This design comes from an exercise in tuning for small area and a short achievable clock period on the open sky130 flow, not from production work. RTL that was checked went through simulation tests only; none was proved equivalent to the original. Not every run is shown, and edits may drop behaviour that the tests do not exercise. For runs 5 to 7 and 11 to 15, only the layout was checked, not whether the RTL still works.

### Clock network drawn from the DEF, run 1

Scale: 3 px per µm.
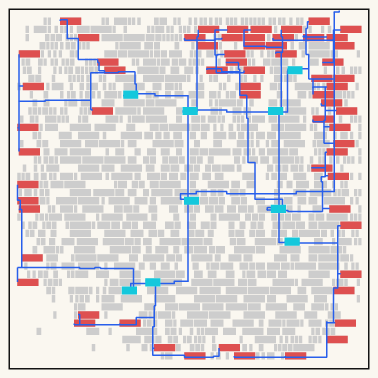
### Drive-strength map, run 1

Scale: 4 px per µm.
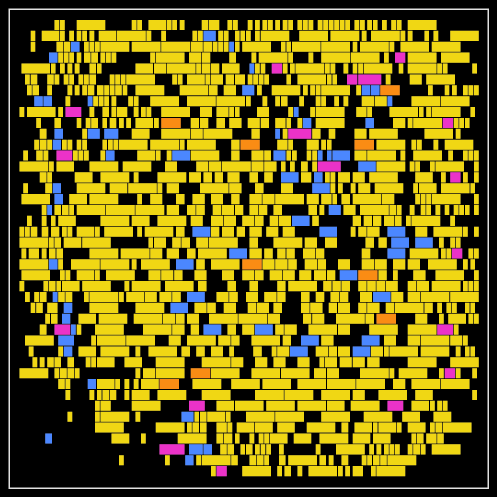
### Cells coloured by class, run 1

Scale: 4 px per µm.
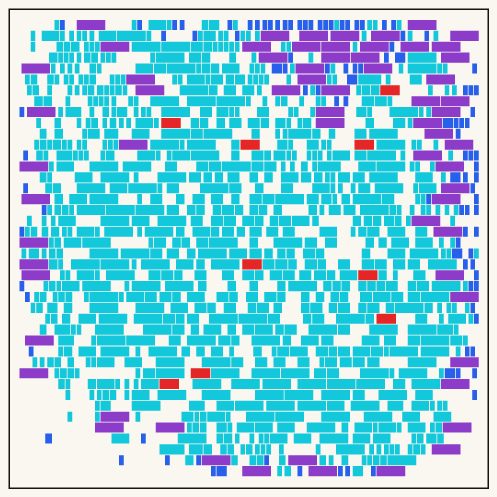
### Track usage over the die, run 1

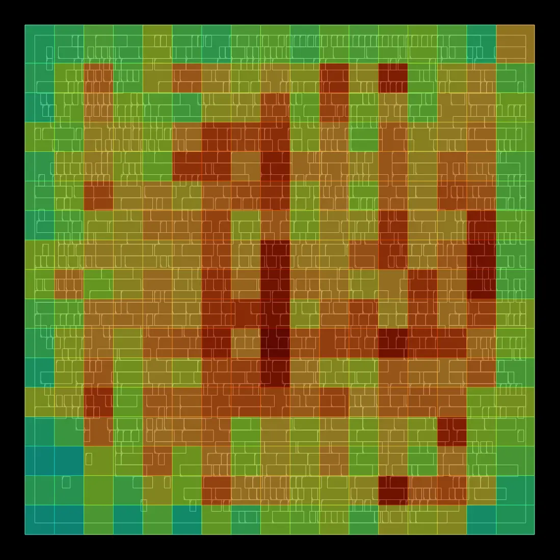
$ cat design/flow/flow/run.sh
#!/bin/bash
# The standard synthesis and layout, with two changes to the layout:
#  * the port buffers are the smallest buffer cell (buffer_ports -buffer_cell) instead of
#    the delay-cell buffers buffer_ports picks by itself;
#  * the clock tree uses the buffers in flow/cts_bufs.txt and no dummy loads;
#  * repair_timing aims for extra setup slack (flow/setup_margin.txt, ns) so the resizer
#    speeds up the critical paths. The clock and I/O constraints are unchanged.
set -euo pipefail
# clock tree: small clock buffers and no dummy loads (64 flip-flops need little drive)
export CTS_ARGS="-sink_clustering_enable -repair_clock_nets -buf_list {$(cat flow/cts_bufs.txt)} -dont_use_dummy_load"
export BUFFER_PORTS_ARGS="-buffer_cell sky130_fd_sc_hd__buf_1"
M=$(cat flow/setup_margin.txt)
if [[ "$M" != "0" ]]; then export SETUP_SLACK_MARGIN=$M; fi
S=$(cat flow/move_sequence.txt)
if [[ -n "$S" ]]; then export SETUP_MOVE_SEQUENCE=$S; fi
bash standard.sh synth > synth.log 2>&1
bash standard.sh finish > layout.log 2>&1
$ cat design/flow/flow/cts_bufs.txt
sky130_fd_sc_hd__clkbuf_4 sky130_fd_sc_hd__clkbuf_8
$ cat design/flow/flow/move_sequence.txt
unbuffer,sizeup,swap
$ cat design/flow/flow/setup_margin.txt
10.8
$ cat design/flow/standard.sh
#!/bin/bash
# synth_recipe.tcl (not shown) runs the flow's synth.tcl, then flattens the netlist and writes it again
# the make line also repeats each setting of config.mk as NAME=value (left out here)
make -C /OpenROAD-flow-scripts/flow DESIGN_CONFIG=/design/flow/config.mk WORK_HOME=/design/flow/orfs CLKGATE_MAP_FILE= SYNTH_SCRIPT=/design/flow/synth_recipe.tcl "${@:-finish}"
$ cat design/flow/config.mk
export PLATFORM = sky130hd
export DESIGN_NAME = multiplier_16bit
export DESIGN_NICKNAME = multiplier_16bit
export VERILOG_FILES = /design/flow/design.v
export SDC_FILE = /design/flow/constraint.sdc
export NUM_CORES = 4
export LEC_CHECK = 0
export ABC_AREA = 1
export CAP_MARGIN = 20
export CORE_MARGIN = 2
export CORE_UTILIZATION = 65
export PLACE_DENSITY = 0.75
export SLEW_MARGIN = 20
export SYNTH_HIERARCHICAL = 1
$ cat design/flow/constraint.sdc
create_clock -name core_clock -period 20.0 [get_ports {clk}]
set_input_delay 4.0000 -clock core_clock [delete_from_list [all_inputs] [get_ports {clk}]]
set_output_delay 4.0000 -clock core_clock [all_outputs]
set_load 0.01 [all_outputs]
$ cat design/flow/design.v
`timescale 1ns / 1ps
module multiplier_16bit (
    input  wire clk,
    input  wire rst,
    input  wire signed [15:0] a,
    input  wire signed [15:0] b,
    output reg  signed [31:0] product,
    output reg  signed [15:0] a_out,
    output reg  signed [15:0] b_out
);
    wire [15:0] ag = a;
    wire [31:0] accn = product;
    wire one0 = b[0] ^ 1'b0;
    wire two0 = (b[1] & ~b[0] & ~1'b0) | (~b[1] & b[0] & 1'b0);
    wire neg0 = b[1];
    wire [16:0] x0;    
    assign x0[0] = ((one0 & ag[0]) | (two0 & 1'b0)) ^ neg0;
    assign x0[1] = ((one0 & ag[1]) | (two0 & ag[0])) ^ neg0;
    assign x0[2] = ((one0 & ag[2]) | (two0 & ag[1])) ^ neg0;
    assign x0[3] = ((one0 & ag[3]) | (two0 & ag[2])) ^ neg0;
    assign x0[4] = ((one0 & ag[4]) | (two0 & ag[3])) ^ neg0;
    assign x0[5] = ((one0 & ag[5]) | (two0 & ag[4])) ^ neg0;
    assign x0[6] = ((one0 & ag[6]) | (two0 & ag[5])) ^ neg0;
    assign x0[7] = ((one0 & ag[7]) | (two0 & ag[6])) ^ neg0;
    assign x0[8] = ((one0 & ag[8]) | (two0 & ag[7])) ^ neg0;
    assign x0[9] = ((one0 & ag[9]) | (two0 & ag[8])) ^ neg0;
    assign x0[10] = ((one0 & ag[10]) | (two0 & ag[9])) ^ neg0;
    assign x0[11] = ((one0 & ag[11]) | (two0 & ag[10])) ^ neg0;
    assign x0[12] = ((one0 & ag[12]) | (two0 & ag[11])) ^ neg0;
    assign x0[13] = ((one0 & ag[13]) | (two0 & ag[12])) ^ neg0;
    assign x0[14] = ((one0 & ag[14]) | (two0 & ag[13])) ^ neg0;
    assign x0[15] = ((one0 & ag[15]) | (two0 & ag[14])) ^ neg0;
    assign x0[16] = ~(((one0 & ag[15]) | (two0 & ag[15])) ^ neg0);
    wire one1 = b[2] ^ b[1];
    wire two1 = (b[3] & ~b[2] & ~b[1]) | (~b[3] & b[2] & b[1]);
    wire neg1 = b[3];
    wire [16:0] x1;    
    assign x1[0] = ((one1 & ag[0]) | (two1 & 1'b0)) ^ neg1;
    assign x1[1] = ((one1 & ag[1]) | (two1 & ag[0])) ^ neg1;
    assign x1[2] = ((one1 & ag[2]) | (two1 & ag[1])) ^ neg1;
    assign x1[3] = ((one1 & ag[3]) | (two1 & ag[2])) ^ neg1;
    assign x1[4] = ((one1 & ag[4]) | (two1 & ag[3])) ^ neg1;
    assign x1[5] = ((one1 & ag[5]) | (two1 & ag[4])) ^ neg1;
    assign x1[6] = ((one1 & ag[6]) | (two1 & ag[5])) ^ neg1;
    assign x1[7] = ((one1 & ag[7]) | (two1 & ag[6])) ^ neg1;
    assign x1[8] = ((one1 & ag[8]) | (two1 & ag[7])) ^ neg1;
    assign x1[9] = ((one1 & ag[9]) | (two1 & ag[8])) ^ neg1;
    assign x1[10] = ((one1 & ag[10]) | (two1 & ag[9])) ^ neg1;
    assign x1[11] = ((one1 & ag[11]) | (two1 & ag[10])) ^ neg1;
    assign x1[12] = ((one1 & ag[12]) | (two1 & ag[11])) ^ neg1;
    assign x1[13] = ((one1 & ag[13]) | (two1 & ag[12])) ^ neg1;
    assign x1[14] = ((one1 & ag[14]) | (two1 & ag[13])) ^ neg1;
    assign x1[15] = ((one1 & ag[15]) | (two1 & ag[14])) ^ neg1;
    assign x1[16] = ~(((one1 & ag[15]) | (two1 & ag[15])) ^ neg1);
    wire one2 = b[4] ^ b[3];
    wire two2 = (b[5] & ~b[4] & ~b[3]) | (~b[5] & b[4] & b[3]);
    wire neg2 = b[5];
    wire [16:0] x2;    
    assign x2[0] = ((one2 & ag[0]) | (two2 & 1'b0)) ^ neg2;
    assign x2[1] = ((one2 & ag[1]) | (two2 & ag[0])) ^ neg2;
    assign x2[2] = ((one2 & ag[2]) | (two2 & ag[1])) ^ neg2;
    assign x2[3] = ((one2 & ag[3]) | (two2 & ag[2])) ^ neg2;
    assign x2[4] = ((one2 & ag[4]) | (two2 & ag[3])) ^ neg2;
    assign x2[5] = ((one2 & ag[5]) | (two2 & ag[4])) ^ neg2;
    assign x2[6] = ((one2 & ag[6]) | (two2 & ag[5])) ^ neg2;
    assign x2[7] = ((one2 & ag[7]) | (two2 & ag[6])) ^ neg2;
    assign x2[8] = ((one2 & ag[8]) | (two2 & ag[7])) ^ neg2;
    assign x2[9] = ((one2 & ag[9]) | (two2 & ag[8])) ^ neg2;
    assign x2[10] = ((one2 & ag[10]) | (two2 & ag[9])) ^ neg2;
    assign x2[11] = ((one2 & ag[11]) | (two2 & ag[10])) ^ neg2;
    assign x2[12] = ((one2 & ag[12]) | (two2 & ag[11])) ^ neg2;
    assign x2[13] = ((one2 & ag[13]) | (two2 & ag[12])) ^ neg2;
    assign x2[14] = ((one2 & ag[14]) | (two2 & ag[13])) ^ neg2;
    assign x2[15] = ((one2 & ag[15]) | (two2 & ag[14])) ^ neg2;
    assign x2[16] = ~(((one2 & ag[15]) | (two2 & ag[15])) ^ neg2);
    wire one3 = b[6] ^ b[5];
    wire two3 = (b[7] & ~b[6] & ~b[5]) | (~b[7] & b[6] & b[5]);
    wire neg3 = b[7];
    wire [16:0] x3;    
    assign x3[0] = ((one3 & ag[0]) | (two3 & 1'b0)) ^ neg3;
    assign x3[1] = ((one3 & ag[1]) | (two3 & ag[0])) ^ neg3;
    assign x3[2] = ((one3 & ag[2]) | (two3 & ag[1])) ^ neg3;
    assign x3[3] = ((one3 & ag[3]) | (two3 & ag[2])) ^ neg3;
    assign x3[4] = ((one3 & ag[4]) | (two3 & ag[3])) ^ neg3;
    assign x3[5] = ((one3 & ag[5]) | (two3 & ag[4])) ^ neg3;
    assign x3[6] = ((one3 & ag[6]) | (two3 & ag[5])) ^ neg3;
    assign x3[7] = ((one3 & ag[7]) | (two3 & ag[6])) ^ neg3;
    assign x3[8] = ((one3 & ag[8]) | (two3 & ag[7])) ^ neg3;
    assign x3[9] = ((one3 & ag[9]) | (two3 & ag[8])) ^ neg3;
    assign x3[10] = ((one3 & ag[10]) | (two3 & ag[9])) ^ neg3;
    assign x3[11] = ((one3 & ag[11]) | (two3 & ag[10])) ^ neg3;
    assign x3[12] = ((one3 & ag[12]) | (two3 & ag[11])) ^ neg3;
    assign x3[13] = ((one3 & ag[13]) | (two3 & ag[12])) ^ neg3;
    assign x3[14] = ((one3 & ag[14]) | (two3 & ag[13])) ^ neg3;
    assign x3[15] = ((one3 & ag[15]) | (two3 & ag[14])) ^ neg3;
    assign x3[16] = ~(((one3 & ag[15]) | (two3 & ag[15])) ^ neg3);
    wire one4 = b[8] ^ b[7];
    wire two4 = (b[9] & ~b[8] & ~b[7]) | (~b[9] & b[8] & b[7]);
    wire neg4 = b[9];
    wire [16:0] x4;    
    assign x4[0] = ((one4 & ag[0]) | (two4 & 1'b0)) ^ neg4;
    assign x4[1] = ((one4 & ag[1]) | (two4 & ag[0])) ^ neg4;
    assign x4[2] = ((one4 & ag[2]) | (two4 & ag[1])) ^ neg4;
    assign x4[3] = ((one4 & ag[3]) | (two4 & ag[2])) ^ neg4;
    assign x4[4] = ((one4 & ag[4]) | (two4 & ag[3])) ^ neg4;
    assign x4[5] = ((one4 & ag[5]) | (two4 & ag[4])) ^ neg4;
    assign x4[6] = ((one4 & ag[6]) | (two4 & ag[5])) ^ neg4;
    assign x4[7] = ((one4 & ag[7]) | (two4 & ag[6])) ^ neg4;
    assign x4[8] = ((one4 & ag[8]) | (two4 & ag[7])) ^ neg4;
    assign x4[9] = ((one4 & ag[9]) | (two4 & ag[8])) ^ neg4;
    assign x4[10] = ((one4 & ag[10]) | (two4 & ag[9])) ^ neg4;
    assign x4[11] = ((one4 & ag[11]) | (two4 & ag[10])) ^ neg4;
    assign x4[12] = ((one4 & ag[12]) | (two4 & ag[11])) ^ neg4;
    assign x4[13] = ((one4 & ag[13]) | (two4 & ag[12])) ^ neg4;
    assign x4[14] = ((one4 & ag[14]) | (two4 & ag[13])) ^ neg4;
    assign x4[15] = ((one4 & ag[15]) | (two4 & ag[14])) ^ neg4;
    assign x4[16] = ~(((one4 & ag[15]) | (two4 & ag[15])) ^ neg4);
    wire one5 = b[10] ^ b[9];
    wire two5 = (b[11] & ~b[10] & ~b[9]) | (~b[11] & b[10] & b[9]);
    wire neg5 = b[11];
    wire [16:0] x5;    
    assign x5[0] = ((one5 & ag[0]) | (two5 & 1'b0)) ^ neg5;
    assign x5[1] = ((one5 & ag[1]) | (two5 & ag[0])) ^ neg5;
    assign x5[2] = ((one5 & ag[2]) | (two5 & ag[1])) ^ neg5;
    assign x5[3] = ((one5 & ag[3]) | (two5 & ag[2])) ^ neg5;
    assign x5[4] = ((one5 & ag[4]) | (two5 & ag[3])) ^ neg5;
    assign x5[5] = ((one5 & ag[5]) | (two5 & ag[4])) ^ neg5;
    assign x5[6] = ((one5 & ag[6]) | (two5 & ag[5])) ^ neg5;
    assign x5[7] = ((one5 & ag[7]) | (two5 & ag[6])) ^ neg5;
    assign x5[8] = ((one5 & ag[8]) | (two5 & ag[7])) ^ neg5;
    assign x5[9] = ((one5 & ag[9]) | (two5 & ag[8])) ^ neg5;
    assign x5[10] = ((one5 & ag[10]) | (two5 & ag[9])) ^ neg5;
    assign x5[11] = ((one5 & ag[11]) | (two5 & ag[10])) ^ neg5;
    assign x5[12] = ((one5 & ag[12]) | (two5 & ag[11])) ^ neg5;
    assign x5[13] = ((one5 & ag[13]) | (two5 & ag[12])) ^ neg5;
    assign x5[14] = ((one5 & ag[14]) | (two5 & ag[13])) ^ neg5;
    assign x5[15] = ((one5 & ag[15]) | (two5 & ag[14])) ^ neg5;
    assign x5[16] = ~(((one5 & ag[15]) | (two5 & ag[15])) ^ neg5);
    wire one6 = b[12] ^ b[11];
    wire two6 = (b[13] & ~b[12] & ~b[11]) | (~b[13] & b[12] & b[11]);
    wire neg6 = b[13];
    wire [16:0] x6;    
    assign x6[0] = ((one6 & ag[0]) | (two6 & 1'b0)) ^ neg6;
    assign x6[1] = ((one6 & ag[1]) | (two6 & ag[0])) ^ neg6;
    assign x6[2] = ((one6 & ag[2]) | (two6 & ag[1])) ^ neg6;
    assign x6[3] = ((one6 & ag[3]) | (two6 & ag[2])) ^ neg6;
    assign x6[4] = ((one6 & ag[4]) | (two6 & ag[3])) ^ neg6;
    assign x6[5] = ((one6 & ag[5]) | (two6 & ag[4])) ^ neg6;
    assign x6[6] = ((one6 & ag[6]) | (two6 & ag[5])) ^ neg6;
    assign x6[7] = ((one6 & ag[7]) | (two6 & ag[6])) ^ neg6;
    assign x6[8] = ((one6 & ag[8]) | (two6 & ag[7])) ^ neg6;
    assign x6[9] = ((one6 & ag[9]) | (two6 & ag[8])) ^ neg6;
    assign x6[10] = ((one6 & ag[10]) | (two6 & ag[9])) ^ neg6;
    assign x6[11] = ((one6 & ag[11]) | (two6 & ag[10])) ^ neg6;
    assign x6[12] = ((one6 & ag[12]) | (two6 & ag[11])) ^ neg6;
    assign x6[13] = ((one6 & ag[13]) | (two6 & ag[12])) ^ neg6;
    assign x6[14] = ((one6 & ag[14]) | (two6 & ag[13])) ^ neg6;
    assign x6[15] = ((one6 & ag[15]) | (two6 & ag[14])) ^ neg6;
    assign x6[16] = ~(((one6 & ag[15]) | (two6 & ag[15])) ^ neg6);
    wire one7 = b[14] ^ b[13];
    wire two7 = (b[15] & ~b[14] & ~b[13]) | (~b[15] & b[14] & b[13]);
    wire neg7 = b[15];
    wire [16:0] x7;    
    assign x7[0] = ((one7 & ag[0]) | (two7 & 1'b0)) ^ neg7;
    assign x7[1] = ((one7 & ag[1]) | (two7 & ag[0])) ^ neg7;
    assign x7[2] = ((one7 & ag[2]) | (two7 & ag[1])) ^ neg7;
    assign x7[3] = ((one7 & ag[3]) | (two7 & ag[2])) ^ neg7;
    assign x7[4] = ((one7 & ag[4]) | (two7 & ag[3])) ^ neg7;
    assign x7[5] = ((one7 & ag[5]) | (two7 & ag[4])) ^ neg7;
    assign x7[6] = ((one7 & ag[6]) | (two7 & ag[5])) ^ neg7;
    assign x7[7] = ((one7 & ag[7]) | (two7 & ag[6])) ^ neg7;
    assign x7[8] = ((one7 & ag[8]) | (two7 & ag[7])) ^ neg7;
    assign x7[9] = ((one7 & ag[9]) | (two7 & ag[8])) ^ neg7;
    assign x7[10] = ((one7 & ag[10]) | (two7 & ag[9])) ^ neg7;
    assign x7[11] = ((one7 & ag[11]) | (two7 & ag[10])) ^ neg7;
    assign x7[12] = ((one7 & ag[12]) | (two7 & ag[11])) ^ neg7;
    assign x7[13] = ((one7 & ag[13]) | (two7 & ag[12])) ^ neg7;
    assign x7[14] = ((one7 & ag[14]) | (two7 & ag[13])) ^ neg7;
    assign x7[15] = ((one7 & ag[15]) | (two7 & ag[14])) ^ neg7;
    assign x7[16] = ~(((one7 & ag[15]) | (two7 & ag[15])) ^ neg7);
    wire s0, c1;
    fa us0 (accn[0], neg0, x0[0], s0, c1);
    wire s2, c3;
    fa us2 (accn[1], x0[1], c1, s2, c3);
    wire s4, c5;
    fa us4 (accn[2], neg1, x0[2], s4, c5);
    wire s6, c7;
    fa us6 (x1[0], s4, c3, s6, c7);
    wire s8, c9;
    fa us8 (accn[3], x0[3], x1[1], s8, c9);
    wire s10, c11;
    fa us10 (c5, s8, c7, s10, c11);
    wire s12, c13;
    fa us12 (accn[4], neg2, x0[4], s12, c13);
    wire s14, c15;
    fa us14 (x1[2], x2[0], c9, s14, c15);
    wire s16, c17;
    fa us16 (s12, s14, c11, s16, c17);
    wire s18, c19;
    fa us18 (accn[5], x0[5], x1[3], s18, c19);
    wire s20, c21;
    fa us20 (x2[1], c13, s18, s20, c21);
    wire s22, c23;
    ha us22 (c15, s20, s22, c23);
    wire s24, c25;
    fa us24 (accn[6], neg3, x0[6], s24, c25);
    wire s26, c27;
    fa us26 (x1[4], x2[2], x3[0], s26, c27);
    wire s28, c29;
    fa us28 (c19, s24, s26, s28, c29);
    wire s30, c31;
    fa us30 (c21, s28, c23, s30, c31);
    wire s32, c33;
    fa us32 (accn[7], x0[7], x1[5], s32, c33);
    wire s34, c35;
    fa us34 (x2[3], x3[1], c25, s34, c35);
    wire s36, c37;
    fa us36 (c27, s32, s34, s36, c37);
    wire s38, c39;
    fa us38 (c29, s36, c31, s38, c39);
    wire s40, c41;
    fa us40 (accn[8], neg4, x0[8], s40, c41);
    wire s42, c43;
    fa us42 (x1[6], x2[4], x3[2], s42, c43);
    wire s44, c45;
    fa us44 (x4[0], c33, s40, s44, c45);
    wire s46, c47;
    fa us46 (s42, c35, s44, s46, c47);
    wire s48, c49;
    ha us48 (c37, s46, s48, c49);
    wire s50, c51;
    fa us50 (accn[9], x0[9], x1[7], s50, c51);
    wire s52, c53;
    fa us52 (x2[5], x3[3], x4[1], s52, c53);
    wire s54, c55;
    fa us54 (c41, c43, s50, s54, c55);
    wire s56, c57;
    fa us56 (s52, c45, s54, s56, c57);
    wire s58, c59;
    ha us58 (c47, s56, s58, c59);
    wire s60, c61;
    fa us60 (accn[10], neg5, x0[10], s60, c61);
    wire s62, c63;
    fa us62 (x1[8], x2[6], x3[4], s62, c63);
    wire s64, c65;
    fa us64 (x4[2], x5[0], c51, s64, c65);
    wire s66, c67;
    fa us66 (c53, s60, s62, s66, c67);
    wire s68, c69;
    fa us68 (s64, c55, s66, s68, c69);
    wire s70, c71;
    ha us70 (c57, s68, s70, c71);
    wire s72, c73;
    fa us72 (accn[11], x0[11], x1[9], s72, c73);
    wire s74, c75;
    fa us74 (x2[7], x3[5], x4[3], s74, c75);
    wire s76, c77;
    fa us76 (x5[1], c61, c63, s76, c77);
    wire s78, c79;
    fa us78 (s72, s74, c65, s78, c79);
    wire s80, c81;
    fa us80 (s76, c67, s78, s80, c81);
    wire s82, c83;
    ha us82 (c69, c71, s82, c83);
    wire s84, c85;
    fa us84 (accn[12], neg6, x0[12], s84, c85);
    wire s86, c87;
    fa us86 (x1[10], x2[8], x3[6], s86, c87);
    wire s88, c89;
    fa us88 (x4[4], x5[2], x6[0], s88, c89);
    wire s90, c91;
    fa us90 (c73, c75, s84, s90, c91);
    wire s92, c93;
    fa us92 (s86, s88, c77, s92, c93);
    wire s94, c95;
    fa us94 (s90, c79, s92, s94, c95);
    wire s96, c97;
    ha us96 (c81, s94, s96, c97);
    wire s98, c99;
    fa us98 (accn[13], x0[13], x1[11], s98, c99);
    wire s100, c101;
    fa us100 (x2[9], x3[7], x4[5], s100, c101);
    wire s102, c103;
    fa us102 (x5[3], x6[1], c85, s102, c103);
    wire s104, c105;
    fa us104 (c87, c89, s98, s104, c105);
    wire s106, c107;
    fa us106 (s100, s102, c91, s106, c107);
    wire s108, c109;
    fa us108 (s104, c93, s106, s108, c109);
    wire s110, c111;
    ha us110 (c95, s108, s110, c111);
    wire s112, c113;
    fa us112 (accn[14], neg7, x0[14], s112, c113);
    wire s114, c115;
    fa us114 (x1[12], x2[10], x3[8], s114, c115);
    wire s116, c117;
    fa us116 (x4[6], x5[4], x6[2], s116, c117);
    wire s118, c119;
    fa us118 (x7[0], c99, c101, s118, c119);
    wire s120, c121;
    fa us120 (s112, s114, s116, s120, c121);
    wire s122, c123;
    fa us122 (c103, s118, c105, s122, c123);
    wire s124, c125;
    fa us124 (s120, c107, s122, s124, c125);
    wire s126, c127;
    ha us126 (c109, s124, s126, c127);
    wire s128, c129;
    fa us128 (accn[15], x0[15], x1[13], s128, c129);
    wire s130, c131;
    fa us130 (x2[11], x3[9], x4[7], s130, c131);
    wire s132, c133;
    fa us132 (x5[5], x6[3], x7[1], s132, c133);
    wire s134, c135;
    fa us134 (c113, c115, c117, s134, c135);
    wire s136, c137;
    fa us136 (s128, s130, s132, s136, c137);
    wire s138, c139;
    fa us138 (c119, s134, c121, s138, c139);
    wire s140, c141;
    fa us140 (s136, c123, s138, s140, c141);
    wire s142, c143;
    ha us142 (c125, s140, s142, c143);
    wire s144, c145;
    fa1 us144 (accn[16], x0[16], s144, c145);
    wire s146, c147;
    fa us146 (x1[14], x2[12], x3[10], s146, c147);
    wire s148, c149;
    fa us148 (x4[8], x5[6], x6[4], s148, c149);
    wire s150, c151;
    fa us150 (x7[2], s144, c129, s150, c151);
    wire s152, c153;
    fa us152 (c131, c133, s146, s152, c153);
    wire s154, c155;
    fa us154 (s148, c135, s150, s154, c155);
    wire s156, c157;
    fa us156 (c137, s152, c139, s156, c157);
    wire s158, c159;
    fa us158 (s154, c141, s156, s158, c159);
    wire s160, c161;
    fa1 us160 (accn[17], x1[15], s160, c161);
    wire s162, c163;
    fa us162 (x2[13], x3[11], x4[9], s162, c163);
    wire s164, c165;
    fa us164 (x5[7], x6[5], x7[3], s164, c165);
    wire s166, c167;
    fa us166 (c145, s160, c147, s166, c167);
    wire s168, c169;
    fa us168 (c149, s162, s164, s168, c169);
    wire s170, c171;
    fa us170 (c151, s166, c153, s170, c171);
    wire s172, c173;
    fa us172 (s168, c155, s170, s172, c173);
    wire s174, c175;
    ha us174 (c157, s172, s174, c175);
    wire s176, c177;
    fa us176 (accn[18], x1[16], x2[14], s176, c177);
    wire s178, c179;
    fa us178 (x3[12], x4[10], x5[8], s178, c179);
    wire s180, c181;
    fa us180 (x6[6], x7[4], c161, s180, c181);
    wire s182, c183;
    fa us182 (c163, c165, s176, s182, c183);
    wire s184, c185;
    fa us184 (s178, s180, c167, s184, c185);
    wire s186, c187;
    fa us186 (c169, s182, c171, s186, c187);
    wire s188, c189;
    fa us188 (s184, c173, s186, s188, c189);
    wire s190, c191;
    fa1 us190 (accn[19], x2[15], s190, c191);
    wire s192, c193;
    fa us192 (x3[13], x4[11], x5[9], s192, c193);
    wire s194, c195;
    fa us194 (x6[7], x7[5], s190, s194, c195);
    wire s196, c197;
    fa us196 (c177, c179, s192, s196, c197);
    wire s198, c199;
    fa us198 (c181, s194, c183, s198, c199);
    wire s200, c201;
    fa us200 (s196, c185, s198, s200, c201);
    wire s202, c203;
    ha us202 (c187, s200, s202, c203);
    wire s204, c205;
    fa us204 (accn[20], x2[16], x3[14], s204, c205);
    wire s206, c207;
    fa us206 (x4[12], x5[10], x6[8], s206, c207);
    wire s208, c209;
    fa us208 (x7[6], c191, c193, s208, c209);
    wire s210, c211;
    fa us210 (s204, s206, c195, s210, c211);
    wire s212, c213;
    fa us212 (s208, c197, s210, s212, c213);
    wire s214, c215;
    fa us214 (c199, s212, c201, s214, c215);
    wire s216, c217;
    fa1 us216 (accn[21], x3[15], s216, c217);
    wire s218, c219;
    fa us218 (x4[13], x5[11], x6[9], s218, c219);
    wire s220, c221;
    fa us220 (x7[7], s216, c205, s220, c221);
    wire s222, c223;
    fa us222 (c207, s218, c209, s222, c223);
    wire s224, c225;
    fa us224 (s220, c211, s222, s224, c225);
    wire s226, c227;
    ha us226 (c213, s224, s226, c227);
    wire s228, c229;
    fa us228 (accn[22], x3[16], x4[14], s228, c229);
    wire s230, c231;
    fa us230 (x5[12], x6[10], x7[8], s230, c231);
    wire s232, c233;
    fa us232 (c217, c219, s228, s232, c233);
    wire s234, c235;
    fa us234 (s230, c221, s232, s234, c235);
    wire s236, c237;
    fa us236 (c223, s234, c225, s236, c237);
    wire s238, c239;
    fa1 us238 (accn[23], x4[15], s238, c239);
    wire s240, c241;
    fa us240 (x5[13], x6[11], x7[9], s240, c241);
    wire s242, c243;
    fa us242 (s238, c229, c231, s242, c243);
    wire s244, c245;
    fa us244 (s240, s242, c233, s244, c245);
    wire s246, c247;
    ha us246 (c235, s244, s246, c247);
    wire s248, c249;
    fa us248 (accn[24], x4[16], x5[14], s248, c249);
    wire s250, c251;
    fa us250 (x6[12], x7[10], c239, s250, c251);
    wire s252, c253;
    fa us252 (c241, s248, s250, s252, c253);
    wire s254, c255;
    fa us254 (c243, s252, c245, s254, c255);
    wire s256, c257;
    fa1 us256 (accn[25], x5[15], s256, c257);
    wire s258, c259;
    fa us258 (x6[13], x7[11], s256, s258, c259);
    wire s260, c261;
    fa us260 (c249, c251, s258, s260, c261);
    wire s262, c263;
    ha us262 (c253, s260, s262, c263);
    wire s264, c265;
    fa us264 (accn[26], x5[16], x6[14], s264, c265);
    wire s266, c267;
    fa us266 (x7[12], c257, s264, s266, c267);
    wire s268, c269;
    fa us268 (c259, s266, c261, s268, c269);
    wire s270, c271;
    fa1 us270 (accn[27], x6[15], s270, c271);
    wire s272, c273;
    fa us272 (x7[13], s270, c265, s272, c273);
    wire s274, c275;
    fa us274 (s272, c267, c269, s274, c275);
    wire s276, c277;
    fa us276 (accn[28], x6[16], x7[14], s276, c277);
    wire s278, c279;
    fa us278 (c271, s276, c273, s278, c279);
    wire s280, c281;
    fa1 us280 (accn[29], x7[15], s280, c281);
    wire s282, c283;
    fa us282 (s280, c277, c279, s282, c283);
    wire s284, c285;
    fa us284 (accn[30], x7[16], c281, s284, c285);
    wire s286, c287;
    fa1 us286 (accn[31], c285, s286, c287);
    wire [31:0] r0 = {s286, s284, s282, s278, s274, c263, s262, c247, s246, c227, s226, c203, s202, c175, s174, c143, c127, c111, c97, c83, s80, c59, c49, s48, s38, s30, s22, s16, s10, s6, s2, s0};
    wire [31:0] r1 = {1'b0, c283, 1'b0, c275, 1'b0, s268, c255, s254, c237, s236, c215, s214, c189, s188, c159, s158, s142, s126, s110, s96, s82, s70, s58, c39, 1'b0, 1'b0, c17, 1'b0, 1'b0, 1'b0, 1'b0, 1'b0};
    wire [31:0] sum;
    wire [31:0] p0, gn;
    assign p0[0] = r0[0];
    assign gn[0] = 1'b1;
    assign p0[1] = r0[1];
    assign gn[1] = 1'b1;
    assign p0[2] = r0[2];
    assign gn[2] = 1'b1;
    assign p0[3] = r0[3];
    assign gn[3] = 1'b1;
    assign p0[4] = r0[4];
    assign gn[4] = 1'b1;
    pg upg5 (r0[5], r1[5], p0[5], gn[5]);
    assign p0[6] = r0[6];
    assign gn[6] = 1'b1;
    assign p0[7] = r0[7];
    assign gn[7] = 1'b1;
    pg upg8 (r0[8], r1[8], p0[8], gn[8]);
    pg upg9 (r0[9], r1[9], p0[9], gn[9]);
    pg upg10 (r0[10], r1[10], p0[10], gn[10]);
    pg upg11 (r0[11], r1[11], p0[11], gn[11]);
    pg upg12 (r0[12], r1[12], p0[12], gn[12]);
    pg upg13 (r0[13], r1[13], p0[13], gn[13]);
    pg upg14 (r0[14], r1[14], p0[14], gn[14]);
    pg upg15 (r0[15], r1[15], p0[15], gn[15]);
    pg upg16 (r0[16], r1[16], p0[16], gn[16]);
    pg upg17 (r0[17], r1[17], p0[17], gn[17]);
    pg upg18 (r0[18], r1[18], p0[18], gn[18]);
    pg upg19 (r0[19], r1[19], p0[19], gn[19]);
    pg upg20 (r0[20], r1[20], p0[20], gn[20]);
    pg upg21 (r0[21], r1[21], p0[21], gn[21]);
    pg upg22 (r0[22], r1[22], p0[22], gn[22]);
    pg upg23 (r0[23], r1[23], p0[23], gn[23]);
    pg upg24 (r0[24], r1[24], p0[24], gn[24]);
    pg upg25 (r0[25], r1[25], p0[25], gn[25]);
    pg upg26 (r0[26], r1[26], p0[26], gn[26]);
    assign p0[27] = r0[27];
    assign gn[27] = 1'b1;
    pg upg28 (r0[28], r1[28], p0[28], gn[28]);
    assign p0[29] = r0[29];
    assign gn[29] = 1'b1;
    pg upg30 (r0[30], r1[30], p0[30], gn[30]);
    assign p0[31] = r0[31];
    assign gn[31] = 1'b1;
    wire G288 = ~gn[1] | (p0[1] & ~gn[0]);
    wire G289 = ~gn[3] | (p0[3] & ~gn[2]);
    wire P290 = p0[3] & p0[2];
    wire G291 = ~gn[5] | (p0[5] & ~gn[4]);
    wire P292 = p0[5] & p0[4];
    wire G293 = ~gn[7] | (p0[7] & ~gn[6]);
    wire P294 = p0[7] & p0[6];
    wire G295 = ~gn[9] | (p0[9] & ~gn[8]);
    wire P296 = p0[9] & p0[8];
    wire G297 = ~gn[11] | (p0[11] & ~gn[10]);
    wire P298 = p0[11] & p0[10];
    wire G299 = ~gn[13] | (p0[13] & ~gn[12]);
    wire P300 = p0[13] & p0[12];
    wire G301 = ~gn[15] | (p0[15] & ~gn[14]);
    wire P302 = p0[15] & p0[14];
    wire G303 = ~gn[17] | (p0[17] & ~gn[16]);
    wire P304 = p0[17] & p0[16];
    wire G305 = ~gn[19] | (p0[19] & ~gn[18]);
    wire P306 = p0[19] & p0[18];
    wire G307 = ~gn[21] | (p0[21] & ~gn[20]);
    wire P308 = p0[21] & p0[20];
    wire G309 = ~gn[23] | (p0[23] & ~gn[22]);
    wire P310 = p0[23] & p0[22];
    wire G311 = ~gn[25] | (p0[25] & ~gn[24]);
    wire P312 = p0[25] & p0[24];
    wire G313 = ~gn[27] | (p0[27] & ~gn[26]);
    wire P314 = p0[27] & p0[26];
    wire G315 = ~gn[29] | (p0[29] & ~gn[28]);
    wire P316 = p0[29] & p0[28];
    wire G317 = ~gn[31] | (p0[31] & ~gn[30]);
    wire P318 = p0[31] & p0[30];
    wire G319 = ~gn[2] | (p0[2] & G288);
    wire G320 = G289 | (P290 & G288);
    wire G321 = ~gn[6] | (p0[6] & G291);
    wire P322 = p0[6] & P292;
    wire G323 = G293 | (P294 & G291);
    wire P324 = P294 & P292;
    wire G325 = ~gn[10] | (p0[10] & G295);
    wire P326 = p0[10] & P296;
    wire G327 = G297 | (P298 & G295);
    wire P328 = P298 & P296;
    wire G329 = ~gn[14] | (p0[14] & G299);
    wire P330 = p0[14] & P300;
    wire G331 = G301 | (P302 & G299);
    wire P332 = P302 & P300;
    wire G333 = ~gn[18] | (p0[18] & G303);
    wire P334 = p0[18] & P304;
    wire G335 = G305 | (P306 & G303);
    wire P336 = P306 & P304;
    wire G337 = ~gn[22] | (p0[22] & G307);
    wire P338 = p0[22] & P308;
    wire G339 = G309 | (P310 & G307);
    wire P340 = P310 & P308;
    wire G341 = ~gn[26] | (p0[26] & G311);
    wire P342 = p0[26] & P312;
    wire G343 = G313 | (P314 & G311);
    wire P344 = P314 & P312;
    wire G345 = ~gn[30] | (p0[30] & G315);
    wire P346 = p0[30] & P316;
    wire G347 = G317 | (P318 & G315);
    wire P348 = P318 & P316;
    wire G349 = ~gn[4] | (p0[4] & G320);
    wire G350 = G291 | (P292 & G320);
    wire G351 = G321 | (P322 & G320);
    wire G352 = G323 | (P324 & G320);
    wire G353 = ~gn[12] | (p0[12] & G327);
    wire P354 = p0[12] & P328;
    wire G355 = G299 | (P300 & G327);
    wire P356 = P300 & P328;
    wire G357 = G329 | (P330 & G327);
    wire P358 = P330 & P328;
    wire G359 = G331 | (P332 & G327);
    wire P360 = P332 & P328;
    wire G361 = ~gn[20] | (p0[20] & G335);
    wire P362 = p0[20] & P336;
    wire G363 = G307 | (P308 & G335);
    wire P364 = P308 & P336;
    wire G365 = G337 | (P338 & G335);
    wire P366 = P338 & P336;
    wire G367 = G339 | (P340 & G335);
    wire P368 = P340 & P336;
    wire G369 = ~gn[28] | (p0[28] & G343);
    wire P370 = p0[28] & P344;
    wire G371 = G315 | (P316 & G343);
    wire P372 = P316 & P344;
    wire G373 = G345 | (P346 & G343);
    wire P374 = P346 & P344;
    wire G375 = G347 | (P348 & G343);
    wire P376 = P348 & P344;
    wire G377 = ~gn[8] | (p0[8] & G352);
    wire G378 = G295 | (P296 & G352);
    wire G379 = G325 | (P326 & G352);
    wire G380 = G327 | (P328 & G352);
    wire G381 = G353 | (P354 & G352);
    wire G382 = G355 | (P356 & G352);
    wire G383 = G357 | (P358 & G352);
    wire G384 = G359 | (P360 & G352);
    wire G385 = ~gn[24] | (p0[24] & G367);
    wire P386 = p0[24] & P368;
    wire G387 = G311 | (P312 & G367);
    wire P388 = P312 & P368;
    wire G389 = G341 | (P342 & G367);
    wire P390 = P342 & P368;
    wire G391 = G343 | (P344 & G367);
    wire P392 = P344 & P368;
    wire G393 = G369 | (P370 & G367);
    wire P394 = P370 & P368;
    wire G395 = G371 | (P372 & G367);
    wire P396 = P372 & P368;
    wire G397 = G373 | (P374 & G367);
    wire P398 = P374 & P368;
    wire G399 = G375 | (P376 & G367);
    wire P400 = P376 & P368;
    wire G401 = ~gn[16] | (p0[16] & G384);
    wire G402 = G303 | (P304 & G384);
    wire G403 = G333 | (P334 & G384);
    wire G404 = G335 | (P336 & G384);
    wire G405 = G361 | (P362 & G384);
    wire G406 = G363 | (P364 & G384);
    wire G407 = G365 | (P366 & G384);
    wire G408 = G367 | (P368 & G384);
    wire G409 = G385 | (P386 & G384);
    wire G410 = G387 | (P388 & G384);
    wire G411 = G389 | (P390 & G384);
    wire G412 = G391 | (P392 & G384);
    wire G413 = G393 | (P394 & G384);
    wire G414 = G395 | (P396 & G384);
    wire G415 = G397 | (P398 & G384);
    wire G416 = G399 | (P400 & G384);
    wire [31:0] cy = {G415, G414, G413, G412, G411, G410, G409, G408, G407, G406, G405, G404, G403, G402, G401, G384, G383, G382, G381, G380, G379, G378, G377, G352, G351, G350, G349, G320, G319, G288, ~gn[0], 1'b0};
    assign sum = p0 ^ cy;
    always @(posedge clk) begin
        product <= sum & {32{~rst}};
        a_out   <= a & {16{~rst}};
        b_out   <= b & {16{~rst}};
    end
endmodule
module pg (input wire a, input wire b, output wire p, output wire gn);
    assign p  = a ^ b;
    assign gn = ~(a & b);
endmodule
module pgi (input wire an, input wire bn, output wire p, output wire gn);
    assign p  = an ^ bn;
    assign gn = an | bn;
endmodule
module fa (input wire a, input wire b, input wire c, output wire s, output wire co);
    assign s  = a ^ b ^ c;
    assign co = (a & b) | (a & c) | (b & c);
endmodule
module ha (input wire a, input wire b, output wire s, output wire co);
    assign s  = a ^ b;
    assign co = a & b;
endmodule
module fa1 (input wire a, input wire b, output wire s, output wire co);
    assign s  = ~(a ^ b);
    assign co = a | b;
endmodule
==> impl_metrics.yaml, run 1 <==
status:
  status: "complete, no violations"
sta:
  period_share_pct: 44.70
  hold_viol: 0
  slew_viol_final: 0
  layout_setup_ws_ns: 11.06
  slew_headroom_pct: 32.87
  min_period_ns: 8.940
  rsz0062_at_grt: "false"
  setup_violations: 0
  final.setup.tns_ns: 0
  worstMarginPinSlew_ns: 1.007
worst_setup_path:
  startpoint_type: "input port"
  crit_cells: 19
  r2r-end: "product[17]"
  path_common_cell: "fa_1"
  rr_startpoint: "product[13]"
  cp.arrival_ns: 9.14
  critPathKind: "in -> reg"
  cpPeakStageDelay_ns: 0.60
  path_delay_family: "adder cells"
  worstPathMaxFanout: 22
  end_kind: "flop"
  path_buf_inv: 3
  cp_slowest_cell: "o21ai_2"
  r2r_cells: 13
  r2r_setup_slack_ns: 15.86
drt:
  postRouteAntennaNets: 0
  avgRoutedWirePerCell_um: 16.81
  route.detailed.drc: 0
  viasPerCell: 5.715
  wl_um: 20260
  vias: 6887
  drt_pre_antenna_iters: 5
hold_path:
  worstHoldPathType: "reg -> reg"
  worstHoldStart: "product[0]"
  min_to: "product[0]"
cells_and_area:
  nets: 1234
  postLayoutCellArea_um2: 9074
  drive_gt1_share_pct: 9.038
  final_common_cell: "xor2_1"
  post-route-util_pct: 69.07
  antenna_cells: 0
  area_growth_pct: 4.904
  layout_common_cells: "xor2_1 (127), fa_1 (121), inv_1 (117), buf_1 (96), o22ai_1 (95)"
clock_network:
  cts-root-buf: "clkbuf_8"
  hold_buffers: 0
  clockBufferDepth: 2
  cts_setup_buffers: 0
  cts_tree: "done"
  cts_resized: 0
  clock_sinks: 64
  clk_pin_slew_ns: 0.07
  cts_buffers: 9
  clk_latency_ns: 0.37
  cts_max_level: 3
synth:
  yosys_warnings: 7
  synth_area_per_cell_um2: 8.899
  synthCells: 972
placed_design:
  place_area_um2: 8930
  hpwl_um: 15690
  place_congestion: 0.8594
  port_buffers: 97
global_routing:
  grt-ovfl-total: 0
  grt_pass1_wl_um: 33800
  grt_pass1_vias: 6698
  antenna_found_initial: 0
  grt_start_max_net_pins: 48
floorplan:
  io_pins: 98
  dieArea_um2: 14250
  die_h_um: 119.4
  start_util_pct: 65.84
  core-area_um2: 13140
job:
  maxCapViolCount: 0
-- 'Clock network drawn from the DEF' (at the start) --
Blue marks clock wires, length 1100 µm. Cyan marks clock-net drivers, count 9. Red marks flip-flops, count 64.
Position of the flops: spread over the die. There are 10 routed clock nets.

-- 'Drive-strength map' (at the start) --
Blue marks x2, cells 66, most used o22ai_2. Orange marks x6 and larger, cells 9, most used clkbuf_8. Magenta marks x3 and x4, cells 18, most used buf_4. Yellow marks x1 and smaller, cells 936, most used xor2_1.

-- 'Cells coloured by class' (at the start) --
Cyan marks remaining logic cells, cells 851, share of their area 79%. Red marks clock-net drivers, cells 9, share of their area 1.4%. Purple marks registers, cells 64, share of their area 14%. Blue marks remaining buffers and delay cells, cells 105, share of their area 4.8%.

-- 'Track usage over the die' (at the start) --
met1 GRT Util: 41.19%
busiest grt layer: met2

## run 1: stage by stage
step                      hold WS, ns  instances
after detailed placement       0.6696       1196
after floorplan                0.6864        972
after CTS                      0.6920       1205
after global placement         0.6446       1196
after global routing           0.7238       1205
final                          0.6781       1205
## run 1: sequential cells by signal, summed over array words and instances, names as in the netlist
| register | count |
|---|---|
| product | 32 |
| a_out | 16 |
| b_out | 16 |
## run 1: how the worst max path moves through the flow
| stage | slack (ns) | start | end |
|---|---|---|---|
| floorplan | 11.56 | b[4] | product[17] |
| global placement | 10.80 | b[3] | product[17] |
| detailed placement | 10.73 | b[3] | product[17] |
| CTS | 11.09 | b[3] | product[17] |
| global route | 10.81 | b[7] | product[29] |
| finish | 11.06 | b[3] | product[17] |
## run 1: layer usage
layer | routed length (µm) | global-route usage, %
met1 | 8851 | 41.19
met2 | 9570 | 48.38
met3 | 1368 | 6.561
met4 | 471 | 8.676
met5 | 0 | 0
## run 1: area by class of cell
cell class                 count  area [µm²]
tap                          176       220.2
sequential                    64        1281
fill                        1122        4064
timing repair buffer         105       425.4
multi-input combinational    707        6482
inverter                     144       540.5
clock buffer                   9       123.9
## run 1: worst reg2reg max path, cell delays in order (launching register included)
cell	delay, ns
dfxtp_1	0.34
fa_1	0.44
fa_1	0.49
fa_1	0.54
fa_1	0.41
ha_1	0.28
ha_1	0.35
nand2_2	0.14
inv_1	0.06
a21oi_2	0.18
nand3_4	0.23
ha_1	0.28
nor3_1	0.17
nor3_1	0.07
### I/O nets highlighted, run 1

Scale: 3 px per µm.
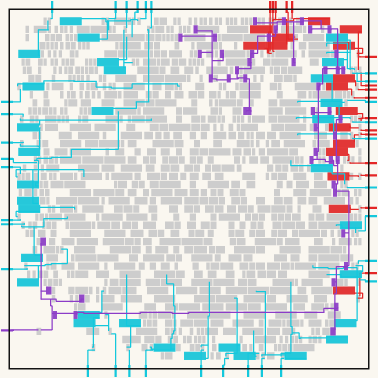

==> run 2: changes to the inputs <==
==> design/flow/flow/cts_bufs.txt (replaced) <==
sky130_fd_sc_hd__clkbuf_8
--- a/design/flow/config.mk
+++ b/design/flow/config.mk
@@ -8,7 +8,6 @@
 export ABC_AREA = 1
 export CAP_MARGIN = 20
 export CORE_MARGIN = 2
-export CORE_UTILIZATION = 65
-export PLACE_DENSITY = 0.75
+export CORE_UTILIZATION = 40
 export SLEW_MARGIN = 20
 export SYNTH_HIERARCHICAL = 1
### I/O nets highlighted, run 2

Scale: 2 px per µm.
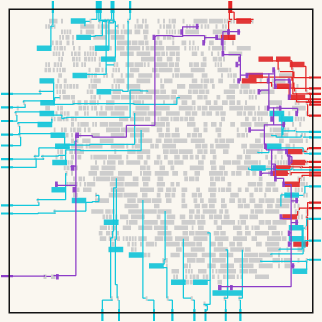
Purple marks rst, bits 1, direction input, edge left, end cells 47, buffers 2, wire 585 µm. Cyan marks product, bits 32, direction output, edge 9 left, 8 right, 8 bottom, 7 top, end cells 32, buffers 32, wire 1410 µm. Red marks a_out, bits 16, direction output, edge 14 right, 2 top, end cells 16, buffers 16, wire 266 µm.

### Cells coloured by class, run 2

Scale: 3 px per µm.
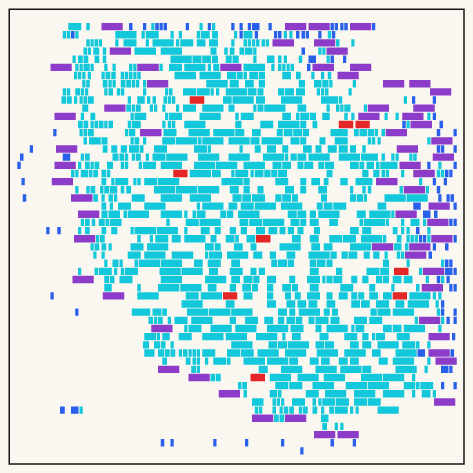
Blue marks remaining buffers and delay cells, cells 106, share of their area 4.9%. Cyan marks remaining logic cells, cells 851, share of their area 79%. Purple marks registers, cells 64, share of their area 14%. Red marks clock-net drivers, cells 9, share of their area 1.4%.

==> run 2 against run 1 <==
  * Still clean
  * Register-to-register slack improved by 0.06 ns
  * Flip-flop and latch count did not move
  * Fmax rose by 1.5%
  * Global-route usage fell by 9.8 points
  * Sequential share of layout area fell by 0.23 points
  * Clock skew rose by 0.0085 ns
  * Critical path type unchanged
  * Critical endpoint unchanged
==> impl_metrics.yaml, run 2 <==
cells_and_area:
  antenna_cells: 0
  final_common_cell: "xor2_1"
  n_fill_cell: 2158
  largest_register_ffs: 32
  layout_common_cells: "xor2_1 (127), fa_1 (121), inv_1 (117), buf_1 (96), o22ai_1 (95)"
  area_growth_pct: 6.654
  post-route-util_pct: 43.61
drt:
  viasPerCell: 5.181
  drt_pre_antenna_iters: 5
  postRouteAntennaNets: 0
  avgRoutedWirePerCell_um: 16.78
  route.detailed.drc: 0
  vias: 6761
clock_network:
  clockBufferDepth: 2
  cts_max_level: 3
  cts_buffers: 9
  clock_sinks: 64
  clk_pin_slew_ns: 0.07
placed_design:
  port_buffers: 97
  hpwl_um: 16810
global_routing:
  grt_pass1_vias: 6519
  antenna_found_initial: 0
  use_met3_pct: 4.789
  grt_pass1_wl_um: 35760
  grt_start_max_net_pins: 48
  met1_usage_pct: 30.81
  busiest_layer: "met1"
  grt-ovfl-total: 0
hold_path:
  worstHoldPathType: "reg -> reg"
sta:
  worstMarginPinSlew_ns: 0.8293
  setup_violations: 0
  slew_headroom_pct: 44.70
  final.setup.tns_ns: 0
  layout_setup_ws_ns: 11.19
  slew_viol_final: 0
  period_share_pct: 44.06
  whs_ns: 0.6761
  rsz0062_at_grt: "false"
floorplan:
  start_util_pct: 40.89
  die_h_um: 151.1
  dieArea_um2: 22820
  io_pins: 98
  core-area_um2: 21150
worst_setup_path:
  path_common_cell: "fa_1"
  startpoint_type: "input port"
  rr_startpoint: "product[14]"
  r2r_cells: 13
  path_buf_inv: 3
  critPathKind: "in -> reg"
  crit_path_end: "product[17]"
  r2r-end: "product[17]"
  cp_slowest_cell: "o21ai_2"
  end_kind: "flop"
  cpPeakStageDelay_ns: 0.67
  cp.arrival_ns: 9.10
  worstPathMaxFanout: 22
  crit_cells: 19
  crit_path_start: "b[11]"
  r2r_setup_slack_ns: 15.92
status:
  status: "complete, no violations"
synth:
  synthCells: 972
  synth_area_per_cell_um2: 8.899
job:
  maxCapViolCount: 0
### Drive-strength map, run 2

Scale: 4 px per µm.
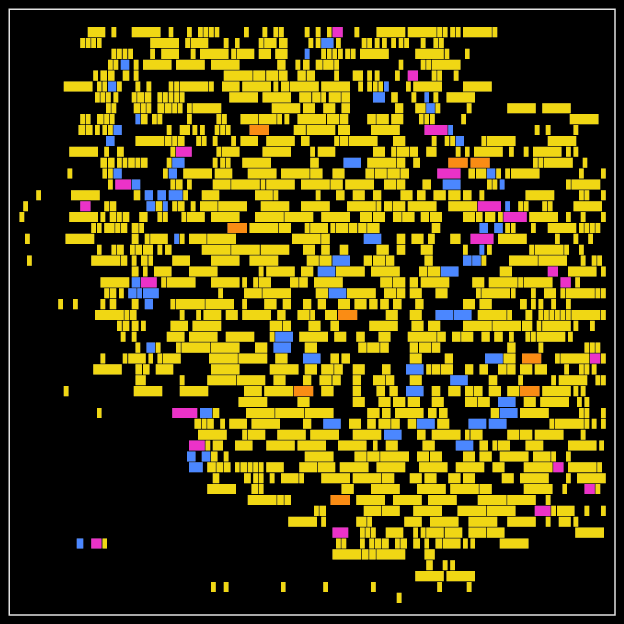
Yellow marks x1 and smaller, cells 934, most used xor2_1. Orange marks x6 and larger, cells 9, most used clkbuf_8. Blue marks x2, cells 66, most used o22ai_2. Magenta marks x3 and x4, cells 21, most used buf_4.

[run 2: changes by cell type in the layout (fill, tap and decap cells not counted), sizes merged]
cell / delta
buf: +1
[run 2: metal layers]
| layer | part of all wire, % | up-vias | wire [µm] |
|---|---|---|---|
| met4 | 1.0 | 0 | 224 |
| met3 | 6.6 | 17 | 1435 |
| li1 | - | 3251 | - |
| met2 | 44 | 200 | 9595 |
| met1 | 49 | 3293 | 10650 |
| met5 | 0 | - | 0 |
[run 2: timing repair]
item | in CTS | in global routing
setup endpoints to repair | 0 | 8
gates resized for setup | 0 | 8
hold buffers | 0 | 0
[run 2: worst min-delay path by stage]
stage | start | endpoint | slack, ns | cells after the start
detailed placement | product[0] | product[0] | 0.66 | 3
finish | product[0] | product[0] | 0.68 | 3
global placement | product[0] | product[0] | 0.65 | 3
CTS | product[0] | product[0] | 0.68 | 3
floorplan | product[0] | product[0] | 0.69 | 3
global route | product[0] | product[0] | 0.73 | 3
[run 2: layout make-up]
type,instances,area [µm²],area share [%]
Inverter,144,540.5,5.859
Tap cell,275,344.1,3.730
Timing Repair Buffer,106,432.9,4.693
Multi-Input combinational cell,707,6502,70.49
Clock buffer,9,123.9,1.343
Sequential cell,64,1281,13.89
[run 2: through the flow]
step	instances	area (µm²)
global route	1305	9225
detailed placement	1296	9061
CTS	1305	9185
finish	1305	9225
global placement	1296	9061
floorplan	972	8650
[run 2: worst register-to-register path: cells and delay by family, from the launching register on]
kind            cells  cell delay (ns)
simple gates        3             0.44
fa+ha+maj           7             2.80
buf+inv             1             0.06
flops               1             0.35
compound gates      2             0.35
==> run 3: changes to the inputs <==
--- a/design/flow/flow/run.sh
+++ b/design/flow/flow/run.sh
@@ -1,5 +1,5 @@
 #!/bin/bash
-# The standard synthesis and layout, with two changes to the layout:
+# The standard synthesis and layout, with these changes to the layout:
 #  * the port buffers are the smallest buffer cell (buffer_ports -buffer_cell) instead of
 #    the delay-cell buffers buffer_ports picks by itself;
 #  * the clock tree uses the buffers in flow/cts_bufs.txt and no dummy loads;
### Clock network drawn from the DEF, run 3

Scale: 2 px per µm.
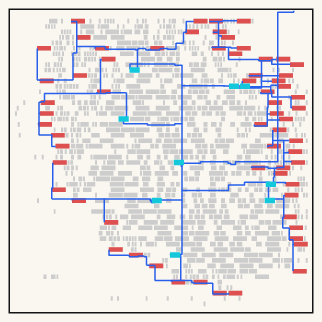
Cyan marks clock-net drivers, count 9. Red marks flip-flops, count 64. Blue marks clock wires, length 1200 µm.
Position of the flops: spread over the die.

### Track usage over the die, run 3

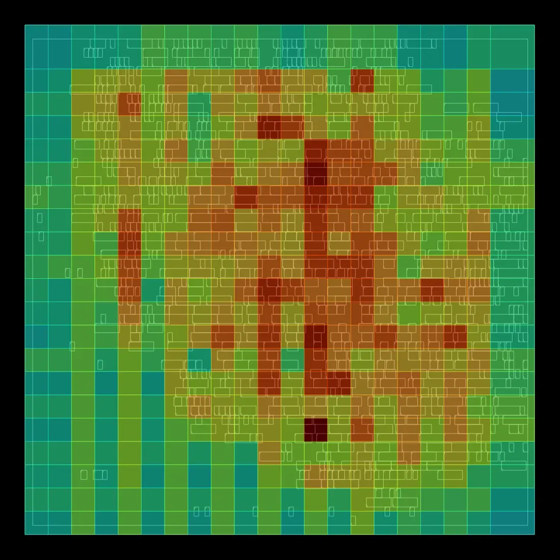
Avg WL per Cell: 16.78 µm
busiest grt layer: met1
GR Util met3: 4.789%
GR Layer Usage met2: 29.30%
gr usage total: 20.29%

==> run 3 against run 2 <==
  * Still clean on timing, DRC and antenna
  * Via count unchanged
  * Register-to-register slack about the same
  * Critical path depth unchanged
  * Die area unchanged
  * Wire length unchanged
  * Critical path type unchanged
==> impl_metrics.yaml, run 3 <==
status:
  status: "complete, no violations"
worst_setup_path:
  crit_chain: "buf_1 -> buf_4 -> nor2_1 -> o21ai_2 -> o22ai_2 -> xor2_1 -> fa_1 -> fa_1 -> fa_1 -> fa_1 -> ha_1 -> ha_1 -> nand2_2 -> inv_1 -> a21oi_2 -> nand3_4 -> ha_1 -> o21a_1 -> nor3_1"
  cp_slowest_cell: "o21ai_2"
  path_common_cell: "fa_1"
  end_kind: "flop"
  r2r_setup_slack_ns: 15.92
  cpPeakStageDelay_ns: 0.67
  cp.arrival_ns: 9.10
  r2r-end: "product[17]"
  path_buf_inv: 3
  rr_startpoint: "product[14]"
  startpoint_type: "input port"
  path_delay_family: "adder cells"
  worstPathMaxFanout: 22
  critPathKind: "in -> reg"
  r2r_cells: 13
sta:
  rsz0062_at_grt: "false"
  slew_viol_final: 0
  final.setup.tns_ns: 0
  worstMarginPinSlew_ns: 0.8293
  clock.fmax_ghz: 0.1135
  slew_headroom_pct: 44.70
  period_share_pct: 44.06
  skew_ns: 0.02814
  hold_viol: 0
  min_period_ns: 8.811
  setup_violations: 0
synth:
  yosys_warnings: 7
  synthCells: 972
  synth_area_per_cell_um2: 8.899
  synth_area_um2: 8650
cells_and_area:
  reg_top3: "product (32), a_out (16), b_out (16)"
  post-route-util_pct: 43.61
  final_cells: 1305
  largest_register_ffs: 32
  antenna_cells: 0
  final_common_cell: "xor2_1"
  drive_gt1_share_pct: 9.320
  area_growth_pct: 6.654
  postLayoutCellArea_um2: 9225
  nets: 1235
  top_register: "product"
  layout_common_cells: "xor2_1 (127), fa_1 (121), inv_1 (117), buf_1 (96), o22ai_1 (95)"
hold_path:
  min_path_cells: 3
  min_to: "product[0]"
  worstHoldStart: "product[0]"
  worstHoldPathType: "reg -> reg"
clock_network:
  cts_buffers: 9
  cts_max_level: 3
  clock_sinks: 64
  cts_tree: "done"
  cts_setup_buffers: 0
  clockBufferDepth: 2
  clk_pin_slew_ns: 0.07
  clk_latency_ns: 0.39
  cts-root-buf: "clkbuf_8"
placed_design:
  place_congestion: 0.8377
  port_buffers: 97
  place_area_um2: 9061
  dp_cells: 1296
  hpwl_um: 16810
drt:
  route.detailed.drc: 0
  drt_pre_antenna_iters: 5
  vias: 6761
  viasPerCell: 5.181
  wl_um: 21900
  first_iter_violations: 581
  postRouteAntennaNets: 0
floorplan:
  die_h_um: 151.1
  start_util_pct: 40.89
  io_pins: 98
  core-area_um2: 21150
  std_cell_rows: 53
  die_width_um: 151.1
  dieArea_um2: 22820
global_routing:
  grt-ovfl-total: 0
  grt_start_max_net_pins: 48
  antenna_found_initial: 0
  grt_pass1_wl_um: 35760
  grt_pass1_vias: 6519
job:
  maxCapViolCount: 0
## run 3: worst register-to-register path: cells and delay by family, from the launching register on
family / cells / cell delay (ns)
fa+ha+maj: 7 / 2.80
simple gates: 3 / 0.44
flops: 1 / 0.35
compound gates: 2 / 0.35
buf+inv: 1 / 0.06
## run 3: cell type report
| cell class | count | area, µm² |
|---|---|---|
| Sequential cell | 64 | 1281 |
| Fill cell | 2158 | 11930 |
| Inverter | 144 | 540.5 |
| Clock buffer | 9 | 123.9 |
| Multi-Input combinational cell | 707 | 6502 |
| Tap cell | 275 | 344.1 |
| Timing Repair Buffer | 106 | 432.9 |
## run 3: worst max path at each step
stage	to	slack [ns]	startpoint	cells after the start
floorplan	product[17]	11.56	b[4]	20
detailed placement	product[17]	10.72	b[3]	19
finish	product[17]	11.19	b[11]	19
global placement	product[17]	10.72	b[3]	19
global route	product[29]	10.82	b[11]	23
CTS	product[17]	11.08	b[3]	19
## run 3: layer usage
layer | share of wire [%] | track usage, %
met1 | 49 | 30.81
met2 | 44 | 29.30
met3 | 6.6 | 4.789
met4 | 1.0 | 4.159
met5 | 0 | 0
## run 3: per-stage QoR
stage	hold slack, ns	worst slack (ns)
after global placement	0.6543	10.72
after CTS	0.6766	11.08
after detailed placement	0.6614	10.72
after global routing	0.7316	10.82
after floorplan	0.6864	11.56
final	0.6761	11.19
## run 3: repair_timing
item / 4_1_cts / 5_1_grt
hold buffers: 0 / 0
resized for setup: 0 / 8
endpoints found under the setup margin: 0 / 8
hold endpoints to repair: 0 / 0
==> run 4: changes to the inputs <==
--- a/design/flow/config.mk
+++ b/design/flow/config.mk
@@ -6,8 +6,8 @@
 export NUM_CORES = 4
 export LEC_CHECK = 0
 export ABC_AREA = 1
-export CAP_MARGIN = 20
+export CAP_MARGIN = 5
 export CORE_MARGIN = 2
 export CORE_UTILIZATION = 40
-export SLEW_MARGIN = 20
+export SLEW_MARGIN = 5
 export SYNTH_HIERARCHICAL = 1
==> run 4 against run 3 <==
  * Still clean on timing, DRC and antenna
  * Non-clock buffer count stayed put
  * Global-route usage stayed put
  * Area after synthesis stayed put
  * Core utilization stayed put
  * First-iteration DRC count stayed put
  * Register-to-register slack hardly changed
  * Critical path type unchanged
==> impl_metrics.yaml, run 4 <==
cells_and_area:
  reg_top3: "product (32), a_out (16), b_out (16)"
  drive_gt1_share_pct: 9.320
  final_common_cell: "xor2_1"
  largest_register_ffs: 32
  top_register: "product"
  antenna_cells: 0
  nets: 1235
  area_growth_pct: 6.654
  layout_common_cells: "xor2_1 (127), fa_1 (121), inv_1 (117), buf_1 (96), o22ai_1 (95)"
sta:
  rsz0062_at_grt: "false"
  min_period_ns: 8.811
  clock.fmax_ghz: 0.1135
  worstMarginPinSlew_ns: 0.8293
  final.setup.tns_ns: 0
  hold_viol: 0
  setup_violations: 0
  whs_ns: 0.6761
  slew_viol_final: 0
  period_share_pct: 44.06
  slew_headroom_pct: 44.70
  skew_ns: 0.02814
floorplan:
  std_cell_rows: 53
  die_width_um: 151.1
  io_pins: 98
  dieArea_um2: 22820
  die_h_um: 151.1
  core-area_um2: 21150
  start_util_pct: 40.89
global_routing:
  antenna_found_initial: 0
  grt_pass1_wl_um: 35760
  grt_start_max_net_pins: 48
  grt_pass1_vias: 6519
  grt-ovfl-total: 0
  track_usage_pct: 20.29
clock_network:
  cts-root-buf: "clkbuf_8"
  clock_sinks: 64
  cts_buffers: 9
  clk_latency_ns: 0.39
  hold_buffers: 0
  cts_max_level: 3
  cts_setup_buffers: 0
  clockBufferDepth: 2
  cts_tree: "done"
  clk_pin_slew_ns: 0.07
drt:
  route.detailed.drc: 0
  vias: 6761
  viasPerCell: 5.181
  drt_pre_antenna_iters: 5
  first_iter_violations: 581
  postRouteAntennaNets: 0
  wl_um: 21900
  avgRoutedWirePerCell_um: 16.78
worst_setup_path:
  cp_slowest_cell: "o21ai_2"
  crit_required_ns: 20.29
  path_buf_inv: 3
  critPathKind: "in -> reg"
  path_common_cell: "fa_1"
  cpPeakStageDelay_ns: 0.67
  worstPathMaxFanout: 22
  end_kind: "flop"
  cp.arrival_ns: 9.10
  startpoint_type: "input port"
  path_delay_family: "adder cells"
  crit_chain: "buf_1 -> buf_4 -> nor2_1 -> o21ai_2 -> o22ai_2 -> xor2_1 -> fa_1 -> fa_1 -> fa_1 -> fa_1 -> ha_1 -> ha_1 -> nand2_2 -> inv_1 -> a21oi_2 -> nand3_4 -> ha_1 -> o21a_1 -> nor3_1"
placed_design:
  place_congestion: 0.8377
  hpwl_um: 16810
  port_buffers: 97
job:
  maxCapViolCount: 0
synth:
  synth_area_um2: 8650
  synthCells: 972
  synth_area_per_cell_um2: 8.899
  yosys_warnings: 7
hold_path:
  worstHoldPathType: "reg -> reg"
status:
  status: "complete, no violations"
-- run 4: tightest hold or removal path: stages (launching register included) --
cell and delay [ns]:
dfxtp_1 0.37, fa_1 0.17, inv_1 0.04, nor2_1 0.06
-- run 4: cell type report --
| type | count | area, µm² |
|---|---|---|
| fillers | 2158 | 11930 |
| multi-input cells | 707 | 6502 |
| flip-flops and latches | 64 | 1281 |
| inverters | 144 | 540.5 |
| repair buffers | 106 | 432.9 |
| well taps | 275 | 344.1 |
| clock buffers | 9 | 123.9 |
-- run 4: per-layer routing --
layer	vias up	global-route usage (%)	wire length [µm]
met1	3293	30.81	10650
met4	0	4.159	224
li1	3251	-	-
met3	17	4.789	1435
met5	-	0	0
met2	200	29.30	9595
-- run 4: final timing paths --
kind,start,to,slack (ns),depth (start not counted)
worst max-delay path,b[11],product[17],11.19,19
worst min register to register,product[0],product[0],0.68,3
worst max register to register,product[14],product[17],15.92,13
worst min-delay path,product[0],product[0],0.68,3
-- run 4: stage by stage --
step / cells / utilization [%] / worst slack, ns / cell area (µm²)
after global routing: 1305 / 43.61 / 10.82 / 9225
final: 1305 / 43.61 / 11.19 / 9225
after floorplan: 972 / - / 11.56 / 8650
after global placement: 1296 / 42.83 / 10.72 / 9061
after detailed placement: 1296 / 42.83 / 10.72 / 9061
after CTS: 1305 / 43.42 / 11.08 / 9185
-- run 4: timing repair --
item,4_1_cts,5_1_grt
endpoints found under the hold margin,0,0
endpoints found under the setup margin,0,8
resized for setup,0,8
==> run 5: changes to the inputs <==
--- a/design/flow/design.v
+++ b/design/flow/design.v
@@ -10,10 +10,10 @@
 );
     wire [15:0] ag = a;
     wire [31:0] accn = product;
+    wire [16:0] x0;    
     wire one0 = b[0] ^ 1'b0;
     wire two0 = (b[1] & ~b[0] & ~1'b0) | (~b[1] & b[0] & 1'b0);
     wire neg0 = b[1];
-    wire [16:0] x0;    
     assign x0[0] = ((one0 & ag[0]) | (two0 & 1'b0)) ^ neg0;
     assign x0[1] = ((one0 & ag[1]) | (two0 & ag[0])) ^ neg0;
     assign x0[2] = ((one0 & ag[2]) | (two0 & ag[1])) ^ neg0;
@@ -31,10 +31,10 @@
     assign x0[14] = ((one0 & ag[14]) | (two0 & ag[13])) ^ neg0;
     assign x0[15] = ((one0 & ag[15]) | (two0 & ag[14])) ^ neg0;
     assign x0[16] = ~(((one0 & ag[15]) | (two0 & ag[15])) ^ neg0);
+    wire [16:0] x1;    
     wire one1 = b[2] ^ b[1];
     wire two1 = (b[3] & ~b[2] & ~b[1]) | (~b[3] & b[2] & b[1]);
     wire neg1 = b[3];
-    wire [16:0] x1;    
     assign x1[0] = ((one1 & ag[0]) | (two1 & 1'b0)) ^ neg1;
     assign x1[1] = ((one1 & ag[1]) | (two1 & ag[0])) ^ neg1;
     assign x1[2] = ((one1 & ag[2]) | (two1 & ag[1])) ^ neg1;
@@ -52,10 +52,10 @@
     assign x1[14] = ((one1 & ag[14]) | (two1 & ag[13])) ^ neg1;
     assign x1[15] = ((one1 & ag[15]) | (two1 & ag[14])) ^ neg1;
     assign x1[16] = ~(((one1 & ag[15]) | (two1 & ag[15])) ^ neg1);
+    wire [16:0] x2;    
     wire one2 = b[4] ^ b[3];
     wire two2 = (b[5] & ~b[4] & ~b[3]) | (~b[5] & b[4] & b[3]);
     wire neg2 = b[5];
-    wire [16:0] x2;    
     assign x2[0] = ((one2 & ag[0]) | (two2 & 1'b0)) ^ neg2;
     assign x2[1] = ((one2 & ag[1]) | (two2 & ag[0])) ^ neg2;
     assign x2[2] = ((one2 & ag[2]) | (two2 & ag[1])) ^ neg2;
@@ -73,10 +73,10 @@
     assign x2[14] = ((one2 & ag[14]) | (two2 & ag[13])) ^ neg2;
     assign x2[15] = ((one2 & ag[15]) | (two2 & ag[14])) ^ neg2;
     assign x2[16] = ~(((one2 & ag[15]) | (two2 & ag[15])) ^ neg2);
+    wire [16:0] x3;    
     wire one3 = b[6] ^ b[5];
     wire two3 = (b[7] & ~b[6] & ~b[5]) | (~b[7] & b[6] & b[5]);
     wire neg3 = b[7];
-    wire [16:0] x3;    
     assign x3[0] = ((one3 & ag[0]) | (two3 & 1'b0)) ^ neg3;
     assign x3[1] = ((one3 & ag[1]) | (two3 & ag[0])) ^ neg3;
     assign x3[2] = ((one3 & ag[2]) | (two3 & ag[1])) ^ neg3;
@@ -94,10 +94,10 @@
     assign x3[14] = ((one3 & ag[14]) | (two3 & ag[13])) ^ neg3;
     assign x3[15] = ((one3 & ag[15]) | (two3 & ag[14])) ^ neg3;
     assign x3[16] = ~(((one3 & ag[15]) | (two3 & ag[15])) ^ neg3);
+    wire [16:0] x4;    
     wire one4 = b[8] ^ b[7];
     wire two4 = (b[9] & ~b[8] & ~b[7]) | (~b[9] & b[8] & b[7]);
     wire neg4 = b[9];
-    wire [16:0] x4;    
     assign x4[0] = ((one4 & ag[0]) | (two4 & 1'b0)) ^ neg4;
     assign x4[1] = ((one4 & ag[1]) | (two4 & ag[0])) ^ neg4;
     assign x4[2] = ((one4 & ag[2]) | (two4 & ag[1])) ^ neg4;
@@ -115,10 +115,10 @@
     assign x4[14] = ((one4 & ag[14]) | (two4 & ag[13])) ^ neg4;
     assign x4[15] = ((one4 & ag[15]) | (two4 & ag[14])) ^ neg4;
     assign x4[16] = ~(((one4 & ag[15]) | (two4 & ag[15])) ^ neg4);
+    wire [16:0] x5;    
     wire one5 = b[10] ^ b[9];
     wire two5 = (b[11] & ~b[10] & ~b[9]) | (~b[11] & b[10] & b[9]);
     wire neg5 = b[11];
-    wire [16:0] x5;    
     assign x5[0] = ((one5 & ag[0]) | (two5 & 1'b0)) ^ neg5;
     assign x5[1] = ((one5 & ag[1]) | (two5 & ag[0])) ^ neg5;
     assign x5[2] = ((one5 & ag[2]) | (two5 & ag[1])) ^ neg5;
@@ -136,10 +136,10 @@
     assign x5[14] = ((one5 & ag[14]) | (two5 & ag[13])) ^ neg5;
     assign x5[15] = ((one5 & ag[15]) | (two5 & ag[14])) ^ neg5;
     assign x5[16] = ~(((one5 & ag[15]) | (two5 & ag[15])) ^ neg5);
+    wire [16:0] x6;    
     wire one6 = b[12] ^ b[11];
     wire two6 = (b[13] & ~b[12] & ~b[11]) | (~b[13] & b[12] & b[11]);
     wire neg6 = b[13];
-    wire [16:0] x6;    
     assign x6[0] = ((one6 & ag[0]) | (two6 & 1'b0)) ^ neg6;
     assign x6[1] = ((one6 & ag[1]) | (two6 & ag[0])) ^ neg6;
     assign x6[2] = ((one6 & ag[2]) | (two6 & ag[1])) ^ neg6;
@@ -157,10 +157,10 @@
     assign x6[14] = ((one6 & ag[14]) | (two6 & ag[13])) ^ neg6;
     assign x6[15] = ((one6 & ag[15]) | (two6 & ag[14])) ^ neg6;
     assign x6[16] = ~(((one6 & ag[15]) | (two6 & ag[15])) ^ neg6);
+    wire [16:0] x7;    
     wire one7 = b[14] ^ b[13];
     wire two7 = (b[15] & ~b[14] & ~b[13]) | (~b[15] & b[14] & b[13]);
     wire neg7 = b[15];
-    wire [16:0] x7;    
     assign x7[0] = ((one7 & ag[0]) | (two7 & 1'b0)) ^ neg7;
     assign x7[1] = ((one7 & ag[1]) | (two7 & ag[0])) ^ neg7;
     assign x7[2] = ((one7 & ag[2]) | (two7 & ag[1])) ^ neg7;
@@ -179,11 +179,11 @@
     assign x7[15] = ((one7 & ag[15]) | (two7 & ag[14])) ^ neg7;
     assign x7[16] = ~(((one7 & ag[15]) | (two7 & ag[15])) ^ neg7);
     wire s0, c1;
-    fa us0 (accn[0], neg0, x0[0], s0, c1);
+    fa us0 (accn[0], b[1], x0[0], s0, c1);
     wire s2, c3;
     fa us2 (accn[1], x0[1], c1, s2, c3);
     wire s4, c5;
-    fa us4 (accn[2], neg1, x0[2], s4, c5);
+    fa us4 (accn[2], b[3], x0[2], s4, c5);
     wire s6, c7;
     fa us6 (x1[0], s4, c3, s6, c7);
     wire s8, c9;
@@ -191,7 +191,7 @@
     wire s10, c11;
     fa us10 (c5, s8, c7, s10, c11);
     wire s12, c13;
-    fa us12 (accn[4], neg2, x0[4], s12, c13);
+    fa us12 (accn[4], b[5], x0[4], s12, c13);
     wire s14, c15;
     fa us14 (x1[2], x2[0], c9, s14, c15);
     wire s16, c17;
@@ -203,7 +203,7 @@
     wire s22, c23;
     ha us22 (c15, s20, s22, c23);
     wire s24, c25;
-    fa us24 (accn[6], neg3, x0[6], s24, c25);
+    fa us24 (accn[6], b[7], x0[6], s24, c25);
     wire s26, c27;
     fa us26 (x1[4], x2[2], x3[0], s26, c27);
     wire s28, c29;
@@ -219,7 +219,7 @@
     wire s38, c39;
     fa us38 (c29, s36, c31, s38, c39);
     wire s40, c41;
-    fa us40 (accn[8], neg4, x0[8], s40, c41);
+    fa us40 (accn[8], b[9], x0[8], s40, c41);
     wire s42, c43;
     fa us42 (x1[6], x2[4], x3[2], s42, c43);
     wire s44, c45;
@@ -239,7 +239,7 @@
     wire s58, c59;
     ha us58 (c47, s56, s58, c59);
     wire s60, c61;
-    fa us60 (accn[10], neg5, x0[10], s60, c61);
+    fa us60 (accn[10], b[11], x0[10], s60, c61);
     wire s62, c63;
     fa us62 (x1[8], x2[6], x3[4], s62, c63);
     wire s64, c65;
@@ -263,7 +263,7 @@
     wire s82, c83;
     ha us82 (c69, c71, s82, c83);
     wire s84, c85;
-    fa us84 (accn[12], neg6, x0[12], s84, c85);
+    fa us84 (accn[12], b[13], x0[12], s84, c85);
     wire s86, c87;
     fa us86 (x1[10], x2[8], x3[6], s86, c87);
     wire s88, c89;
@@ -291,7 +291,7 @@
     wire s110, c111;
     ha us110 (c95, s108, s110, c111);
     wire s112, c113;
-    fa us112 (accn[14], neg7, x0[14], s112, c113);
+    fa us112 (accn[14], b[15], x0[14], s112, c113);
     wire s114, c115;
     fa us114 (x1[12], x2[10], x3[8], s114, c115);
     wire s116, c117;
@@ -323,7 +323,7 @@
     wire s142, c143;
     ha us142 (c125, s140, s142, c143);
     wire s144, c145;
-    fa1 us144 (accn[16], x0[16], s144, c145);
+    fa us144 (accn[16], x0[16], 1'b1, s144, c145);
     wire s146, c147;
     fa us146 (x1[14], x2[12], x3[10], s146, c147);
     wire s148, c149;
@@ -339,7 +339,7 @@
     wire s158, c159;
     fa us158 (s154, c141, s156, s158, c159);
     wire s160, c161;
-    fa1 us160 (accn[17], x1[15], s160, c161);
+    fa us160 (accn[17], x1[15], 1'b1, s160, c161);
     wire s162, c163;
     fa us162 (x2[13], x3[11], x4[9], s162, c163);
     wire s164, c165;
@@ -369,7 +369,7 @@
     wire s188, c189;
     fa us188 (s184, c173, s186, s188, c189);
     wire s190, c191;
-    fa1 us190 (accn[19], x2[15], s190, c191);
+    fa us190 (accn[19], x2[15], 1'b1, s190, c191);
     wire s192, c193;
     fa us192 (x3[13], x4[11], x5[9], s192, c193);
     wire s194, c195;
@@ -395,7 +395,7 @@
     wire s214, c215;
     fa us214 (c199, s212, c201, s214, c215);
     wire s216, c217;
-    fa1 us216 (accn[21], x3[15], s216, c217);
+    fa us216 (accn[21], x3[15], 1'b1, s216, c217);
     wire s218, c219;
     fa us218 (x4[13], x5[11], x6[9], s218, c219);
     wire s220, c221;
@@ -417,7 +417,7 @@
     wire s236, c237;
     fa us236 (c223, s234, c225, s236, c237);
     wire s238, c239;
-    fa1 us238 (accn[23], x4[15], s238, c239);
+    fa us238 (accn[23], x4[15], 1'b1, s238, c239);
     wire s240, c241;
     fa us240 (x5[13], x6[11], x7[9], s240, c241);
     wire s242, c243;
@@ -435,7 +435,7 @@
     wire s254, c255;
     fa us254 (c243, s252, c245, s254, c255);
     wire s256, c257;
-    fa1 us256 (accn[25], x5[15], s256, c257);
+    fa us256 (accn[25], x5[15], 1'b1, s256, c257);
     wire s258, c259;
     fa us258 (x6[13], x7[11], s256, s258, c259);
     wire s260, c261;
@@ -449,7 +449,7 @@
     wire s268, c269;
     fa us268 (c259, s266, c261, s268, c269);
     wire s270, c271;
-    fa1 us270 (accn[27], x6[15], s270, c271);
+    fa us270 (accn[27], x6[15], 1'b1, s270, c271);
     wire s272, c273;
     fa us272 (x7[13], s270, c265, s272, c273);
     wire s274, c275;
@@ -459,13 +459,13 @@
     wire s278, c279;
     fa us278 (c271, s276, c273, s278, c279);
     wire s280, c281;
-    fa1 us280 (accn[29], x7[15], s280, c281);
+    fa us280 (accn[29], x7[15], 1'b1, s280, c281);
     wire s282, c283;
     fa us282 (s280, c277, c279, s282, c283);
     wire s284, c285;
     fa us284 (accn[30], x7[16], c281, s284, c285);
     wire s286, c287;
-    fa1 us286 (accn[31], c285, s286, c287);
+    fa us286 (accn[31], c285, 1'b1, s286, c287);
     wire [31:0] r0 = {s286, s284, s282, s278, s274, c263, s262, c247, s246, c227, s226, c203, s202, c175, s174, c143, c127, c111, c97, c83, s80, c59, c49, s48, s38, s30, s22, s16, s10, s6, s2, s0};
     wire [31:0] r1 = {1'b0, c283, 1'b0, c275, 1'b0, s268, c255, s254, c237, s236, c215, s214, c189, s188, c159, s158, s142, s126, s110, s96, s82, s70, s58, c39, 1'b0, 1'b0, c17, 1'b0, 1'b0, 1'b0, 1'b0, 1'b0};
     wire [31:0] sum;
@@ -480,36 +480,80 @@
     assign gn[3] = 1'b1;
     assign p0[4] = r0[4];
     assign gn[4] = 1'b1;
-    pg upg5 (r0[5], r1[5], p0[5], gn[5]);
+    wire g5;
+    ha upg5 (r0[5], r1[5], p0[5], g5);
+    assign gn[5] = ~g5;
     assign p0[6] = r0[6];
     assign gn[6] = 1'b1;
     assign p0[7] = r0[7];
     assign gn[7] = 1'b1;
-    pg upg8 (r0[8], r1[8], p0[8], gn[8]);
-    pg upg9 (r0[9], r1[9], p0[9], gn[9]);
-    pg upg10 (r0[10], r1[10], p0[10], gn[10]);
-    pg upg11 (r0[11], r1[11], p0[11], gn[11]);
-    pg upg12 (r0[12], r1[12], p0[12], gn[12]);
-    pg upg13 (r0[13], r1[13], p0[13], gn[13]);
-    pg upg14 (r0[14], r1[14], p0[14], gn[14]);
-    pg upg15 (r0[15], r1[15], p0[15], gn[15]);
-    pg upg16 (r0[16], r1[16], p0[16], gn[16]);
-    pg upg17 (r0[17], r1[17], p0[17], gn[17]);
-    pg upg18 (r0[18], r1[18], p0[18], gn[18]);
-    pg upg19 (r0[19], r1[19], p0[19], gn[19]);
-    pg upg20 (r0[20], r1[20], p0[20], gn[20]);
-    pg upg21 (r0[21], r1[21], p0[21], gn[21]);
-    pg upg22 (r0[22], r1[22], p0[22], gn[22]);
-    pg upg23 (r0[23], r1[23], p0[23], gn[23]);
-    pg upg24 (r0[24], r1[24], p0[24], gn[24]);
-    pg upg25 (r0[25], r1[25], p0[25], gn[25]);
-    pg upg26 (r0[26], r1[26], p0[26], gn[26]);
+    wire g8;
+    ha upg8 (r0[8], r1[8], p0[8], g8);
+    assign gn[8] = ~g8;
+    wire g9;
+    ha upg9 (r0[9], r1[9], p0[9], g9);
+    assign gn[9] = ~g9;
+    wire g10;
+    ha upg10 (r0[10], r1[10], p0[10], g10);
+    assign gn[10] = ~g10;
+    wire g11;
+    ha upg11 (r0[11], r1[11], p0[11], g11);
+    assign gn[11] = ~g11;
+    wire g12;
+    ha upg12 (r0[12], r1[12], p0[12], g12);
+    assign gn[12] = ~g12;
+    wire g13;
+    ha upg13 (r0[13], r1[13], p0[13], g13);
+    assign gn[13] = ~g13;
+    wire g14;
+    ha upg14 (r0[14], r1[14], p0[14], g14);
+    assign gn[14] = ~g14;
+    wire g15;
+    ha upg15 (r0[15], r1[15], p0[15], g15);
+    assign gn[15] = ~g15;
+    wire g16;
+    ha upg16 (r0[16], r1[16], p0[16], g16);
+    assign gn[16] = ~g16;
+    wire g17;
+    ha upg17 (r0[17], r1[17], p0[17], g17);
+    assign gn[17] = ~g17;
+    wire g18;
+    ha upg18 (r0[18], r1[18], p0[18], g18);
+    assign gn[18] = ~g18;
+    wire g19;
+    ha upg19 (r0[19], r1[19], p0[19], g19);
+    assign gn[19] = ~g19;
+    wire g20;
+    ha upg20 (r0[20], r1[20], p0[20], g20);
+    assign gn[20] = ~g20;
+    wire g21;
+    ha upg21 (r0[21], r1[21], p0[21], g21);
+    assign gn[21] = ~g21;
+    wire g22;
+    ha upg22 (r0[22], r1[22], p0[22], g22);
+    assign gn[22] = ~g22;
+    wire g23;
+    ha upg23 (r0[23], r1[23], p0[23], g23);
+    assign gn[23] = ~g23;
+    wire g24;
+    ha upg24 (r0[24], r1[24], p0[24], g24);
+    assign gn[24] = ~g24;
+    wire g25;
+    ha upg25 (r0[25], r1[25], p0[25], g25);
+    assign gn[25] = ~g25;
+    wire g26;
+    ha upg26 (r0[26], r1[26], p0[26], g26);
+    assign gn[26] = ~g26;
     assign p0[27] = r0[27];
     assign gn[27] = 1'b1;
-    pg upg28 (r0[28], r1[28], p0[28], gn[28]);
+    wire g28;
+    ha upg28 (r0[28], r1[28], p0[28], g28);
+    assign gn[28] = ~g28;
     assign p0[29] = r0[29];
     assign gn[29] = 1'b1;
-    pg upg30 (r0[30], r1[30], p0[30], gn[30]);
+    wire g30;
+    ha upg30 (r0[30], r1[30], p0[30], g30);
+    assign gn[30] = ~g30;
     assign p0[31] = r0[31];
     assign gn[31] = 1'b1;
     wire G288 = ~gn[1] | (p0[1] & ~gn[0]);
@@ -649,6 +693,27 @@
         b_out   <= b & {16{~rst}};
     end
 endmodule
+module booth_enc (input wire b1, input wire b0, input wire bm1, output wire one, output wire two, output wire neg);
+    assign one = b0 ^ bm1;
+    assign two = (b1 & ~b0 & ~bm1) | (~b1 & b0 & bm1);
+    assign neg = b1;
+endmodule
+module booth_row (input wire [15:0] a, input wire [2:0] b, output wire [16:0] x);
+    wire one = b[1] ^ b[0];
+    wire two = (b[2] & ~b[1] & ~b[0]) | (~b[2] & b[1] & b[0]);
+    wire [16:0] a1 = {a[15], a};
+    wire [16:0] a2 = {a, 1'b0};
+    wire [16:0] y = ((a1 & {17{one}}) | (a2 & {17{two}})) ^ {17{b[2]}};
+    assign x = {~y[16], y[15:0]};
+endmodule
+module booth_row_i (input wire [15:0] a, input wire [2:0] b, output wire [16:0] x);
+    wire one = b[1] ^ b[0];
+    wire two = (b[2] & ~b[1] & ~b[0]) | (~b[2] & b[1] & b[0]);
+    wire [16:0] a1 = {a[15], a};
+    wire [16:0] a2 = {a, 1'b0};
+    wire [16:0] y = ((a1 & {17{one}}) | (a2 & {17{two}})) ^ {17{b[2]}};
+    assign x = {y[16], ~y[15:0]};
+endmodule
 module pg (input wire a, input wire b, output wire p, output wire gn);
     assign p  = a ^ b;
     assign gn = ~(a & b);
--- a/design/flow/config.mk
+++ b/design/flow/config.mk
@@ -6,8 +6,8 @@
 export NUM_CORES = 4
 export LEC_CHECK = 0
 export ABC_AREA = 1
-export CAP_MARGIN = 5
+export CAP_MARGIN = 20
 export CORE_MARGIN = 2
 export CORE_UTILIZATION = 40
-export SLEW_MARGIN = 5
+export SLEW_MARGIN = 20
 export SYNTH_HIERARCHICAL = 1
### Clock network drawn from the DEF, run 5

Scale: 2 px per µm.
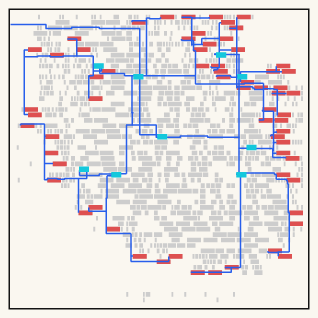
Blue marks clock wires, length 1260 µm. Cyan marks clock-net drivers, count 9. Red marks flip-flops, count 64.
There are 10 routed clock nets. Position of the flops: spread over the die.

### Track usage over the die, run 5

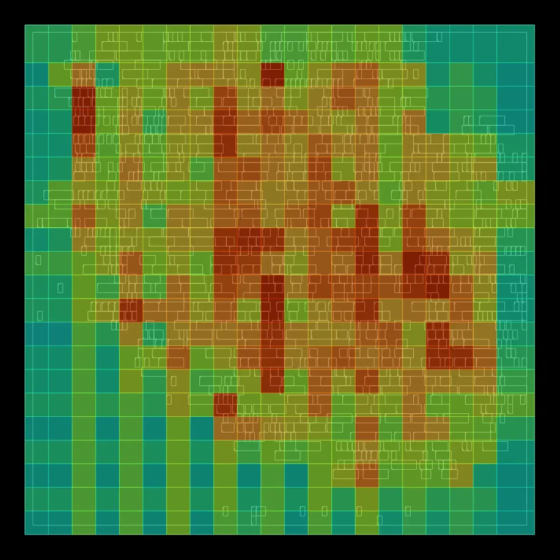
met1 GRT Util: 30.37%
GR Layer Usage met2: 31.04%

### Cells coloured by class, run 5

Scale: 3 px per µm.
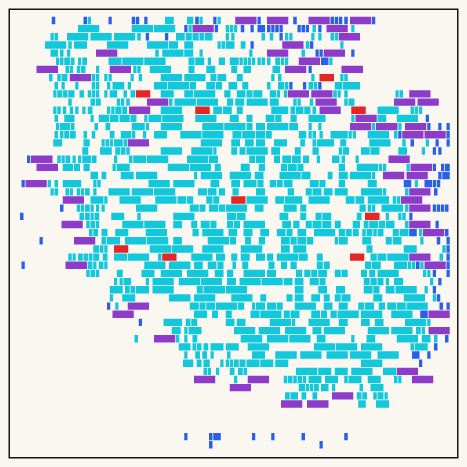
Red marks clock-net drivers, cells 9, share of their area 1.4%. Blue marks remaining buffers and delay cells, cells 106, share of their area 5.0%. Cyan marks remaining logic cells, cells 805, share of their area 79%. Purple marks registers, cells 64, share of their area 15%.

==> run 5 against run 4 <==
  * Hold slack worse by 0.0039 ns
  * Clock skew down 0.0044 ns
  * Non-clock buffer count unchanged
  * Via count down 1.2%
  * Sequential share of layout area up 0.29 points
  * Flip-flop and latch count unchanged
  * Critical path depth unchanged
  * Critical endpoint unchanged
==> impl_metrics.yaml, run 5 <==
clock_network:
  cts_max_level: 3
  clock_sinks: 64
  cts_tree: "done"
  cts_resized: 0
  cts_buffers: 9
  hold_buffers: 0
  clk_pin_slew_ns: 0.08
  clk_latency_ns: 0.37
synth:
  synth_area_per_cell_um2: 9.163
  synthCells: 918
  synth_area_um2: 8412
  yosys_warnings: 7
placed_design:
  place_area_um2: 8862
  pre_cts_slack_ns: 10.70
  hpwl_um: 16630
sta:
  worstMarginPinSlew_ns: 0.7774
  layout_setup_ws_ns: 11.09
  slew_headroom_pct: 48.17
  skew_ns: 0.02376
  final.setup.tns_ns: 0
  hold_viol: 0
  whs_ns: 0.6723
  rsz0062_at_grt: "false"
  clock.fmax_ghz: 0.1122
  period_share_pct: 44.54
global_routing:
  grt_pass1_wl_um: 35800
  grt_pass1_vias: 6419
  track_usage_pct: 20.71
cells_and_area:
  largest_register_ffs: 32
  top_register: "product"
  reg_top3: "product (32), a_out (16), b_out (16)"
  layout_common_cells: "fa_1 (130), xor2_1 (126), o22ai_1 (113), buf_1 (96), nor2_1 (85)"
  antenna_cells: 0
  postLayoutCellArea_um2: 9034
  drive_gt1_share_pct: 8.130
  area_growth_pct: 7.392
drt:
  drt_pre_antenna_iters: 5
  first_iter_violations: 548
  wl_um: 21830
  avgRoutedWirePerCell_um: 17.34
  viasPerCell: 5.306
  vias: 6680
  route.detailed.drc: 0
floorplan:
  std_cell_rows: 53
  dieArea_um2: 22210
  die_h_um: 149.0
  io_pins: 98
  core-area_um2: 20820
worst_setup_path:
  worstPathMaxFanout: 22
  cp_slowest_cell: "o21ai_2"
  cpPeakStageDelay_ns: 0.63
  cp.arrival_ns: 9.18
  crit_chain: "buf_1 -> buf_4 -> nor2_1 -> o21ai_2 -> o22ai_1 -> xor2_1 -> fa_1 -> fa_1 -> fa_1 -> fa_1 -> ha_1 -> ha_1 -> nand2_2 -> inv_1 -> a21oi_2 -> nand3_4 -> ha_1 -> o21a_1 -> nor3_1"
  startpoint_type: "input port"
  crit_required_ns: 20.27
  critPathKind: "in -> reg"
hold_path:
  worstHoldPathType: "reg -> reg"
status:
  status: "complete, no violations"
job:
  maxCapViolCount: 0
run 5: cell types whose count changed in the layout (fill, tap and decap cells not counted), sizes merged, moves of 2 or more:
| cell | previous run | this run |
|---|---|---|
| a21oi | 35 | 37 |
| inv | 128 | 72 |
| a21boi | 5 | 3 |
| o21ai | 18 | 12 |
| conb | 0 | 9 |
| ha | 48 | 39 |
| fa | 121 | 130 |
| nand3 | 25 | 23 |
| nor3 | 7 | 11 |
| nor2 | 89 | 92 |
| o21a | 2 | 4 |
| nand2 | 99 | 101 |
run 5: per-layer routing:
metal	GRT usage, %	up-vias	part of all wire [%]
met2	31.04	255	45
met4	5.429	0	1.6
li1	-	3144	-
met3	4.434	33	6.9
met1	30.37	3248	46
met5	0	-	0
run 5: final cells by class:
class	instances	area (µm²)
multi-input combinational	718	6525
fill	2063	11790
tap	275	344.1
sequential	64	1281
timing repair buffer	106	432.9
inverter	87	326.6
clock buffer	9	123.9
run 5: worst paths after layout:
path                                     to  slack (ns)  cells past startpoint         from
worst max register to register  product[17]       15.88                     13  product[14]
worst min-delay path             product[0]        0.67                      3   product[0]
worst max-delay path            product[17]       11.09                     19        b[11]
worst min register to register   product[0]        0.67                      3   product[0]
run 5: metrics by stage:
stage	instances	util [%]
final	1259	43.38
after global routing	1259	43.38
after CTS	1259	43.16
after detailed placement	1250	42.56
after global placement	1250	42.56
after floorplan	926	-
run 5: kinds of logic after synthesis:
group	Yosys count	synth area share, %
fa+ha+maj	169	36.74
buf+inv	144	8.121
simple gates	229	12.36
other cells	1	0.04458
compound gates	183	14.18
flops	64	15.23
xor+xnor	128	13.33
run 5: Yosys stat by module (local to each module, per instance):
module,copies in the design,area (µm²),flip-flops and latches
fa,130,20.02,0
ha,36,12.51,0
multiplier_16bit,1,5359,64
run 5: worst min-delay path: stages, from the launching register on:
cell and delay (ns):
dfxtp_1 0.37, fa_1 0.17, inv_1 0.04, nor2_1 0.06
### I/O nets highlighted, run 5

Scale: 2 px per µm.
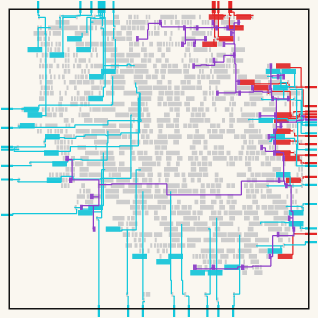

==> run 6: changes to the inputs <==
==> design/flow/flow/setup_margin.txt (replaced) <==
11.3
### I/O nets highlighted, run 6

Scale: 2 px per µm.
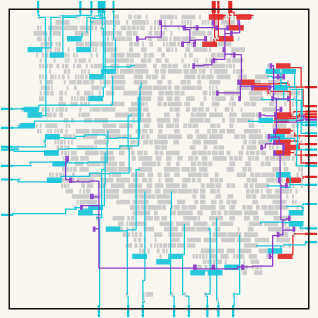
Cyan marks product, bits 32, direction output, edge 9 right, 8 bottom, 8 top, 7 left, end cells 32, buffers 32, wire 1650 µm. Purple marks rst, bits 1, direction input, edge right, end cells 49, buffers 2, wire 566 µm. Red marks a_out, bits 16, direction output, edge 11 right, 5 top, end cells 16, buffers 16, wire 244 µm.

### Track usage over the die, run 6

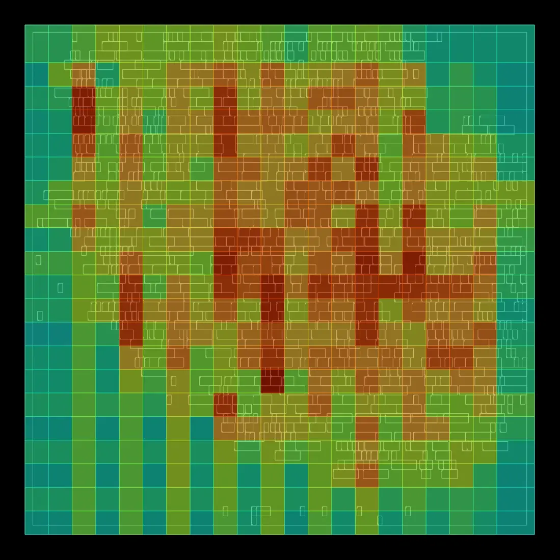
gr usage total: 20.78%
final core utilization: 45.36%
GR Layer Usage met2: 31.29%

==> run 6 against run 5 <==
  * First-iteration DRC count down 11%
  * Synthesized cell count unchanged
  * Register-to-register slack better by 0.07 ns
  * Sequential share of layout area fell by 0.62 points
  * Hold slack about the same
  * Clock skew up 0.0023 ns
  * Flip-flop and latch count stayed put
  * Critical endpoint unchanged
==> impl_metrics.yaml, run 6 <==
cells_and_area:
  final_common_cell: "xor2_1"
  area_growth_pct: 12.27
  antenna_cells: 0
  largest_register_ffs: 32
  reg_top3: "product (32), a_out (16), b_out (16)"
  postLayoutCellArea_um2: 9444
  nets: 1189
  layout_common_cells: "xor2_1 (125), fa_1 (124), o22ai_1 (102), buf_1 (92), nor2_1 (80)"
  top_register: "product"
  drive_gt1_share_pct: 13.21
drt:
  wl_um: 22080
  vias: 6663
  viasPerCell: 5.292
  route.detailed.drc: 0
  avgRoutedWirePerCell_um: 17.53
  drt_pre_antenna_iters: 6
  first_iter_violations: 487
  postRouteAntennaNets: 0
clock_network:
  clock_sinks: 64
  cts_buffers: 9
  cts_max_level: 3
  clockBufferDepth: 2
  cts-root-buf: "clkbuf_8"
  clk_latency_ns: 0.37
  cts_tree: "done"
  cts_setup_buffers: 0
  clk_pin_slew_ns: 0.09
  hold_buffers: 0
synth:
  yosysTopAreaCell: "fa_1"
  yosysUniqueCellTypes: 40
  synth-seq-cells: 64
  synth_edf_count: 0
  ys.flop_type: "dfxtp_1"
  synth_area_um2: 8412
  synth_top_cell_area_share_pct: 30.94
  ys_seq_area_share_pct: 15.23
  async_flop_share_pct: 0
  synth_area_per_cell_um2: 9.163
  synth_commonest_cells: "fa_1 (130), xor2_1 (127), o22ai_1 (113)"
  synthTopCellsByArea: "fa_1 (31%), dfxtp_1 (15%), xor2_1 (13%)"
  synthCells: 918
  synth.most_common_cell: "fa_1"
  yosys_warnings: 7
global_routing:
  antenna_found_initial: 0
  grt_start_max_net_pins: 50
  grt_pass1_wl_um: 35970
  grt_pass1_vias: 6458
  grt-ovfl-total: 0
floorplan:
  io_pins: 98
  dieArea_um2: 22210
  start_util_pct: 40.40
  core-area_um2: 20820
  die_width_um: 149.0
  die_h_um: 149.0
  std_cell_rows: 53
job:
  maxCapViolCount: 0
worst_setup_path:
  end_kind: "flop"
  crit_path_start: "b[7]"
  critPathKind: "in -> reg"
  cp.arrival_ns: 8.79
  worstPathMaxFanout: 22
  startpoint_type: "input port"
  r2r_cells: 13
  rr_startpoint: "product[11]"
  crit_required_ns: 20.27
placed_design:
  place_congestion: 0.8478
  hpwl_um: 16630
  place_area_um2: 8862
  port_buffers: 97
sta:
  skew_ns: 0.02611
  setup_violations: 0
  hold_viol: 0
  slew_headroom_pct: 55.38
  slew_viol_final: 0
  min_period_ns: 8.519
  period_share_pct: 42.60
  worstMarginPinSlew_ns: 0.6651
  clock.fmax_ghz: 0.1174
  whs_ns: 0.6724
  final.setup.tns_ns: 0
  rsz0062_at_grt: "true"
status:
  status: "complete, no violations"
hold_path:
  min_path_cells: 3
  worstHoldPathType: "reg -> reg"
  worstHoldStart: "product[0]"
### Clock network drawn from the DEF, run 6

Scale: 2 px per µm.
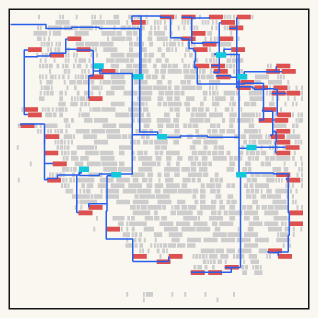
Cyan marks clock-net drivers, count 9. Blue marks clock wires, length 1240 µm. Red marks flip-flops, count 64.
Position of the flops: spread over the die. There are 10 routed clock nets.

## run 6: cell counts after synthesis
Identical to the previous run, type by type.
## run 6: what timing repair did
item                       in CTS  in global routing
resized for setup              18                 80
setup endpoints to repair      16                 16
pin swaps                       3                 33
## run 6: area by class of cell
cell class	instances	area (µm²)
fill	2030	11380
tap	275	344.1
timing repair buffer	106	520.5
multi-input combinational	718	6815
sequential	64	1281
clock buffer	9	123.9
inverter	87	359.1
## run 6: stage by stage
stage	std cells	setup WS, ns
2_1_floorplan	926	11.57
3_3_place_gp	1250	10.75
3_5_place_dp	1250	10.70
4_1_cts	1259	11.29
5_1_grt	1259	11.27
6_report	1259	11.48
## run 6: routing by layer
layer | GRT usage (%) | part of all wire [%]
met2 | 31.29 | 46
met1 | 30.47 | 45
met4 | 5.524 | 2.1
met5 | 0 | 0
met3 | 4.220 | 6.6
## run 6: modules after synthesis (local to each module, per instance)
module            cells  area [µm²]
multiplier_16bit    752        5359
fa                    1       20.02
ha                    1       12.51
## run 6: cells by family after synthesis
family                   share of synthesized area [%]
flip-flops                                       15.23
AO/OA/AOI/OAI                                    14.18
adder cells (fa/ha/maj)                          36.74
other                                          0.04458
buffers and inverters                            8.121
AND/OR/NAND/NOR                                  12.36
XOR/XNOR                                         13.33
## run 6: final timing paths
| check | end | slack [ns] |
|---|---|---|
| worst max-delay path | product[17] | 11.48 |
| worst min-delay path | product[0] | 0.67 |
| worst max register to register | product[17] | 15.95 |
| worst min register to register | product[0] | 0.67 |
## run 6: critical path, stage by stage
cell and delay [ns]:
buf_1 0.14, buf_12 0.21, inv_2 0.08, o21ai_4 0.47, o22ai_1 0.16, xor2_1 0.18, fa_1 0.41, fa_1 0.45
fa_1 0.51, fa_1 0.43, ha_1 0.29, ha_2 0.31, nand2_2 0.11, inv_1 0.05, a21oi_2 0.16, nand3_4 0.25
ha_4 0.26, o21a_1 0.16, nor3_1 0.12
### Drive-strength map, run 6

Scale: 4 px per µm.
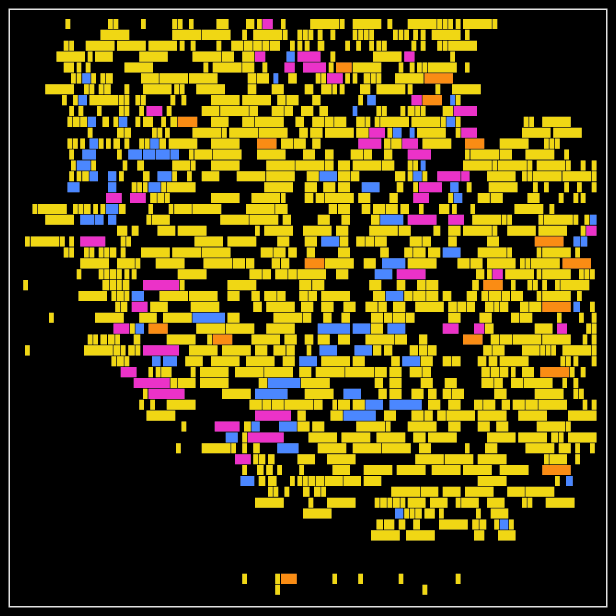

==> run 7: changes to the inputs <==
==> design/flow/flow/setup_margin.txt (replaced) <==
0
### Drive-strength map, run 7

Scale: 4 px per µm.
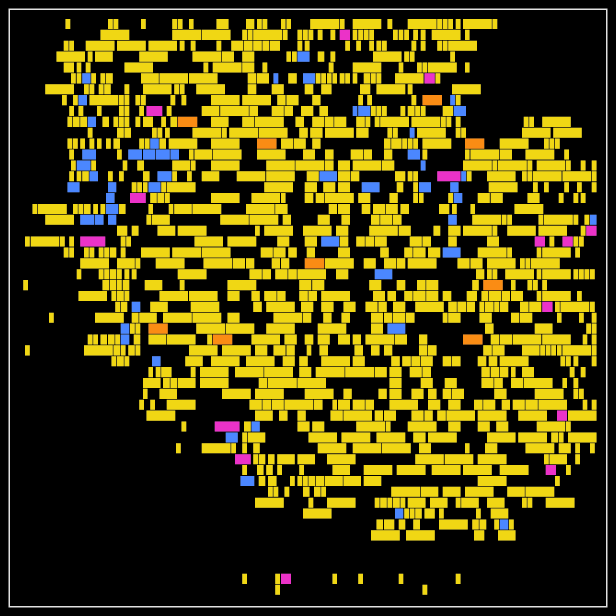
Yellow marks x1 and smaller, cells 909, most used fa_1. Orange marks x6 and larger, cells 9, most used clkbuf_8. Magenta marks x3 and x4, cells 15, most used buf_4. Blue marks x2, cells 51, most used nand2_2.

### I/O nets highlighted, run 7

Scale: 2 px per µm.
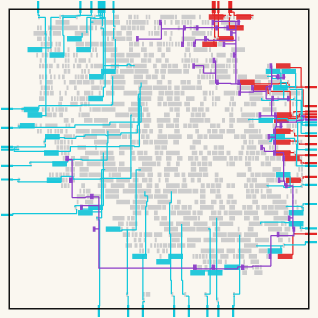
Purple marks rst, bits 1, direction input, edge right, end cells 49, buffers 2, wire 575 µm. Cyan marks product, bits 32, direction output, edge 9 right, 8 bottom, 8 top, 7 left, end cells 32, buffers 32, wire 1660 µm. Red marks a_out, bits 16, direction output, edge 11 right, 5 top, end cells 16, buffers 16, wire 238 µm.

==> run 7 against run 6 <==
  * Still clean on timing, DRC and antenna
  * Cell count unchanged
  * Core utilization down 2.2 points
  * Critical endpoint unchanged
==> impl_metrics.yaml, run 7 <==
status:
  status: "complete, no violations"
drt:
  wl_um: 21780
  viasPerCell: 5.236
  first_iter_violations: 516
  vias: 6592
  met3_length_um: 1599
cells_and_area:
  nets: 1189
  multiInputGateArea_um2: 6477
  largest_register_ffs: 32
  final_common_cell: "fa_1"
  area_growth_pct: 6.827
hold_path:
  worstHoldPathType: "reg -> reg"
sta:
  hold_viol: 0
  rsz0062_at_grt: "false"
  slew_headroom_pct: 44.76
  period_share_pct: 45.00
  layout_setup_ws_ns: 11.00
worst_setup_path:
  crit_chain: "buf_1 -> buf_4 -> nor2_1 -> o21ai_2 -> o22ai_1 -> xor2_1 -> fa_1 -> fa_1 -> fa_1 -> fa_1 -> ha_1 -> ha_1 -> nand2_2 -> inv_1 -> a21oi_2 -> nand3_4 -> ha_1 -> o21a_1 -> nor3_1"
  r2r_setup_slack_ns: 15.87
  path_common_cell: "fa_1"
  cpPeakStageDelay_ns: 0.66
  crit_required_ns: 20.27
clock_network:
  clock_sinks: 64
  clk_pin_slew_ns: 0.08
  cts_tree: "done"
  clk_latency_ns: 0.37
  cts-root-buf: "clkbuf_8"
  cts_buffers: 9
  cts_setup_buffers: 0
global_routing:
  grt-ovfl-total: 0
  grt_pass1_vias: 6419
floorplan:
  io_pins: 98
  die_h_um: 149.0
  std_cell_rows: 53
  die_width_um: 149.0
  dieArea_um2: 22210
synth:
  yosys_warnings: 7
  yosysUniqueCellTypes: 40
  synth_area_per_cell_um2: 9.163
  ys.flop_type: "dfxtp_1"
  synth_commonest_cells: "fa_1 (130), xor2_1 (127), o22ai_1 (113)"
  synthCells: 918
  synth-seq-cells: 64
job:
  maxCapViolCount: 0
### Clock network drawn from the DEF, run 7

Scale: 2 px per µm.
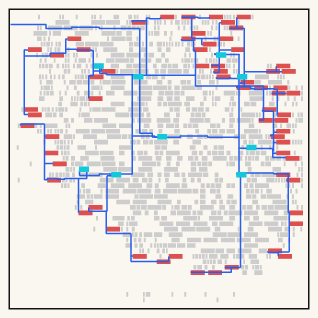
Red marks flip-flops, count 64. Blue marks clock wires, length 1250 µm. Cyan marks clock-net drivers, count 9.
There are 10 routed clock nets.

==> run 7: cell counts after synthesis <==
No cell type changed its count.
==> run 7: worst max-delay path by stage <==
stage	from	slack, ns	endpoint	cells after the start
after detailed placement	b[7]	10.70	product[17]	19
final	b[7]	11.00	product[17]	19
after floorplan	b[4]	11.57	product[17]	20
after global routing	b[7]	10.73	product[17]	19
after CTS	b[7]	11.05	product[17]	19
after global placement	b[3]	10.75	product[30]	22
==> run 7: modules after synthesis, one instance, submodules excluded <==
module            flip-flops and latches  cells inside  times used  cell area [µm²]
multiplier_16bit                      64           752           1             5359
fa                                     0             1         130            20.02
ha                                     0             1          36            12.51
==> run 7: layer usage <==
| metal | track usage [%] | vias to the layer above |
|---|---|---|
| met5 | 0 | - |
| met4 | 5.429 | 0 |
| met3 | 4.434 | 30 |
| met2 | 31.04 | 251 |
| met1 | 30.37 | 3170 |
| li1 | - | 3141 |
==> run 7: final cells by class <==
cell class,instances,share of cell area (%)
repair buffers,106,4.818
clock buffers,9,1.378
well taps,275,3.829
inverters,87,3.634
multi-input cells,718,72.08
flip-flops and latches,64,14.26
==> run 7: cells by family after synthesis <==
| kind of cell | synth area share (%) |
|---|---|
| flops | 15.23 |
| other cells | 0.04458 |
| compound gates | 14.18 |
| buf+inv | 8.121 |
| xor+xnor | 13.33 |
| simple gates | 12.36 |
| fa+ha+maj | 36.74 |
==> run 7: worst max-delay path: cells and delay by family <==
family | cells | cell delay, ns
and+or+nand+nor | 4 | 0.59
AOI/OAI and AO/OA | 4 | 1.17
buffers and inverters | 3 | 0.47
xor gates and xnor gates | 1 | 0.21
adders and majority gates | 7 | 2.81
==> run 7: metrics by stage <==
step / instance area (µm²) / cells / util (%) / hold WS, ns
final: 8986 / 1259 / 43.16 / 0.6710
after CTS: 8986 / 1259 / 43.16 / 0.6845
after floorplan: 8442 / 926 / - / 0.6864
after global placement: 8862 / 1250 / 42.56 / 0.6522
after detailed placement: 8862 / 1250 / 42.56 / 0.6634
after global routing: 8986 / 1259 / 43.16 / 0.7604
### Track usage over the die, run 7

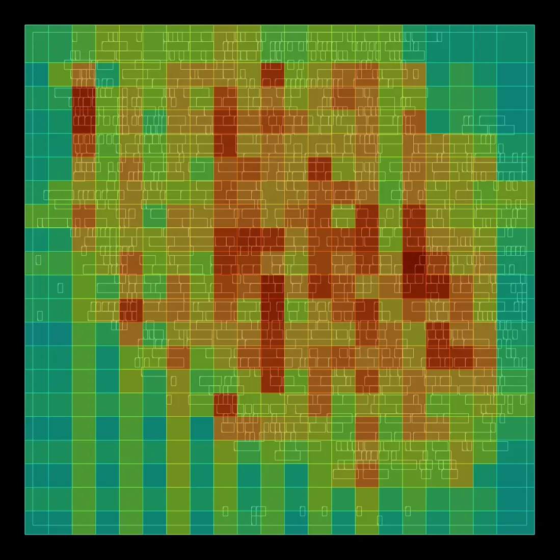

==> run 8: changes to the inputs <==
--- a/design/flow/design.v
+++ b/design/flow/design.v
@@ -237,7 +237,7 @@
     wire s56, c57;
     fa us56 (s52, c45, s54, s56, c57);
     wire s58, c59;
-    ha us58 (c47, s56, s58, c59);
+    fa us58 (c47, s56, c49, s58, c59);
     wire s60, c61;
     fa us60 (accn[10], b[11], x0[10], s60, c61);
     wire s62, c63;
@@ -261,7 +261,7 @@
     wire s80, c81;
     fa us80 (s76, c67, s78, s80, c81);
     wire s82, c83;
-    ha us82 (c69, c71, s82, c83);
+    fa us82 (c69, c71, s80, s82, c83);
     wire s84, c85;
     fa us84 (accn[12], b[13], x0[12], s84, c85);
     wire s86, c87;
@@ -441,7 +441,7 @@
     wire s260, c261;
     fa us260 (c249, c251, s258, s260, c261);
     wire s262, c263;
-    ha us262 (c253, s260, s262, c263);
+    fa us262 (c253, s260, c255, s262, c263);
     wire s264, c265;
     fa us264 (accn[26], x5[16], x6[14], s264, c265);
     wire s266, c267;
@@ -466,8 +466,8 @@
     fa us284 (accn[30], x7[16], c281, s284, c285);
     wire s286, c287;
     fa us286 (accn[31], c285, 1'b1, s286, c287);
-    wire [31:0] r0 = {s286, s284, s282, s278, s274, c263, s262, c247, s246, c227, s226, c203, s202, c175, s174, c143, c127, c111, c97, c83, s80, c59, c49, s48, s38, s30, s22, s16, s10, s6, s2, s0};
-    wire [31:0] r1 = {1'b0, c283, 1'b0, c275, 1'b0, s268, c255, s254, c237, s236, c215, s214, c189, s188, c159, s158, s142, s126, s110, s96, s82, s70, s58, c39, 1'b0, 1'b0, c17, 1'b0, 1'b0, 1'b0, 1'b0, 1'b0};
+    wire [31:0] r0 = {s286, s284, s282, s278, s274, s268, s262, c247, s246, c227, s226, c203, s202, c175, s174, c143, c127, c111, c97, s96, s82, s70, s58, s48, s38, s30, s22, s16, s10, s6, s2, s0};
+    wire [31:0] r1 = {1'b0, c283, 1'b0, c275, 1'b0, c263, 1'b0, s254, c237, s236, c215, s214, c189, s188, c159, s158, s142, s126, s110, c83, 1'b0, c59, 1'b0, c39, 1'b0, 1'b0, c17, 1'b0, 1'b0, 1'b0, 1'b0, 1'b0};
     wire [31:0] sum;
     wire [31:0] p0, gn;
     assign p0[0] = r0[0];
@@ -490,15 +490,13 @@
     wire g8;
     ha upg8 (r0[8], r1[8], p0[8], g8);
     assign gn[8] = ~g8;
-    wire g9;
-    ha upg9 (r0[9], r1[9], p0[9], g9);
-    assign gn[9] = ~g9;
+    assign p0[9] = r0[9];
+    assign gn[9] = 1'b1;
     wire g10;
     ha upg10 (r0[10], r1[10], p0[10], g10);
     assign gn[10] = ~g10;
-    wire g11;
-    ha upg11 (r0[11], r1[11], p0[11], g11);
-    assign gn[11] = ~g11;
+    assign p0[11] = r0[11];
+    assign gn[11] = 1'b1;
     wire g12;
     ha upg12 (r0[12], r1[12], p0[12], g12);
     assign gn[12] = ~g12;
@@ -538,9 +536,8 @@
     wire g24;
     ha upg24 (r0[24], r1[24], p0[24], g24);
     assign gn[24] = ~g24;
-    wire g25;
-    ha upg25 (r0[25], r1[25], p0[25], g25);
-    assign gn[25] = ~g25;
+    assign p0[25] = r0[25];
+    assign gn[25] = 1'b1;
     wire g26;
     ha upg26 (r0[26], r1[26], p0[26], g26);
     assign gn[26] = ~g26;
==> design/flow/flow/setup_margin.txt (replaced) <==
10.8
--- a/design/flow/config.mk
+++ b/design/flow/config.mk
@@ -8,6 +8,7 @@
 export ABC_AREA = 1
 export CAP_MARGIN = 20
 export CORE_MARGIN = 2
-export CORE_UTILIZATION = 40
+export CORE_UTILIZATION = 55
+export PLACE_DENSITY = 0.65
 export SLEW_MARGIN = 20
 export SYNTH_HIERARCHICAL = 1
### Track usage over the die, run 8

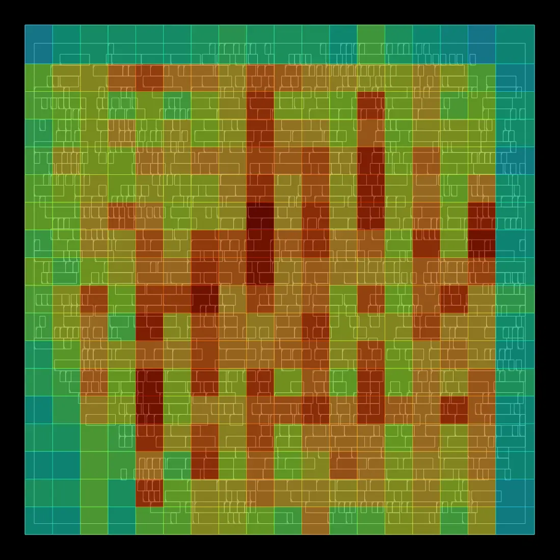
GR Util met3: 6.072%
GR Layer Usage met2: 40.73%
gr usage total: 27.27%
final core utilization: 60.69%
Avg WL per Cell: 17.85 µm

### Clock network drawn from the DEF, run 8

Scale: 3 px per µm.
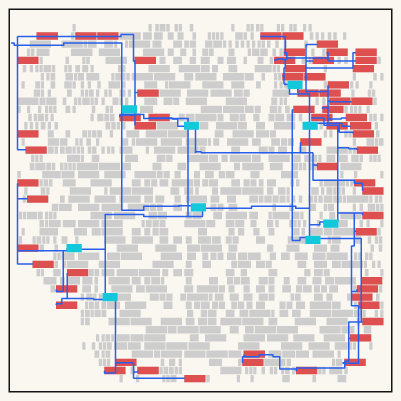
Cyan marks clock-net drivers, count 9. Blue marks clock wires, length 1200 µm. Red marks flip-flops, count 64.
There are 10 routed clock nets. Position of the flops: spread over the die.

### Drive-strength map, run 8

Scale: 4 px per µm.
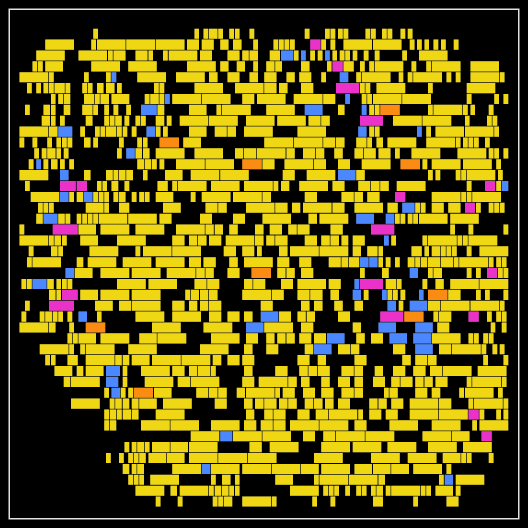
Magenta marks x3 and x4, cells 19, most used buf_4. Yellow marks x1 and smaller, cells 893, most used fa_1. Orange marks x6 and larger, cells 9, most used clkbuf_8. Blue marks x2, cells 53.

==> run 8 against run 7 <==
  * Still clean on timing, DRC and antenna
  * Flip-flop and latch count is the same
  * Hold slack got worse by 0.0035 ns
==> impl_metrics.yaml, run 8 <==
placed_design:
  port_buffers: 97
  place_area_um2: 8711
  hpwl_um: 15750
  place_congestion: 0.8879
hold_path:
  worstHoldStart: "product[0]"
  worstHoldPathType: "reg -> reg"
  min_path_cells: 3
sta:
  slew_headroom_pct: 44.99
  skew_ns: 0.02685
  hold_viol: 0
  rsz0062_at_grt: "false"
  slew_viol_final: 0
  worstMarginPinSlew_ns: 0.8243
  final.setup.tns_ns: 0
worst_setup_path:
  end_kind: "flop"
  cpPeakStageDelay_ns: 0.54
  rr_startpoint: "product[12]"
  crit_chain: "buf_1 -> buf_4 -> inv_2 -> o21ai_4 -> o22ai_1 -> xor2_1 -> fa_1 -> fa_1 -> fa_1 -> fa_1 -> ha_1 -> ha_1 -> nand2_1 -> inv_1 -> a21oi_2 -> nand3_2 -> ha_1 -> o21a_1 -> nor3_1"
  critPathKind: "in -> reg"
  r2r_setup_slack_ns: 15.77
  r2r_cells: 13
clock_network:
  clockBufferDepth: 2
  cts_max_level: 3
  clk_pin_slew_ns: 0.08
  cts_setup_buffers: 0
  cts-root-buf: "clkbuf_8"
  clock_sinks: 64
  cts_tree: "done"
floorplan:
  die_width_um: 127.0
  start_util_pct: 56.79
  die_h_um: 127.0
  io_pins: 98
  std_cell_rows: 44
drt:
  first_iter_violations: 552
  vias: 6674
  postRouteAntennaNets: 0
  viasPerCell: 5.763
  wl_um: 20670
cells_and_area:
  top_register: "product"
  antenna_cells: 0
  drive_gt1_share_pct: 8.316
  area_growth_pct: 6.860
  postLayoutCellArea_um2: 8887
  reg_top3: "product (32), a_out (16), b_out (16)"
synth:
  synth_area_um2: 8317
  synth_area_per_cell_um2: 9.169
  yosysUniqueCellTypes: 39
  synthTopCellsByArea: "fa_1 (32%), dfxtp_1 (15%), xor2_1 (13%)"
  synth_edf_count: 0
  synthCells: 907
  synth-seq-cells: 64
  synth.most_common_cell: "fa_1"
  yosys_warnings: 7
  synth_top_cell_area_share_pct: 32.01
  synth_commonest_cells: "fa_1 (133), xor2_1 (127), o22ai_1 (106)"
status:
  status: "complete, no violations"
global_routing:
  grt_pass1_vias: 6463
  grt_start_max_net_pins: 51
  grt_pass1_wl_um: 34370
job:
  maxCapViolCount: 0
[run 8: stage by stage]
| stage | hold WS, ns | cells | util (%) | setup WS [ns] |
|---|---|---|---|---|
| global placement | 0.6401 | 1149 | 59.48 | 10.65 |
| floorplan | 0.6864 | 915 | - | 11.58 |
| CTS | 0.6777 | 1158 | 60.33 | 10.93 |
| detailed placement | 0.6578 | 1149 | 59.48 | 10.57 |
| global route | 0.7240 | 1158 | 60.69 | 10.82 |
| finish | 0.6675 | 1158 | 60.69 | 11.12 |
[run 8: layer usage]
metal  part of all wire [%]  routed length, µm  track usage (%)  up-vias
met5                      0                  0                0        -
met4                    1.5                310            6.464        0
met3                    7.2               1490            6.072       29
met2                     45               9299            40.73      255
met1                     46               9570            40.74     3261
li1                       -                  -                -     3129
[run 8: per-module statistics from Yosys (local to each module, per instance)]
module / cells / copies in the design
multiplier_16bit: 744 / 1
fa: 1 / 133
ha: 1 / 30
[run 8: final cells by class]
class	count	area [µm²]
flip-flops and latches	64	1281
well taps	184	230.2
fillers	1349	5757
repair buffers	107	440.4
inverters	87	326.6
multi-input cells	707	6485
clock buffers	9	123.9
[run 8: cells by family after synthesis]
group	count (synthesis)	synth area share, %
flops	64	15.41
fa+ha+maj	166	36.98
xor+xnor	128	13.48
buf+inv	144	7.612
other cells	1	0.04509
compound gates	175	14.17
simple gates	229	12.31
[run 8: timing repair]
| action | 4_1_cts | 5_1_grt |
|---|---|---|
| endpoints found under the setup margin | 0 | 11 |
| hold buffers | 0 | 0 |
| gates resized for setup | 0 | 11 |
[run 8: worst max-delay path, delay by kind of cell]
kind / cells / cell delay, ns
AO/OA/AOI/OAI: 4 / 0.94
buffers and inverters: 4 / 0.56
AND/OR/NAND/NOR: 3 / 0.55
XOR/XNOR: 1 / 0.19
adder cells (fa/ha/maj): 7 / 2.89
[run 8: worst max-delay path by stage]
stage,start,end,slack [ns]
2_1_floorplan,b[1],product[17],11.58
3_3_place_gp,b[3],product[17],10.65
3_5_place_dp,b[3],product[17],10.57
4_1_cts,b[3],product[17],10.93
5_1_grt,b[5],product[17],10.82
6_report,b[3],product[17],11.12
### I/O nets highlighted, run 8

Scale: 3 px per µm.
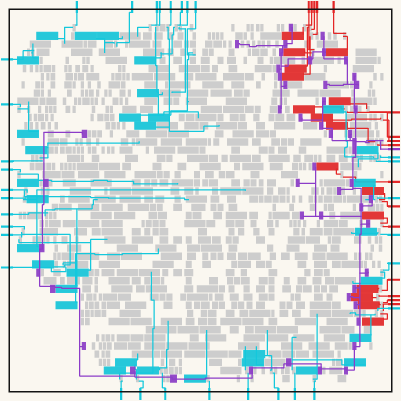

==> run 9: changes to the inputs <==
--- a/design/flow/config.mk
+++ b/design/flow/config.mk
@@ -8,7 +8,6 @@
 export ABC_AREA = 1
 export CAP_MARGIN = 20
 export CORE_MARGIN = 2
-export CORE_UTILIZATION = 55
-export PLACE_DENSITY = 0.65
+export CORE_UTILIZATION = 40
 export SLEW_MARGIN = 20
 export SYNTH_HIERARCHICAL = 1
### I/O nets highlighted, run 9

Scale: 2 px per µm.
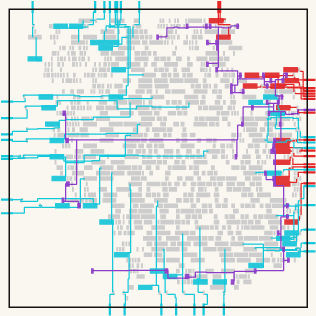
Purple marks rst, bits 1, direction input, edge right, end cells 50, buffers 2, wire 617 µm. Red marks a_out, bits 16, direction output, edge 14 right, 2 top, end cells 16, buffers 16, wire 227 µm. Cyan marks product, bits 32, direction output, edge 9 right, 8 left, 8 top, 7 bottom, end cells 32, buffers 32, wire 1540 µm.

### Drive-strength map, run 9

Scale: 4 px per µm.
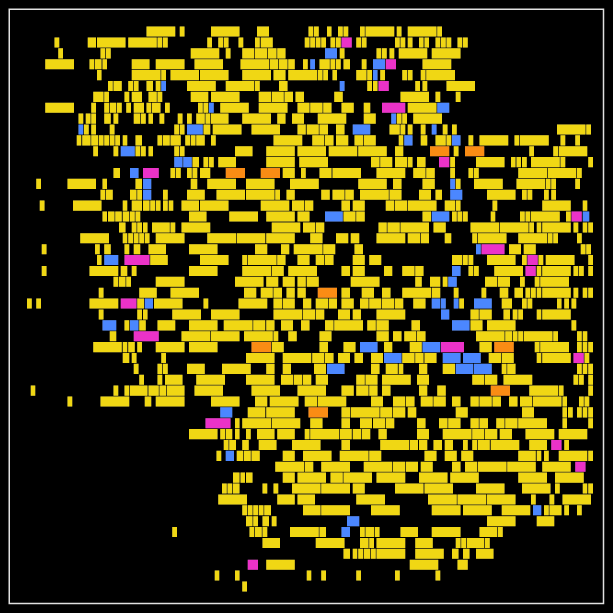
Magenta marks x3 and x4, cells 19, most used buf_4. Orange marks x6 and larger, cells 9, most used clkbuf_8. Yellow marks x1 and smaller, cells 895, most used fa_1. Blue marks x2, cells 52, most used o22ai_2.

==> run 9 against run 8 <==
  * Global-route usage fell by 6.8 points
  * Critical path depth rose by 1
  * Clock skew rose by 0.0041 ns
  * Still clean on timing, DRC and antenna
  * Highest routed layer unchanged
  * Critical path type unchanged
==> impl_metrics.yaml, run 9 <==
status:
  status: "complete, no violations"
global_routing:
  track_usage_pct: 20.45
  antenna_found_initial: 0
  grt_pass1_vias: 6531
  grt-ovfl-total: 0
  grt_pass1_wl_um: 35340
  grt_start_max_net_pins: 51
clock_network:
  cts-root-buf: "clkbuf_8"
  cts_setup_buffers: 0
  clk_latency_ns: 0.37
  cts_tree: "done"
  clockBufferDepth: 2
  clock_sinks: 64
  clk_pin_slew_ns: 0.07
  cts_buffers: 9
  hold_buffers: 0
  cts_max_level: 3
synth:
  synth_top_cell_area_share_pct: 32.01
  synth_area_per_cell_um2: 9.169
  ys.flop_type: "dfxtp_1"
  yosys_warnings: 7
  synth.most_common_cell: "fa_1"
  synth_commonest_cells: "fa_1 (133), xor2_1 (127), o22ai_1 (106)"
  synthCells: 907
  yosysTopAreaCell: "fa_1"
  async_flop_share_pct: 0
  yosysUniqueCellTypes: 39
  synth_area_um2: 8317
  synth-seq-cells: 64
  ys_seq_area_share_pct: 15.41
  synthTopCellsByArea: "fa_1 (32%), dfxtp_1 (15%), xor2_1 (13%)"
  synth_edf_count: 0
hold_path:
  min_path_cells: 3
  worstHoldStart: "product[0]"
  min_to: "product[0]"
  worstHoldPathType: "reg -> reg"
drt:
  drt_pre_antenna_iters: 4
  wl_um: 21480
  postRouteAntennaNets: 0
  route.detailed.drc: 0
  vias: 6628
  viasPerCell: 5.324
  avgRoutedWirePerCell_um: 17.25
  first_iter_violations: 484
cells_and_area:
  largest_register_ffs: 32
  antenna_cells: 0
  n_fill_cell: 1975
  final_common_cell: "fa_1"
  area_growth_pct: 8.094
  layout_common_cells: "fa_1 (133), xor2_1 (127), o22ai_1 (106), buf_1 (96), nor2_1 (86)"
  top_register: "product"
  nets: 1177
  postLayoutCellArea_um2: 8990
  drive_gt1_share_pct: 8.205
  reg_top3: "product (32), a_out (16), b_out (16)"
worst_setup_path:
  crit_chain: "buf_1 -> buf_4 -> nor2_1 -> inv_1 -> nand2_1 -> o22ai_1 -> xor2_1 -> fa_1 -> fa_1 -> fa_1 -> fa_1 -> ha_1 -> ha_1 -> nand2_1 -> inv_1 -> a21oi_2 -> nand3_4 -> ha_1 -> o21a_1 -> nor3_1"
  cp_slowest_cell: "fa_1"
  startpoint_type: "input port"
  path_buf_inv: 4
  r2r_setup_slack_ns: 15.89
  r2r_cells: 13
  critPathKind: "in -> reg"
  path_common_cell: "fa_1"
  crit_required_ns: 20.27
  r2r-end: "product[17]"
  path_delay_family: "adder cells"
  worstPathMaxFanout: 22
  cpPeakStageDelay_ns: 0.51
  end_kind: "flop"
  rr_startpoint: "product[13]"
  cp.arrival_ns: 9.11
placed_design:
  port_buffers: 97
  pre_cts_slack_ns: 10.55
  place_congestion: 0.8615
  place_area_um2: 8826
  hpwl_um: 16600
sta:
  slew_headroom_pct: 46.32
  rsz0062_at_grt: "false"
  slew_viol_final: 0
  min_period_ns: 8.843
  setup_violations: 0
  clock.fmax_ghz: 0.1131
  layout_setup_ws_ns: 11.16
  worstMarginPinSlew_ns: 0.8042
  skew_ns: 0.03098
  period_share_pct: 44.22
  final.setup.tns_ns: 0
  hold_viol: 0
floorplan:
  std_cell_rows: 52
  die_width_um: 148.2
  core-area_um2: 20300
  dieArea_um2: 21960
  die_h_um: 148.2
  io_pins: 98
  start_util_pct: 40.97
job:
  maxCapViolCount: 0
### Clock network drawn from the DEF, run 9

Scale: 2 px per µm.
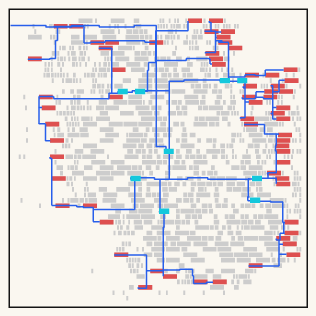
Red marks flip-flops, count 64. Cyan marks clock-net drivers, count 9. Blue marks clock wires, length 1150 µm.
Position of the flops: spread over the die. There are 10 routed clock nets.

-- run 9: changes by cell type in the layout (fill, tap and decap cells not counted), moves of 2 or more --
cell	change
o21ai_2	+2
nand2_2	-2
nand2_1	+2
o21ai_4	-2
-- run 9: stage by stage --
stage | cells | hold slack, ns | utilization [%]
CTS | 1245 | 0.6896 | 44.09
finish | 1245 | 0.6943 | 44.29
global placement | 1236 | 0.6668 | 43.48
floorplan | 915 | 0.6864 | -
detailed placement | 1236 | 0.6690 | 43.48
global route | 1245 | 0.7654 | 44.29
-- run 9: timing repair --
| item | 4_1_cts | 5_1_grt |
|---|---|---|
| setup endpoints to repair | 0 | 15 |
| gates resized for setup | 0 | 8 |
| endpoints found under the hold margin | 0 | 0 |
-- run 9: modules after synthesis (local to each module, per instance) --
module / flip-flops and latches / cells inside / copies in the design
fa: 0 / 1 / 133
ha: 0 / 1 / 30
multiplier_16bit: 64 / 744 / 1
-- run 9: cells by family (layout without fill, tap and decap cells) --
group                    count (synthesis)  in the layout  synth area share, %
AO/OA/AOI/OAI                          175            175                14.17
flip-flops                              64             64                15.41
adder cells (fa/ha/maj)                166            166                36.98
XOR/XNOR                               128            128                13.48
AND/OR/NAND/NOR                        229            229                12.31
buffers and inverters                  144            204                7.612
other                                    1              9              0.04509
-- run 9: area by class of cell --
| class | count | area, µm² | share of cell area (%) |
|---|---|---|---|
| multi-input cells | 707 | 6472 | 72.00 |
| inverters | 87 | 326.6 | 3.633 |
| well taps | 270 | 337.8 | 3.758 |
| clock buffers | 9 | 123.9 | 1.378 |
| repair buffers | 108 | 447.9 | 4.983 |
| flip-flops and latches | 64 | 1281 | 14.25 |
-- run 9: how the worst max path moves through the flow --
stage / end / cells past startpoint / from / slack [ns]
finish: product[17] / 20 / b[11] / 11.16
global route: product[26] / 22 / b[3] / 10.83
CTS: product[17] / 19 / b[3] / 10.91
detailed placement: product[17] / 19 / b[3] / 10.55
global placement: product[17] / 19 / b[3] / 10.65
floorplan: product[17] / 20 / b[1] / 11.58
-- run 9: worst min-delay path, delay by kind of cell, from the launching register on --
family | cells | cell delay (ns)
fa+ha+maj | 1 | 0.18
simple gates | 1 | 0.07
flops | 1 | 0.37
buf+inv | 1 | 0.04
-- run 9: routing by layer --
layer | part of all wire [%] | track usage (%)
met1 | 46 | 29.50
met2 | 45 | 30.32
met3 | 8.1 | 5.828
met5 | 0 | 0
met4 | 1.8 | 5.190
==> run 10: changes to the inputs <==
--- a/design/flow/flow/run.sh
+++ b/design/flow/flow/run.sh
@@ -7,7 +7,7 @@
 #    speeds up the critical paths. The clock and I/O constraints are unchanged.
 set -euo pipefail
 # clock tree: small clock buffers and no dummy loads (64 flip-flops need little drive)
-export CTS_ARGS="-sink_clustering_enable -repair_clock_nets -buf_list {$(cat flow/cts_bufs.txt)} -dont_use_dummy_load"
+export CTS_ARGS="-sink_clustering_enable -repair_clock_nets -buf_list {$(cat flow/cts_bufs.txt)} -dont_use_dummy_load -sink_clustering_size 24 -sink_clustering_max_diameter 120"
 export BUFFER_PORTS_ARGS="-buffer_cell sky130_fd_sc_hd__buf_1"
 M=$(cat flow/setup_margin.txt)
 if [[ "$M" != "0" ]]; then export SETUP_SLACK_MARGIN=$M; fi
### Cells coloured by class, run 10

Scale: 3 px per µm.
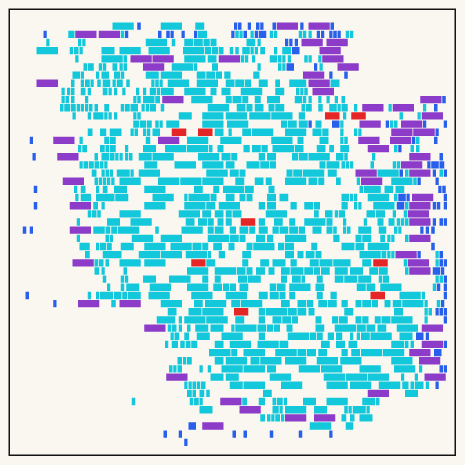
Red marks clock-net drivers, cells 9, share of their area 1.4%. Cyan marks remaining logic cells, cells 794, share of their area 79%. Blue marks remaining buffers and delay cells, cells 108, share of their area 5.2%. Purple marks registers, cells 64, share of their area 15%.

### Track usage over the die, run 10

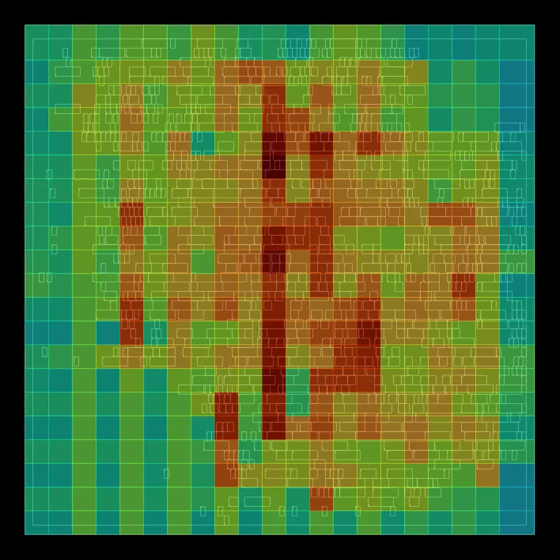
final core utilization: 44.29%
GR Layer Usage met2: 30.32%
GR Util met3: 5.828%
met1 GRT Util: 29.50%
Avg WL per Cell: 17.25 µm

==> run 10 against run 9 <==
  * Still clean on timing, DRC and antenna
  * Core utilization did not move
  * Flip-flop and latch count unchanged
  * Global-route usage unchanged
  * Critical path type unchanged
  * Critical endpoint unchanged
==> impl_metrics.yaml, run 10 <==
sta:
  worstMarginPinSlew_ns: 0.8042
  final.setup.tns_ns: 0
  rsz0062_at_grt: "false"
  slew_headroom_pct: 46.32
  hold_viol: 0
  skew_ns: 0.03098
  slew_viol_final: 0
  clock.fmax_ghz: 0.1131
  min_period_ns: 8.843
cells_and_area:
  nets: 1177
  area_growth_pct: 8.094
  drive_gt1_share_pct: 8.205
  antenna_cells: 0
  reg_top3: "product (32), a_out (16), b_out (16)"
  seqCellArea_um2: 1281
  top_register: "product"
  multiInputGateArea_um2: 6472
  layout_common_cells: "fa_1 (133), xor2_1 (127), o22ai_1 (106), buf_1 (96), nor2_1 (86)"
floorplan:
  core-area_um2: 20300
  die_h_um: 148.2
  die_width_um: 148.2
  io_pins: 98
drt:
  first_iter_violations: 484
  drt_pre_antenna_iters: 4
  wl_um: 21480
  vias: 6628
  postRouteAntennaNets: 0
  route.detailed.drc: 0
  viasPerCell: 5.324
global_routing:
  grt-ovfl-total: 0
  grt_start_max_net_pins: 51
  grt_pass1_wl_um: 35340
  antenna_found_initial: 0
synth:
  yosys_warnings: 7
  synthTopCellsByArea: "fa_1 (32%), dfxtp_1 (15%), xor2_1 (13%)"
  synth_commonest_cells: "fa_1 (133), xor2_1 (127), o22ai_1 (106)"
  ys_seq_area_share_pct: 15.41
  synth_top_cell_area_share_pct: 32.01
  yosysTopAreaCell: "fa_1"
  synth_area_per_cell_um2: 9.169
  synth_edf_count: 0
  synthCells: 907
  async_flop_share_pct: 0
  synth_area_um2: 8317
worst_setup_path:
  crit_chain: "buf_1 -> buf_4 -> nor2_1 -> inv_1 -> nand2_1 -> o22ai_1 -> xor2_1 -> fa_1 -> fa_1 -> fa_1 -> fa_1 -> ha_1 -> ha_1 -> nand2_1 -> inv_1 -> a21oi_2 -> nand3_4 -> ha_1 -> o21a_1 -> nor3_1"
  cp_slowest_cell: "fa_1"
  cpPeakStageDelay_ns: 0.51
  path_common_cell: "fa_1"
  cp.arrival_ns: 9.11
  critPathKind: "in -> reg"
  startpoint_type: "input port"
  crit_required_ns: 20.27
  worstPathMaxFanout: 22
  end_kind: "flop"
clock_network:
  clk_latency_ns: 0.37
  clock_sinks: 64
  cts-root-buf: "clkbuf_8"
  clk_pin_slew_ns: 0.07
  cts_tree: "done"
status:
  status: "complete, no violations"
job:
  maxCapViolCount: 0
placed_design:
  place_area_um2: 8826
  port_buffers: 97
  place_congestion: 0.8615
hold_path:
  worstHoldPathType: "reg -> reg"
==> run 10: final timing paths <==
kind	endpoint	from	cells after the start	slack [ns]
setup reg to reg	product[17]	product[13]	13	15.89
hold / removal	product[0]	product[0]	3	0.69
hold reg to reg	product[0]	product[0]	3	0.69
setup / recovery	product[17]	b[11]	20	11.16
==> run 10: layout make-up <==
type                    instances  share of cell area [%]
repair buffers                108                   4.983
inverters                      87                   3.633
well taps                     270                   3.758
flip-flops and latches         64                   14.25
multi-input cells             707                   72.00
clock buffers                   9                   1.378
==> run 10: stage by stage <==
step                      setup WS, ns  util [%]  hold slack, ns  cells
after floorplan                  11.58         -          0.6864    915
after global routing             10.83     44.29          0.7654   1245
final                            11.16     44.29          0.6943   1245
after detailed placement         10.55     43.48          0.6690   1236
after global placement           10.65     43.48          0.6668   1236
after CTS                        10.91     44.09          0.6896   1245
==> run 10: logic make-up (layout without fill, tap and decap cells) <==
group	count (synthesis)	count (layout)	share of synthesized area [%]
and+or+nand+nor	229	229	12.31
AOI/OAI and AO/OA	175	175	14.17
adders and majority gates	166	166	36.98
buffers and inverters	144	204	7.612
xor gates and xnor gates	128	128	13.48
DFF	64	64	15.41
other	1	9	0.04509
==> run 10: worst register-to-register path, delay by kind of cell, from the launching register on <==
family	cells	cell delay, ns
flip-flops	1	0.35
adder cells (fa/ha/maj)	7	2.82
AO/OA/AOI/OAI	2	0.33
AND/OR/NAND/NOR	3	0.47
buffers and inverters	1	0.06
==> run 10: timing repair <==
item / 4_1_cts / 5_1_grt
endpoints found under the setup margin: 0 / 15
buffers inserted: 0 / 0
hold buffers: 0 / 0
endpoints found under the hold margin: 0 / 0
resized for setup: 0 / 8
==> run 10: per-layer routing <==
metal / vias up / GRT usage (%) / share of wire [%]
li1: 3117 / - / -
met4: 0 / 5.190 / 1.8
met3: 34 / 5.828 / 8.1
met1: 3216 / 29.50 / 46
met5: - / 0 / 0
met2: 261 / 30.32 / 45
==> run 10: per-module statistics from Yosys (local to each module, per instance) <==
module	times used	flip-flops and latches	area, µm²	cells
fa	133	0	20.02	1
ha	30	0	12.51	1
multiplier_16bit	1	64	5279	744
==> run 11: changes to the inputs <==
--- a/design/flow/design.v
+++ b/design/flow/design.v
@@ -215,9 +215,9 @@
     wire s34, c35;
     fa us34 (x2[3], x3[1], c25, s34, c35);
     wire s36, c37;
-    fa us36 (c27, s32, s34, s36, c37);
+    fa us36 (c27, s32, c29, s36, c37);
     wire s38, c39;
-    fa us38 (c29, s36, c31, s38, c39);
+    fa us38 (s34, s36, c31, s38, c39);
     wire s40, c41;
     fa us40 (accn[8], b[9], x0[8], s40, c41);
     wire s42, c43;
@@ -247,7 +247,7 @@
     wire s66, c67;
     fa us66 (c53, s60, s62, s66, c67);
     wire s68, c69;
-    fa us68 (s64, c55, s66, s68, c69);
+    fa us68 (c55, s64, s66, s68, c69);
     wire s70, c71;
     ha us70 (c57, s68, s70, c71);
     wire s72, c73;
@@ -259,9 +259,9 @@
     wire s78, c79;
     fa us78 (s72, s74, c65, s78, c79);
     wire s80, c81;
-    fa us80 (s76, c67, s78, s80, c81);
+    fa us80 (c67, s76, s78, s80, c81);
     wire s82, c83;
-    fa us82 (c69, c71, s80, s82, c83);
+    ha us82 (c69, c71, s82, c83);
     wire s84, c85;
     fa us84 (accn[12], b[13], x0[12], s84, c85);
     wire s86, c87;
@@ -285,7 +285,7 @@
     wire s104, c105;
     fa us104 (c87, c89, s98, s104, c105);
     wire s106, c107;
-    fa us106 (s100, s102, c91, s106, c107);
+    fa us106 (s100, c91, s102, s106, c107);
     wire s108, c109;
     fa us108 (s104, c93, s106, s108, c109);
     wire s110, c111;
@@ -301,7 +301,7 @@
     wire s120, c121;
     fa us120 (s112, s114, s116, s120, c121);
     wire s122, c123;
-    fa us122 (c103, s118, c105, s122, c123);
+    fa us122 (c103, c105, s118, s122, c123);
     wire s124, c125;
     fa us124 (s120, c107, s122, s124, c125);
     wire s126, c127;
@@ -317,7 +317,7 @@
     wire s136, c137;
     fa us136 (s128, s130, s132, s136, c137);
     wire s138, c139;
-    fa us138 (c119, s134, c121, s138, c139);
+    fa us138 (c119, c121, s134, s138, c139);
     wire s140, c141;
     fa us140 (s136, c123, s138, s140, c141);
     wire s142, c143;
@@ -333,9 +333,9 @@
     wire s152, c153;
     fa us152 (c131, c133, s146, s152, c153);
     wire s154, c155;
-    fa us154 (s148, c135, s150, s154, c155);
+    fa us154 (s148, c135, c137, s154, c155);
     wire s156, c157;
-    fa us156 (c137, s152, c139, s156, c157);
+    fa us156 (s150, s152, c139, s156, c157);
     wire s158, c159;
     fa us158 (s154, c141, s156, s158, c159);
     wire s160, c161;
@@ -349,7 +349,7 @@
     wire s168, c169;
     fa us168 (c149, s162, s164, s168, c169);
     wire s170, c171;
-    fa us170 (c151, s166, c153, s170, c171);
+    fa us170 (c151, c153, s166, s170, c171);
     wire s172, c173;
     fa us172 (s168, c155, s170, s172, c173);
     wire s174, c175;
@@ -391,7 +391,7 @@
     wire s210, c211;
     fa us210 (s204, s206, c195, s210, c211);
     wire s212, c213;
-    fa us212 (s208, c197, s210, s212, c213);
+    fa us212 (c197, s208, s210, s212, c213);
     wire s214, c215;
     fa us214 (c199, s212, c201, s214, c215);
     wire s216, c217;
@@ -423,7 +423,7 @@
     wire s242, c243;
     fa us242 (s238, c229, c231, s242, c243);
     wire s244, c245;
-    fa us244 (s240, s242, c233, s244, c245);
+    fa us244 (s240, c233, s242, s244, c245);
     wire s246, c247;
     ha us246 (c235, s244, s246, c247);
     wire s248, c249;
@@ -441,7 +441,7 @@
     wire s260, c261;
     fa us260 (c249, c251, s258, s260, c261);
     wire s262, c263;
-    fa us262 (c253, s260, c255, s262, c263);
+    ha us262 (c253, s260, s262, c263);
     wire s264, c265;
     fa us264 (accn[26], x5[16], x6[14], s264, c265);
     wire s266, c267;
@@ -453,7 +453,7 @@
     wire s272, c273;
     fa us272 (x7[13], s270, c265, s272, c273);
     wire s274, c275;
-    fa us274 (s272, c267, c269, s274, c275);
+    fa us274 (c267, s272, c269, s274, c275);
     wire s276, c277;
     fa us276 (accn[28], x6[16], x7[14], s276, c277);
     wire s278, c279;
@@ -466,8 +466,8 @@
     fa us284 (accn[30], x7[16], c281, s284, c285);
     wire s286, c287;
     fa us286 (accn[31], c285, 1'b1, s286, c287);
-    wire [31:0] r0 = {s286, s284, s282, s278, s274, s268, s262, c247, s246, c227, s226, c203, s202, c175, s174, c143, c127, c111, c97, s96, s82, s70, s58, s48, s38, s30, s22, s16, s10, s6, s2, s0};
-    wire [31:0] r1 = {1'b0, c283, 1'b0, c275, 1'b0, c263, 1'b0, s254, c237, s236, c215, s214, c189, s188, c159, s158, s142, s126, s110, c83, 1'b0, c59, 1'b0, c39, 1'b0, 1'b0, c17, 1'b0, 1'b0, 1'b0, 1'b0, 1'b0};
+    wire [31:0] r0 = {s286, s284, s282, s278, s274, c263, s262, c247, s246, c227, s226, c203, s202, c175, s174, c143, c127, c111, c97, c83, s80, s70, s58, s48, s38, s30, s22, s16, s10, s6, s2, s0};
+    wire [31:0] r1 = {1'b0, c283, 1'b0, c275, 1'b0, s268, c255, s254, c237, s236, c215, s214, c189, s188, c159, s158, s142, s126, s110, s96, s82, c59, 1'b0, c39, 1'b0, 1'b0, c17, 1'b0, 1'b0, 1'b0, 1'b0, 1'b0};
     wire [31:0] sum;
     wire [31:0] p0, gn;
     assign p0[0] = r0[0];
@@ -495,8 +495,9 @@
     wire g10;
     ha upg10 (r0[10], r1[10], p0[10], g10);
     assign gn[10] = ~g10;
-    assign p0[11] = r0[11];
-    assign gn[11] = 1'b1;
+    wire g11;
+    ha upg11 (r0[11], r1[11], p0[11], g11);
+    assign gn[11] = ~g11;
     wire g12;
     ha upg12 (r0[12], r1[12], p0[12], g12);
     assign gn[12] = ~g12;
@@ -536,8 +537,9 @@
     wire g24;
     ha upg24 (r0[24], r1[24], p0[24], g24);
     assign gn[24] = ~g24;
-    assign p0[25] = r0[25];
-    assign gn[25] = 1'b1;
+    wire g25;
+    ha upg25 (r0[25], r1[25], p0[25], g25);
+    assign gn[25] = ~g25;
     wire g26;
     ha upg26 (r0[26], r1[26], p0[26], g26);
     assign gn[26] = ~g26;
--- a/design/flow/flow/run.sh
+++ b/design/flow/flow/run.sh
@@ -7,7 +7,7 @@
 #    speeds up the critical paths. The clock and I/O constraints are unchanged.
 set -euo pipefail
 # clock tree: small clock buffers and no dummy loads (64 flip-flops need little drive)
-export CTS_ARGS="-sink_clustering_enable -repair_clock_nets -buf_list {$(cat flow/cts_bufs.txt)} -dont_use_dummy_load -sink_clustering_size 24 -sink_clustering_max_diameter 120"
+export CTS_ARGS="-sink_clustering_enable -repair_clock_nets -buf_list {$(cat flow/cts_bufs.txt)} -dont_use_dummy_load"
 export BUFFER_PORTS_ARGS="-buffer_cell sky130_fd_sc_hd__buf_1"
 M=$(cat flow/setup_margin.txt)
 if [[ "$M" != "0" ]]; then export SETUP_SLACK_MARGIN=$M; fi
### Cells coloured by class, run 11

Scale: 3 px per µm.
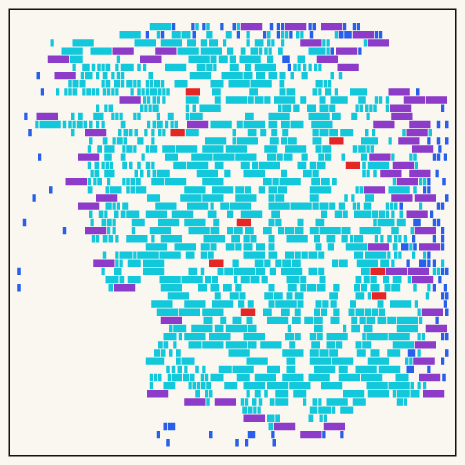
Cyan marks remaining logic cells, cells 816, share of their area 79%. Red marks clock-net drivers, cells 9, share of their area 1.4%. Purple marks registers, cells 64, share of their area 15%. Blue marks remaining buffers and delay cells, cells 106, share of their area 5.0%.

### Clock network drawn from the DEF, run 11

Scale: 2 px per µm.
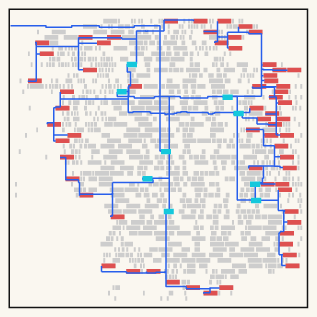
Red marks flip-flops, count 64. Blue marks clock wires, length 1210 µm. Cyan marks clock-net drivers, count 9.
There are 10 routed clock nets. Position of the flops: spread over the die.

==> run 11 against run 10 <==
  * Non-clock buffer count decreased by 2
  * Largest cell class unchanged
  * Area after synthesis up 0.20%
  * Sequential share of layout area barely moved
  * Die area increased by 0.19%
  * Wire length down 0.94%
  * Cell area is essentially flat
  * Highest routed layer unchanged
  * Register-to-register slack is essentially flat
  * Clock-buffer cell count unchanged
  * Hold slack lost 0.0052 ns
==> impl_metrics.yaml, run 11 <==
status:
  status: "complete, no violations"
worst_setup_path:
  path_buf_inv: 3
  worstPathMaxFanout: 22
  startpoint_type: "input port"
  crit_cells: 19
  cpPeakStageDelay_ns: 0.53
  cp_slowest_cell: "fa_1"
  crit_path_end: "product[17]"
  r2r_cells: 13
synth:
  synth_area_per_cell_um2: 8.970
  synth.most_common_cell: "fa_1"
  yosysUniqueCellTypes: 35
  synth_top_cell_area_share_pct: 31.47
  ys_seq_area_share_pct: 15.38
  synth-seq-cells: 64
  synth_area_um2: 8333
  ys.flop_type: "dfxtp_1"
  synth_edf_count: 0
  synthCells: 929
hold_path:
  min_path_cells: 3
  worstHoldPathType: "reg -> reg"
drt:
  avgRoutedWirePerCell_um: 16.82
  drt_pre_antenna_iters: 5
  postRouteAntennaNets: 0
  viasPerCell: 5.274
  first_iter_violations: 537
job:
  maxCapViolCount: 0
cells_and_area:
  seqCellArea_um2: 1281
  nets: 1199
  final_common_cell: "fa_1"
  multiInputGateArea_um2: 6466
  largest_register_ffs: 32
clock_network:
  clk_pin_slew_ns: 0.06
  cts_tree: "done"
  cts-root-buf: "clkbuf_8"
global_routing:
  grt_pass1_wl_um: 35070
  use_met3_pct: 4.018
  grt_start_max_net_pins: 47
  grt_pass1_vias: 6495
  use_met2_pct: 30.25
  met1_usage_pct: 30.47
sta:
  final.setup.tns_ns: 0
  layout_setup_ws_ns: 11.23
  period_share_pct: 43.87
  slew_headroom_pct: 46.23
  worstMarginPinSlew_ns: 0.8057
  min_period_ns: 8.774
  clock.fmax_ghz: 0.1140
  skew_ns: 0.02342
  setup_violations: 0
floorplan:
  dieArea_um2: 22000
  die_width_um: 148.3
  io_pins: 98
placed_design:
  pre_cts_slack_ns: 10.59
  port_buffers: 97
### I/O nets highlighted, run 11

Scale: 2 px per µm.
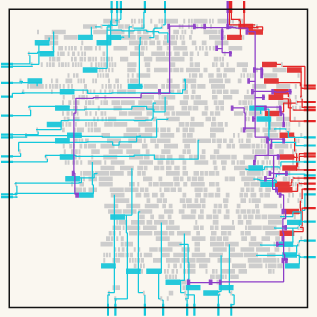
Purple marks rst, bits 1, direction input, edge top, end cells 46, buffers 2, wire 534 µm. Red marks a_out, bits 16, direction output, edge 13 right, 3 top, end cells 16, buffers 16, wire 256 µm. Cyan marks product, bits 32, direction output, edge 11 left, 8 right, 8 bottom, 5 top, end cells 32, buffers 32, wire 1560 µm.

## run 11: cell count changes in the layout (fill, tap and decap cells not counted), sizes merged, moves of 3 or more
| cell | delta |
|---|---|
| inv | +6 |
| nand3b | -3 |
| nand2 | +11 |
| ha | +4 |
| nor2 | +6 |
## run 11: worst min-delay path by stage
stage                            end  startpoint
after floorplan           product[0]  product[0]
after CTS                 product[0]  product[0]
after global routing      product[1]  product[1]
after detailed placement  product[1]  product[1]
final                     product[0]  product[0]
after global placement    product[0]  product[0]
## run 11: routing by layer
metal	part of all wire [%]	routed length (µm)
met1	47	10070
met5	0	0
met3	6.8	1438
met4	1.2	262
met2	45	9500
## run 11: tightest hold or removal path: stages (launching register included)
cell,delay [ns]
dfxtp_1,0.36
fa_1,0.18
inv_1,0.04
nor2_1,0.07
## run 11: final cells by class
type,count,area share [%]
inverters,94,3.923
well taps,270,3.756
clock buffers,9,1.377
multi-input cells,722,71.89
repair buffers,106,4.813
flip-flops and latches,64,14.24
## run 11: what timing repair did
action,in CTS,in global routing
setup endpoints to repair,0,11
buffers inserted,0,0
resized for setup,0,14
hold buffers,0,0
## run 11: cells by family after synthesis
| family | share of synthesized area (%) |
|---|---|
| AO/OA/AOI/OAI | 13.51 |
| XOR/XNOR | 13.45 |
| other | 0.04500 |
| flip-flops | 15.38 |
| adder cells (fa/ha/maj) | 37.03 |
| buffers and inverters | 8.228 |
| AND/OR/NAND/NOR | 12.36 |
## run 11: through the flow
stage / hold WS, ns / instance area (µm²) / util, % / cells
floorplan: 0.6864 / 8363 / - / 937
global placement: 0.6737 / 8801 / 43.22 / 1256
detailed placement: 0.6773 / 8801 / 43.22 / 1256
CTS: 0.7011 / 8925 / 43.83 / 1265
global route: 0.7377 / 8995 / 44.17 / 1265
finish: 0.6891 / 8995 / 44.17 / 1265
## run 11: per-module statistics from Yosys, one instance, submodules excluded
module,area (µm²),times used,cells inside
ha,12.51,34,1
multiplier_16bit,5285,1,764
fa,20.02,131,1
### Track usage over the die, run 11

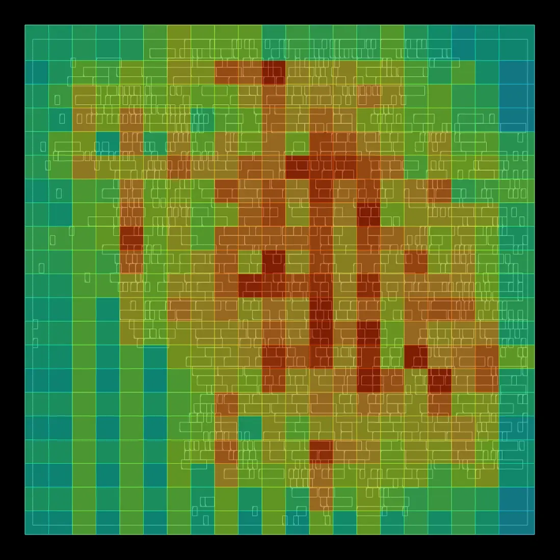

==> run 12: changes to the inputs <==
==> design/flow/flow/setup_margin.txt (replaced) <==
0
### Track usage over the die, run 12

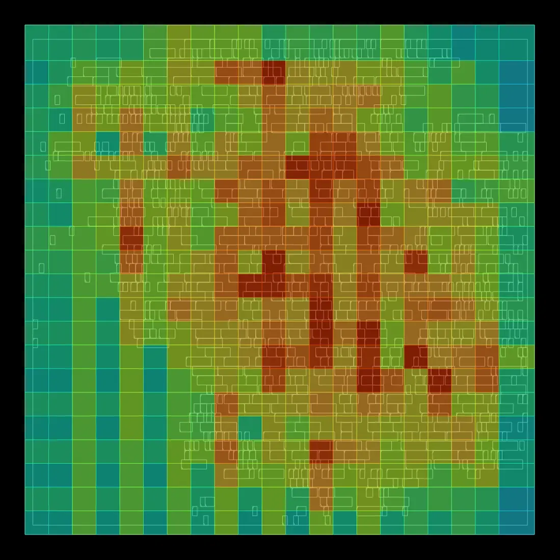
final core utilization: 43.83%
GR Layer Usage met2: 30.25%
GR Util met3: 4.018%

### Clock network drawn from the DEF, run 12

Scale: 2 px per µm.
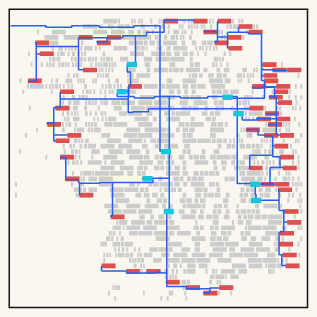
Red marks flip-flops, count 64. Cyan marks clock-net drivers, count 9. Blue marks clock wires, length 1200 µm.
There are 10 routed clock nets.

### Cells coloured by class, run 12

Scale: 3 px per µm.
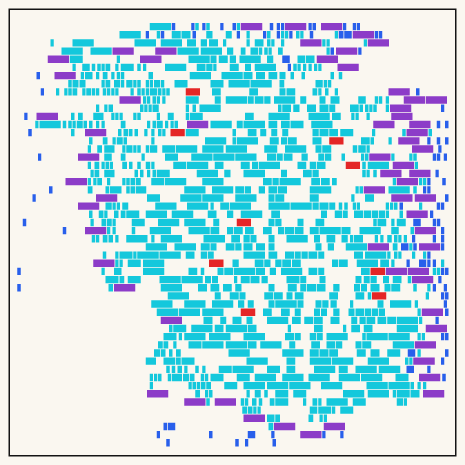
Blue marks remaining buffers and delay cells, cells 106, share of their area 5.0%. Red marks clock-net drivers, cells 9, share of their area 1.4%. Cyan marks remaining logic cells, cells 816, share of their area 79%. Purple marks registers, cells 64, share of their area 15%.

==> run 12 against run 11 <==
  * Synthesized cell count is the same
  * Cell area is 0.78% lower
  * Clock-buffer cell count unchanged
  * Cell count is the same
  * Die area unchanged
  * Highest routed layer unchanged
  * Register-to-register slack worse by 0.09 ns
  * Still clean
  * Global-route usage stayed put
  * Flip-flop and latch count is the same
==> impl_metrics.yaml, run 12 <==
sta:
  setup_violations: 0
  worstMarginPinSlew_ns: 0.8383
  hold_viol: 0
  slew_viol_final: 0
  slew_headroom_pct: 44.05
  rsz0062_at_grt: "false"
  clock.fmax_ghz: 0.1104
drt:
  postRouteAntennaNets: 0
  first_iter_violations: 444
  viasPerCell: 5.235
  avgRoutedWirePerCell_um: 16.78
  vias: 6622
  drt_pre_antenna_iters: 5
placed_design:
  place_congestion: 0.8585
  hpwl_um: 16410
  port_buffers: 97
  place_area_um2: 8801
synth:
  synth-seq-cells: 64
  synthCells: 929
  synth_area_um2: 8333
  synth_edf_count: 0
  synthTopCellsByArea: "fa_1 (31%), dfxtp_1 (15%), xor2_1 (13%)"
  yosys_warnings: 7
  ys_seq_area_share_pct: 15.38
  synth_commonest_cells: "fa_1 (131), xor2_1 (127), o22ai_1 (115)"
  synth_top_cell_area_share_pct: 31.47
worst_setup_path:
  cp_slowest_cell: "o21ai_2"
  path_delay_family: "adder cells"
  crit_chain: "buf_1 -> buf_4 -> nor2_1 -> o21ai_2 -> o22ai_1 -> xor2_1 -> fa_1 -> fa_1 -> fa_1 -> fa_1 -> ha_1 -> ha_1 -> nand2_2 -> inv_1 -> a21oi_1 -> nand3_2 -> ha_1 -> o21a_1 -> nor3_1"
  crit_required_ns: 20.27
  cp.arrival_ns: 9.33
  startpoint_type: "input port"
  end_kind: "flop"
  path_buf_inv: 3
  critPathKind: "in -> reg"
floorplan:
  die_width_um: 148.3
  dieArea_um2: 22000
  std_cell_rows: 52
cells_and_area:
  seqCellArea_um2: 1281
  postLayoutCellArea_um2: 8925
  area_growth_pct: 7.102
  nets: 1199
  layout_common_cells: "fa_1 (131), xor2_1 (127), o22ai_1 (115), nand2_1 (98), buf_1 (96)"
clock_network:
  cts_buffers: 9
  cts_setup_buffers: 0
  cts_tree: "done"
  cts-root-buf: "clkbuf_8"
  clockBufferDepth: 2
  clock_sinks: 64
  hold_buffers: 0
  cts_max_level: 3
global_routing:
  grt-ovfl-total: 0
  grt_pass1_vias: 6495
  grt_start_max_net_pins: 47
  grt_pass1_wl_um: 35070
status:
  status: "complete, no violations"
## run 12: worst min-delay path, stage by stage, from the launching register on
cell and delay [ns]:
dfxtp_1 0.36, fa_1 0.18, inv_1 0.04, nor2_1 0.08
## run 12: cell families after synthesis
| group | after synthesis | synth area share, % |
|---|---|---|
| xor gates and xnor gates | 128 | 13.45 |
| adders and majority gates | 168 | 37.03 |
| other | 1 | 0.04500 |
| buffers and inverters | 151 | 8.228 |
| AOI/OAI and AO/OA | 177 | 13.51 |
| DFF | 64 | 15.38 |
| and+or+nand+nor | 240 | 12.36 |
## run 12: metal layers
metal | vias up | track usage, % | wire length (µm)
li1 | 3172 | - | -
met3 | 19 | 4.018 | 1350
met5 | - | 0 | 0
met1 | 3232 | 30.47 | 10200
met4 | 0 | 5.095 | 247
met2 | 199 | 30.25 | 9427
## run 12: final cells by class
cell class,count,share of cell area [%]
clock buffer,9,1.388
multi-input combinational,722,71.67
timing repair buffer,106,4.851
tap,270,3.785
inverter,94,3.953
sequential,64,14.36
## run 12: metrics by stage
step | util, % | instances | setup slack [ns]
after global placement | 43.22 | 1256 | 10.66
after floorplan | - | 937 | 11.57
final | 43.83 | 1265 | 10.94
after detailed placement | 43.22 | 1256 | 10.59
after global routing | 43.83 | 1265 | 10.53
after CTS | 43.83 | 1265 | 10.96
## run 12: modules after synthesis, one instance, submodules excluded
module | cell area [µm²] | copies in the design
multiplier_16bit | 5285 | 1
fa | 20.02 | 131
ha | 12.51 | 34
## run 12: final timing paths
path                     from  slack (ns)     endpoint  cells past startpoint
setup / recovery         b[7]       10.94  product[17]                     19
hold / removal     product[0]        0.69   product[0]                      3
setup reg to reg  product[13]       15.81  product[17]                     13
hold reg to reg    product[0]        0.69   product[0]                      3
### Drive-strength map, run 12

Scale: 4 px per µm.
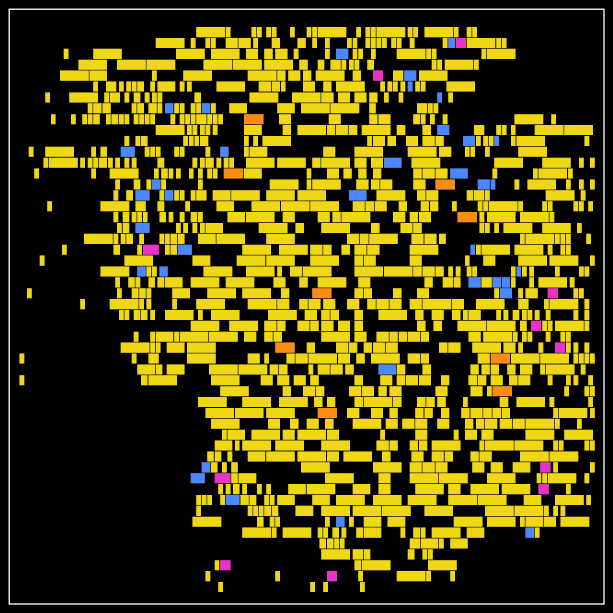

==> run 13: changes to the inputs <==
--- a/design/flow/design.v
+++ b/design/flow/design.v
@@ -201,7 +201,7 @@
     wire s20, c21;
     fa us20 (x2[1], c13, s18, s20, c21);
     wire s22, c23;
-    ha us22 (c15, s20, s22, c23);
+    fa us22 (c15, s20, c17, s22, c23);
     wire s24, c25;
     fa us24 (accn[6], b[7], x0[6], s24, c25);
     wire s26, c27;
@@ -209,15 +209,15 @@
     wire s28, c29;
     fa us28 (c19, s24, s26, s28, c29);
     wire s30, c31;
-    fa us30 (c21, s28, c23, s30, c31);
+    ha us30 (c21, s28, s30, c31);
     wire s32, c33;
     fa us32 (accn[7], x0[7], x1[5], s32, c33);
     wire s34, c35;
     fa us34 (x2[3], x3[1], c25, s34, c35);
     wire s36, c37;
-    fa us36 (c27, s32, c29, s36, c37);
+    fa us36 (c27, s32, s34, s36, c37);
     wire s38, c39;
-    fa us38 (s34, s36, c31, s38, c39);
+    fa us38 (c29, c31, s36, s38, c39);
     wire s40, c41;
     fa us40 (accn[8], b[9], x0[8], s40, c41);
     wire s42, c43;
@@ -227,7 +227,7 @@
     wire s46, c47;
     fa us46 (s42, c35, s44, s46, c47);
     wire s48, c49;
-    ha us48 (c37, s46, s48, c49);
+    fa us48 (c37, s46, c39, s48, c49);
     wire s50, c51;
     fa us50 (accn[9], x0[9], x1[7], s50, c51);
     wire s52, c53;
@@ -237,7 +237,7 @@
     wire s56, c57;
     fa us56 (s52, c45, s54, s56, c57);
     wire s58, c59;
-    fa us58 (c47, s56, c49, s58, c59);
+    ha us58 (c47, s56, s58, c59);
     wire s60, c61;
     fa us60 (accn[10], b[11], x0[10], s60, c61);
     wire s62, c63;
@@ -247,9 +247,9 @@
     wire s66, c67;
     fa us66 (c53, s60, s62, s66, c67);
     wire s68, c69;
-    fa us68 (c55, s64, s66, s68, c69);
+    fa us68 (s64, c55, s66, s68, c69);
     wire s70, c71;
-    ha us70 (c57, s68, s70, c71);
+    fa us70 (c57, s68, c59, s70, c71);
     wire s72, c73;
     fa us72 (accn[11], x0[11], x1[9], s72, c73);
     wire s74, c75;
@@ -259,9 +259,9 @@
     wire s78, c79;
     fa us78 (s72, s74, c65, s78, c79);
     wire s80, c81;
-    fa us80 (c67, s76, s78, s80, c81);
+    fa us80 (s76, c67, s78, s80, c81);
     wire s82, c83;
-    ha us82 (c69, c71, s82, c83);
+    ha us82 (c69, s80, s82, c83);
     wire s84, c85;
     fa us84 (accn[12], b[13], x0[12], s84, c85);
     wire s86, c87;
@@ -275,7 +275,7 @@
     wire s94, c95;
     fa us94 (s90, c79, s92, s94, c95);
     wire s96, c97;
-    ha us96 (c81, s94, s96, c97);
+    fa us96 (c81, s94, c83, s96, c97);
     wire s98, c99;
     fa us98 (accn[13], x0[13], x1[11], s98, c99);
     wire s100, c101;
@@ -285,7 +285,7 @@
     wire s104, c105;
     fa us104 (c87, c89, s98, s104, c105);
     wire s106, c107;
-    fa us106 (s100, c91, s102, s106, c107);
+    fa us106 (s100, s102, c91, s106, c107);
     wire s108, c109;
     fa us108 (s104, c93, s106, s108, c109);
     wire s110, c111;
@@ -301,7 +301,7 @@
     wire s120, c121;
     fa us120 (s112, s114, s116, s120, c121);
     wire s122, c123;
-    fa us122 (c103, c105, s118, s122, c123);
+    fa us122 (c103, s118, c105, s122, c123);
     wire s124, c125;
     fa us124 (s120, c107, s122, s124, c125);
     wire s126, c127;
@@ -317,7 +317,7 @@
     wire s136, c137;
     fa us136 (s128, s130, s132, s136, c137);
     wire s138, c139;
-    fa us138 (c119, c121, s134, s138, c139);
+    fa us138 (c119, s134, c121, s138, c139);
     wire s140, c141;
     fa us140 (s136, c123, s138, s140, c141);
     wire s142, c143;
@@ -333,9 +333,9 @@
     wire s152, c153;
     fa us152 (c131, c133, s146, s152, c153);
     wire s154, c155;
-    fa us154 (s148, c135, c137, s154, c155);
+    fa us154 (s148, c135, s150, s154, c155);
     wire s156, c157;
-    fa us156 (s150, s152, c139, s156, c157);
+    fa us156 (c137, s152, c139, s156, c157);
     wire s158, c159;
     fa us158 (s154, c141, s156, s158, c159);
     wire s160, c161;
@@ -349,7 +349,7 @@
     wire s168, c169;
     fa us168 (c149, s162, s164, s168, c169);
     wire s170, c171;
-    fa us170 (c151, c153, s166, s170, c171);
+    fa us170 (c151, s166, c153, s170, c171);
     wire s172, c173;
     fa us172 (s168, c155, s170, s172, c173);
     wire s174, c175;
@@ -391,7 +391,7 @@
     wire s210, c211;
     fa us210 (s204, s206, c195, s210, c211);
     wire s212, c213;
-    fa us212 (c197, s208, s210, s212, c213);
+    fa us212 (s208, c197, s210, s212, c213);
     wire s214, c215;
     fa us214 (c199, s212, c201, s214, c215);
     wire s216, c217;
@@ -423,7 +423,7 @@
     wire s242, c243;
     fa us242 (s238, c229, c231, s242, c243);
     wire s244, c245;
-    fa us244 (s240, c233, s242, s244, c245);
+    fa us244 (s240, s242, c233, s244, c245);
     wire s246, c247;
     ha us246 (c235, s244, s246, c247);
     wire s248, c249;
@@ -441,7 +441,7 @@
     wire s260, c261;
     fa us260 (c249, c251, s258, s260, c261);
     wire s262, c263;
-    ha us262 (c253, s260, s262, c263);
+    fa us262 (c253, s260, c255, s262, c263);
     wire s264, c265;
     fa us264 (accn[26], x5[16], x6[14], s264, c265);
     wire s266, c267;
@@ -453,7 +453,7 @@
     wire s272, c273;
     fa us272 (x7[13], s270, c265, s272, c273);
     wire s274, c275;
-    fa us274 (c267, s272, c269, s274, c275);
+    fa us274 (s272, c267, c269, s274, c275);
     wire s276, c277;
     fa us276 (accn[28], x6[16], x7[14], s276, c277);
     wire s278, c279;
@@ -466,8 +466,8 @@
     fa us284 (accn[30], x7[16], c281, s284, c285);
     wire s286, c287;
     fa us286 (accn[31], c285, 1'b1, s286, c287);
-    wire [31:0] r0 = {s286, s284, s282, s278, s274, c263, s262, c247, s246, c227, s226, c203, s202, c175, s174, c143, c127, c111, c97, c83, s80, s70, s58, s48, s38, s30, s22, s16, s10, s6, s2, s0};
-    wire [31:0] r1 = {1'b0, c283, 1'b0, c275, 1'b0, s268, c255, s254, c237, s236, c215, s214, c189, s188, c159, s158, s142, s126, s110, s96, s82, c59, 1'b0, c39, 1'b0, 1'b0, c17, 1'b0, 1'b0, 1'b0, 1'b0, 1'b0};
+    wire [31:0] r0 = {s286, s284, s282, s278, s274, s268, s262, c247, s246, c227, s226, c203, s202, c175, s174, c143, c127, c111, s110, s96, s82, s70, s58, s48, s38, s30, s22, s16, s10, s6, s2, s0};
+    wire [31:0] r1 = {1'b0, c283, 1'b0, c275, 1'b0, c263, 1'b0, s254, c237, s236, c215, s214, c189, s188, c159, s158, s142, s126, c97, 1'b0, c71, 1'b0, c49, 1'b0, 1'b0, c23, 1'b0, 1'b0, 1'b0, 1'b0, 1'b0, 1'b0};
     wire [31:0] sum;
     wire [31:0] p0, gn;
     assign p0[0] = r0[0];
@@ -480,27 +480,25 @@
     assign gn[3] = 1'b1;
     assign p0[4] = r0[4];
     assign gn[4] = 1'b1;
-    wire g5;
-    ha upg5 (r0[5], r1[5], p0[5], g5);
-    assign gn[5] = ~g5;
-    assign p0[6] = r0[6];
-    assign gn[6] = 1'b1;
+    assign p0[5] = r0[5];
+    assign gn[5] = 1'b1;
+    wire g6;
+    ha upg6 (r0[6], r1[6], p0[6], g6);
+    assign gn[6] = ~g6;
     assign p0[7] = r0[7];
     assign gn[7] = 1'b1;
-    wire g8;
-    ha upg8 (r0[8], r1[8], p0[8], g8);
-    assign gn[8] = ~g8;
-    assign p0[9] = r0[9];
-    assign gn[9] = 1'b1;
-    wire g10;
-    ha upg10 (r0[10], r1[10], p0[10], g10);
-    assign gn[10] = ~g10;
+    assign p0[8] = r0[8];
+    assign gn[8] = 1'b1;
+    wire g9;
+    ha upg9 (r0[9], r1[9], p0[9], g9);
+    assign gn[9] = ~g9;
+    assign p0[10] = r0[10];
+    assign gn[10] = 1'b1;
     wire g11;
     ha upg11 (r0[11], r1[11], p0[11], g11);
     assign gn[11] = ~g11;
-    wire g12;
-    ha upg12 (r0[12], r1[12], p0[12], g12);
-    assign gn[12] = ~g12;
+    assign p0[12] = r0[12];
+    assign gn[12] = 1'b1;
     wire g13;
     ha upg13 (r0[13], r1[13], p0[13], g13);
     assign gn[13] = ~g13;
@@ -537,9 +535,8 @@
     wire g24;
     ha upg24 (r0[24], r1[24], p0[24], g24);
     assign gn[24] = ~g24;
-    wire g25;
-    ha upg25 (r0[25], r1[25], p0[25], g25);
-    assign gn[25] = ~g25;
+    assign p0[25] = r0[25];
+    assign gn[25] = 1'b1;
     wire g26;
     ha upg26 (r0[26], r1[26], p0[26], g26);
     assign gn[26] = ~g26;
--- a/design/flow/flow/run.sh
+++ b/design/flow/flow/run.sh
@@ -2,12 +2,15 @@
 # The standard synthesis and layout, with these changes to the layout:
 #  * the port buffers are the smallest buffer cell (buffer_ports -buffer_cell) instead of
 #    the delay-cell buffers buffer_ports picks by itself;
+#  * one tie cell drives all constant inputs;
 #  * the clock tree uses the buffers in flow/cts_bufs.txt and no dummy loads;
 #  * repair_timing aims for extra setup slack (flow/setup_margin.txt, ns) so the resizer
 #    speeds up the critical paths. The clock and I/O constraints are unchanged.
 set -euo pipefail
 # clock tree: small clock buffers and no dummy loads (64 flip-flops need little drive)
 export CTS_ARGS="-sink_clustering_enable -repair_clock_nets -buf_list {$(cat flow/cts_bufs.txt)} -dont_use_dummy_load"
+# one tie cell for all constant inputs instead of one per input
+export SKIP_REPAIR_TIE_FANOUT=1
 export BUFFER_PORTS_ARGS="-buffer_cell sky130_fd_sc_hd__buf_1"
 M=$(cat flow/setup_margin.txt)
 if [[ "$M" != "0" ]]; then export SETUP_SLACK_MARGIN=$M; fi
==> design/flow/flow/setup_margin.txt (replaced) <==
10.8
### Drive-strength map, run 13

Scale: 4 px per µm.
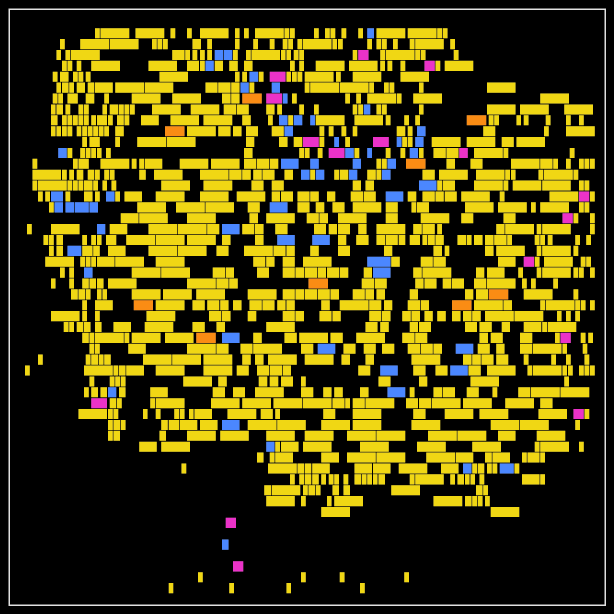
Orange marks x6 and larger, cells 9, most used clkbuf_8. Magenta marks x3 and x4, cells 16, most used buf_4. Yellow marks x1 and smaller, cells 885, most used fa_1. Blue marks x2, cells 58, most used nand2_2.

### Cells coloured by class, run 13

Scale: 3 px per µm.
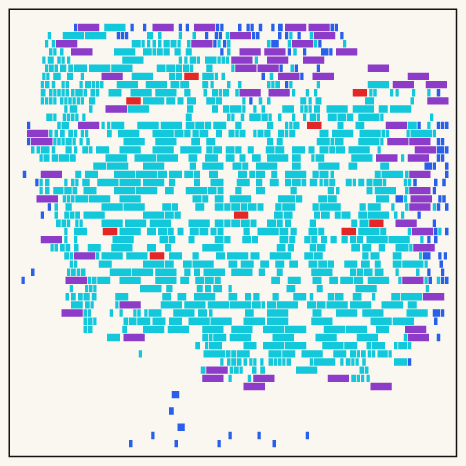
Purple marks registers, cells 64, share of their area 15%. Red marks clock-net drivers, cells 9, share of their area 1.4%. Cyan marks remaining logic cells, cells 789, share of their area 79%. Blue marks remaining buffers and delay cells, cells 106, share of their area 5.1%.

### I/O nets highlighted, run 13

Scale: 2 px per µm.
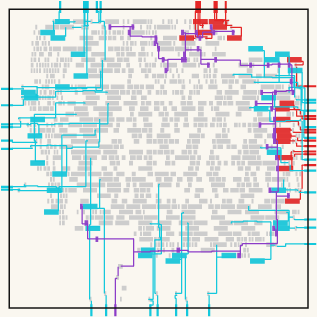
Purple marks rst, bits 1, direction input, edge bottom, end cells 47, buffers 2, wire 489 µm. Cyan marks product, bits 32, direction output, edge 11 right, 8 left, 7 bottom, 6 top, end cells 32, buffers 32, wire 1540 µm. Red marks a_out, bits 16, direction output, edge 10 right, 6 top, end cells 16, buffers 16, wire 223 µm.

==> run 13 against run 12 <==
  * Area after synthesis grew 0.39%
  * First-iteration DRC count shrank 8.1%
  * Critical path depth increased by 5
  * Cell count is 2.1% lower
  * Via count about the same
  * Hold slack worse by 0.015 ns
  * Flip-flop and latch count unchanged
  * Sequential share of layout area is essentially flat
  * Setup slack gained 0.25 ns
  * Largest cell class unchanged
  * Fmax grew 2.9%
==> impl_metrics.yaml, run 13 <==
cells_and_area:
  reg_top3: "product (32), a_out (16), b_out (16)"
  final_cells: 1238
  post-route-util_pct: 43.72
  drive_gt1_share_pct: 8.574
  top_register: "product"
  final_common_cell: "fa_1"
  layout_common_cells: "fa_1 (134), xor2_1 (126), o22ai_1 (104), buf_1 (95), nor2_1 (93)"
  area_growth_pct: 6.431
  nets: 1169
clock_network:
  cts_tree: "done"
  clk_latency_ns: 0.37
  cts_buffers: 9
  hold_buffers: 0
  clock_sinks: 64
  clk_pin_slew_ns: 0.07
  cts_max_level: 3
  cts_setup_buffers: 0
  cts-root-buf: "clkbuf_8"
  clockBufferDepth: 2
synth:
  synth_commonest_cells: "fa_1 (134), xor2_1 (127), o22ai_1 (104)"
  synthMuxAreaShare_pct: 0
  yosysTopAreaCell: "fa_1"
  synth_area_um2: 8366
  synthCells: 909
  synth_xor_area_share_pct: 13.40
  async_flop_share_pct: 0
  synthAdderAreaFrac_pct: 36.70
  synth.most_common_cell: "fa_1"
  ys_seq_area_share_pct: 15.32
  synth-seq-cells: 64
  synth_edf_count: 0
  yosys_warnings: 7
  ys.flop_type: "dfxtp_1"
  synth_compound_area_share_pct: 12.56
sta:
  skew_ns: 0.02242
  slew_headroom_pct: 51.78
  rsz0062_at_grt: "false"
  worstMarginPinSlew_ns: 0.7188
  whs_ns: 0.6769
  slew_viol_final: 0
  period_share_pct: 44.01
  clock.fmax_ghz: 0.1136
worst_setup_path:
  crit_path_start: "b[1]"
  crit_required_ns: 20.27
  end_kind: "flop"
  startpoint_type: "input port"
  critPathKind: "in -> reg"
  path_delay_family: "adder cells"
  cp_slowest_cell: "fa_1"
  rr_startpoint: "product[0]"
  cpPeakStageDelay_ns: 0.55
  path_buf_inv: 5
drt:
  first_iter_violations: 408
  avgRoutedWirePerCell_um: 17.78
  wl_um: 22020
  viasPerCell: 5.352
  vias: 6626
  postRouteAntennaNets: 0
  drt_pre_antenna_iters: 5
floorplan:
  dieArea_um2: 22090
  die_width_um: 148.6
  io_pins: 98
  core-area_um2: 20360
  start_util_pct: 41.08
  die_h_um: 148.6
hold_path:
  worstHoldPathType: "reg -> reg"
  worstHoldStart: "product[0]"
global_routing:
  grt-ovfl-total: 0
  grt_pass1_vias: 6479
  grt_pass1_wl_um: 35860
  track_usage_pct: 20.91
placed_design:
  place_congestion: 0.8627
  hpwl_um: 16900
  port_buffers: 97
job:
  maxCapViolCount: 0
status:
  status: "complete, no violations"
-- run 13: changes by cell type in the layout (fill, tap and decap cells not counted), sizes merged, moves of 3 or more --
cell,delta
ha,-6
conb,-8
a211oi,-7
nor3,-3
a31oi,+7
inv,-14
fa,+3
a21oi,-13
nand2,+19
nand3,+3
o21ai,-5
-- run 13: worst paths after layout --
kind                 end  slack (ns)  depth (start not counted)
max reg2reg  product[17]       15.61                         15
min           product[0]        0.68                          3
min reg2reg   product[0]        0.68                          3
max          product[28]       11.20                         24
-- run 13: worst min-delay path: cells and delay by family, from the launching register on --
kind,cells,cell delay (ns)
flops,1,0.37
fa+ha+maj,1,0.17
simple gates,1,0.07
buf+inv,1,0.04
-- run 13: per-module statistics from Yosys, one instance, submodules excluded --
| module | flip-flops and latches | copies in the design | cells inside |
|---|---|---|---|
| fa | 0 | 134 | 1 |
| ha | 0 | 28 | 1 |
| multiplier_16bit | 64 | 1 | 747 |
-- run 13: final cells by class --
type,instances,area [µm²]
clock buffer,9,123.9
timing repair buffer,106,434.2
multi-input combinational,708,6419
inverter,81,307.8
tap,270,337.8
fill,2020,11460
sequential,64,1281
-- run 13: stage by stage --
| stage | area [µm²] | setup WS, ns |
|---|---|---|
| floorplan | 8366 | 11.76 |
| global placement | 8767 | 10.45 |
| detailed placement | 8767 | 10.41 |
| CTS | 8892 | 11.00 |
| global route | 8904 | 10.84 |
| finish | 8904 | 11.20 |
-- run 13: routing by layer --
layer | vias up | wire length (µm) | GRT usage (%) | part of all wire, %
met5 | - | 0 | 0 | 0
met4 | 0 | 388 | 5.143 | 1.8
met3 | 25 | 1665 | 5.368 | 7.6
met2 | 248 | 10150 | 31.48 | 46
met1 | 3265 | 9814 | 30.17 | 45
li1 | 3088 | - | - | -
-- run 13: kinds of logic after synthesis --
group	after synthesis
compound gates	156
xor+xnor	128
fa+ha+maj	165
buf+inv	137
flops	64
other cells	1
simple gates	258
-- run 13: timing repair --
item,CTS,global route
gates resized for setup,1,5
cloned,0,0
setup endpoints to repair,1,11
### Track usage over the die, run 13

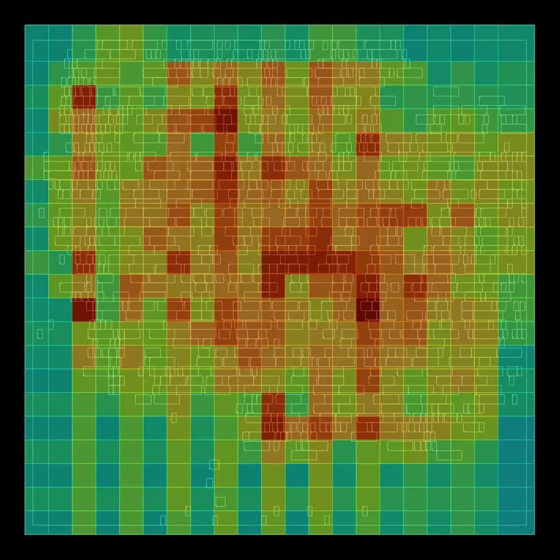

==> run 14: changes to the inputs <==
--- a/design/flow/design.v
+++ b/design/flow/design.v
@@ -209,7 +209,7 @@
     wire s28, c29;
     fa us28 (c19, s24, s26, s28, c29);
     wire s30, c31;
-    ha us30 (c21, s28, s30, c31);
+    fa us30 (c21, s28, c23, s30, c31);
     wire s32, c33;
     fa us32 (accn[7], x0[7], x1[5], s32, c33);
     wire s34, c35;
@@ -217,7 +217,7 @@
     wire s36, c37;
     fa us36 (c27, s32, s34, s36, c37);
     wire s38, c39;
-    fa us38 (c29, c31, s36, s38, c39);
+    ha us38 (c29, s36, s38, c39);
     wire s40, c41;
     fa us40 (accn[8], b[9], x0[8], s40, c41);
     wire s42, c43;
@@ -237,7 +237,7 @@
     wire s56, c57;
     fa us56 (s52, c45, s54, s56, c57);
     wire s58, c59;
-    ha us58 (c47, s56, s58, c59);
+    fa us58 (c47, s56, c49, s58, c59);
     wire s60, c61;
     fa us60 (accn[10], b[11], x0[10], s60, c61);
     wire s62, c63;
@@ -289,7 +289,7 @@
     wire s108, c109;
     fa us108 (s104, c93, s106, s108, c109);
     wire s110, c111;
-    ha us110 (c95, s108, s110, c111);
+    fa us110 (c95, s108, c97, s110, c111);
     wire s112, c113;
     fa us112 (accn[14], b[15], x0[14], s112, c113);
     wire s114, c115;
@@ -321,7 +321,7 @@
     wire s140, c141;
     fa us140 (s136, c123, s138, s140, c141);
     wire s142, c143;
-    ha us142 (c125, s140, s142, c143);
+    fa us142 (c125, s140, c127, s142, c143);
     wire s144, c145;
     fa us144 (accn[16], x0[16], 1'b1, s144, c145);
     wire s146, c147;
@@ -353,7 +353,7 @@
     wire s172, c173;
     fa us172 (s168, c155, s170, s172, c173);
     wire s174, c175;
-    ha us174 (c157, s172, s174, c175);
+    fa us174 (c157, s172, c159, s174, c175);
     wire s176, c177;
     fa us176 (accn[18], x1[16], x2[14], s176, c177);
     wire s178, c179;
@@ -381,7 +381,7 @@
     wire s200, c201;
     fa us200 (s196, c185, s198, s200, c201);
     wire s202, c203;
-    ha us202 (c187, s200, s202, c203);
+    fa us202 (c187, s200, c189, s202, c203);
     wire s204, c205;
     fa us204 (accn[20], x2[16], x3[14], s204, c205);
     wire s206, c207;
@@ -405,7 +405,7 @@
     wire s224, c225;
     fa us224 (s220, c211, s222, s224, c225);
     wire s226, c227;
-    ha us226 (c213, s224, s226, c227);
+    fa us226 (c213, s224, c215, s226, c227);
     wire s228, c229;
     fa us228 (accn[22], x3[16], x4[14], s228, c229);
     wire s230, c231;
@@ -425,7 +425,7 @@
     wire s244, c245;
     fa us244 (s240, s242, c233, s244, c245);
     wire s246, c247;
-    ha us246 (c235, s244, s246, c247);
+    fa us246 (c235, s244, c237, s246, c247);
     wire s248, c249;
     fa us248 (accn[24], x4[16], x5[14], s248, c249);
     wire s250, c251;
@@ -466,8 +466,8 @@
     fa us284 (accn[30], x7[16], c281, s284, c285);
     wire s286, c287;
     fa us286 (accn[31], c285, 1'b1, s286, c287);
-    wire [31:0] r0 = {s286, s284, s282, s278, s274, s268, s262, c247, s246, c227, s226, c203, s202, c175, s174, c143, c127, c111, s110, s96, s82, s70, s58, s48, s38, s30, s22, s16, s10, s6, s2, s0};
-    wire [31:0] r1 = {1'b0, c283, 1'b0, c275, 1'b0, c263, 1'b0, s254, c237, s236, c215, s214, c189, s188, c159, s158, s142, s126, c97, 1'b0, c71, 1'b0, c49, 1'b0, 1'b0, c23, 1'b0, 1'b0, 1'b0, 1'b0, 1'b0, 1'b0};
+    wire [31:0] r0 = {s286, s284, s282, s278, s274, s268, s262, s254, s246, s236, s226, s214, s202, s188, s174, s158, s142, s126, s110, s96, s82, s70, s58, s48, s38, s30, s22, s16, s10, s6, s2, s0};
+    wire [31:0] r1 = {1'b0, c283, 1'b0, c275, 1'b0, c263, 1'b0, c247, 1'b0, c227, 1'b0, c203, 1'b0, c175, 1'b0, c143, 1'b0, c111, 1'b0, 1'b0, c71, 1'b0, 1'b0, 1'b0, c31, 1'b0, 1'b0, 1'b0, 1'b0, 1'b0, 1'b0, 1'b0};
     wire [31:0] sum;
     wire [31:0] p0, gn;
     assign p0[0] = r0[0];
@@ -482,16 +482,15 @@
     assign gn[4] = 1'b1;
     assign p0[5] = r0[5];
     assign gn[5] = 1'b1;
-    wire g6;
-    ha upg6 (r0[6], r1[6], p0[6], g6);
-    assign gn[6] = ~g6;
-    assign p0[7] = r0[7];
-    assign gn[7] = 1'b1;
+    assign p0[6] = r0[6];
+    assign gn[6] = 1'b1;
+    wire g7;
+    ha upg7 (r0[7], r1[7], p0[7], g7);
+    assign gn[7] = ~g7;
     assign p0[8] = r0[8];
     assign gn[8] = 1'b1;
-    wire g9;
-    ha upg9 (r0[9], r1[9], p0[9], g9);
-    assign gn[9] = ~g9;
+    assign p0[9] = r0[9];
+    assign gn[9] = 1'b1;
     assign p0[10] = r0[10];
     assign gn[10] = 1'b1;
     wire g11;
@@ -499,39 +498,33 @@
     assign gn[11] = ~g11;
     assign p0[12] = r0[12];
     assign gn[12] = 1'b1;
-    wire g13;
-    ha upg13 (r0[13], r1[13], p0[13], g13);
-    assign gn[13] = ~g13;
+    assign p0[13] = r0[13];
+    assign gn[13] = 1'b1;
     wire g14;
     ha upg14 (r0[14], r1[14], p0[14], g14);
     assign gn[14] = ~g14;
-    wire g15;
-    ha upg15 (r0[15], r1[15], p0[15], g15);
-    assign gn[15] = ~g15;
+    assign p0[15] = r0[15];
+    assign gn[15] = 1'b1;
     wire g16;
     ha upg16 (r0[16], r1[16], p0[16], g16);
     assign gn[16] = ~g16;
-    wire g17;
-    ha upg17 (r0[17], r1[17], p0[17], g17);
-    assign gn[17] = ~g17;
+    assign p0[17] = r0[17];
+    assign gn[17] = 1'b1;
     wire g18;
     ha upg18 (r0[18], r1[18], p0[18], g18);
     assign gn[18] = ~g18;
-    wire g19;
-    ha upg19 (r0[19], r1[19], p0[19], g19);
-    assign gn[19] = ~g19;
+    assign p0[19] = r0[19];
+    assign gn[19] = 1'b1;
     wire g20;
     ha upg20 (r0[20], r1[20], p0[20], g20);
     assign gn[20] = ~g20;
-    wire g21;
-    ha upg21 (r0[21], r1[21], p0[21], g21);
-    assign gn[21] = ~g21;
+    assign p0[21] = r0[21];
+    assign gn[21] = 1'b1;
     wire g22;
     ha upg22 (r0[22], r1[22], p0[22], g22);
     assign gn[22] = ~g22;
-    wire g23;
-    ha upg23 (r0[23], r1[23], p0[23], g23);
-    assign gn[23] = ~g23;
+    assign p0[23] = r0[23];
+    assign gn[23] = 1'b1;
     wire g24;
     ha upg24 (r0[24], r1[24], p0[24], g24);
     assign gn[24] = ~g24;
==> design/flow/flow/run.sh (replaced) <==
#!/bin/bash
# The standard synthesis and layout, with these changes to the layout:
#  * the port buffers are the smallest buffer cell (buffer_ports -buffer_cell) instead of
#    the delay-cell buffers buffer_ports picks by itself;
#  * the clock tree uses the buffers in flow/cts_bufs.txt and no dummy loads;
#  * repair_timing aims for extra setup slack (flow/setup_margin.txt, ns) so the resizer
#    speeds up the critical paths. The clock and I/O constraints are unchanged.
set -euo pipefail
# clock tree: small clock buffers and no dummy loads (64 flip-flops need little drive)
export CTS_ARGS="-sink_clustering_enable -repair_clock_nets -buf_list {$(cat flow/cts_bufs.txt)} -dont_use_dummy_load"
export BUFFER_PORTS_ARGS="-buffer_cell sky130_fd_sc_hd__buf_1"
M=$(cat flow/setup_margin.txt)
if [[ "$M" != "0" ]]; then export SETUP_SLACK_MARGIN=$M; fi
S=$(cat flow/move_sequence.txt)
if [[ -n "$S" ]]; then export SETUP_MOVE_SEQUENCE=$S; fi
bash standard.sh synth > synth.log 2>&1
bash standard.sh finish > layout.log 2>&1
### Track usage over the die, run 14

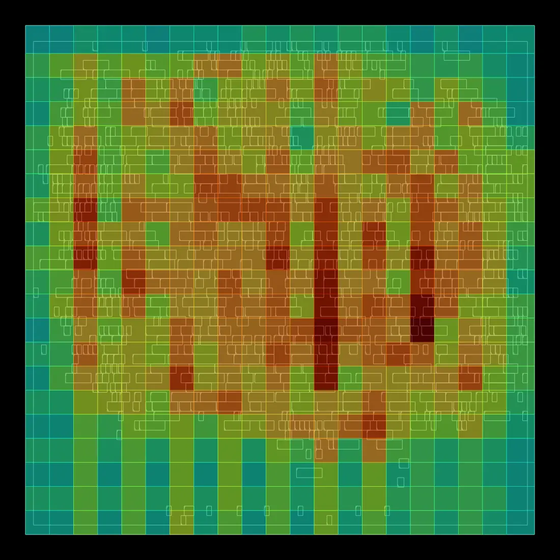
Avg WL per Cell: 17.93 µm
gr usage total: 21.06%

### Clock network drawn from the DEF, run 14

Scale: 2 px per µm.
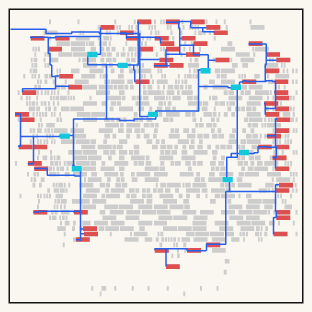
Cyan marks clock-net drivers, count 9. Red marks flip-flops, count 64. Blue marks clock wires, length 1070 µm.
There are 10 routed clock nets. Position of the flops: spread over the die.

### I/O nets highlighted, run 14

Scale: 2 px per µm.
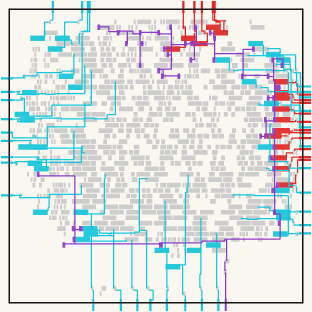
Purple marks rst, bits 1, direction input, edge bottom, end cells 48, buffers 2, wire 547 µm. Cyan marks product, bits 32, direction output, edge 11 right, 9 left, 8 bottom, 4 top, end cells 32, buffers 32, wire 1500 µm. Red marks a_out, bits 16, direction output, edge 11 right, 5 top, end cells 16, buffers 16, wire 182 µm.

==> run 14 against run 13 <==
  * Cell count shrank 3.0%
  * Clock skew grew 0.0056 ns
  * Die area shrank 3.5%
  * Wire length shrank 2.2%
  * Sequential share of layout area grew 0.10 points
  * Critical endpoint is now product[17]
  * Highest routed layer unchanged
==> impl_metrics.yaml, run 14 <==
worst_setup_path:
  startpoint_type: "input port"
  crit_cells: 21
  crit_chain: "buf_1 -> buf_12 -> nor2_1 -> inv_1 -> nand2_2 -> o22ai_1 -> xor2_1 -> fa_1 -> fa_1 -> fa_1 -> fa_1 -> fa_1 -> fa_1 -> ha_1 -> nand3_1 -> a21boi_4 -> nand2_4 -> inv_4 -> ha_1 -> nor3_1 -> nor3_1"
  crit_required_ns: 20.28
  critPathKind: "in -> reg"
  path_buf_inv: 4
  cpPeakStageDelay_ns: 0.52
  worstPathMaxFanout: 22
  r2r_cells: 15
drt:
  vias: 6382
  first_iter_violations: 382
  postRouteAntennaNets: 0
sta:
  min_period_ns: 9.016
  clock.fmax_ghz: 0.1109
  final.setup.tns_ns: 0
  hold_viol: 0
  slew_viol_final: 0
  layout_setup_ws_ns: 10.98
hold_path:
  min_path_cells: 3
synth:
  synth_xor_area_share_pct: 13.90
  synth_edf_count: 0
  ys_seq_area_share_pct: 15.88
  synth.most_common_cell: "fa_1"
  synthCells: 866
  synth_compound_area_share_pct: 13.48
  synth_commonest_cells: "fa_1 (141), xor2_1 (127), o22ai_1 (115)"
  synth_top_cell_area_share_pct: 34.99
  synthAdderAreaFrac_pct: 37.47
  yosysUniqueCellTypes: 36
  synthTopCellsByArea: "fa_1 (35%), dfxtp_1 (16%), xor2_1 (14%)"
  yosys_warnings: 7
  ys.flop_type: "dfxtp_1"
clock_network:
  clk_latency_ns: 0.37
  cts-root-buf: "clkbuf_8"
  hold_buffers: 0
  cts_setup_buffers: 0
  cts_tree: "done"
  clockBufferDepth: 2
  clk_pin_slew_ns: 0.07
cells_and_area:
  postLayoutCellArea_um2: 8842
  drive_gt1_share_pct: 7.585
  area_growth_pct: 9.600
  seqCellArea_um2: 1281
  reg_top3: "product (32), a_out (16), b_out (16)"
status:
  status: "complete, no violations"
global_routing:
  grt_pass1_vias: 6291
  grt_start_max_net_pins: 49
  antenna_found_initial: 0
placed_design:
  place_area_um2: 8543
  place_congestion: 0.8419
  pre_cts_slack_ns: 10.27
floorplan:
  io_pins: 98
  dieArea_um2: 21320
[run 14: cell count changes in the layout (fill, tap and decap cells not counted), sizes merged, moves of 2 or more]
cell      change
nand2        -41
ha           -15
o21ai         +9
a211oi        +8
conb          +8
a31oi         -7
fa            +7
nand3         -4
buf           +2
clkinv        -2
clkinvlp      +2
o21bai        +2
[run 14: layer usage]
layer	track usage, %	up-vias	part of all wire (%)
li1	-	2963	-
met1	29.72	3172	43
met2	33.87	221	49
met3	3.406	26	6.1
met4	5.631	0	1.9
met5	0	-	0
[run 14: worst paths after layout]
path / startpoint / to / slack, ns
setup / recovery: b[3] / product[17] / 10.98
hold / removal: product[0] / product[0] / 0.67
setup reg to reg: product[9] / product[17] / 15.42
hold reg to reg: product[0] / product[0] / 0.67
[run 14: tightest hold or removal path, stage by stage (launching register included)]
cell	delay, ns
dfxtp_1	0.36
fa_1	0.17
inv_1	0.04
nor2_1	0.07
[run 14: per-stage QoR]
step | cells | utilization (%) | hold WS [ns]
2_1_floorplan | 874 | - | 0.6864
3_3_place_gp | 1192 | 43.47 | 0.6482
3_5_place_dp | 1192 | 43.47 | 0.6638
4_1_cts | 1201 | 44.24 | 0.6811
5_1_grt | 1201 | 44.99 | 0.7224
6_report | 1201 | 44.99 | 0.6673
[run 14: Yosys stat by module (local to each module, per instance)]
module | times used | cells | area, µm² | flops+latches
ha | 14 | 1 | 12.51 | 0
multiplier_16bit | 1 | 711 | 5070 | 64
fa | 141 | 1 | 20.02 | 0
[run 14: logic make-up (layout without fill, tap and decap cells)]
family | count (synthesis) | count (layout)
compound gates | 167 | 167
flops | 64 | 64
fa+ha+maj | 157 | 157
buf+inv | 137 | 199
xor+xnor | 128 | 128
other cells | 1 | 9
simple gates | 212 | 212
[run 14: layout make-up]
type,instances,share of cell area (%)
tap,265,3.750
inverter,82,3.594
multi-input combinational,673,71.18
sequential,64,14.49
clock buffer,9,1.401
timing repair buffer,108,5.589
[run 14: timing repair]
item	in CTS	in global routing
endpoints found under the setup margin	10	17
pin swaps	0	9
resized for setup	5	30
### Drive-strength map, run 14

Scale: 4 px per µm.
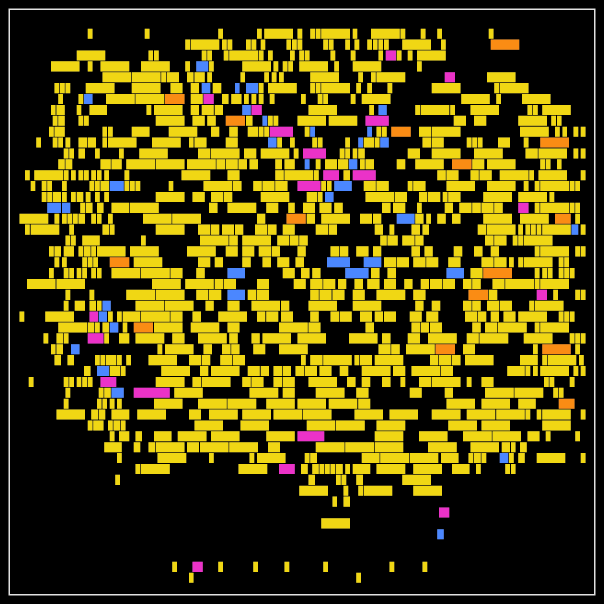

==> run 15: changes to the inputs <==
--- a/design/flow/design.v
+++ b/design/flow/design.v
@@ -217,7 +217,7 @@
     wire s36, c37;
     fa us36 (c27, s32, s34, s36, c37);
     wire s38, c39;
-    ha us38 (c29, s36, s38, c39);
+    fa us38 (c29, s36, c31, s38, c39);
     wire s40, c41;
     fa us40 (accn[8], b[9], x0[8], s40, c41);
     wire s42, c43;
@@ -249,7 +249,7 @@
     wire s68, c69;
     fa us68 (s64, c55, s66, s68, c69);
     wire s70, c71;
-    fa us70 (c57, s68, c59, s70, c71);
+    ha us70 (c57, s68, s70, c71);
     wire s72, c73;
     fa us72 (accn[11], x0[11], x1[9], s72, c73);
     wire s74, c75;
@@ -261,7 +261,7 @@
     wire s80, c81;
     fa us80 (s76, c67, s78, s80, c81);
     wire s82, c83;
-    ha us82 (c69, s80, s82, c83);
+    fa us82 (c69, c71, s80, s82, c83);
     wire s84, c85;
     fa us84 (accn[12], b[13], x0[12], s84, c85);
     wire s86, c87;
@@ -305,7 +305,7 @@
     wire s124, c125;
     fa us124 (s120, c107, s122, s124, c125);
     wire s126, c127;
-    ha us126 (c109, s124, s126, c127);
+    fa us126 (c109, s124, c111, s126, c127);
     wire s128, c129;
     fa us128 (accn[15], x0[15], x1[13], s128, c129);
     wire s130, c131;
@@ -467,7 +467,7 @@
     wire s286, c287;
     fa us286 (accn[31], c285, 1'b1, s286, c287);
     wire [31:0] r0 = {s286, s284, s282, s278, s274, s268, s262, s254, s246, s236, s226, s214, s202, s188, s174, s158, s142, s126, s110, s96, s82, s70, s58, s48, s38, s30, s22, s16, s10, s6, s2, s0};
-    wire [31:0] r1 = {1'b0, c283, 1'b0, c275, 1'b0, c263, 1'b0, c247, 1'b0, c227, 1'b0, c203, 1'b0, c175, 1'b0, c143, 1'b0, c111, 1'b0, 1'b0, c71, 1'b0, 1'b0, 1'b0, c31, 1'b0, 1'b0, 1'b0, 1'b0, 1'b0, 1'b0, 1'b0};
+    wire [31:0] r1 = {1'b0, c283, 1'b0, c275, 1'b0, c263, 1'b0, c247, 1'b0, c227, 1'b0, c203, 1'b0, c175, 1'b0, c143, 1'b0, 1'b0, 1'b0, 1'b0, 1'b0, c59, 1'b0, 1'b0, 1'b0, 1'b0, 1'b0, 1'b0, 1'b0, 1'b0, 1'b0, 1'b0};
     wire [31:0] sum;
     wire [31:0] p0, gn;
     assign p0[0] = r0[0];
@@ -484,25 +484,23 @@
     assign gn[5] = 1'b1;
     assign p0[6] = r0[6];
     assign gn[6] = 1'b1;
-    wire g7;
-    ha upg7 (r0[7], r1[7], p0[7], g7);
-    assign gn[7] = ~g7;
+    assign p0[7] = r0[7];
+    assign gn[7] = 1'b1;
     assign p0[8] = r0[8];
     assign gn[8] = 1'b1;
     assign p0[9] = r0[9];
     assign gn[9] = 1'b1;
-    assign p0[10] = r0[10];
-    assign gn[10] = 1'b1;
-    wire g11;
-    ha upg11 (r0[11], r1[11], p0[11], g11);
-    assign gn[11] = ~g11;
+    wire g10;
+    ha upg10 (r0[10], r1[10], p0[10], g10);
+    assign gn[10] = ~g10;
+    assign p0[11] = r0[11];
+    assign gn[11] = 1'b1;
     assign p0[12] = r0[12];
     assign gn[12] = 1'b1;
     assign p0[13] = r0[13];
     assign gn[13] = 1'b1;
-    wire g14;
-    ha upg14 (r0[14], r1[14], p0[14], g14);
-    assign gn[14] = ~g14;
+    assign p0[14] = r0[14];
+    assign gn[14] = 1'b1;
     assign p0[15] = r0[15];
     assign gn[15] = 1'b1;
     wire g16;
### Drive-strength map, run 15

Scale: 4 px per µm.
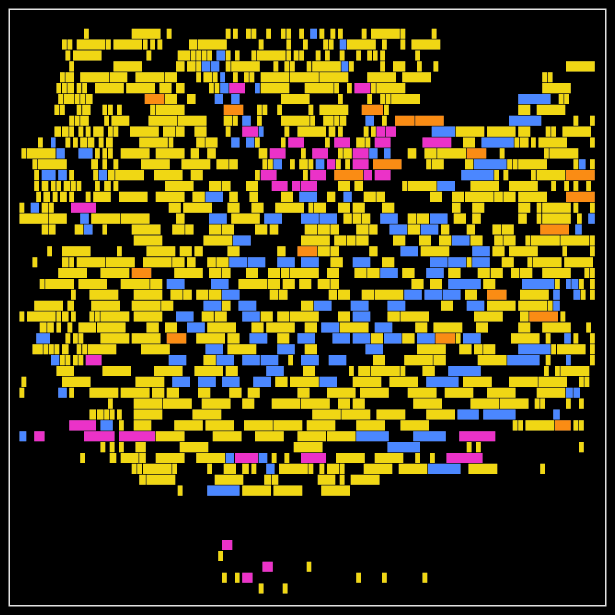
Magenta marks x3 and x4, cells 34, most used nand2_4. Yellow marks x1 and smaller, cells 718. Orange marks x6 and larger, cells 18, most used clkbuf_8. Blue marks x2, cells 135, most used o22ai_2.

### I/O nets highlighted, run 15

Scale: 2 px per µm.
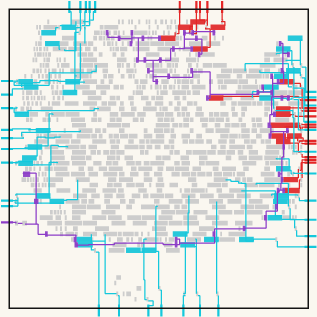
Purple marks rst, bits 1, direction input, edge left, end cells 51, buffers 2, wire 551 µm. Cyan marks product, bits 32, direction output, edge 11 right, 9 left, 7 bottom, 5 top, end cells 32, buffers 32, wire 1350 µm. Red marks a_out, bits 16, direction output, edge 11 right, 5 top, end cells 16, buffers 16, wire 226 µm.

==> run 15 against run 14 <==
  * Still clean
  * First-iteration DRC count increased by 16%
  * Core utilization increased by 0.69 points
  * Via count decreased by 3.4%
  * Area after synthesis increased by 3.8%
  * Setup slack got worse by 0.31 ns
  * Flip-flop and latch count unchanged
  * Critical path depth increased by 3
  * Non-clock buffer count decreased by 2
==> impl_metrics.yaml, run 15 <==
status:
  status: "complete, no violations"
synth:
  synthCells: 838
  synth-seq-cells: 64
  yosys_warnings: 7
  yosysTopAreaCell: "fa_1"
  synth.most_common_cell: "fa_1"
  ys.flop_type: "dfxtp_1"
  ys_seq_area_share_pct: 15.29
  synth_area_per_cell_um2: 9.998
  synth_area_um2: 8378
  synthTopCellsByArea: "fa_1 (34%), dfxtp_1 (15%), xor2_1 (13%)"
  synth_edf_count: 0
floorplan:
  die_width_um: 148.7
  std_cell_rows: 52
  die_h_um: 148.7
  io_pins: 98
worst_setup_path:
  worstPathMaxFanout: 21
  cpPeakStageDelay_ns: 0.53
  crit_cells: 24
  cp_slowest_cell: "fa_1"
  crit_chain: "buf_2 -> buf_12 -> inv_4 -> nand2_4 -> nand2_1 -> nand2_4 -> o22ai_2 -> xor2_1 -> fa_1 -> fa_1 -> fa_1 -> ha_2 -> fa_2 -> fa_2 -> fa_2 -> fa_2 -> fa_2 -> ha_4 -> nand4_4 -> nor2_4 -> nand2_2 -> nand3_4 -> o21ai_1 -> a21oi_1"
  critPathKind: "in -> reg"
  startpoint_type: "input port"
  end_kind: "flop"
  path_buf_inv: 3
  r2r_cells: 18
  cp.arrival_ns: 9.61
clock_network:
  cts-root-buf: "clkbuf_8"
  cts_tree: "done"
  clk_pin_slew_ns: 0.07
  cts_max_level: 3
  cts_buffers: 9
  cts_setup_buffers: 0
  clockBufferDepth: 2
global_routing:
  grt_start_max_net_pins: 52
  grt-ovfl-total: 0
  antenna_found_initial: 0
  grt_pass1_vias: 6372
  grt_pass1_wl_um: 34970
  track_usage_pct: 20.69
drt:
  wl_um: 21730
  avgRoutedWirePerCell_um: 18.49
  drt_pre_antenna_iters: 5
  first_iter_violations: 443
  vias: 6162
sta:
  hold_viol: 0
  final.setup.tns_ns: 0
  slew_headroom_pct: 47.00
  slew_viol_final: 0
  setup_violations: 0
  min_period_ns: 9.325
  rsz0062_at_grt: "true"
placed_design:
  hpwl_um: 16460
  dp_cells: 1166
hold_path:
  worstHoldPathType: "reg -> reg"
  min_path_cells: 3
cells_and_area:
  layout_common_cells: "xor2_1 (126), fa_1 (126), buf_1 (90), nor2_1 (79), o22ai_2 (65)"
  n_fill_cell: 1985
  top_register: "product"
  drive_gt1_share_pct: 20.66
  reg_top3: "product (32), a_out (16), b_out (16)"
  area_growth_pct: 11.04
job:
  maxCapViolCount: 0
### Clock network drawn from the DEF, run 15

Scale: 2 px per µm.
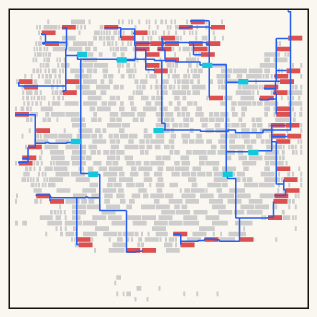
Blue marks clock wires, length 1130 µm. Red marks flip-flops, count 64. Cyan marks clock-net drivers, count 9.
Position of the flops: spread over the die. There are 10 routed clock nets.

==> run 15: changes by cell type in the layout (fill, tap and decap cells not counted), sizes merged, moves of 2 or more <==
| cell | previous run | this run |
|---|---|---|
| a211oi | 8 | 0 |
| a21oi | 16 | 10 |
| a31oi | 0 | 7 |
| fa | 141 | 143 |
| ha | 16 | 13 |
| inv | 66 | 59 |
| nand2 | 83 | 99 |
| nand3 | 19 | 17 |
| nand3b | 3 | 1 |
| nor2 | 96 | 81 |
| o21ai | 16 | 9 |
| o21bai | 4 | 2 |
| or2 | 0 | 3 |
==> run 15: what timing repair did <==
action | CTS | global route
gates resized for setup | 72 | 11
pin swaps | 23 | 8
setup endpoints to repair | 20 | 16
==> run 15: logic make-up after synthesis <==
logic type	Yosys count	share of synthesized area, %
flip-flops	64	15.29
buffers and inverters	129	7.766
adder cells (fa/ha/maj)	156	36.11
AO/OA/AOI/OAI	150	15.76
XOR/XNOR	128	13.38
other	1	0.04476
AND/OR/NAND/NOR	210	11.65
==> run 15: path summary, 6_finish.rpt <==
kind / start / to / slack [ns]
min reg2reg: product[0] / product[0] / 0.68
max reg2reg: product[0] / product[19] / 14.87
max: b[5] / product[24] / 10.67
min: product[0] / product[0] / 0.68
==> run 15: worst min-delay path: stages, from the launching register on <==
cell and delay (ns):
dfxtp_1 0.36, fa_1 0.17, inv_1 0.04, nor2_1 0.07
==> run 15: layer usage <==
layer	up-vias	track usage (%)	routed length [µm]	part of all wire, %
li1	2852	-	-	-
met1	3061	27.41	9127	42
met2	208	32.99	10520	48
met3	41	4.693	1283	5.9
met4	0	8.286	792	3.6
met5	-	0	0	0
==> run 15: layout make-up <==
type | instances | area (µm²) | share of cell area [%]
Multi-Input combinational cell | 653 | 6755 | 72.62
Timing Repair Buffer | 106 | 504.2 | 5.420
Tap cell | 270 | 337.8 | 3.631
Sequential cell | 64 | 1281 | 13.77
Clock buffer | 9 | 123.9 | 1.332
Inverter | 73 | 300.3 | 3.228
==> run 15: modules after synthesis (local to each module, per instance) <==
module            copies in the design  flip-flops and latches  cells
ha                                  10                       0      1
fa                                 143                       0      1
multiplier_16bit                     1                      64    685
==> run 15: stage by stage <==
step | hold WS [ns] | setup WS [ns] | utilization [%] | cell area [µm²]
finish | 0.6810 | 10.67 | 45.68 | 9303
global route | 0.7638 | 10.48 | 45.68 | 9303
CTS | 0.6853 | 10.62 | 45.45 | 9255
detailed placement | 0.6687 | 9.753 | 43.57 | 8874
global placement | 0.6428 | 9.753 | 43.57 | 8874
floorplan | 0.6864 | 10.79 | - | 8486
### Track usage over the die, run 15

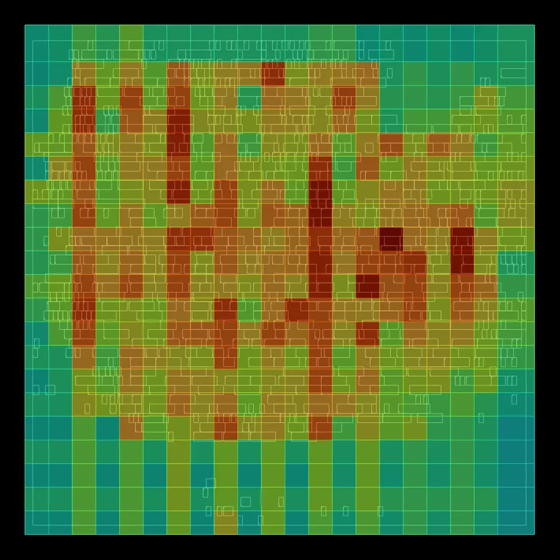

==> run 16: changes to the inputs <==
--- a/design/flow/design.v
+++ b/design/flow/design.v
@@ -209,7 +209,7 @@
     wire s28, c29;
     fa us28 (c19, s24, s26, s28, c29);
     wire s30, c31;
-    fa us30 (c21, s28, c23, s30, c31);
+    ha us30 (c21, s28, s30, c31);
     wire s32, c33;
     fa us32 (accn[7], x0[7], x1[5], s32, c33);
     wire s34, c35;
@@ -217,7 +217,7 @@
     wire s36, c37;
     fa us36 (c27, s32, s34, s36, c37);
     wire s38, c39;
-    fa us38 (c29, s36, c31, s38, c39);
+    fa us38 (c29, c31, s36, s38, c39);
     wire s40, c41;
     fa us40 (accn[8], b[9], x0[8], s40, c41);
     wire s42, c43;
@@ -289,7 +289,7 @@
     wire s108, c109;
     fa us108 (s104, c93, s106, s108, c109);
     wire s110, c111;
-    fa us110 (c95, s108, c97, s110, c111);
+    ha us110 (c95, s108, s110, c111);
     wire s112, c113;
     fa us112 (accn[14], b[15], x0[14], s112, c113);
     wire s114, c115;
@@ -321,7 +321,7 @@
     wire s140, c141;
     fa us140 (s136, c123, s138, s140, c141);
     wire s142, c143;
-    fa us142 (c125, s140, c127, s142, c143);
+    ha us142 (c125, s140, s142, c143);
     wire s144, c145;
     fa us144 (accn[16], x0[16], 1'b1, s144, c145);
     wire s146, c147;
@@ -466,8 +466,8 @@
     fa us284 (accn[30], x7[16], c281, s284, c285);
     wire s286, c287;
     fa us286 (accn[31], c285, 1'b1, s286, c287);
-    wire [31:0] r0 = {s286, s284, s282, s278, s274, s268, s262, s254, s246, s236, s226, s214, s202, s188, s174, s158, s142, s126, s110, s96, s82, s70, s58, s48, s38, s30, s22, s16, s10, s6, s2, s0};
-    wire [31:0] r1 = {1'b0, c283, 1'b0, c275, 1'b0, c263, 1'b0, c247, 1'b0, c227, 1'b0, c203, 1'b0, c175, 1'b0, c143, 1'b0, 1'b0, 1'b0, 1'b0, 1'b0, c59, 1'b0, 1'b0, 1'b0, 1'b0, 1'b0, 1'b0, 1'b0, 1'b0, 1'b0, 1'b0};
+    wire [31:0] r0 = {s286, s284, s282, s278, s274, s268, s262, s254, s246, s236, s226, s214, s202, s188, s174, c143, s142, s126, s110, s96, s82, s70, s58, s48, s38, s30, s22, s16, s10, s6, s2, s0};
+    wire [31:0] r1 = {1'b0, c283, 1'b0, c275, 1'b0, c263, 1'b0, c247, 1'b0, c227, 1'b0, c203, 1'b0, c175, 1'b0, s158, c127, 1'b0, c97, 1'b0, 1'b0, c59, 1'b0, 1'b0, 1'b0, c23, 1'b0, 1'b0, 1'b0, 1'b0, 1'b0, 1'b0};
     wire [31:0] sum;
     wire [31:0] p0, gn;
     assign p0[0] = r0[0];
@@ -482,8 +482,9 @@
     assign gn[4] = 1'b1;
     assign p0[5] = r0[5];
     assign gn[5] = 1'b1;
-    assign p0[6] = r0[6];
-    assign gn[6] = 1'b1;
+    wire g6;
+    ha upg6 (r0[6], r1[6], p0[6], g6);
+    assign gn[6] = ~g6;
     assign p0[7] = r0[7];
     assign gn[7] = 1'b1;
     assign p0[8] = r0[8];
@@ -497,12 +498,14 @@
     assign gn[11] = 1'b1;
     assign p0[12] = r0[12];
     assign gn[12] = 1'b1;
-    assign p0[13] = r0[13];
-    assign gn[13] = 1'b1;
+    wire g13;
+    ha upg13 (r0[13], r1[13], p0[13], g13);
+    assign gn[13] = ~g13;
     assign p0[14] = r0[14];
     assign gn[14] = 1'b1;
-    assign p0[15] = r0[15];
-    assign gn[15] = 1'b1;
+    wire g15;
+    ha upg15 (r0[15], r1[15], p0[15], g15);
+    assign gn[15] = ~g15;
     wire g16;
     ha upg16 (r0[16], r1[16], p0[16], g16);
     assign gn[16] = ~g16;
==> design/flow/flow/setup_margin.txt (replaced) <==
11.3
--- a/design/flow/config.mk
+++ b/design/flow/config.mk
@@ -11,3 +11,4 @@
 export CORE_UTILIZATION = 40
 export SLEW_MARGIN = 20
 export SYNTH_HIERARCHICAL = 1
+export TNS_END_PERCENT = 0
### Track usage over the die, run 16

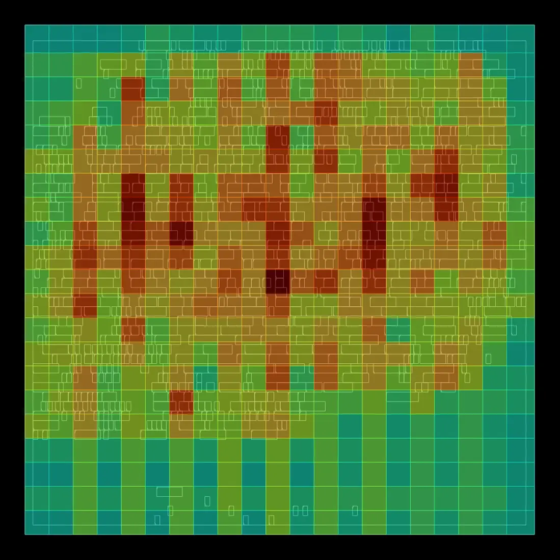
GR Util met3: 3.918%
gr usage total: 20.38%
GR Layer Usage met2: 35.28%
met1 GRT Util: 26.10%
final core utilization: 47.76%

### Cells coloured by class, run 16

Scale: 3 px per µm.
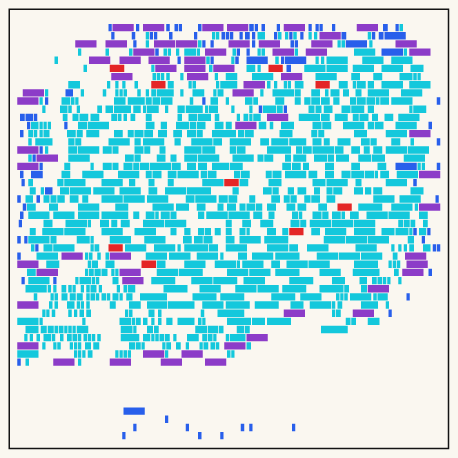
Blue marks remaining buffers and delay cells, cells 108, share of their area 6.1%. Red marks clock-net drivers, cells 9, share of their area 1.4%. Purple marks registers, cells 64, share of their area 14%. Cyan marks remaining logic cells, cells 757, share of their area 78%.

==> run 16 against run 15 <==
  * First-iteration DRC count decreased by 2.0%
  * Clock skew is 0.0016 ns higher
  * Critical path type unchanged
  * Register-to-register slack improved by 0.90 ns
  * Still clean on timing, DRC and antenna
  * Highest routed layer unchanged
==> impl_metrics.yaml, run 16 <==
placed_design:
  place_congestion: 0.8194
  port_buffers: 97
  place_area_um2: 8551
  dp_cells: 1194
floorplan:
  die_h_um: 146.0
  start_util_pct: 41.14
  dieArea_um2: 21300
  std_cell_rows: 51
  io_pins: 98
synth:
  yosys_warnings: 7
  synth_top_cell_area_share_pct: 34.77
  yosys.area_share.simple_pct: 11.13
  synth_commonest_cells: "fa_1 (140), xor2_1 (127), o22ai_1 (115)"
  synth_xor_area_share_pct: 13.91
  synth_top_family_by_area: "adder cells"
  synthAdderAreaFrac_pct: 37.72
  yosysTopAreaCell: "fa_1"
  synth_compound_area_share_pct: 13.57
  synth_edf_count: 0
  synth.most_common_cell: "fa_1"
  synthTopCellsByArea: "fa_1 (35%), dfxtp_1 (16%), xor2_1 (14%)"
  synthCells: 869
global_routing:
  grt_pass1_vias: 6587
  grt-ovfl-total: 0
cells_and_area:
  final_common_cell: "xor2_1"
  drive_gt1_share_pct: 16.42
  reg_top3: "product (32), a_out (16), b_out (16)"
  final_cells: 1203
  postLayoutCellArea_um2: 9356
  layout_common_cells: "xor2_1 (123), fa_1 (117), o22ai_1 (93), buf_1 (90), nor2_1 (84)"
  largest_register_ffs: 32
sta:
  setup_violations: 0
  skew_ns: 0.01613
  clock.fmax_ghz: 0.1161
  slew_headroom_pct: 54.96
  period_share_pct: 43.06
  rsz0062_at_grt: "true"
  final.setup.tns_ns: 0
  hold_viol: 0
clock_network:
  cts_tree: "done"
  cts_buffers: 9
  cts_setup_buffers: 0
  clk_pin_slew_ns: 0.06
  clock_sinks: 64
  clk_latency_ns: 0.36
  cts_max_level: 3
worst_setup_path:
  r2r_cells: 14
  startpoint_type: "input port"
  worstPathMaxFanout: 22
  crit_required_ns: 20.23
  crit_path_start: "b[3]"
job:
  maxCapViolCount: 0
drt:
  drt_pre_antenna_iters: 5
  vias: 6430
  avgRoutedWirePerCell_um: 17.70
status:
  status: "complete, no violations"
hold_path:
  worstHoldStart: "product[1]"
  worstHoldPathType: "reg -> reg"
### Clock network drawn from the DEF, run 16

Scale: 2 px per µm.
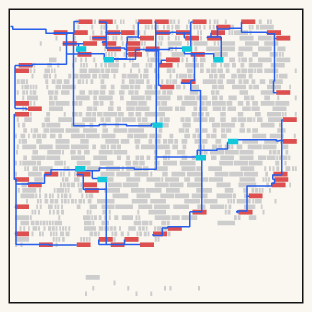
Red marks flip-flops, count 64. Blue marks clock wires, length 1170 µm. Cyan marks clock-net drivers, count 9.
There are 10 routed clock nets.

[run 16: worst max-delay path, stage by stage]
cell and delay [ns]:
clkbuf_2 0.10, buf_12 0.19, inv_2 0.08, o21ai_4 0.47, o22ai_2 0.19, xor2_2 0.30, fa_2 0.48, fa_1 0.40
fa_2 0.54, fa_1 0.43, fa_2 0.40, ha_4 0.29, nand2_1 0.09, nor2_4 0.16, nand3_2 0.14, nand2_8 0.17
ha_2 0.29, inv_1 0.05, nor2_1 0.03
[run 16: Yosys stat by module, one instance, submodules excluded]
module,cells,area (µm²)
ha,1,12.51
multiplier_16bit,713,5057
fa,1,20.02
[run 16: final timing paths]
kind                            slack [ns]     endpoint
worst max-delay path                 11.39  product[16]
worst min-delay path                  0.67   product[1]
worst max register to register       15.77  product[16]
worst min register to register        0.67   product[1]
[run 16: area by class of cell]
cell class	instances	area, µm²	area share (%)
multi-input combinational	676	6734	71.97
clock buffer	9	123.9	1.324
inverter	81	339.1	3.624
tap	265	331.6	3.544
sequential	64	1281	13.69
timing repair buffer	108	546.8	5.844
[run 16: routing by layer]
layer | up-vias | track usage (%) | part of all wire [%] | wire [µm]
met1 | 3243 | 26.10 | 40 | 8485
met2 | 197 | 35.28 | 53 | 11320
met5 | - | 0 | 0 | 0
li1 | 2964 | - | - | -
met4 | 0 | 5.539 | 2.1 | 437
met3 | 26 | 3.918 | 5.0 | 1055
[run 16: cell families after synthesis]
group | count (synthesis)
simple gates | 212
compound gates | 168
fa+ha+maj | 159
buf+inv | 137
xor+xnor | 128
flops | 64
other cells | 1
[run 16: repair_timing]
action / 4_1_cts / 5_1_grt
pin swaps: 17 / 46
gates cloned: 0 / 0
hold endpoints to repair: 0 / 0
setup endpoints to repair: 16 / 19
gates resized for setup: 55 / 98
[run 16: through the flow]
stage          hold slack, ns  util, %
6_report               0.6725    47.76
5_1_grt                0.7195    47.76
4_1_cts                0.6797    45.62
3_5_place_dp           0.6725    43.65
3_3_place_gp           0.6472    43.65
2_1_floorplan          0.6864        -
### Drive-strength map, run 16

Scale: 4 px per µm.
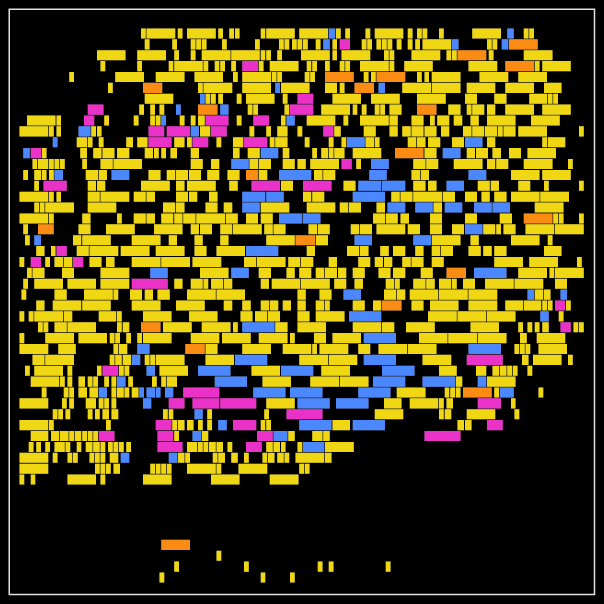

==> run 17: changes to the inputs <==
--- a/design/flow/config.mk
+++ b/design/flow/config.mk
@@ -11,4 +11,3 @@
 export CORE_UTILIZATION = 40
 export SLEW_MARGIN = 20
 export SYNTH_HIERARCHICAL = 1
-export TNS_END_PERCENT = 0
### Drive-strength map, run 17

Scale: 4 px per µm.
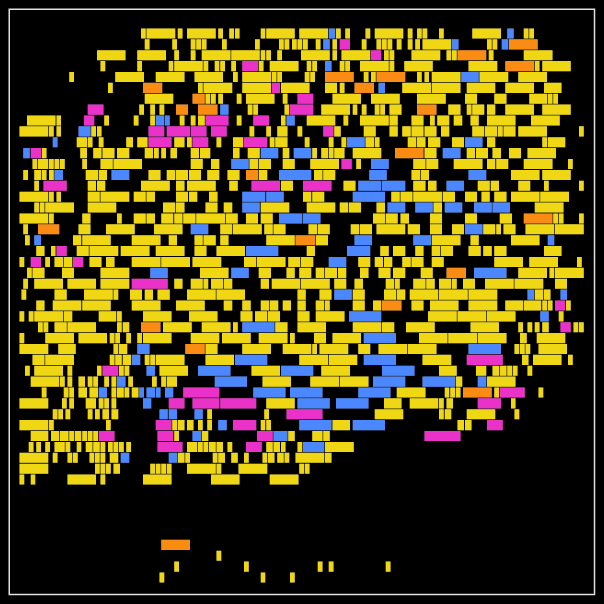
Blue marks x2, cells 96, most used o22ai_2. Magenta marks x3 and x4, cells 47, most used nand2_4. Yellow marks x1 and smaller, cells 773, most used xor2_1. Orange marks x6 and larger, cells 22, most used clkbuf_8.

### Track usage over the die, run 17

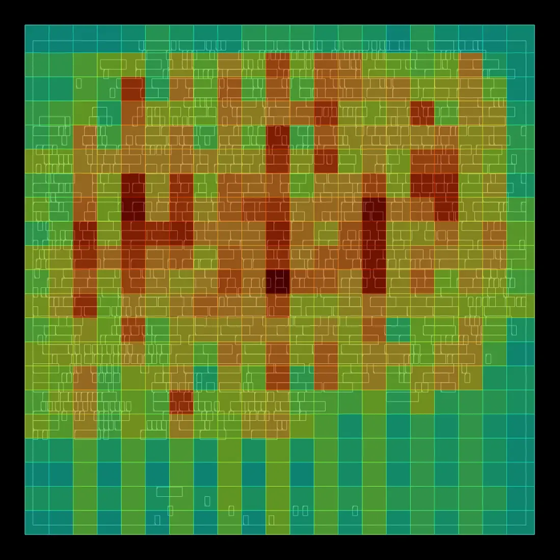
final core utilization: 48.14%
Avg WL per Cell: 17.87 µm
busiest grt layer: met2

### Cells coloured by class, run 17

Scale: 3 px per µm.
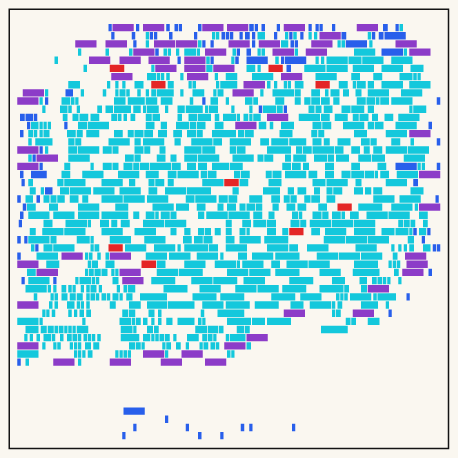
Red marks clock-net drivers, cells 9, share of their area 1.4%. Blue marks remaining buffers and delay cells, cells 108, share of their area 6.1%. Cyan marks remaining logic cells, cells 757, share of their area 78%. Purple marks registers, cells 64, share of their area 14%.

==> run 17 against run 16 <==
  * Register-to-register slack better by 0.02 ns
  * Global-route usage unchanged
  * Fmax grew 0.37%
  * Critical endpoint unchanged
  * First-iteration DRC count is 2.3% higher
  * Critical path type unchanged
  * Area after synthesis unchanged
  * Die area unchanged
  * Cell count did not move
  * Synthesized cell count is the same
  * Flip-flop and latch count unchanged
==> impl_metrics.yaml, run 17 <==
status:
  status: "complete, no violations"
drt:
  wl_um: 21500
  postRouteAntennaNets: 0
  drt_pre_antenna_iters: 5
  route.detailed.drc: 0
  viasPerCell: 5.421
global_routing:
  track_usage_pct: 20.38
  grt_start_max_net_pins: 47
  grt_pass1_vias: 6587
sta:
  period_share_pct: 42.90
  min_period_ns: 8.580
  final.setup.tns_ns: 0
  worstMarginPinSlew_ns: 0.6625
  slew_viol_final: 0
synth:
  synthTopCellsByArea: "fa_1 (35%), dfxtp_1 (16%), xor2_1 (14%)"
  synth_area_um2: 8060
  synthCells: 869
  async_flop_share_pct: 0
  yosysUniqueCellTypes: 36
  synth_area_per_cell_um2: 9.275
  ys.flop_type: "dfxtp_1"
  synth_edf_count: 0
  yosys_warnings: 7
cells_and_area:
  antenna_cells: 0
  n_fill_cell: 1927
  final_common_cell: "xor2_1"
  reg_top3: "product (32), a_out (16), b_out (16)"
  layout_common_cells: "xor2_1 (122), fa_1 (117), o22ai_1 (89), buf_1 (88), nor2_1 (83)"
  seqCellArea_um2: 1281
  largest_register_ffs: 32
  top_register: "product"
placed_design:
  pre_cts_slack_ns: 10.47
  hpwl_um: 15690
  place_area_um2: 8551
clock_network:
  cts_tree: "done"
  clockBufferDepth: 2
  clk_latency_ns: 0.36
  cts-root-buf: "clkbuf_8"
floorplan:
  die_h_um: 146.0
  std_cell_rows: 51
  die_width_um: 146.0
worst_setup_path:
  crit_path_start: "b[3]"
  rr_startpoint: "product[6]"
  startpoint_type: "input port"
job:
  maxCapViolCount: 0
run 17: cell counts after synthesis:
No cell type changed its count.
run 17: timing repair:
action,in CTS,in global routing
endpoints found under the setup margin,16,19
gates cloned,0,0
resized for setup,55,118
pin swaps,17,47
run 17: through the flow:
| step | instances | util, % | hold slack, ns |
|---|---|---|---|
| final | 1203 | 48.14 | 0.6752 |
| after global routing | 1203 | 48.14 | 0.7195 |
| after CTS | 1203 | 45.62 | 0.6797 |
| after detailed placement | 1194 | 43.65 | 0.6725 |
| after global placement | 1194 | 43.65 | 0.6472 |
| after floorplan | 877 | - | 0.6864 |
run 17: worst paths after layout:
kind / end / cells after the start
setup / recovery: product[16] / 19
hold reg to reg: product[1] / 3
hold / removal: product[1] / 3
setup reg to reg: product[16] / 14
run 17: worst max-delay path, cell delays in order:
cell      delay (ns)
clkbuf_2        0.10
buf_12          0.19
inv_4           0.06
o21ai_4         0.48
o22ai_2         0.20
xor2_2          0.30
fa_2            0.48
fa_1            0.40
fa_2            0.54
fa_1            0.43
fa_2            0.40
ha_4            0.29
nand2_1         0.09
nor2_4          0.18
nand3_4         0.11
nand2_8         0.15
ha_2            0.29
inv_1           0.05
nor2_1          0.03
run 17: kinds of logic after synthesis:
family | Yosys count | synth area share (%)
adders and majority gates | 159 | 37.72
and+or+nand+nor | 212 | 11.13
buffers and inverters | 137 | 7.731
other | 1 | 0.04652
xor gates and xnor gates | 128 | 13.91
DFF | 64 | 15.90
AOI/OAI and AO/OA | 168 | 13.57
run 17: cell type report:
cell class                      count  area share (%)
Multi-Input combinational cell    676           71.96
Timing Repair Buffer              108           5.864
Tap cell                          265           3.516
Inverter                           81           3.768
Clock buffer                        9           1.313
Sequential cell                    64           13.58
run 17: Yosys stat by module, one instance, submodules excluded:
module | cells | area, µm² | copies in the design
multiplier_16bit | 713 | 5057 | 1
fa | 1 | 20.02 | 140
ha | 1 | 12.51 | 16
run 17: per-layer routing:
layer / track usage (%) / vias to the layer above / routed length (µm)
li1: - / 2962 / -
met1: 26.10 / 3325 / 8716
met2: 35.28 / 205 / 11390
met3: 3.918 / 30 / 967
met4: 5.539 / 0 / 421
met5: 0 / - / 0
### I/O nets highlighted, run 17

Scale: 2 px per µm.
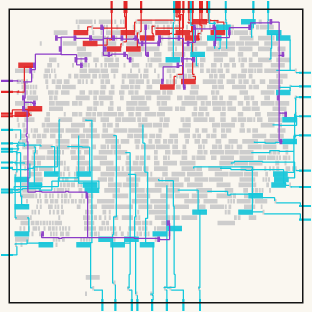

==> run 18: changes to the inputs <==
==> design/flow/flow/setup_margin.txt (replaced) <==
11.05
### I/O nets highlighted, run 18

Scale: 2 px per µm.
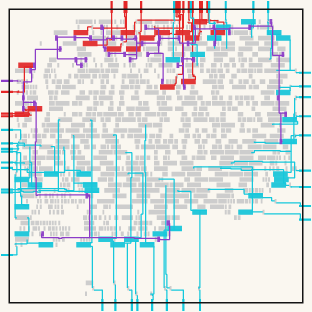
Purple marks rst, bits 1, direction input, edge left, end cells 46, buffers 2, wire 589 µm. Red marks a_out, bits 16, direction output, edge 13 top, 3 left, end cells 16, buffers 16, wire 363 µm. Cyan marks product, bits 32, direction output, edge 9 right, 9 left, 8 bottom, 6 top, end cells 32, buffers 32, wire 1600 µm.

### Clock network drawn from the DEF, run 18

Scale: 2 px per µm.
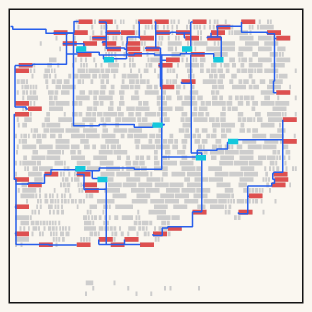
Red marks flip-flops, count 64. Cyan marks clock-net drivers, count 9. Blue marks clock wires, length 1160 µm.
There are 10 routed clock nets.

### Track usage over the die, run 18

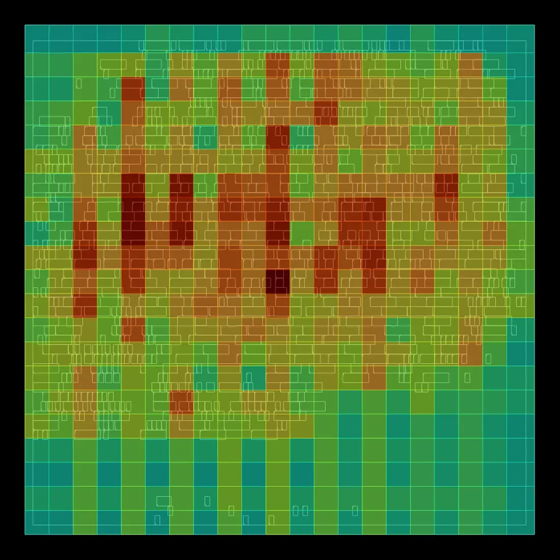
GR Util met3: 3.856%
Avg WL per Cell: 17.29 µm
met1 GRT Util: 25.95%

==> run 18 against run 17 <==
  * Still clean on timing, DRC and antenna
  * Fmax shrank 2.2%
  * Global-route usage shrank 0.18 points
  * Cell count stayed put
  * Critical path type unchanged
==> impl_metrics.yaml, run 18 <==
status:
  status: "complete, no violations"
global_routing:
  antenna_found_initial: 0
  grt-ovfl-total: 0
  track_usage_pct: 20.19
  grt_pass1_wl_um: 34300
  grt_pass1_vias: 6514
floorplan:
  std_cell_rows: 51
  die_h_um: 146.0
  core-area_um2: 19590
  start_util_pct: 41.14
cells_and_area:
  layout_common_cells: "fa_1 (137), xor2_1 (125), o22ai_1 (107), buf_1 (96), nor2_1 (88)"
  antenna_cells: 0
  drive_gt1_share_pct: 8.955
  post-route-util_pct: 46.02
  final_common_cell: "fa_1"
  area_growth_pct: 11.84
  final_cells: 1203
  nets: 1133
  largest_register_ffs: 32
sta:
  final.setup.tns_ns: 0
  rsz0062_at_grt: "true"
  worstMarginPinSlew_ns: 0.7914
  min_period_ns: 8.774
  whs_ns: 0.6727
  setup_violations: 0
  hold_viol: 0
  slew_headroom_pct: 47.18
synth:
  synth.most_common_cell: "fa_1"
  synth-seq-cells: 64
  synth_top_cell_area_share_pct: 34.77
  ys_seq_area_share_pct: 15.90
  yosysTopAreaCell: "fa_1"
  async_flop_share_pct: 0
  yosysUniqueCellTypes: 36
  synth_area_per_cell_um2: 9.275
  yosys_warnings: 7
  synthCells: 869
  ys.flop_type: "dfxtp_1"
  synth_area_um2: 8060
  synthTopCellsByArea: "fa_1 (35%), dfxtp_1 (16%), xor2_1 (14%)"
  synth_edf_count: 0
worst_setup_path:
  cpPeakStageDelay_ns: 0.52
  critPathKind: "in -> reg"
  crit_chain: "buf_1 -> buf_12 -> nor2_1 -> o21ai_4 -> o22ai_1 -> xor2_1 -> fa_1 -> fa_1 -> fa_1 -> ha_1 -> fa_1 -> fa_1 -> ha_1 -> nand2_1 -> nor2_1 -> a21oi_1 -> nand2_4 -> ha_1 -> o21a_1 -> nor3_1"
  end_kind: "flop"
  crit_required_ns: 20.28
  worstPathMaxFanout: 22
  cp.arrival_ns: 9.06
  path_common_cell: "fa_1"
clock_network:
  cts_tree: "done"
  cts_setup_buffers: 0
  cts_buffers: 9
  hold_buffers: 0
  clk_pin_slew_ns: 0.06
  clk_latency_ns: 0.36
  cts-root-buf: "clkbuf_8"
  cts_max_level: 3
drt:
  postRouteAntennaNets: 0
  route.detailed.drc: 0
  viasPerCell: 5.303
  wl_um: 20810
  drt_pre_antenna_iters: 5
  vias: 6380
placed_design:
  dp_cells: 1194
  port_buffers: 97
  place_congestion: 0.8194
  hpwl_um: 15690
hold_path:
  worstHoldPathType: "reg -> reg"
job:
  maxCapViolCount: 0
[run 18: cell counts after synthesis]
No cell type changed its count.
[run 18: repair_timing]
item	4_1_cts	5_1_grt
gates resized for setup	12	56
setup endpoints to repair	11	16
pin swaps	0	15
[run 18: worst min-delay path, cell delays in order (launching register included)]
cell     delay, ns
dfxtp_1       0.37
fa_1          0.18
inv_1         0.04
nor2_1        0.06
[run 18: modules after synthesis (local to each module, per instance)]
module | cell area [µm²] | flip-flops and latches
multiplier_16bit | 5057 | 64
ha | 12.51 | 0
fa | 20.02 | 0
[run 18: metal layers]
| metal | global-route usage, % | part of all wire [%] | vias to the layer above | wire length [µm] |
|---|---|---|---|---|
| li1 | - | - | 2978 | - |
| met1 | 25.95 | 41 | 3184 | 8532 |
| met2 | 34.72 | 52 | 190 | 10800 |
| met3 | 3.856 | 4.8 | 28 | 1000 |
| met4 | 5.833 | 2.3 | 0 | 469 |
| met5 | 0 | 0 | - | 0 |
[run 18: area by class of cell]
class	count	area [µm²]
Fill cell	1975	10580
Multi-Input combinational cell	676	6425
Sequential cell	64	1281
Timing Repair Buffer	108	530.5
Tap cell	265	331.6
Inverter	81	322.8
Clock buffer	9	123.9
[run 18: path summary, 6_finish.rpt]
path	to	cells after the start	slack (ns)	from
worst max-delay path	product[17]	20	11.23	b[5]
worst min-delay path	product[1]	3	0.67	product[1]
worst max register to register	product[24]	16	15.70	product[14]
worst min register to register	product[1]	3	0.67	product[1]
[run 18: logic make-up (layout without fill, tap and decap cells)]
family          count (synthesis)  count (layout)  share of synthesized area [%]
compound gates                168             168                          13.57
fa+ha+maj                     159             159                          37.72
simple gates                  212             212                          11.13
other cells                     1               9                        0.04652
xor+xnor                      128             128                          13.91
buf+inv                       137             198                          7.731
flops                          64              64                          15.90
[run 18: stage by stage]
| stage | setup slack, ns | instance area, µm² |
|---|---|---|
| 4_1_cts | 11.03 | 8732 |
| 6_report | 11.23 | 9015 |
| 3_5_place_dp | 10.47 | 8551 |
| 2_1_floorplan | 11.36 | 8090 |
| 5_1_grt | 11.00 | 9015 |
| 3_3_place_gp | 10.54 | 8551 |
### Drive-strength map, run 18

Scale: 4 px per µm.
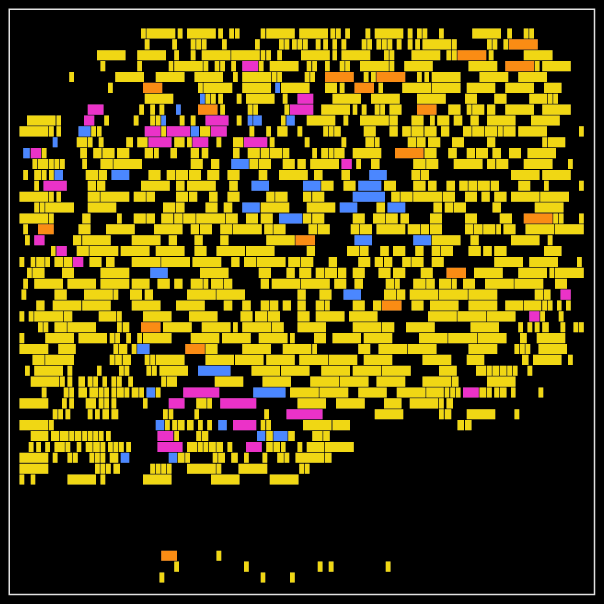

==> run 19: changes to the inputs <==
==> design/flow/flow/setup_margin.txt (replaced) <==
10.8
### Drive-strength map, run 19

Scale: 4 px per µm.
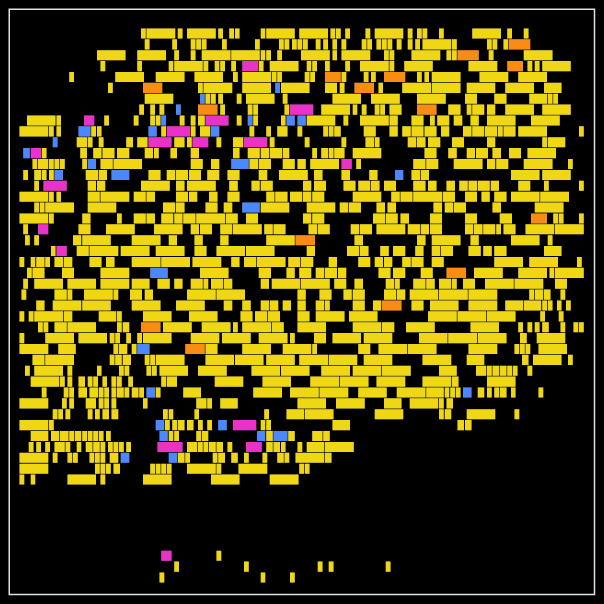
Blue marks x2, cells 29, most used nand2_2. Magenta marks x3 and x4, cells 17, most used o21ai_4. Orange marks x6 and larger, cells 15, most used clkbuf_8. Yellow marks x1 and smaller, cells 877, most used fa_1.

### Cells coloured by class, run 19

Scale: 3 px per µm.
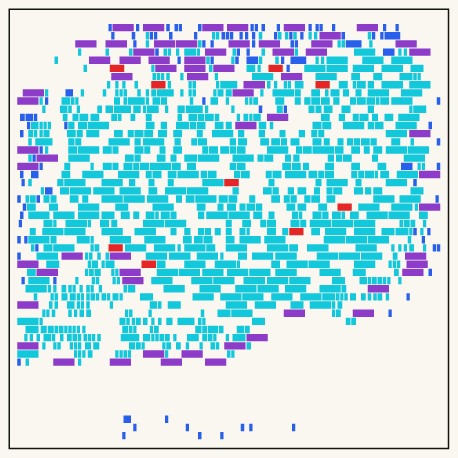
Cyan marks remaining logic cells, cells 757, share of their area 78%. Blue marks remaining buffers and delay cells, cells 108, share of their area 5.7%. Purple marks registers, cells 64, share of their area 15%. Red marks clock-net drivers, cells 9, share of their area 1.5%.

### I/O nets highlighted, run 19

Scale: 2 px per µm.
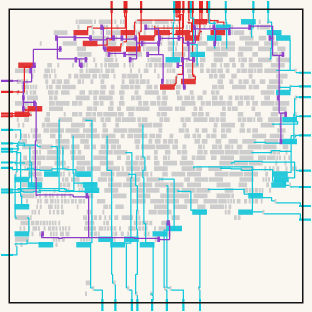
Cyan marks product, bits 32, direction output, edge 9 right, 9 left, 8 bottom, 6 top, end cells 32, buffers 32, wire 1600 µm. Purple marks rst, bits 1, direction input, edge left, end cells 46, buffers 2, wire 588 µm. Red marks a_out, bits 16, direction output, edge 13 top, 3 left, end cells 16, buffers 16, wire 363 µm.

==> run 19 against run 18 <==
  * Global-route usage hardly changed
  * Area after synthesis stayed put
  * First-iteration DRC count is 11% higher
  * Hold slack hardly changed
  * Setup slack worse by 0.16 ns
  * Cell area is 2.6% lower
  * Register-to-register slack worse by 0.09 ns
  * Critical path type unchanged
  * Critical endpoint unchanged
  * Highest routed layer unchanged
==> impl_metrics.yaml, run 19 <==
drt:
  route.detailed.drc: 0
  postRouteAntennaNets: 0
  met1_length_um: 8500
  drt_pre_antenna_iters: 5
  avgRoutedWirePerCell_um: 17.26
  met3_length_um: 1033
  first_iter_violations: 449
  dr.max_layer_used: "met4"
sta:
  rsz0062_at_grt: "false"
  worstMarginPinSlew_ns: 0.7782
  clock.fmax_ghz: 0.1120
  slew_headroom_pct: 48.06
  setup_violations: 0
status:
  status: "complete, no violations"
synth:
  synth_area_per_cell_um2: 9.275
  yosysTopAreaCell: "fa_1"
  synth_area_um2: 8060
  synthCells: 869
  async_flop_share_pct: 0
  yosysUniqueCellTypes: 36
  synth-seq-cells: 64
  synthTopCellsByArea: "fa_1 (35%), dfxtp_1 (16%), xor2_1 (14%)"
clock_network:
  clk_pin_slew_ns: 0.07
  cts_max_level: 3
  clk_latency_ns: 0.36
  cts-root-buf: "clkbuf_8"
  clockBufferDepth: 2
floorplan:
  core-area_um2: 19590
  die_width_um: 146.0
  die_h_um: 146.0
hold_path:
  min_path_cells: 3
  worstHoldPathType: "reg -> reg"
cells_and_area:
  top_register: "product"
  drive_gt1_share_pct: 6.503
  final_common_cell: "fa_1"
  area_growth_pct: 8.988
placed_design:
  pre_cts_slack_ns: 10.47
worst_setup_path:
  r2r-end: "product[24]"
  r2r_cells: 16
  startpoint_type: "input port"
  cp.arrival_ns: 9.22
  crit_required_ns: 20.28
  r2r_setup_slack_ns: 15.61
  rr_startpoint: "product[14]"
  worstPathMaxFanout: 17
job:
  maxCapViolCount: 0
global_routing:
  grt_pass1_wl_um: 34210
[run 19: cell types whose count changed in the layout (fill, tap and decap cells not counted), sizes merged]
cell | previous run | this run
clkinvlp | 5 | 1
clkinv | 11 | 15
[run 19: per-stage QoR]
stage	cell area, µm²	hold WS (ns)	instances	util (%)
after floorplan	8090	0.6864	877	-
after global placement	8551	0.6472	1194	43.65
after detailed placement	8551	0.6725	1194	43.65
after CTS	8675	0.6797	1203	44.28
after global routing	8785	0.7195	1203	44.84
final	8785	0.6726	1203	44.84
[run 19: modules after synthesis (local to each module, per instance)]
| module | cells inside | copies in the design |
|---|---|---|
| multiplier_16bit | 713 | 1 |
| ha | 1 | 16 |
| fa | 1 | 140 |
[run 19: layer usage]
metal / GRT usage, % / vias up
li1: - / 2971
met1: 25.95 / 3174
met2: 34.58 / 212
met3: 3.824 / 45
met4: 5.882 / 0
met5: 0 / -
[run 19: cell type report]
cell class | count | area (µm²)
inverters | 81 | 307.8
multi-input cells | 676 | 6259
flip-flops and latches | 64 | 1281
repair buffers | 108 | 481.7
fillers | 1992 | 10810
clock buffers | 9 | 123.9
well taps | 265 | 331.6
[run 19: worst max-delay path, cell delays in order]
cell	delay [ns]
buf_1	0.08
clkinv_1	0.54
o22ai_1	0.44
xor2_1	0.29
fa_1	0.48
fa_1	0.54
fa_1	0.42
ha_1	0.22
fa_1	0.41
fa_1	0.37
ha_1	0.31
nand2_1	0.10
nor2_1	0.05
a21oi_1	0.15
nand2_2	0.25
ha_1	0.30
o21a_1	0.16
nor3_1	0.11
[run 19: logic make-up after synthesis]
family                     share of synthesized area, %
and+or+nand+nor                                   11.13
adders and majority gates                         37.72
other                                           0.04652
xor gates and xnor gates                          13.91
buffers and inverters                             7.731
AOI/OAI and AO/OA                                 13.57
DFF                                               15.90
[run 19: timing repair]
item                       CTS  global route
setup endpoints to repair    0            13
setup buffers                0             0
hold buffers                 0             0
gates resized for setup      0            25
[run 19: worst max path at each step]
| stage | start | end |
|---|---|---|
| after floorplan | b[1] | product[17] |
| after CTS | b[7] | product[24] |
| final | a[10] | product[17] |
| after detailed placement | b[7] | product[24] |
| after global placement | b[9] | product[24] |
| after global routing | a[10] | product[24] |
==> run 20: changes to the inputs <==
==> design/flow/flow/cts_bufs.txt (replaced) <==
sky130_fd_sc_hd__clkbuf_4 sky130_fd_sc_hd__clkbuf_8
### Track usage over the die, run 20

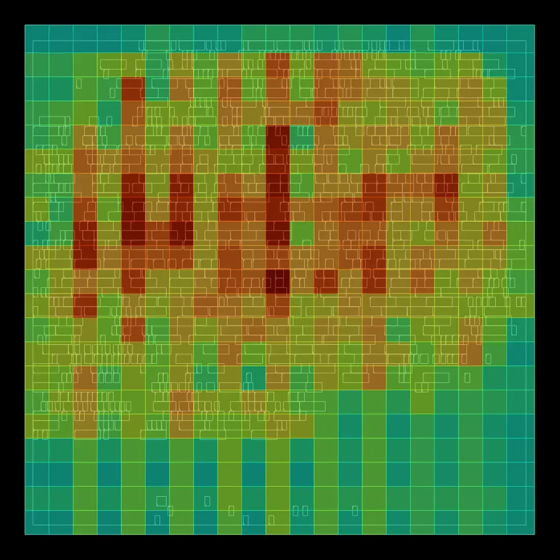
GR Util met3: 3.824%
Avg WL per Cell: 17.26 µm
GR Layer Usage met2: 34.58%
final core utilization: 44.84%
gr usage total: 20.15%

### Clock network drawn from the DEF, run 20

Scale: 2 px per µm.
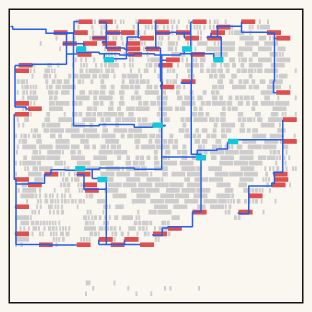
Cyan marks clock-net drivers, count 9. Blue marks clock wires, length 1160 µm. Red marks flip-flops, count 64.
There are 10 routed clock nets. Position of the flops: spread over the die.

==> run 20 against run 19 <==
  * Cell area unchanged
  * Critical path depth unchanged
  * Die area unchanged
  * Hold slack is the same
  * Cell count unchanged
  * Largest cell class unchanged
  * Highest routed layer unchanged
==> impl_metrics.yaml, run 20 <==
status:
  status: "complete, no violations"
cells_and_area:
  reg_top3: "product (32), a_out (16), b_out (16)"
  top_register: "product"
  largest_register_ffs: 32
  final_common_cell: "fa_1"
  area_growth_pct: 8.988
  antenna_cells: 0
  drive_gt1_share_pct: 6.503
  layout_common_cells: "fa_1 (140), xor2_1 (127), o22ai_1 (115), buf_1 (96), nor2_1 (91)"
  nets: 1133
synth:
  synth_area_um2: 8060
  synth_edf_count: 0
  synth-seq-cells: 64
  ys_seq_area_share_pct: 15.90
  synthTopCellsByArea: "fa_1 (35%), dfxtp_1 (16%), xor2_1 (14%)"
  yosysUniqueCellTypes: 36
  synthCells: 869
  yosysTopAreaCell: "fa_1"
  async_flop_share_pct: 0
  synth.most_common_cell: "fa_1"
  yosys_warnings: 7
  synth_area_per_cell_um2: 9.275
  synth_top_cell_area_share_pct: 34.77
  ys.flop_type: "dfxtp_1"
  synth_commonest_cells: "fa_1 (140), xor2_1 (127), o22ai_1 (115)"
worst_setup_path:
  crit_required_ns: 20.28
  end_kind: "flop"
  r2r_setup_slack_ns: 15.61
  rr_startpoint: "product[14]"
  critPathKind: "in -> reg"
  r2r-end: "product[24]"
  r2r_cells: 16
  startpoint_type: "input port"
  worstPathMaxFanout: 17
  cp.arrival_ns: 9.22
hold_path:
  worstHoldStart: "product[1]"
  worstHoldPathType: "reg -> reg"
  min_path_cells: 3
  min_to: "product[1]"
floorplan:
  io_pins: 98
  dieArea_um2: 21300
  die_h_um: 146.0
  core-area_um2: 19590
  std_cell_rows: 51
  start_util_pct: 41.14
  die_width_um: 146.0
placed_design:
  place_congestion: 0.8194
  hpwl_um: 15690
  port_buffers: 97
  pre_cts_slack_ns: 10.47
drt:
  viasPerCell: 5.322
  drt_pre_antenna_iters: 5
  vias: 6402
  wl_um: 20760
  route.detailed.drc: 0
  postRouteAntennaNets: 0
  first_iter_violations: 449
clock_network:
  cts_buffers: 9
  clock_sinks: 64
  hold_buffers: 0
  clk_latency_ns: 0.36
  cts-root-buf: "clkbuf_8"
  clk_pin_slew_ns: 0.07
  cts_tree: "done"
  cts_max_level: 3
  clockBufferDepth: 2
sta:
  clock.fmax_ghz: 0.1120
  layout_setup_ws_ns: 11.07
  rsz0062_at_grt: "false"
  hold_viol: 0
  skew_ns: 0.01782
  slew_headroom_pct: 48.06
  final.setup.tns_ns: 0
  slew_viol_final: 0
  period_share_pct: 44.66
  min_period_ns: 8.931
  worstMarginPinSlew_ns: 0.7782
  setup_violations: 0
global_routing:
  grt_pass1_vias: 6480
  grt_start_max_net_pins: 47
  antenna_found_initial: 0
  grt_pass1_wl_um: 34210
  grt-ovfl-total: 0
job:
  maxCapViolCount: 0
[run 20: cell counts after synthesis]
Identical to the previous run, type by type.
[run 20: logic make-up after synthesis]
logic type                 count (synthesis)  synth area share (%)
and+or+nand+nor                          212                 11.13
AOI/OAI and AO/OA                        168                 13.57
buffers and inverters                    137                 7.731
other                                      1               0.04652
adders and majority gates                159                 37.72
xor gates and xnor gates                 128                 13.91
DFF                                       64                 15.90
[run 20: layout make-up]
type | instances | area [µm²]
clock buffer | 9 | 123.9
fill | 1992 | 10810
inverter | 81 | 307.8
multi-input combinational | 676 | 6259
sequential | 64 | 1281
tap | 265 | 331.6
timing repair buffer | 108 | 481.7
[run 20: timing repair]
action	in CTS	in global routing
endpoints found under the setup margin	0	13
gates resized for setup	0	25
setup buffers	0	0
[run 20: metrics by stage]
stage / cells / instance area [µm²] / hold slack, ns
after global placement: 1194 / 8551 / 0.6472
after floorplan: 877 / 8090 / 0.6864
final: 1203 / 8785 / 0.6726
after global routing: 1203 / 8785 / 0.7195
after detailed placement: 1194 / 8551 / 0.6725
after CTS: 1203 / 8675 / 0.6797
[run 20: worst max-delay path, cell delays in order]
cell	delay (ns)
buf_1	0.08
clkinv_1	0.54
o22ai_1	0.44
xor2_1	0.29
fa_1	0.48
fa_1	0.54
fa_1	0.42
ha_1	0.22
fa_1	0.41
fa_1	0.37
ha_1	0.31
nand2_1	0.10
nor2_1	0.05
a21oi_1	0.15
nand2_2	0.25
ha_1	0.30
o21a_1	0.16
nor3_1	0.11
[run 20: modules after synthesis (local to each module, per instance)]
module	flops+latches	cells inside
multiplier_16bit	64	713
fa	0	1
ha	0	1
[run 20: layer usage]
metal | up-vias | part of all wire [%] | global-route usage [%]
met2 | 212 | 52 | 34.58
li1 | 2971 | - | -
met4 | 0 | 2.6 | 5.882
met5 | - | 0 | 0
met1 | 3174 | 41 | 25.95
met3 | 45 | 5.0 | 3.824
[run 20: worst max-delay path by stage]
stage          start     endpoint  slack (ns)  cells past startpoint
2_1_floorplan   b[1]  product[17]       11.36                     22
3_3_place_gp    b[9]  product[24]       10.54                     22
3_5_place_dp    b[7]  product[24]       10.47                     22
4_1_cts         b[7]  product[24]       10.85                     22
5_1_grt        a[10]  product[24]       10.80                     20
6_report       a[10]  product[17]       11.07                     18
==> run 21: changes to the inputs <==
--- a/design/flow/flow/run.sh
+++ b/design/flow/flow/run.sh
@@ -8,6 +8,8 @@
 set -euo pipefail
 # clock tree: small clock buffers and no dummy loads (64 flip-flops need little drive)
 export CTS_ARGS="-sink_clustering_enable -repair_clock_nets -buf_list {$(cat flow/cts_bufs.txt)} -dont_use_dummy_load"
+# repair timing once, after global routing, on its parasitics
+export SKIP_CTS_REPAIR_TIMING=1
 export BUFFER_PORTS_ARGS="-buffer_cell sky130_fd_sc_hd__buf_1"
 M=$(cat flow/setup_margin.txt)
 if [[ "$M" != "0" ]]; then export SETUP_SLACK_MARGIN=$M; fi
==> design/flow/flow/cts_bufs.txt (replaced) <==
sky130_fd_sc_hd__clkbuf_8
==> design/flow/flow/setup_margin.txt (replaced) <==
11.0
### Clock network drawn from the DEF, run 21

Scale: 2 px per µm.
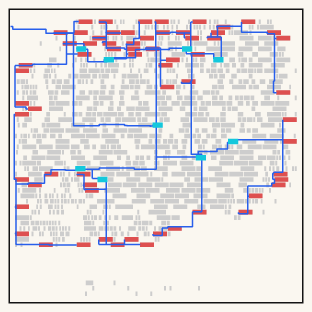
Red marks flip-flops, count 64. Cyan marks clock-net drivers, count 9. Blue marks clock wires, length 1170 µm.
There are 10 routed clock nets.

### Cells coloured by class, run 21

Scale: 3 px per µm.
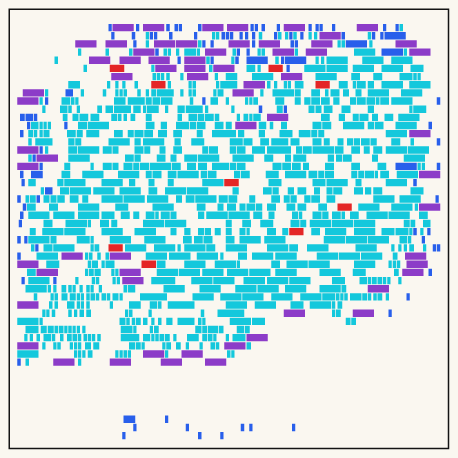
Red marks clock-net drivers, cells 9, share of their area 1.4%. Blue marks remaining buffers and delay cells, cells 108, share of their area 6.1%. Purple marks registers, cells 64, share of their area 15%. Cyan marks remaining logic cells, cells 757, share of their area 78%.

==> run 21 against run 20 <==
  * Cell count is the same
  * Global-route usage is the same
  * Synthesized cell count is the same
  * Register-to-register slack gained 0.09 ns
  * Non-clock buffer count is the same
  * Area after synthesis is the same
  * Clock-buffer cell count is the same
  * Hold slack is essentially flat
  * Clock skew is essentially flat
==> impl_metrics.yaml, run 21 <==
synth:
  ys_seq_area_share_pct: 15.90
  synth_top_cell_area_share_pct: 34.77
  ys.flop_type: "dfxtp_1"
  async_flop_share_pct: 0
  synth.most_common_cell: "fa_1"
  yosysUniqueCellTypes: 36
  synth-seq-cells: 64
  synth_area_per_cell_um2: 9.275
  synth_area_um2: 8060
clock_network:
  clk_latency_ns: 0.37
  cts-root-buf: "clkbuf_8"
  clk_pin_slew_ns: 0.07
drt:
  viasPerCell: 5.294
  avgRoutedWirePerCell_um: 17.37
  drt_pre_antenna_iters: 5
  vias: 6369
cells_and_area:
  nets: 1133
  n_fill_cell: 1971
  drive_gt1_share_pct: 8.955
  antenna_cells: 0
  post-route-util_pct: 45.99
  largest_register_ffs: 32
sta:
  skew_ns: 0.01738
  rsz0062_at_grt: "false"
  clock.fmax_ghz: 0.1136
  slew_viol_final: 0
  layout_setup_ws_ns: 11.20
status:
  status: "complete, no violations"
global_routing:
  grt_pass1_wl_um: 34210
  grt_pass1_vias: 6480
  grt-ovfl-total: 0
  antenna_found_initial: 0
floorplan:
  die_h_um: 146.0
  io_pins: 98
  die_width_um: 146.0
  core-area_um2: 19590
  start_util_pct: 41.14
  std_cell_rows: 51
  dieArea_um2: 21300
placed_design:
  port_buffers: 97
  place_congestion: 0.8194
  pre_cts_slack_ns: 10.47
  hpwl_um: 15690
worst_setup_path:
  crit_required_ns: 20.29
  cp_slowest_cell: "fa_1"
  end_kind: "flop"
  startpoint_type: "input port"
  critPathKind: "in -> reg"
  cp.arrival_ns: 9.09
  cpPeakStageDelay_ns: 0.52
### I/O nets highlighted, run 21

Scale: 2 px per µm.
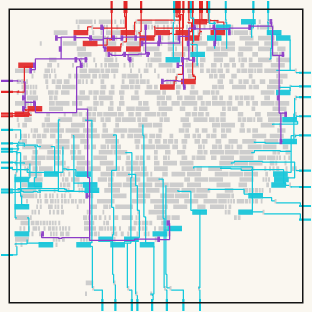
Cyan marks product, bits 32, direction output, edge 9 right, 9 left, 8 bottom, 6 top, end cells 32, buffers 32, wire 1600 µm. Red marks a_out, bits 16, direction output, edge 13 top, 3 left, end cells 16, buffers 16, wire 363 µm. Purple marks rst, bits 1, direction input, edge left, end cells 46, buffers 2, wire 584 µm.

[run 21: cell counts after synthesis]
Identical to the previous run, type by type.
[run 21: layer usage]
metal | wire (µm) | vias to the layer above | track usage [%]
li1 | - | 2972 | -
met1 | 8696 | 3176 | 25.95
met2 | 10770 | 191 | 34.58
met3 | 937 | 30 | 3.824
met4 | 485 | 0 | 5.882
met5 | 0 | - | 0
[run 21: cell type report]
type / count / area (µm²) / share of cell area (%)
clock buffer: 9 / 123.9 / 1.375
inverter: 81 / 322.8 / 3.583
multi-input combinational: 676 / 6420 / 71.25
sequential: 64 / 1281 / 14.22
tap: 265 / 331.6 / 3.680
timing repair buffer: 108 / 530.5 / 5.888
[run 21: worst paths after layout]
path | depth (start not counted) | slack [ns] | to | startpoint
hold / removal | 3 | 0.67 | product[1] | product[1]
setup / recovery | 20 | 11.20 | product[17] | b[3]
hold reg to reg | 3 | 0.67 | product[1] | product[1]
setup reg to reg | 16 | 15.70 | product[24] | product[14]
[run 21: cell families after synthesis]
kind of cell             share of synthesized area [%]
adder cells (fa/ha/maj)                          37.72
other                                          0.04652
flip-flops                                       15.90
buffers and inverters                            7.731
XOR/XNOR                                         13.91
AND/OR/NAND/NOR                                  11.13
AO/OA/AOI/OAI                                    13.57
[run 21: per-module statistics from Yosys, one instance, submodules excluded]
module | cells | flops+latches
multiplier_16bit | 713 | 64
fa | 1 | 0
ha | 1 | 0
[run 21: worst max-delay path: cells and delay by family]
kind                     cells  cell delay (ns)
adder cells (fa/ha/maj)      8             2.99
AO/OA/AOI/OAI                4             0.96
AND/OR/NAND/NOR              5             0.55
buffers and inverters        2             0.32
XOR/XNOR                     1             0.23
[run 21: per-stage QoR]
step	instance area, µm²	instances
floorplan	8090	877
global placement	8551	1194
detailed placement	8551	1194
CTS	8675	1203
global route	9010	1203
finish	9010	1203

## re-timing with driven ports
How much do the figures lean on ideal ports? The routed layouts below were timed once more, with nothing changed but the port constraints.
Step 1: set_driving_cell puts a clkbuf_16 on clk and a buf_2 on each other input, an assumption about the parent block.
Step 2 times the ports against the registers' clock, not the clock port: input delays grow and output delays shrink by t, the midpoint of the rising clock arrivals with the driver on.
a / b / c = ideal / step 1 / step 2; a / b = the first two.
| run | t (ns) | setup WS [ns] | hold WS [ns] | worst register clock-pin slew, ns |
|---|---|---|---|---|
| run 1 | 0.395 | 11.060 / 11.073 / 10.678 | 0.678 / 0.678 / 0.678 | 0.08 / 0.08 |
| run 2 | 0.416 | 11.189 / 11.199 / 10.783 | 0.676 / 0.676 / 0.676 | 0.09 / 0.09 |
| run 3 | 0.416 | 11.189 / 11.199 / 10.783 | 0.676 / 0.676 / 0.676 | 0.09 / 0.09 |
| run 4 | 0.416 | 11.189 / 11.199 / 10.783 | 0.676 / 0.676 / 0.676 | 0.09 / 0.09 |
| run 5 | 0.402 | 11.091 / 11.109 / 10.707 | 0.672 / 0.672 / 0.672 | 0.08 / 0.08 |
| run 6 | 0.401 | 11.481 / 11.495 / 11.094 | 0.672 / 0.672 / 0.672 | 0.09 / 0.09 |
| run 7 | 0.401 | 11.000 / 11.015 / 10.614 | 0.671 / 0.671 / 0.671 | 0.08 / 0.08 |
| run 8 | 0.401 | 11.118 / 11.131 / 10.730 | 0.668 / 0.668 / 0.668 | 0.08 / 0.08 |
| run 9 | 0.401 | 11.157 / 11.175 / 10.773 | 0.694 / 0.694 / 0.694 | 0.09 / 0.09 |
| run 10 | 0.401 | 11.157 / 11.175 / 10.773 | 0.694 / 0.694 / 0.694 | 0.09 / 0.09 |
| run 11 | 0.401 | 11.226 / 11.248 / 10.847 | 0.689 / 0.689 / 0.689 | 0.08 / 0.08 |
| run 12 | 0.400 | 10.944 / 10.967 / 10.567 | 0.692 / 0.692 / 0.692 | 0.08 / 0.08 |
| run 13 | 0.406 | 11.199 / 11.220 / 10.814 | 0.677 / 0.677 / 0.677 | 0.08 / 0.08 |
| run 14 | 0.397 | 10.984 / 10.999 / 10.602 | 0.667 / 0.667 / 0.667 | 0.08 / 0.08 |
| run 15 | 0.405 | 10.675 / 10.670 / 10.265 | 0.681 / 0.681 / 0.681 | 0.08 / 0.08 |
| run 16 | 0.396 | 11.388 / 11.394 / 10.998 | 0.672 / 0.672 / 0.672 | 0.07 / 0.07 |
| run 17 | 0.394 | 11.420 / 11.425 / 11.031 | 0.675 / 0.675 / 0.675 | 0.07 / 0.07 |
| run 18 | 0.397 | 11.226 / 11.242 / 10.845 | 0.673 / 0.673 / 0.673 | 0.07 / 0.07 |
| run 19 | 0.396 | 11.069 / 11.079 / 10.683 | 0.673 / 0.673 / 0.673 | 0.08 / 0.08 |
| run 20 | 0.396 | 11.069 / 11.079 / 10.683 | 0.673 / 0.673 / 0.673 | 0.08 / 0.08 |
| run 21 | 0.398 | 11.198 / 11.205 / 10.807 | 0.672 / 0.672 / 0.672 | 0.08 / 0.08 |
After both steps setup and hold are still met in every run listed. The setup slack of run 15, which loses most, moves by -0.005 ns with the drivers and by -0.410 ns with both steps.
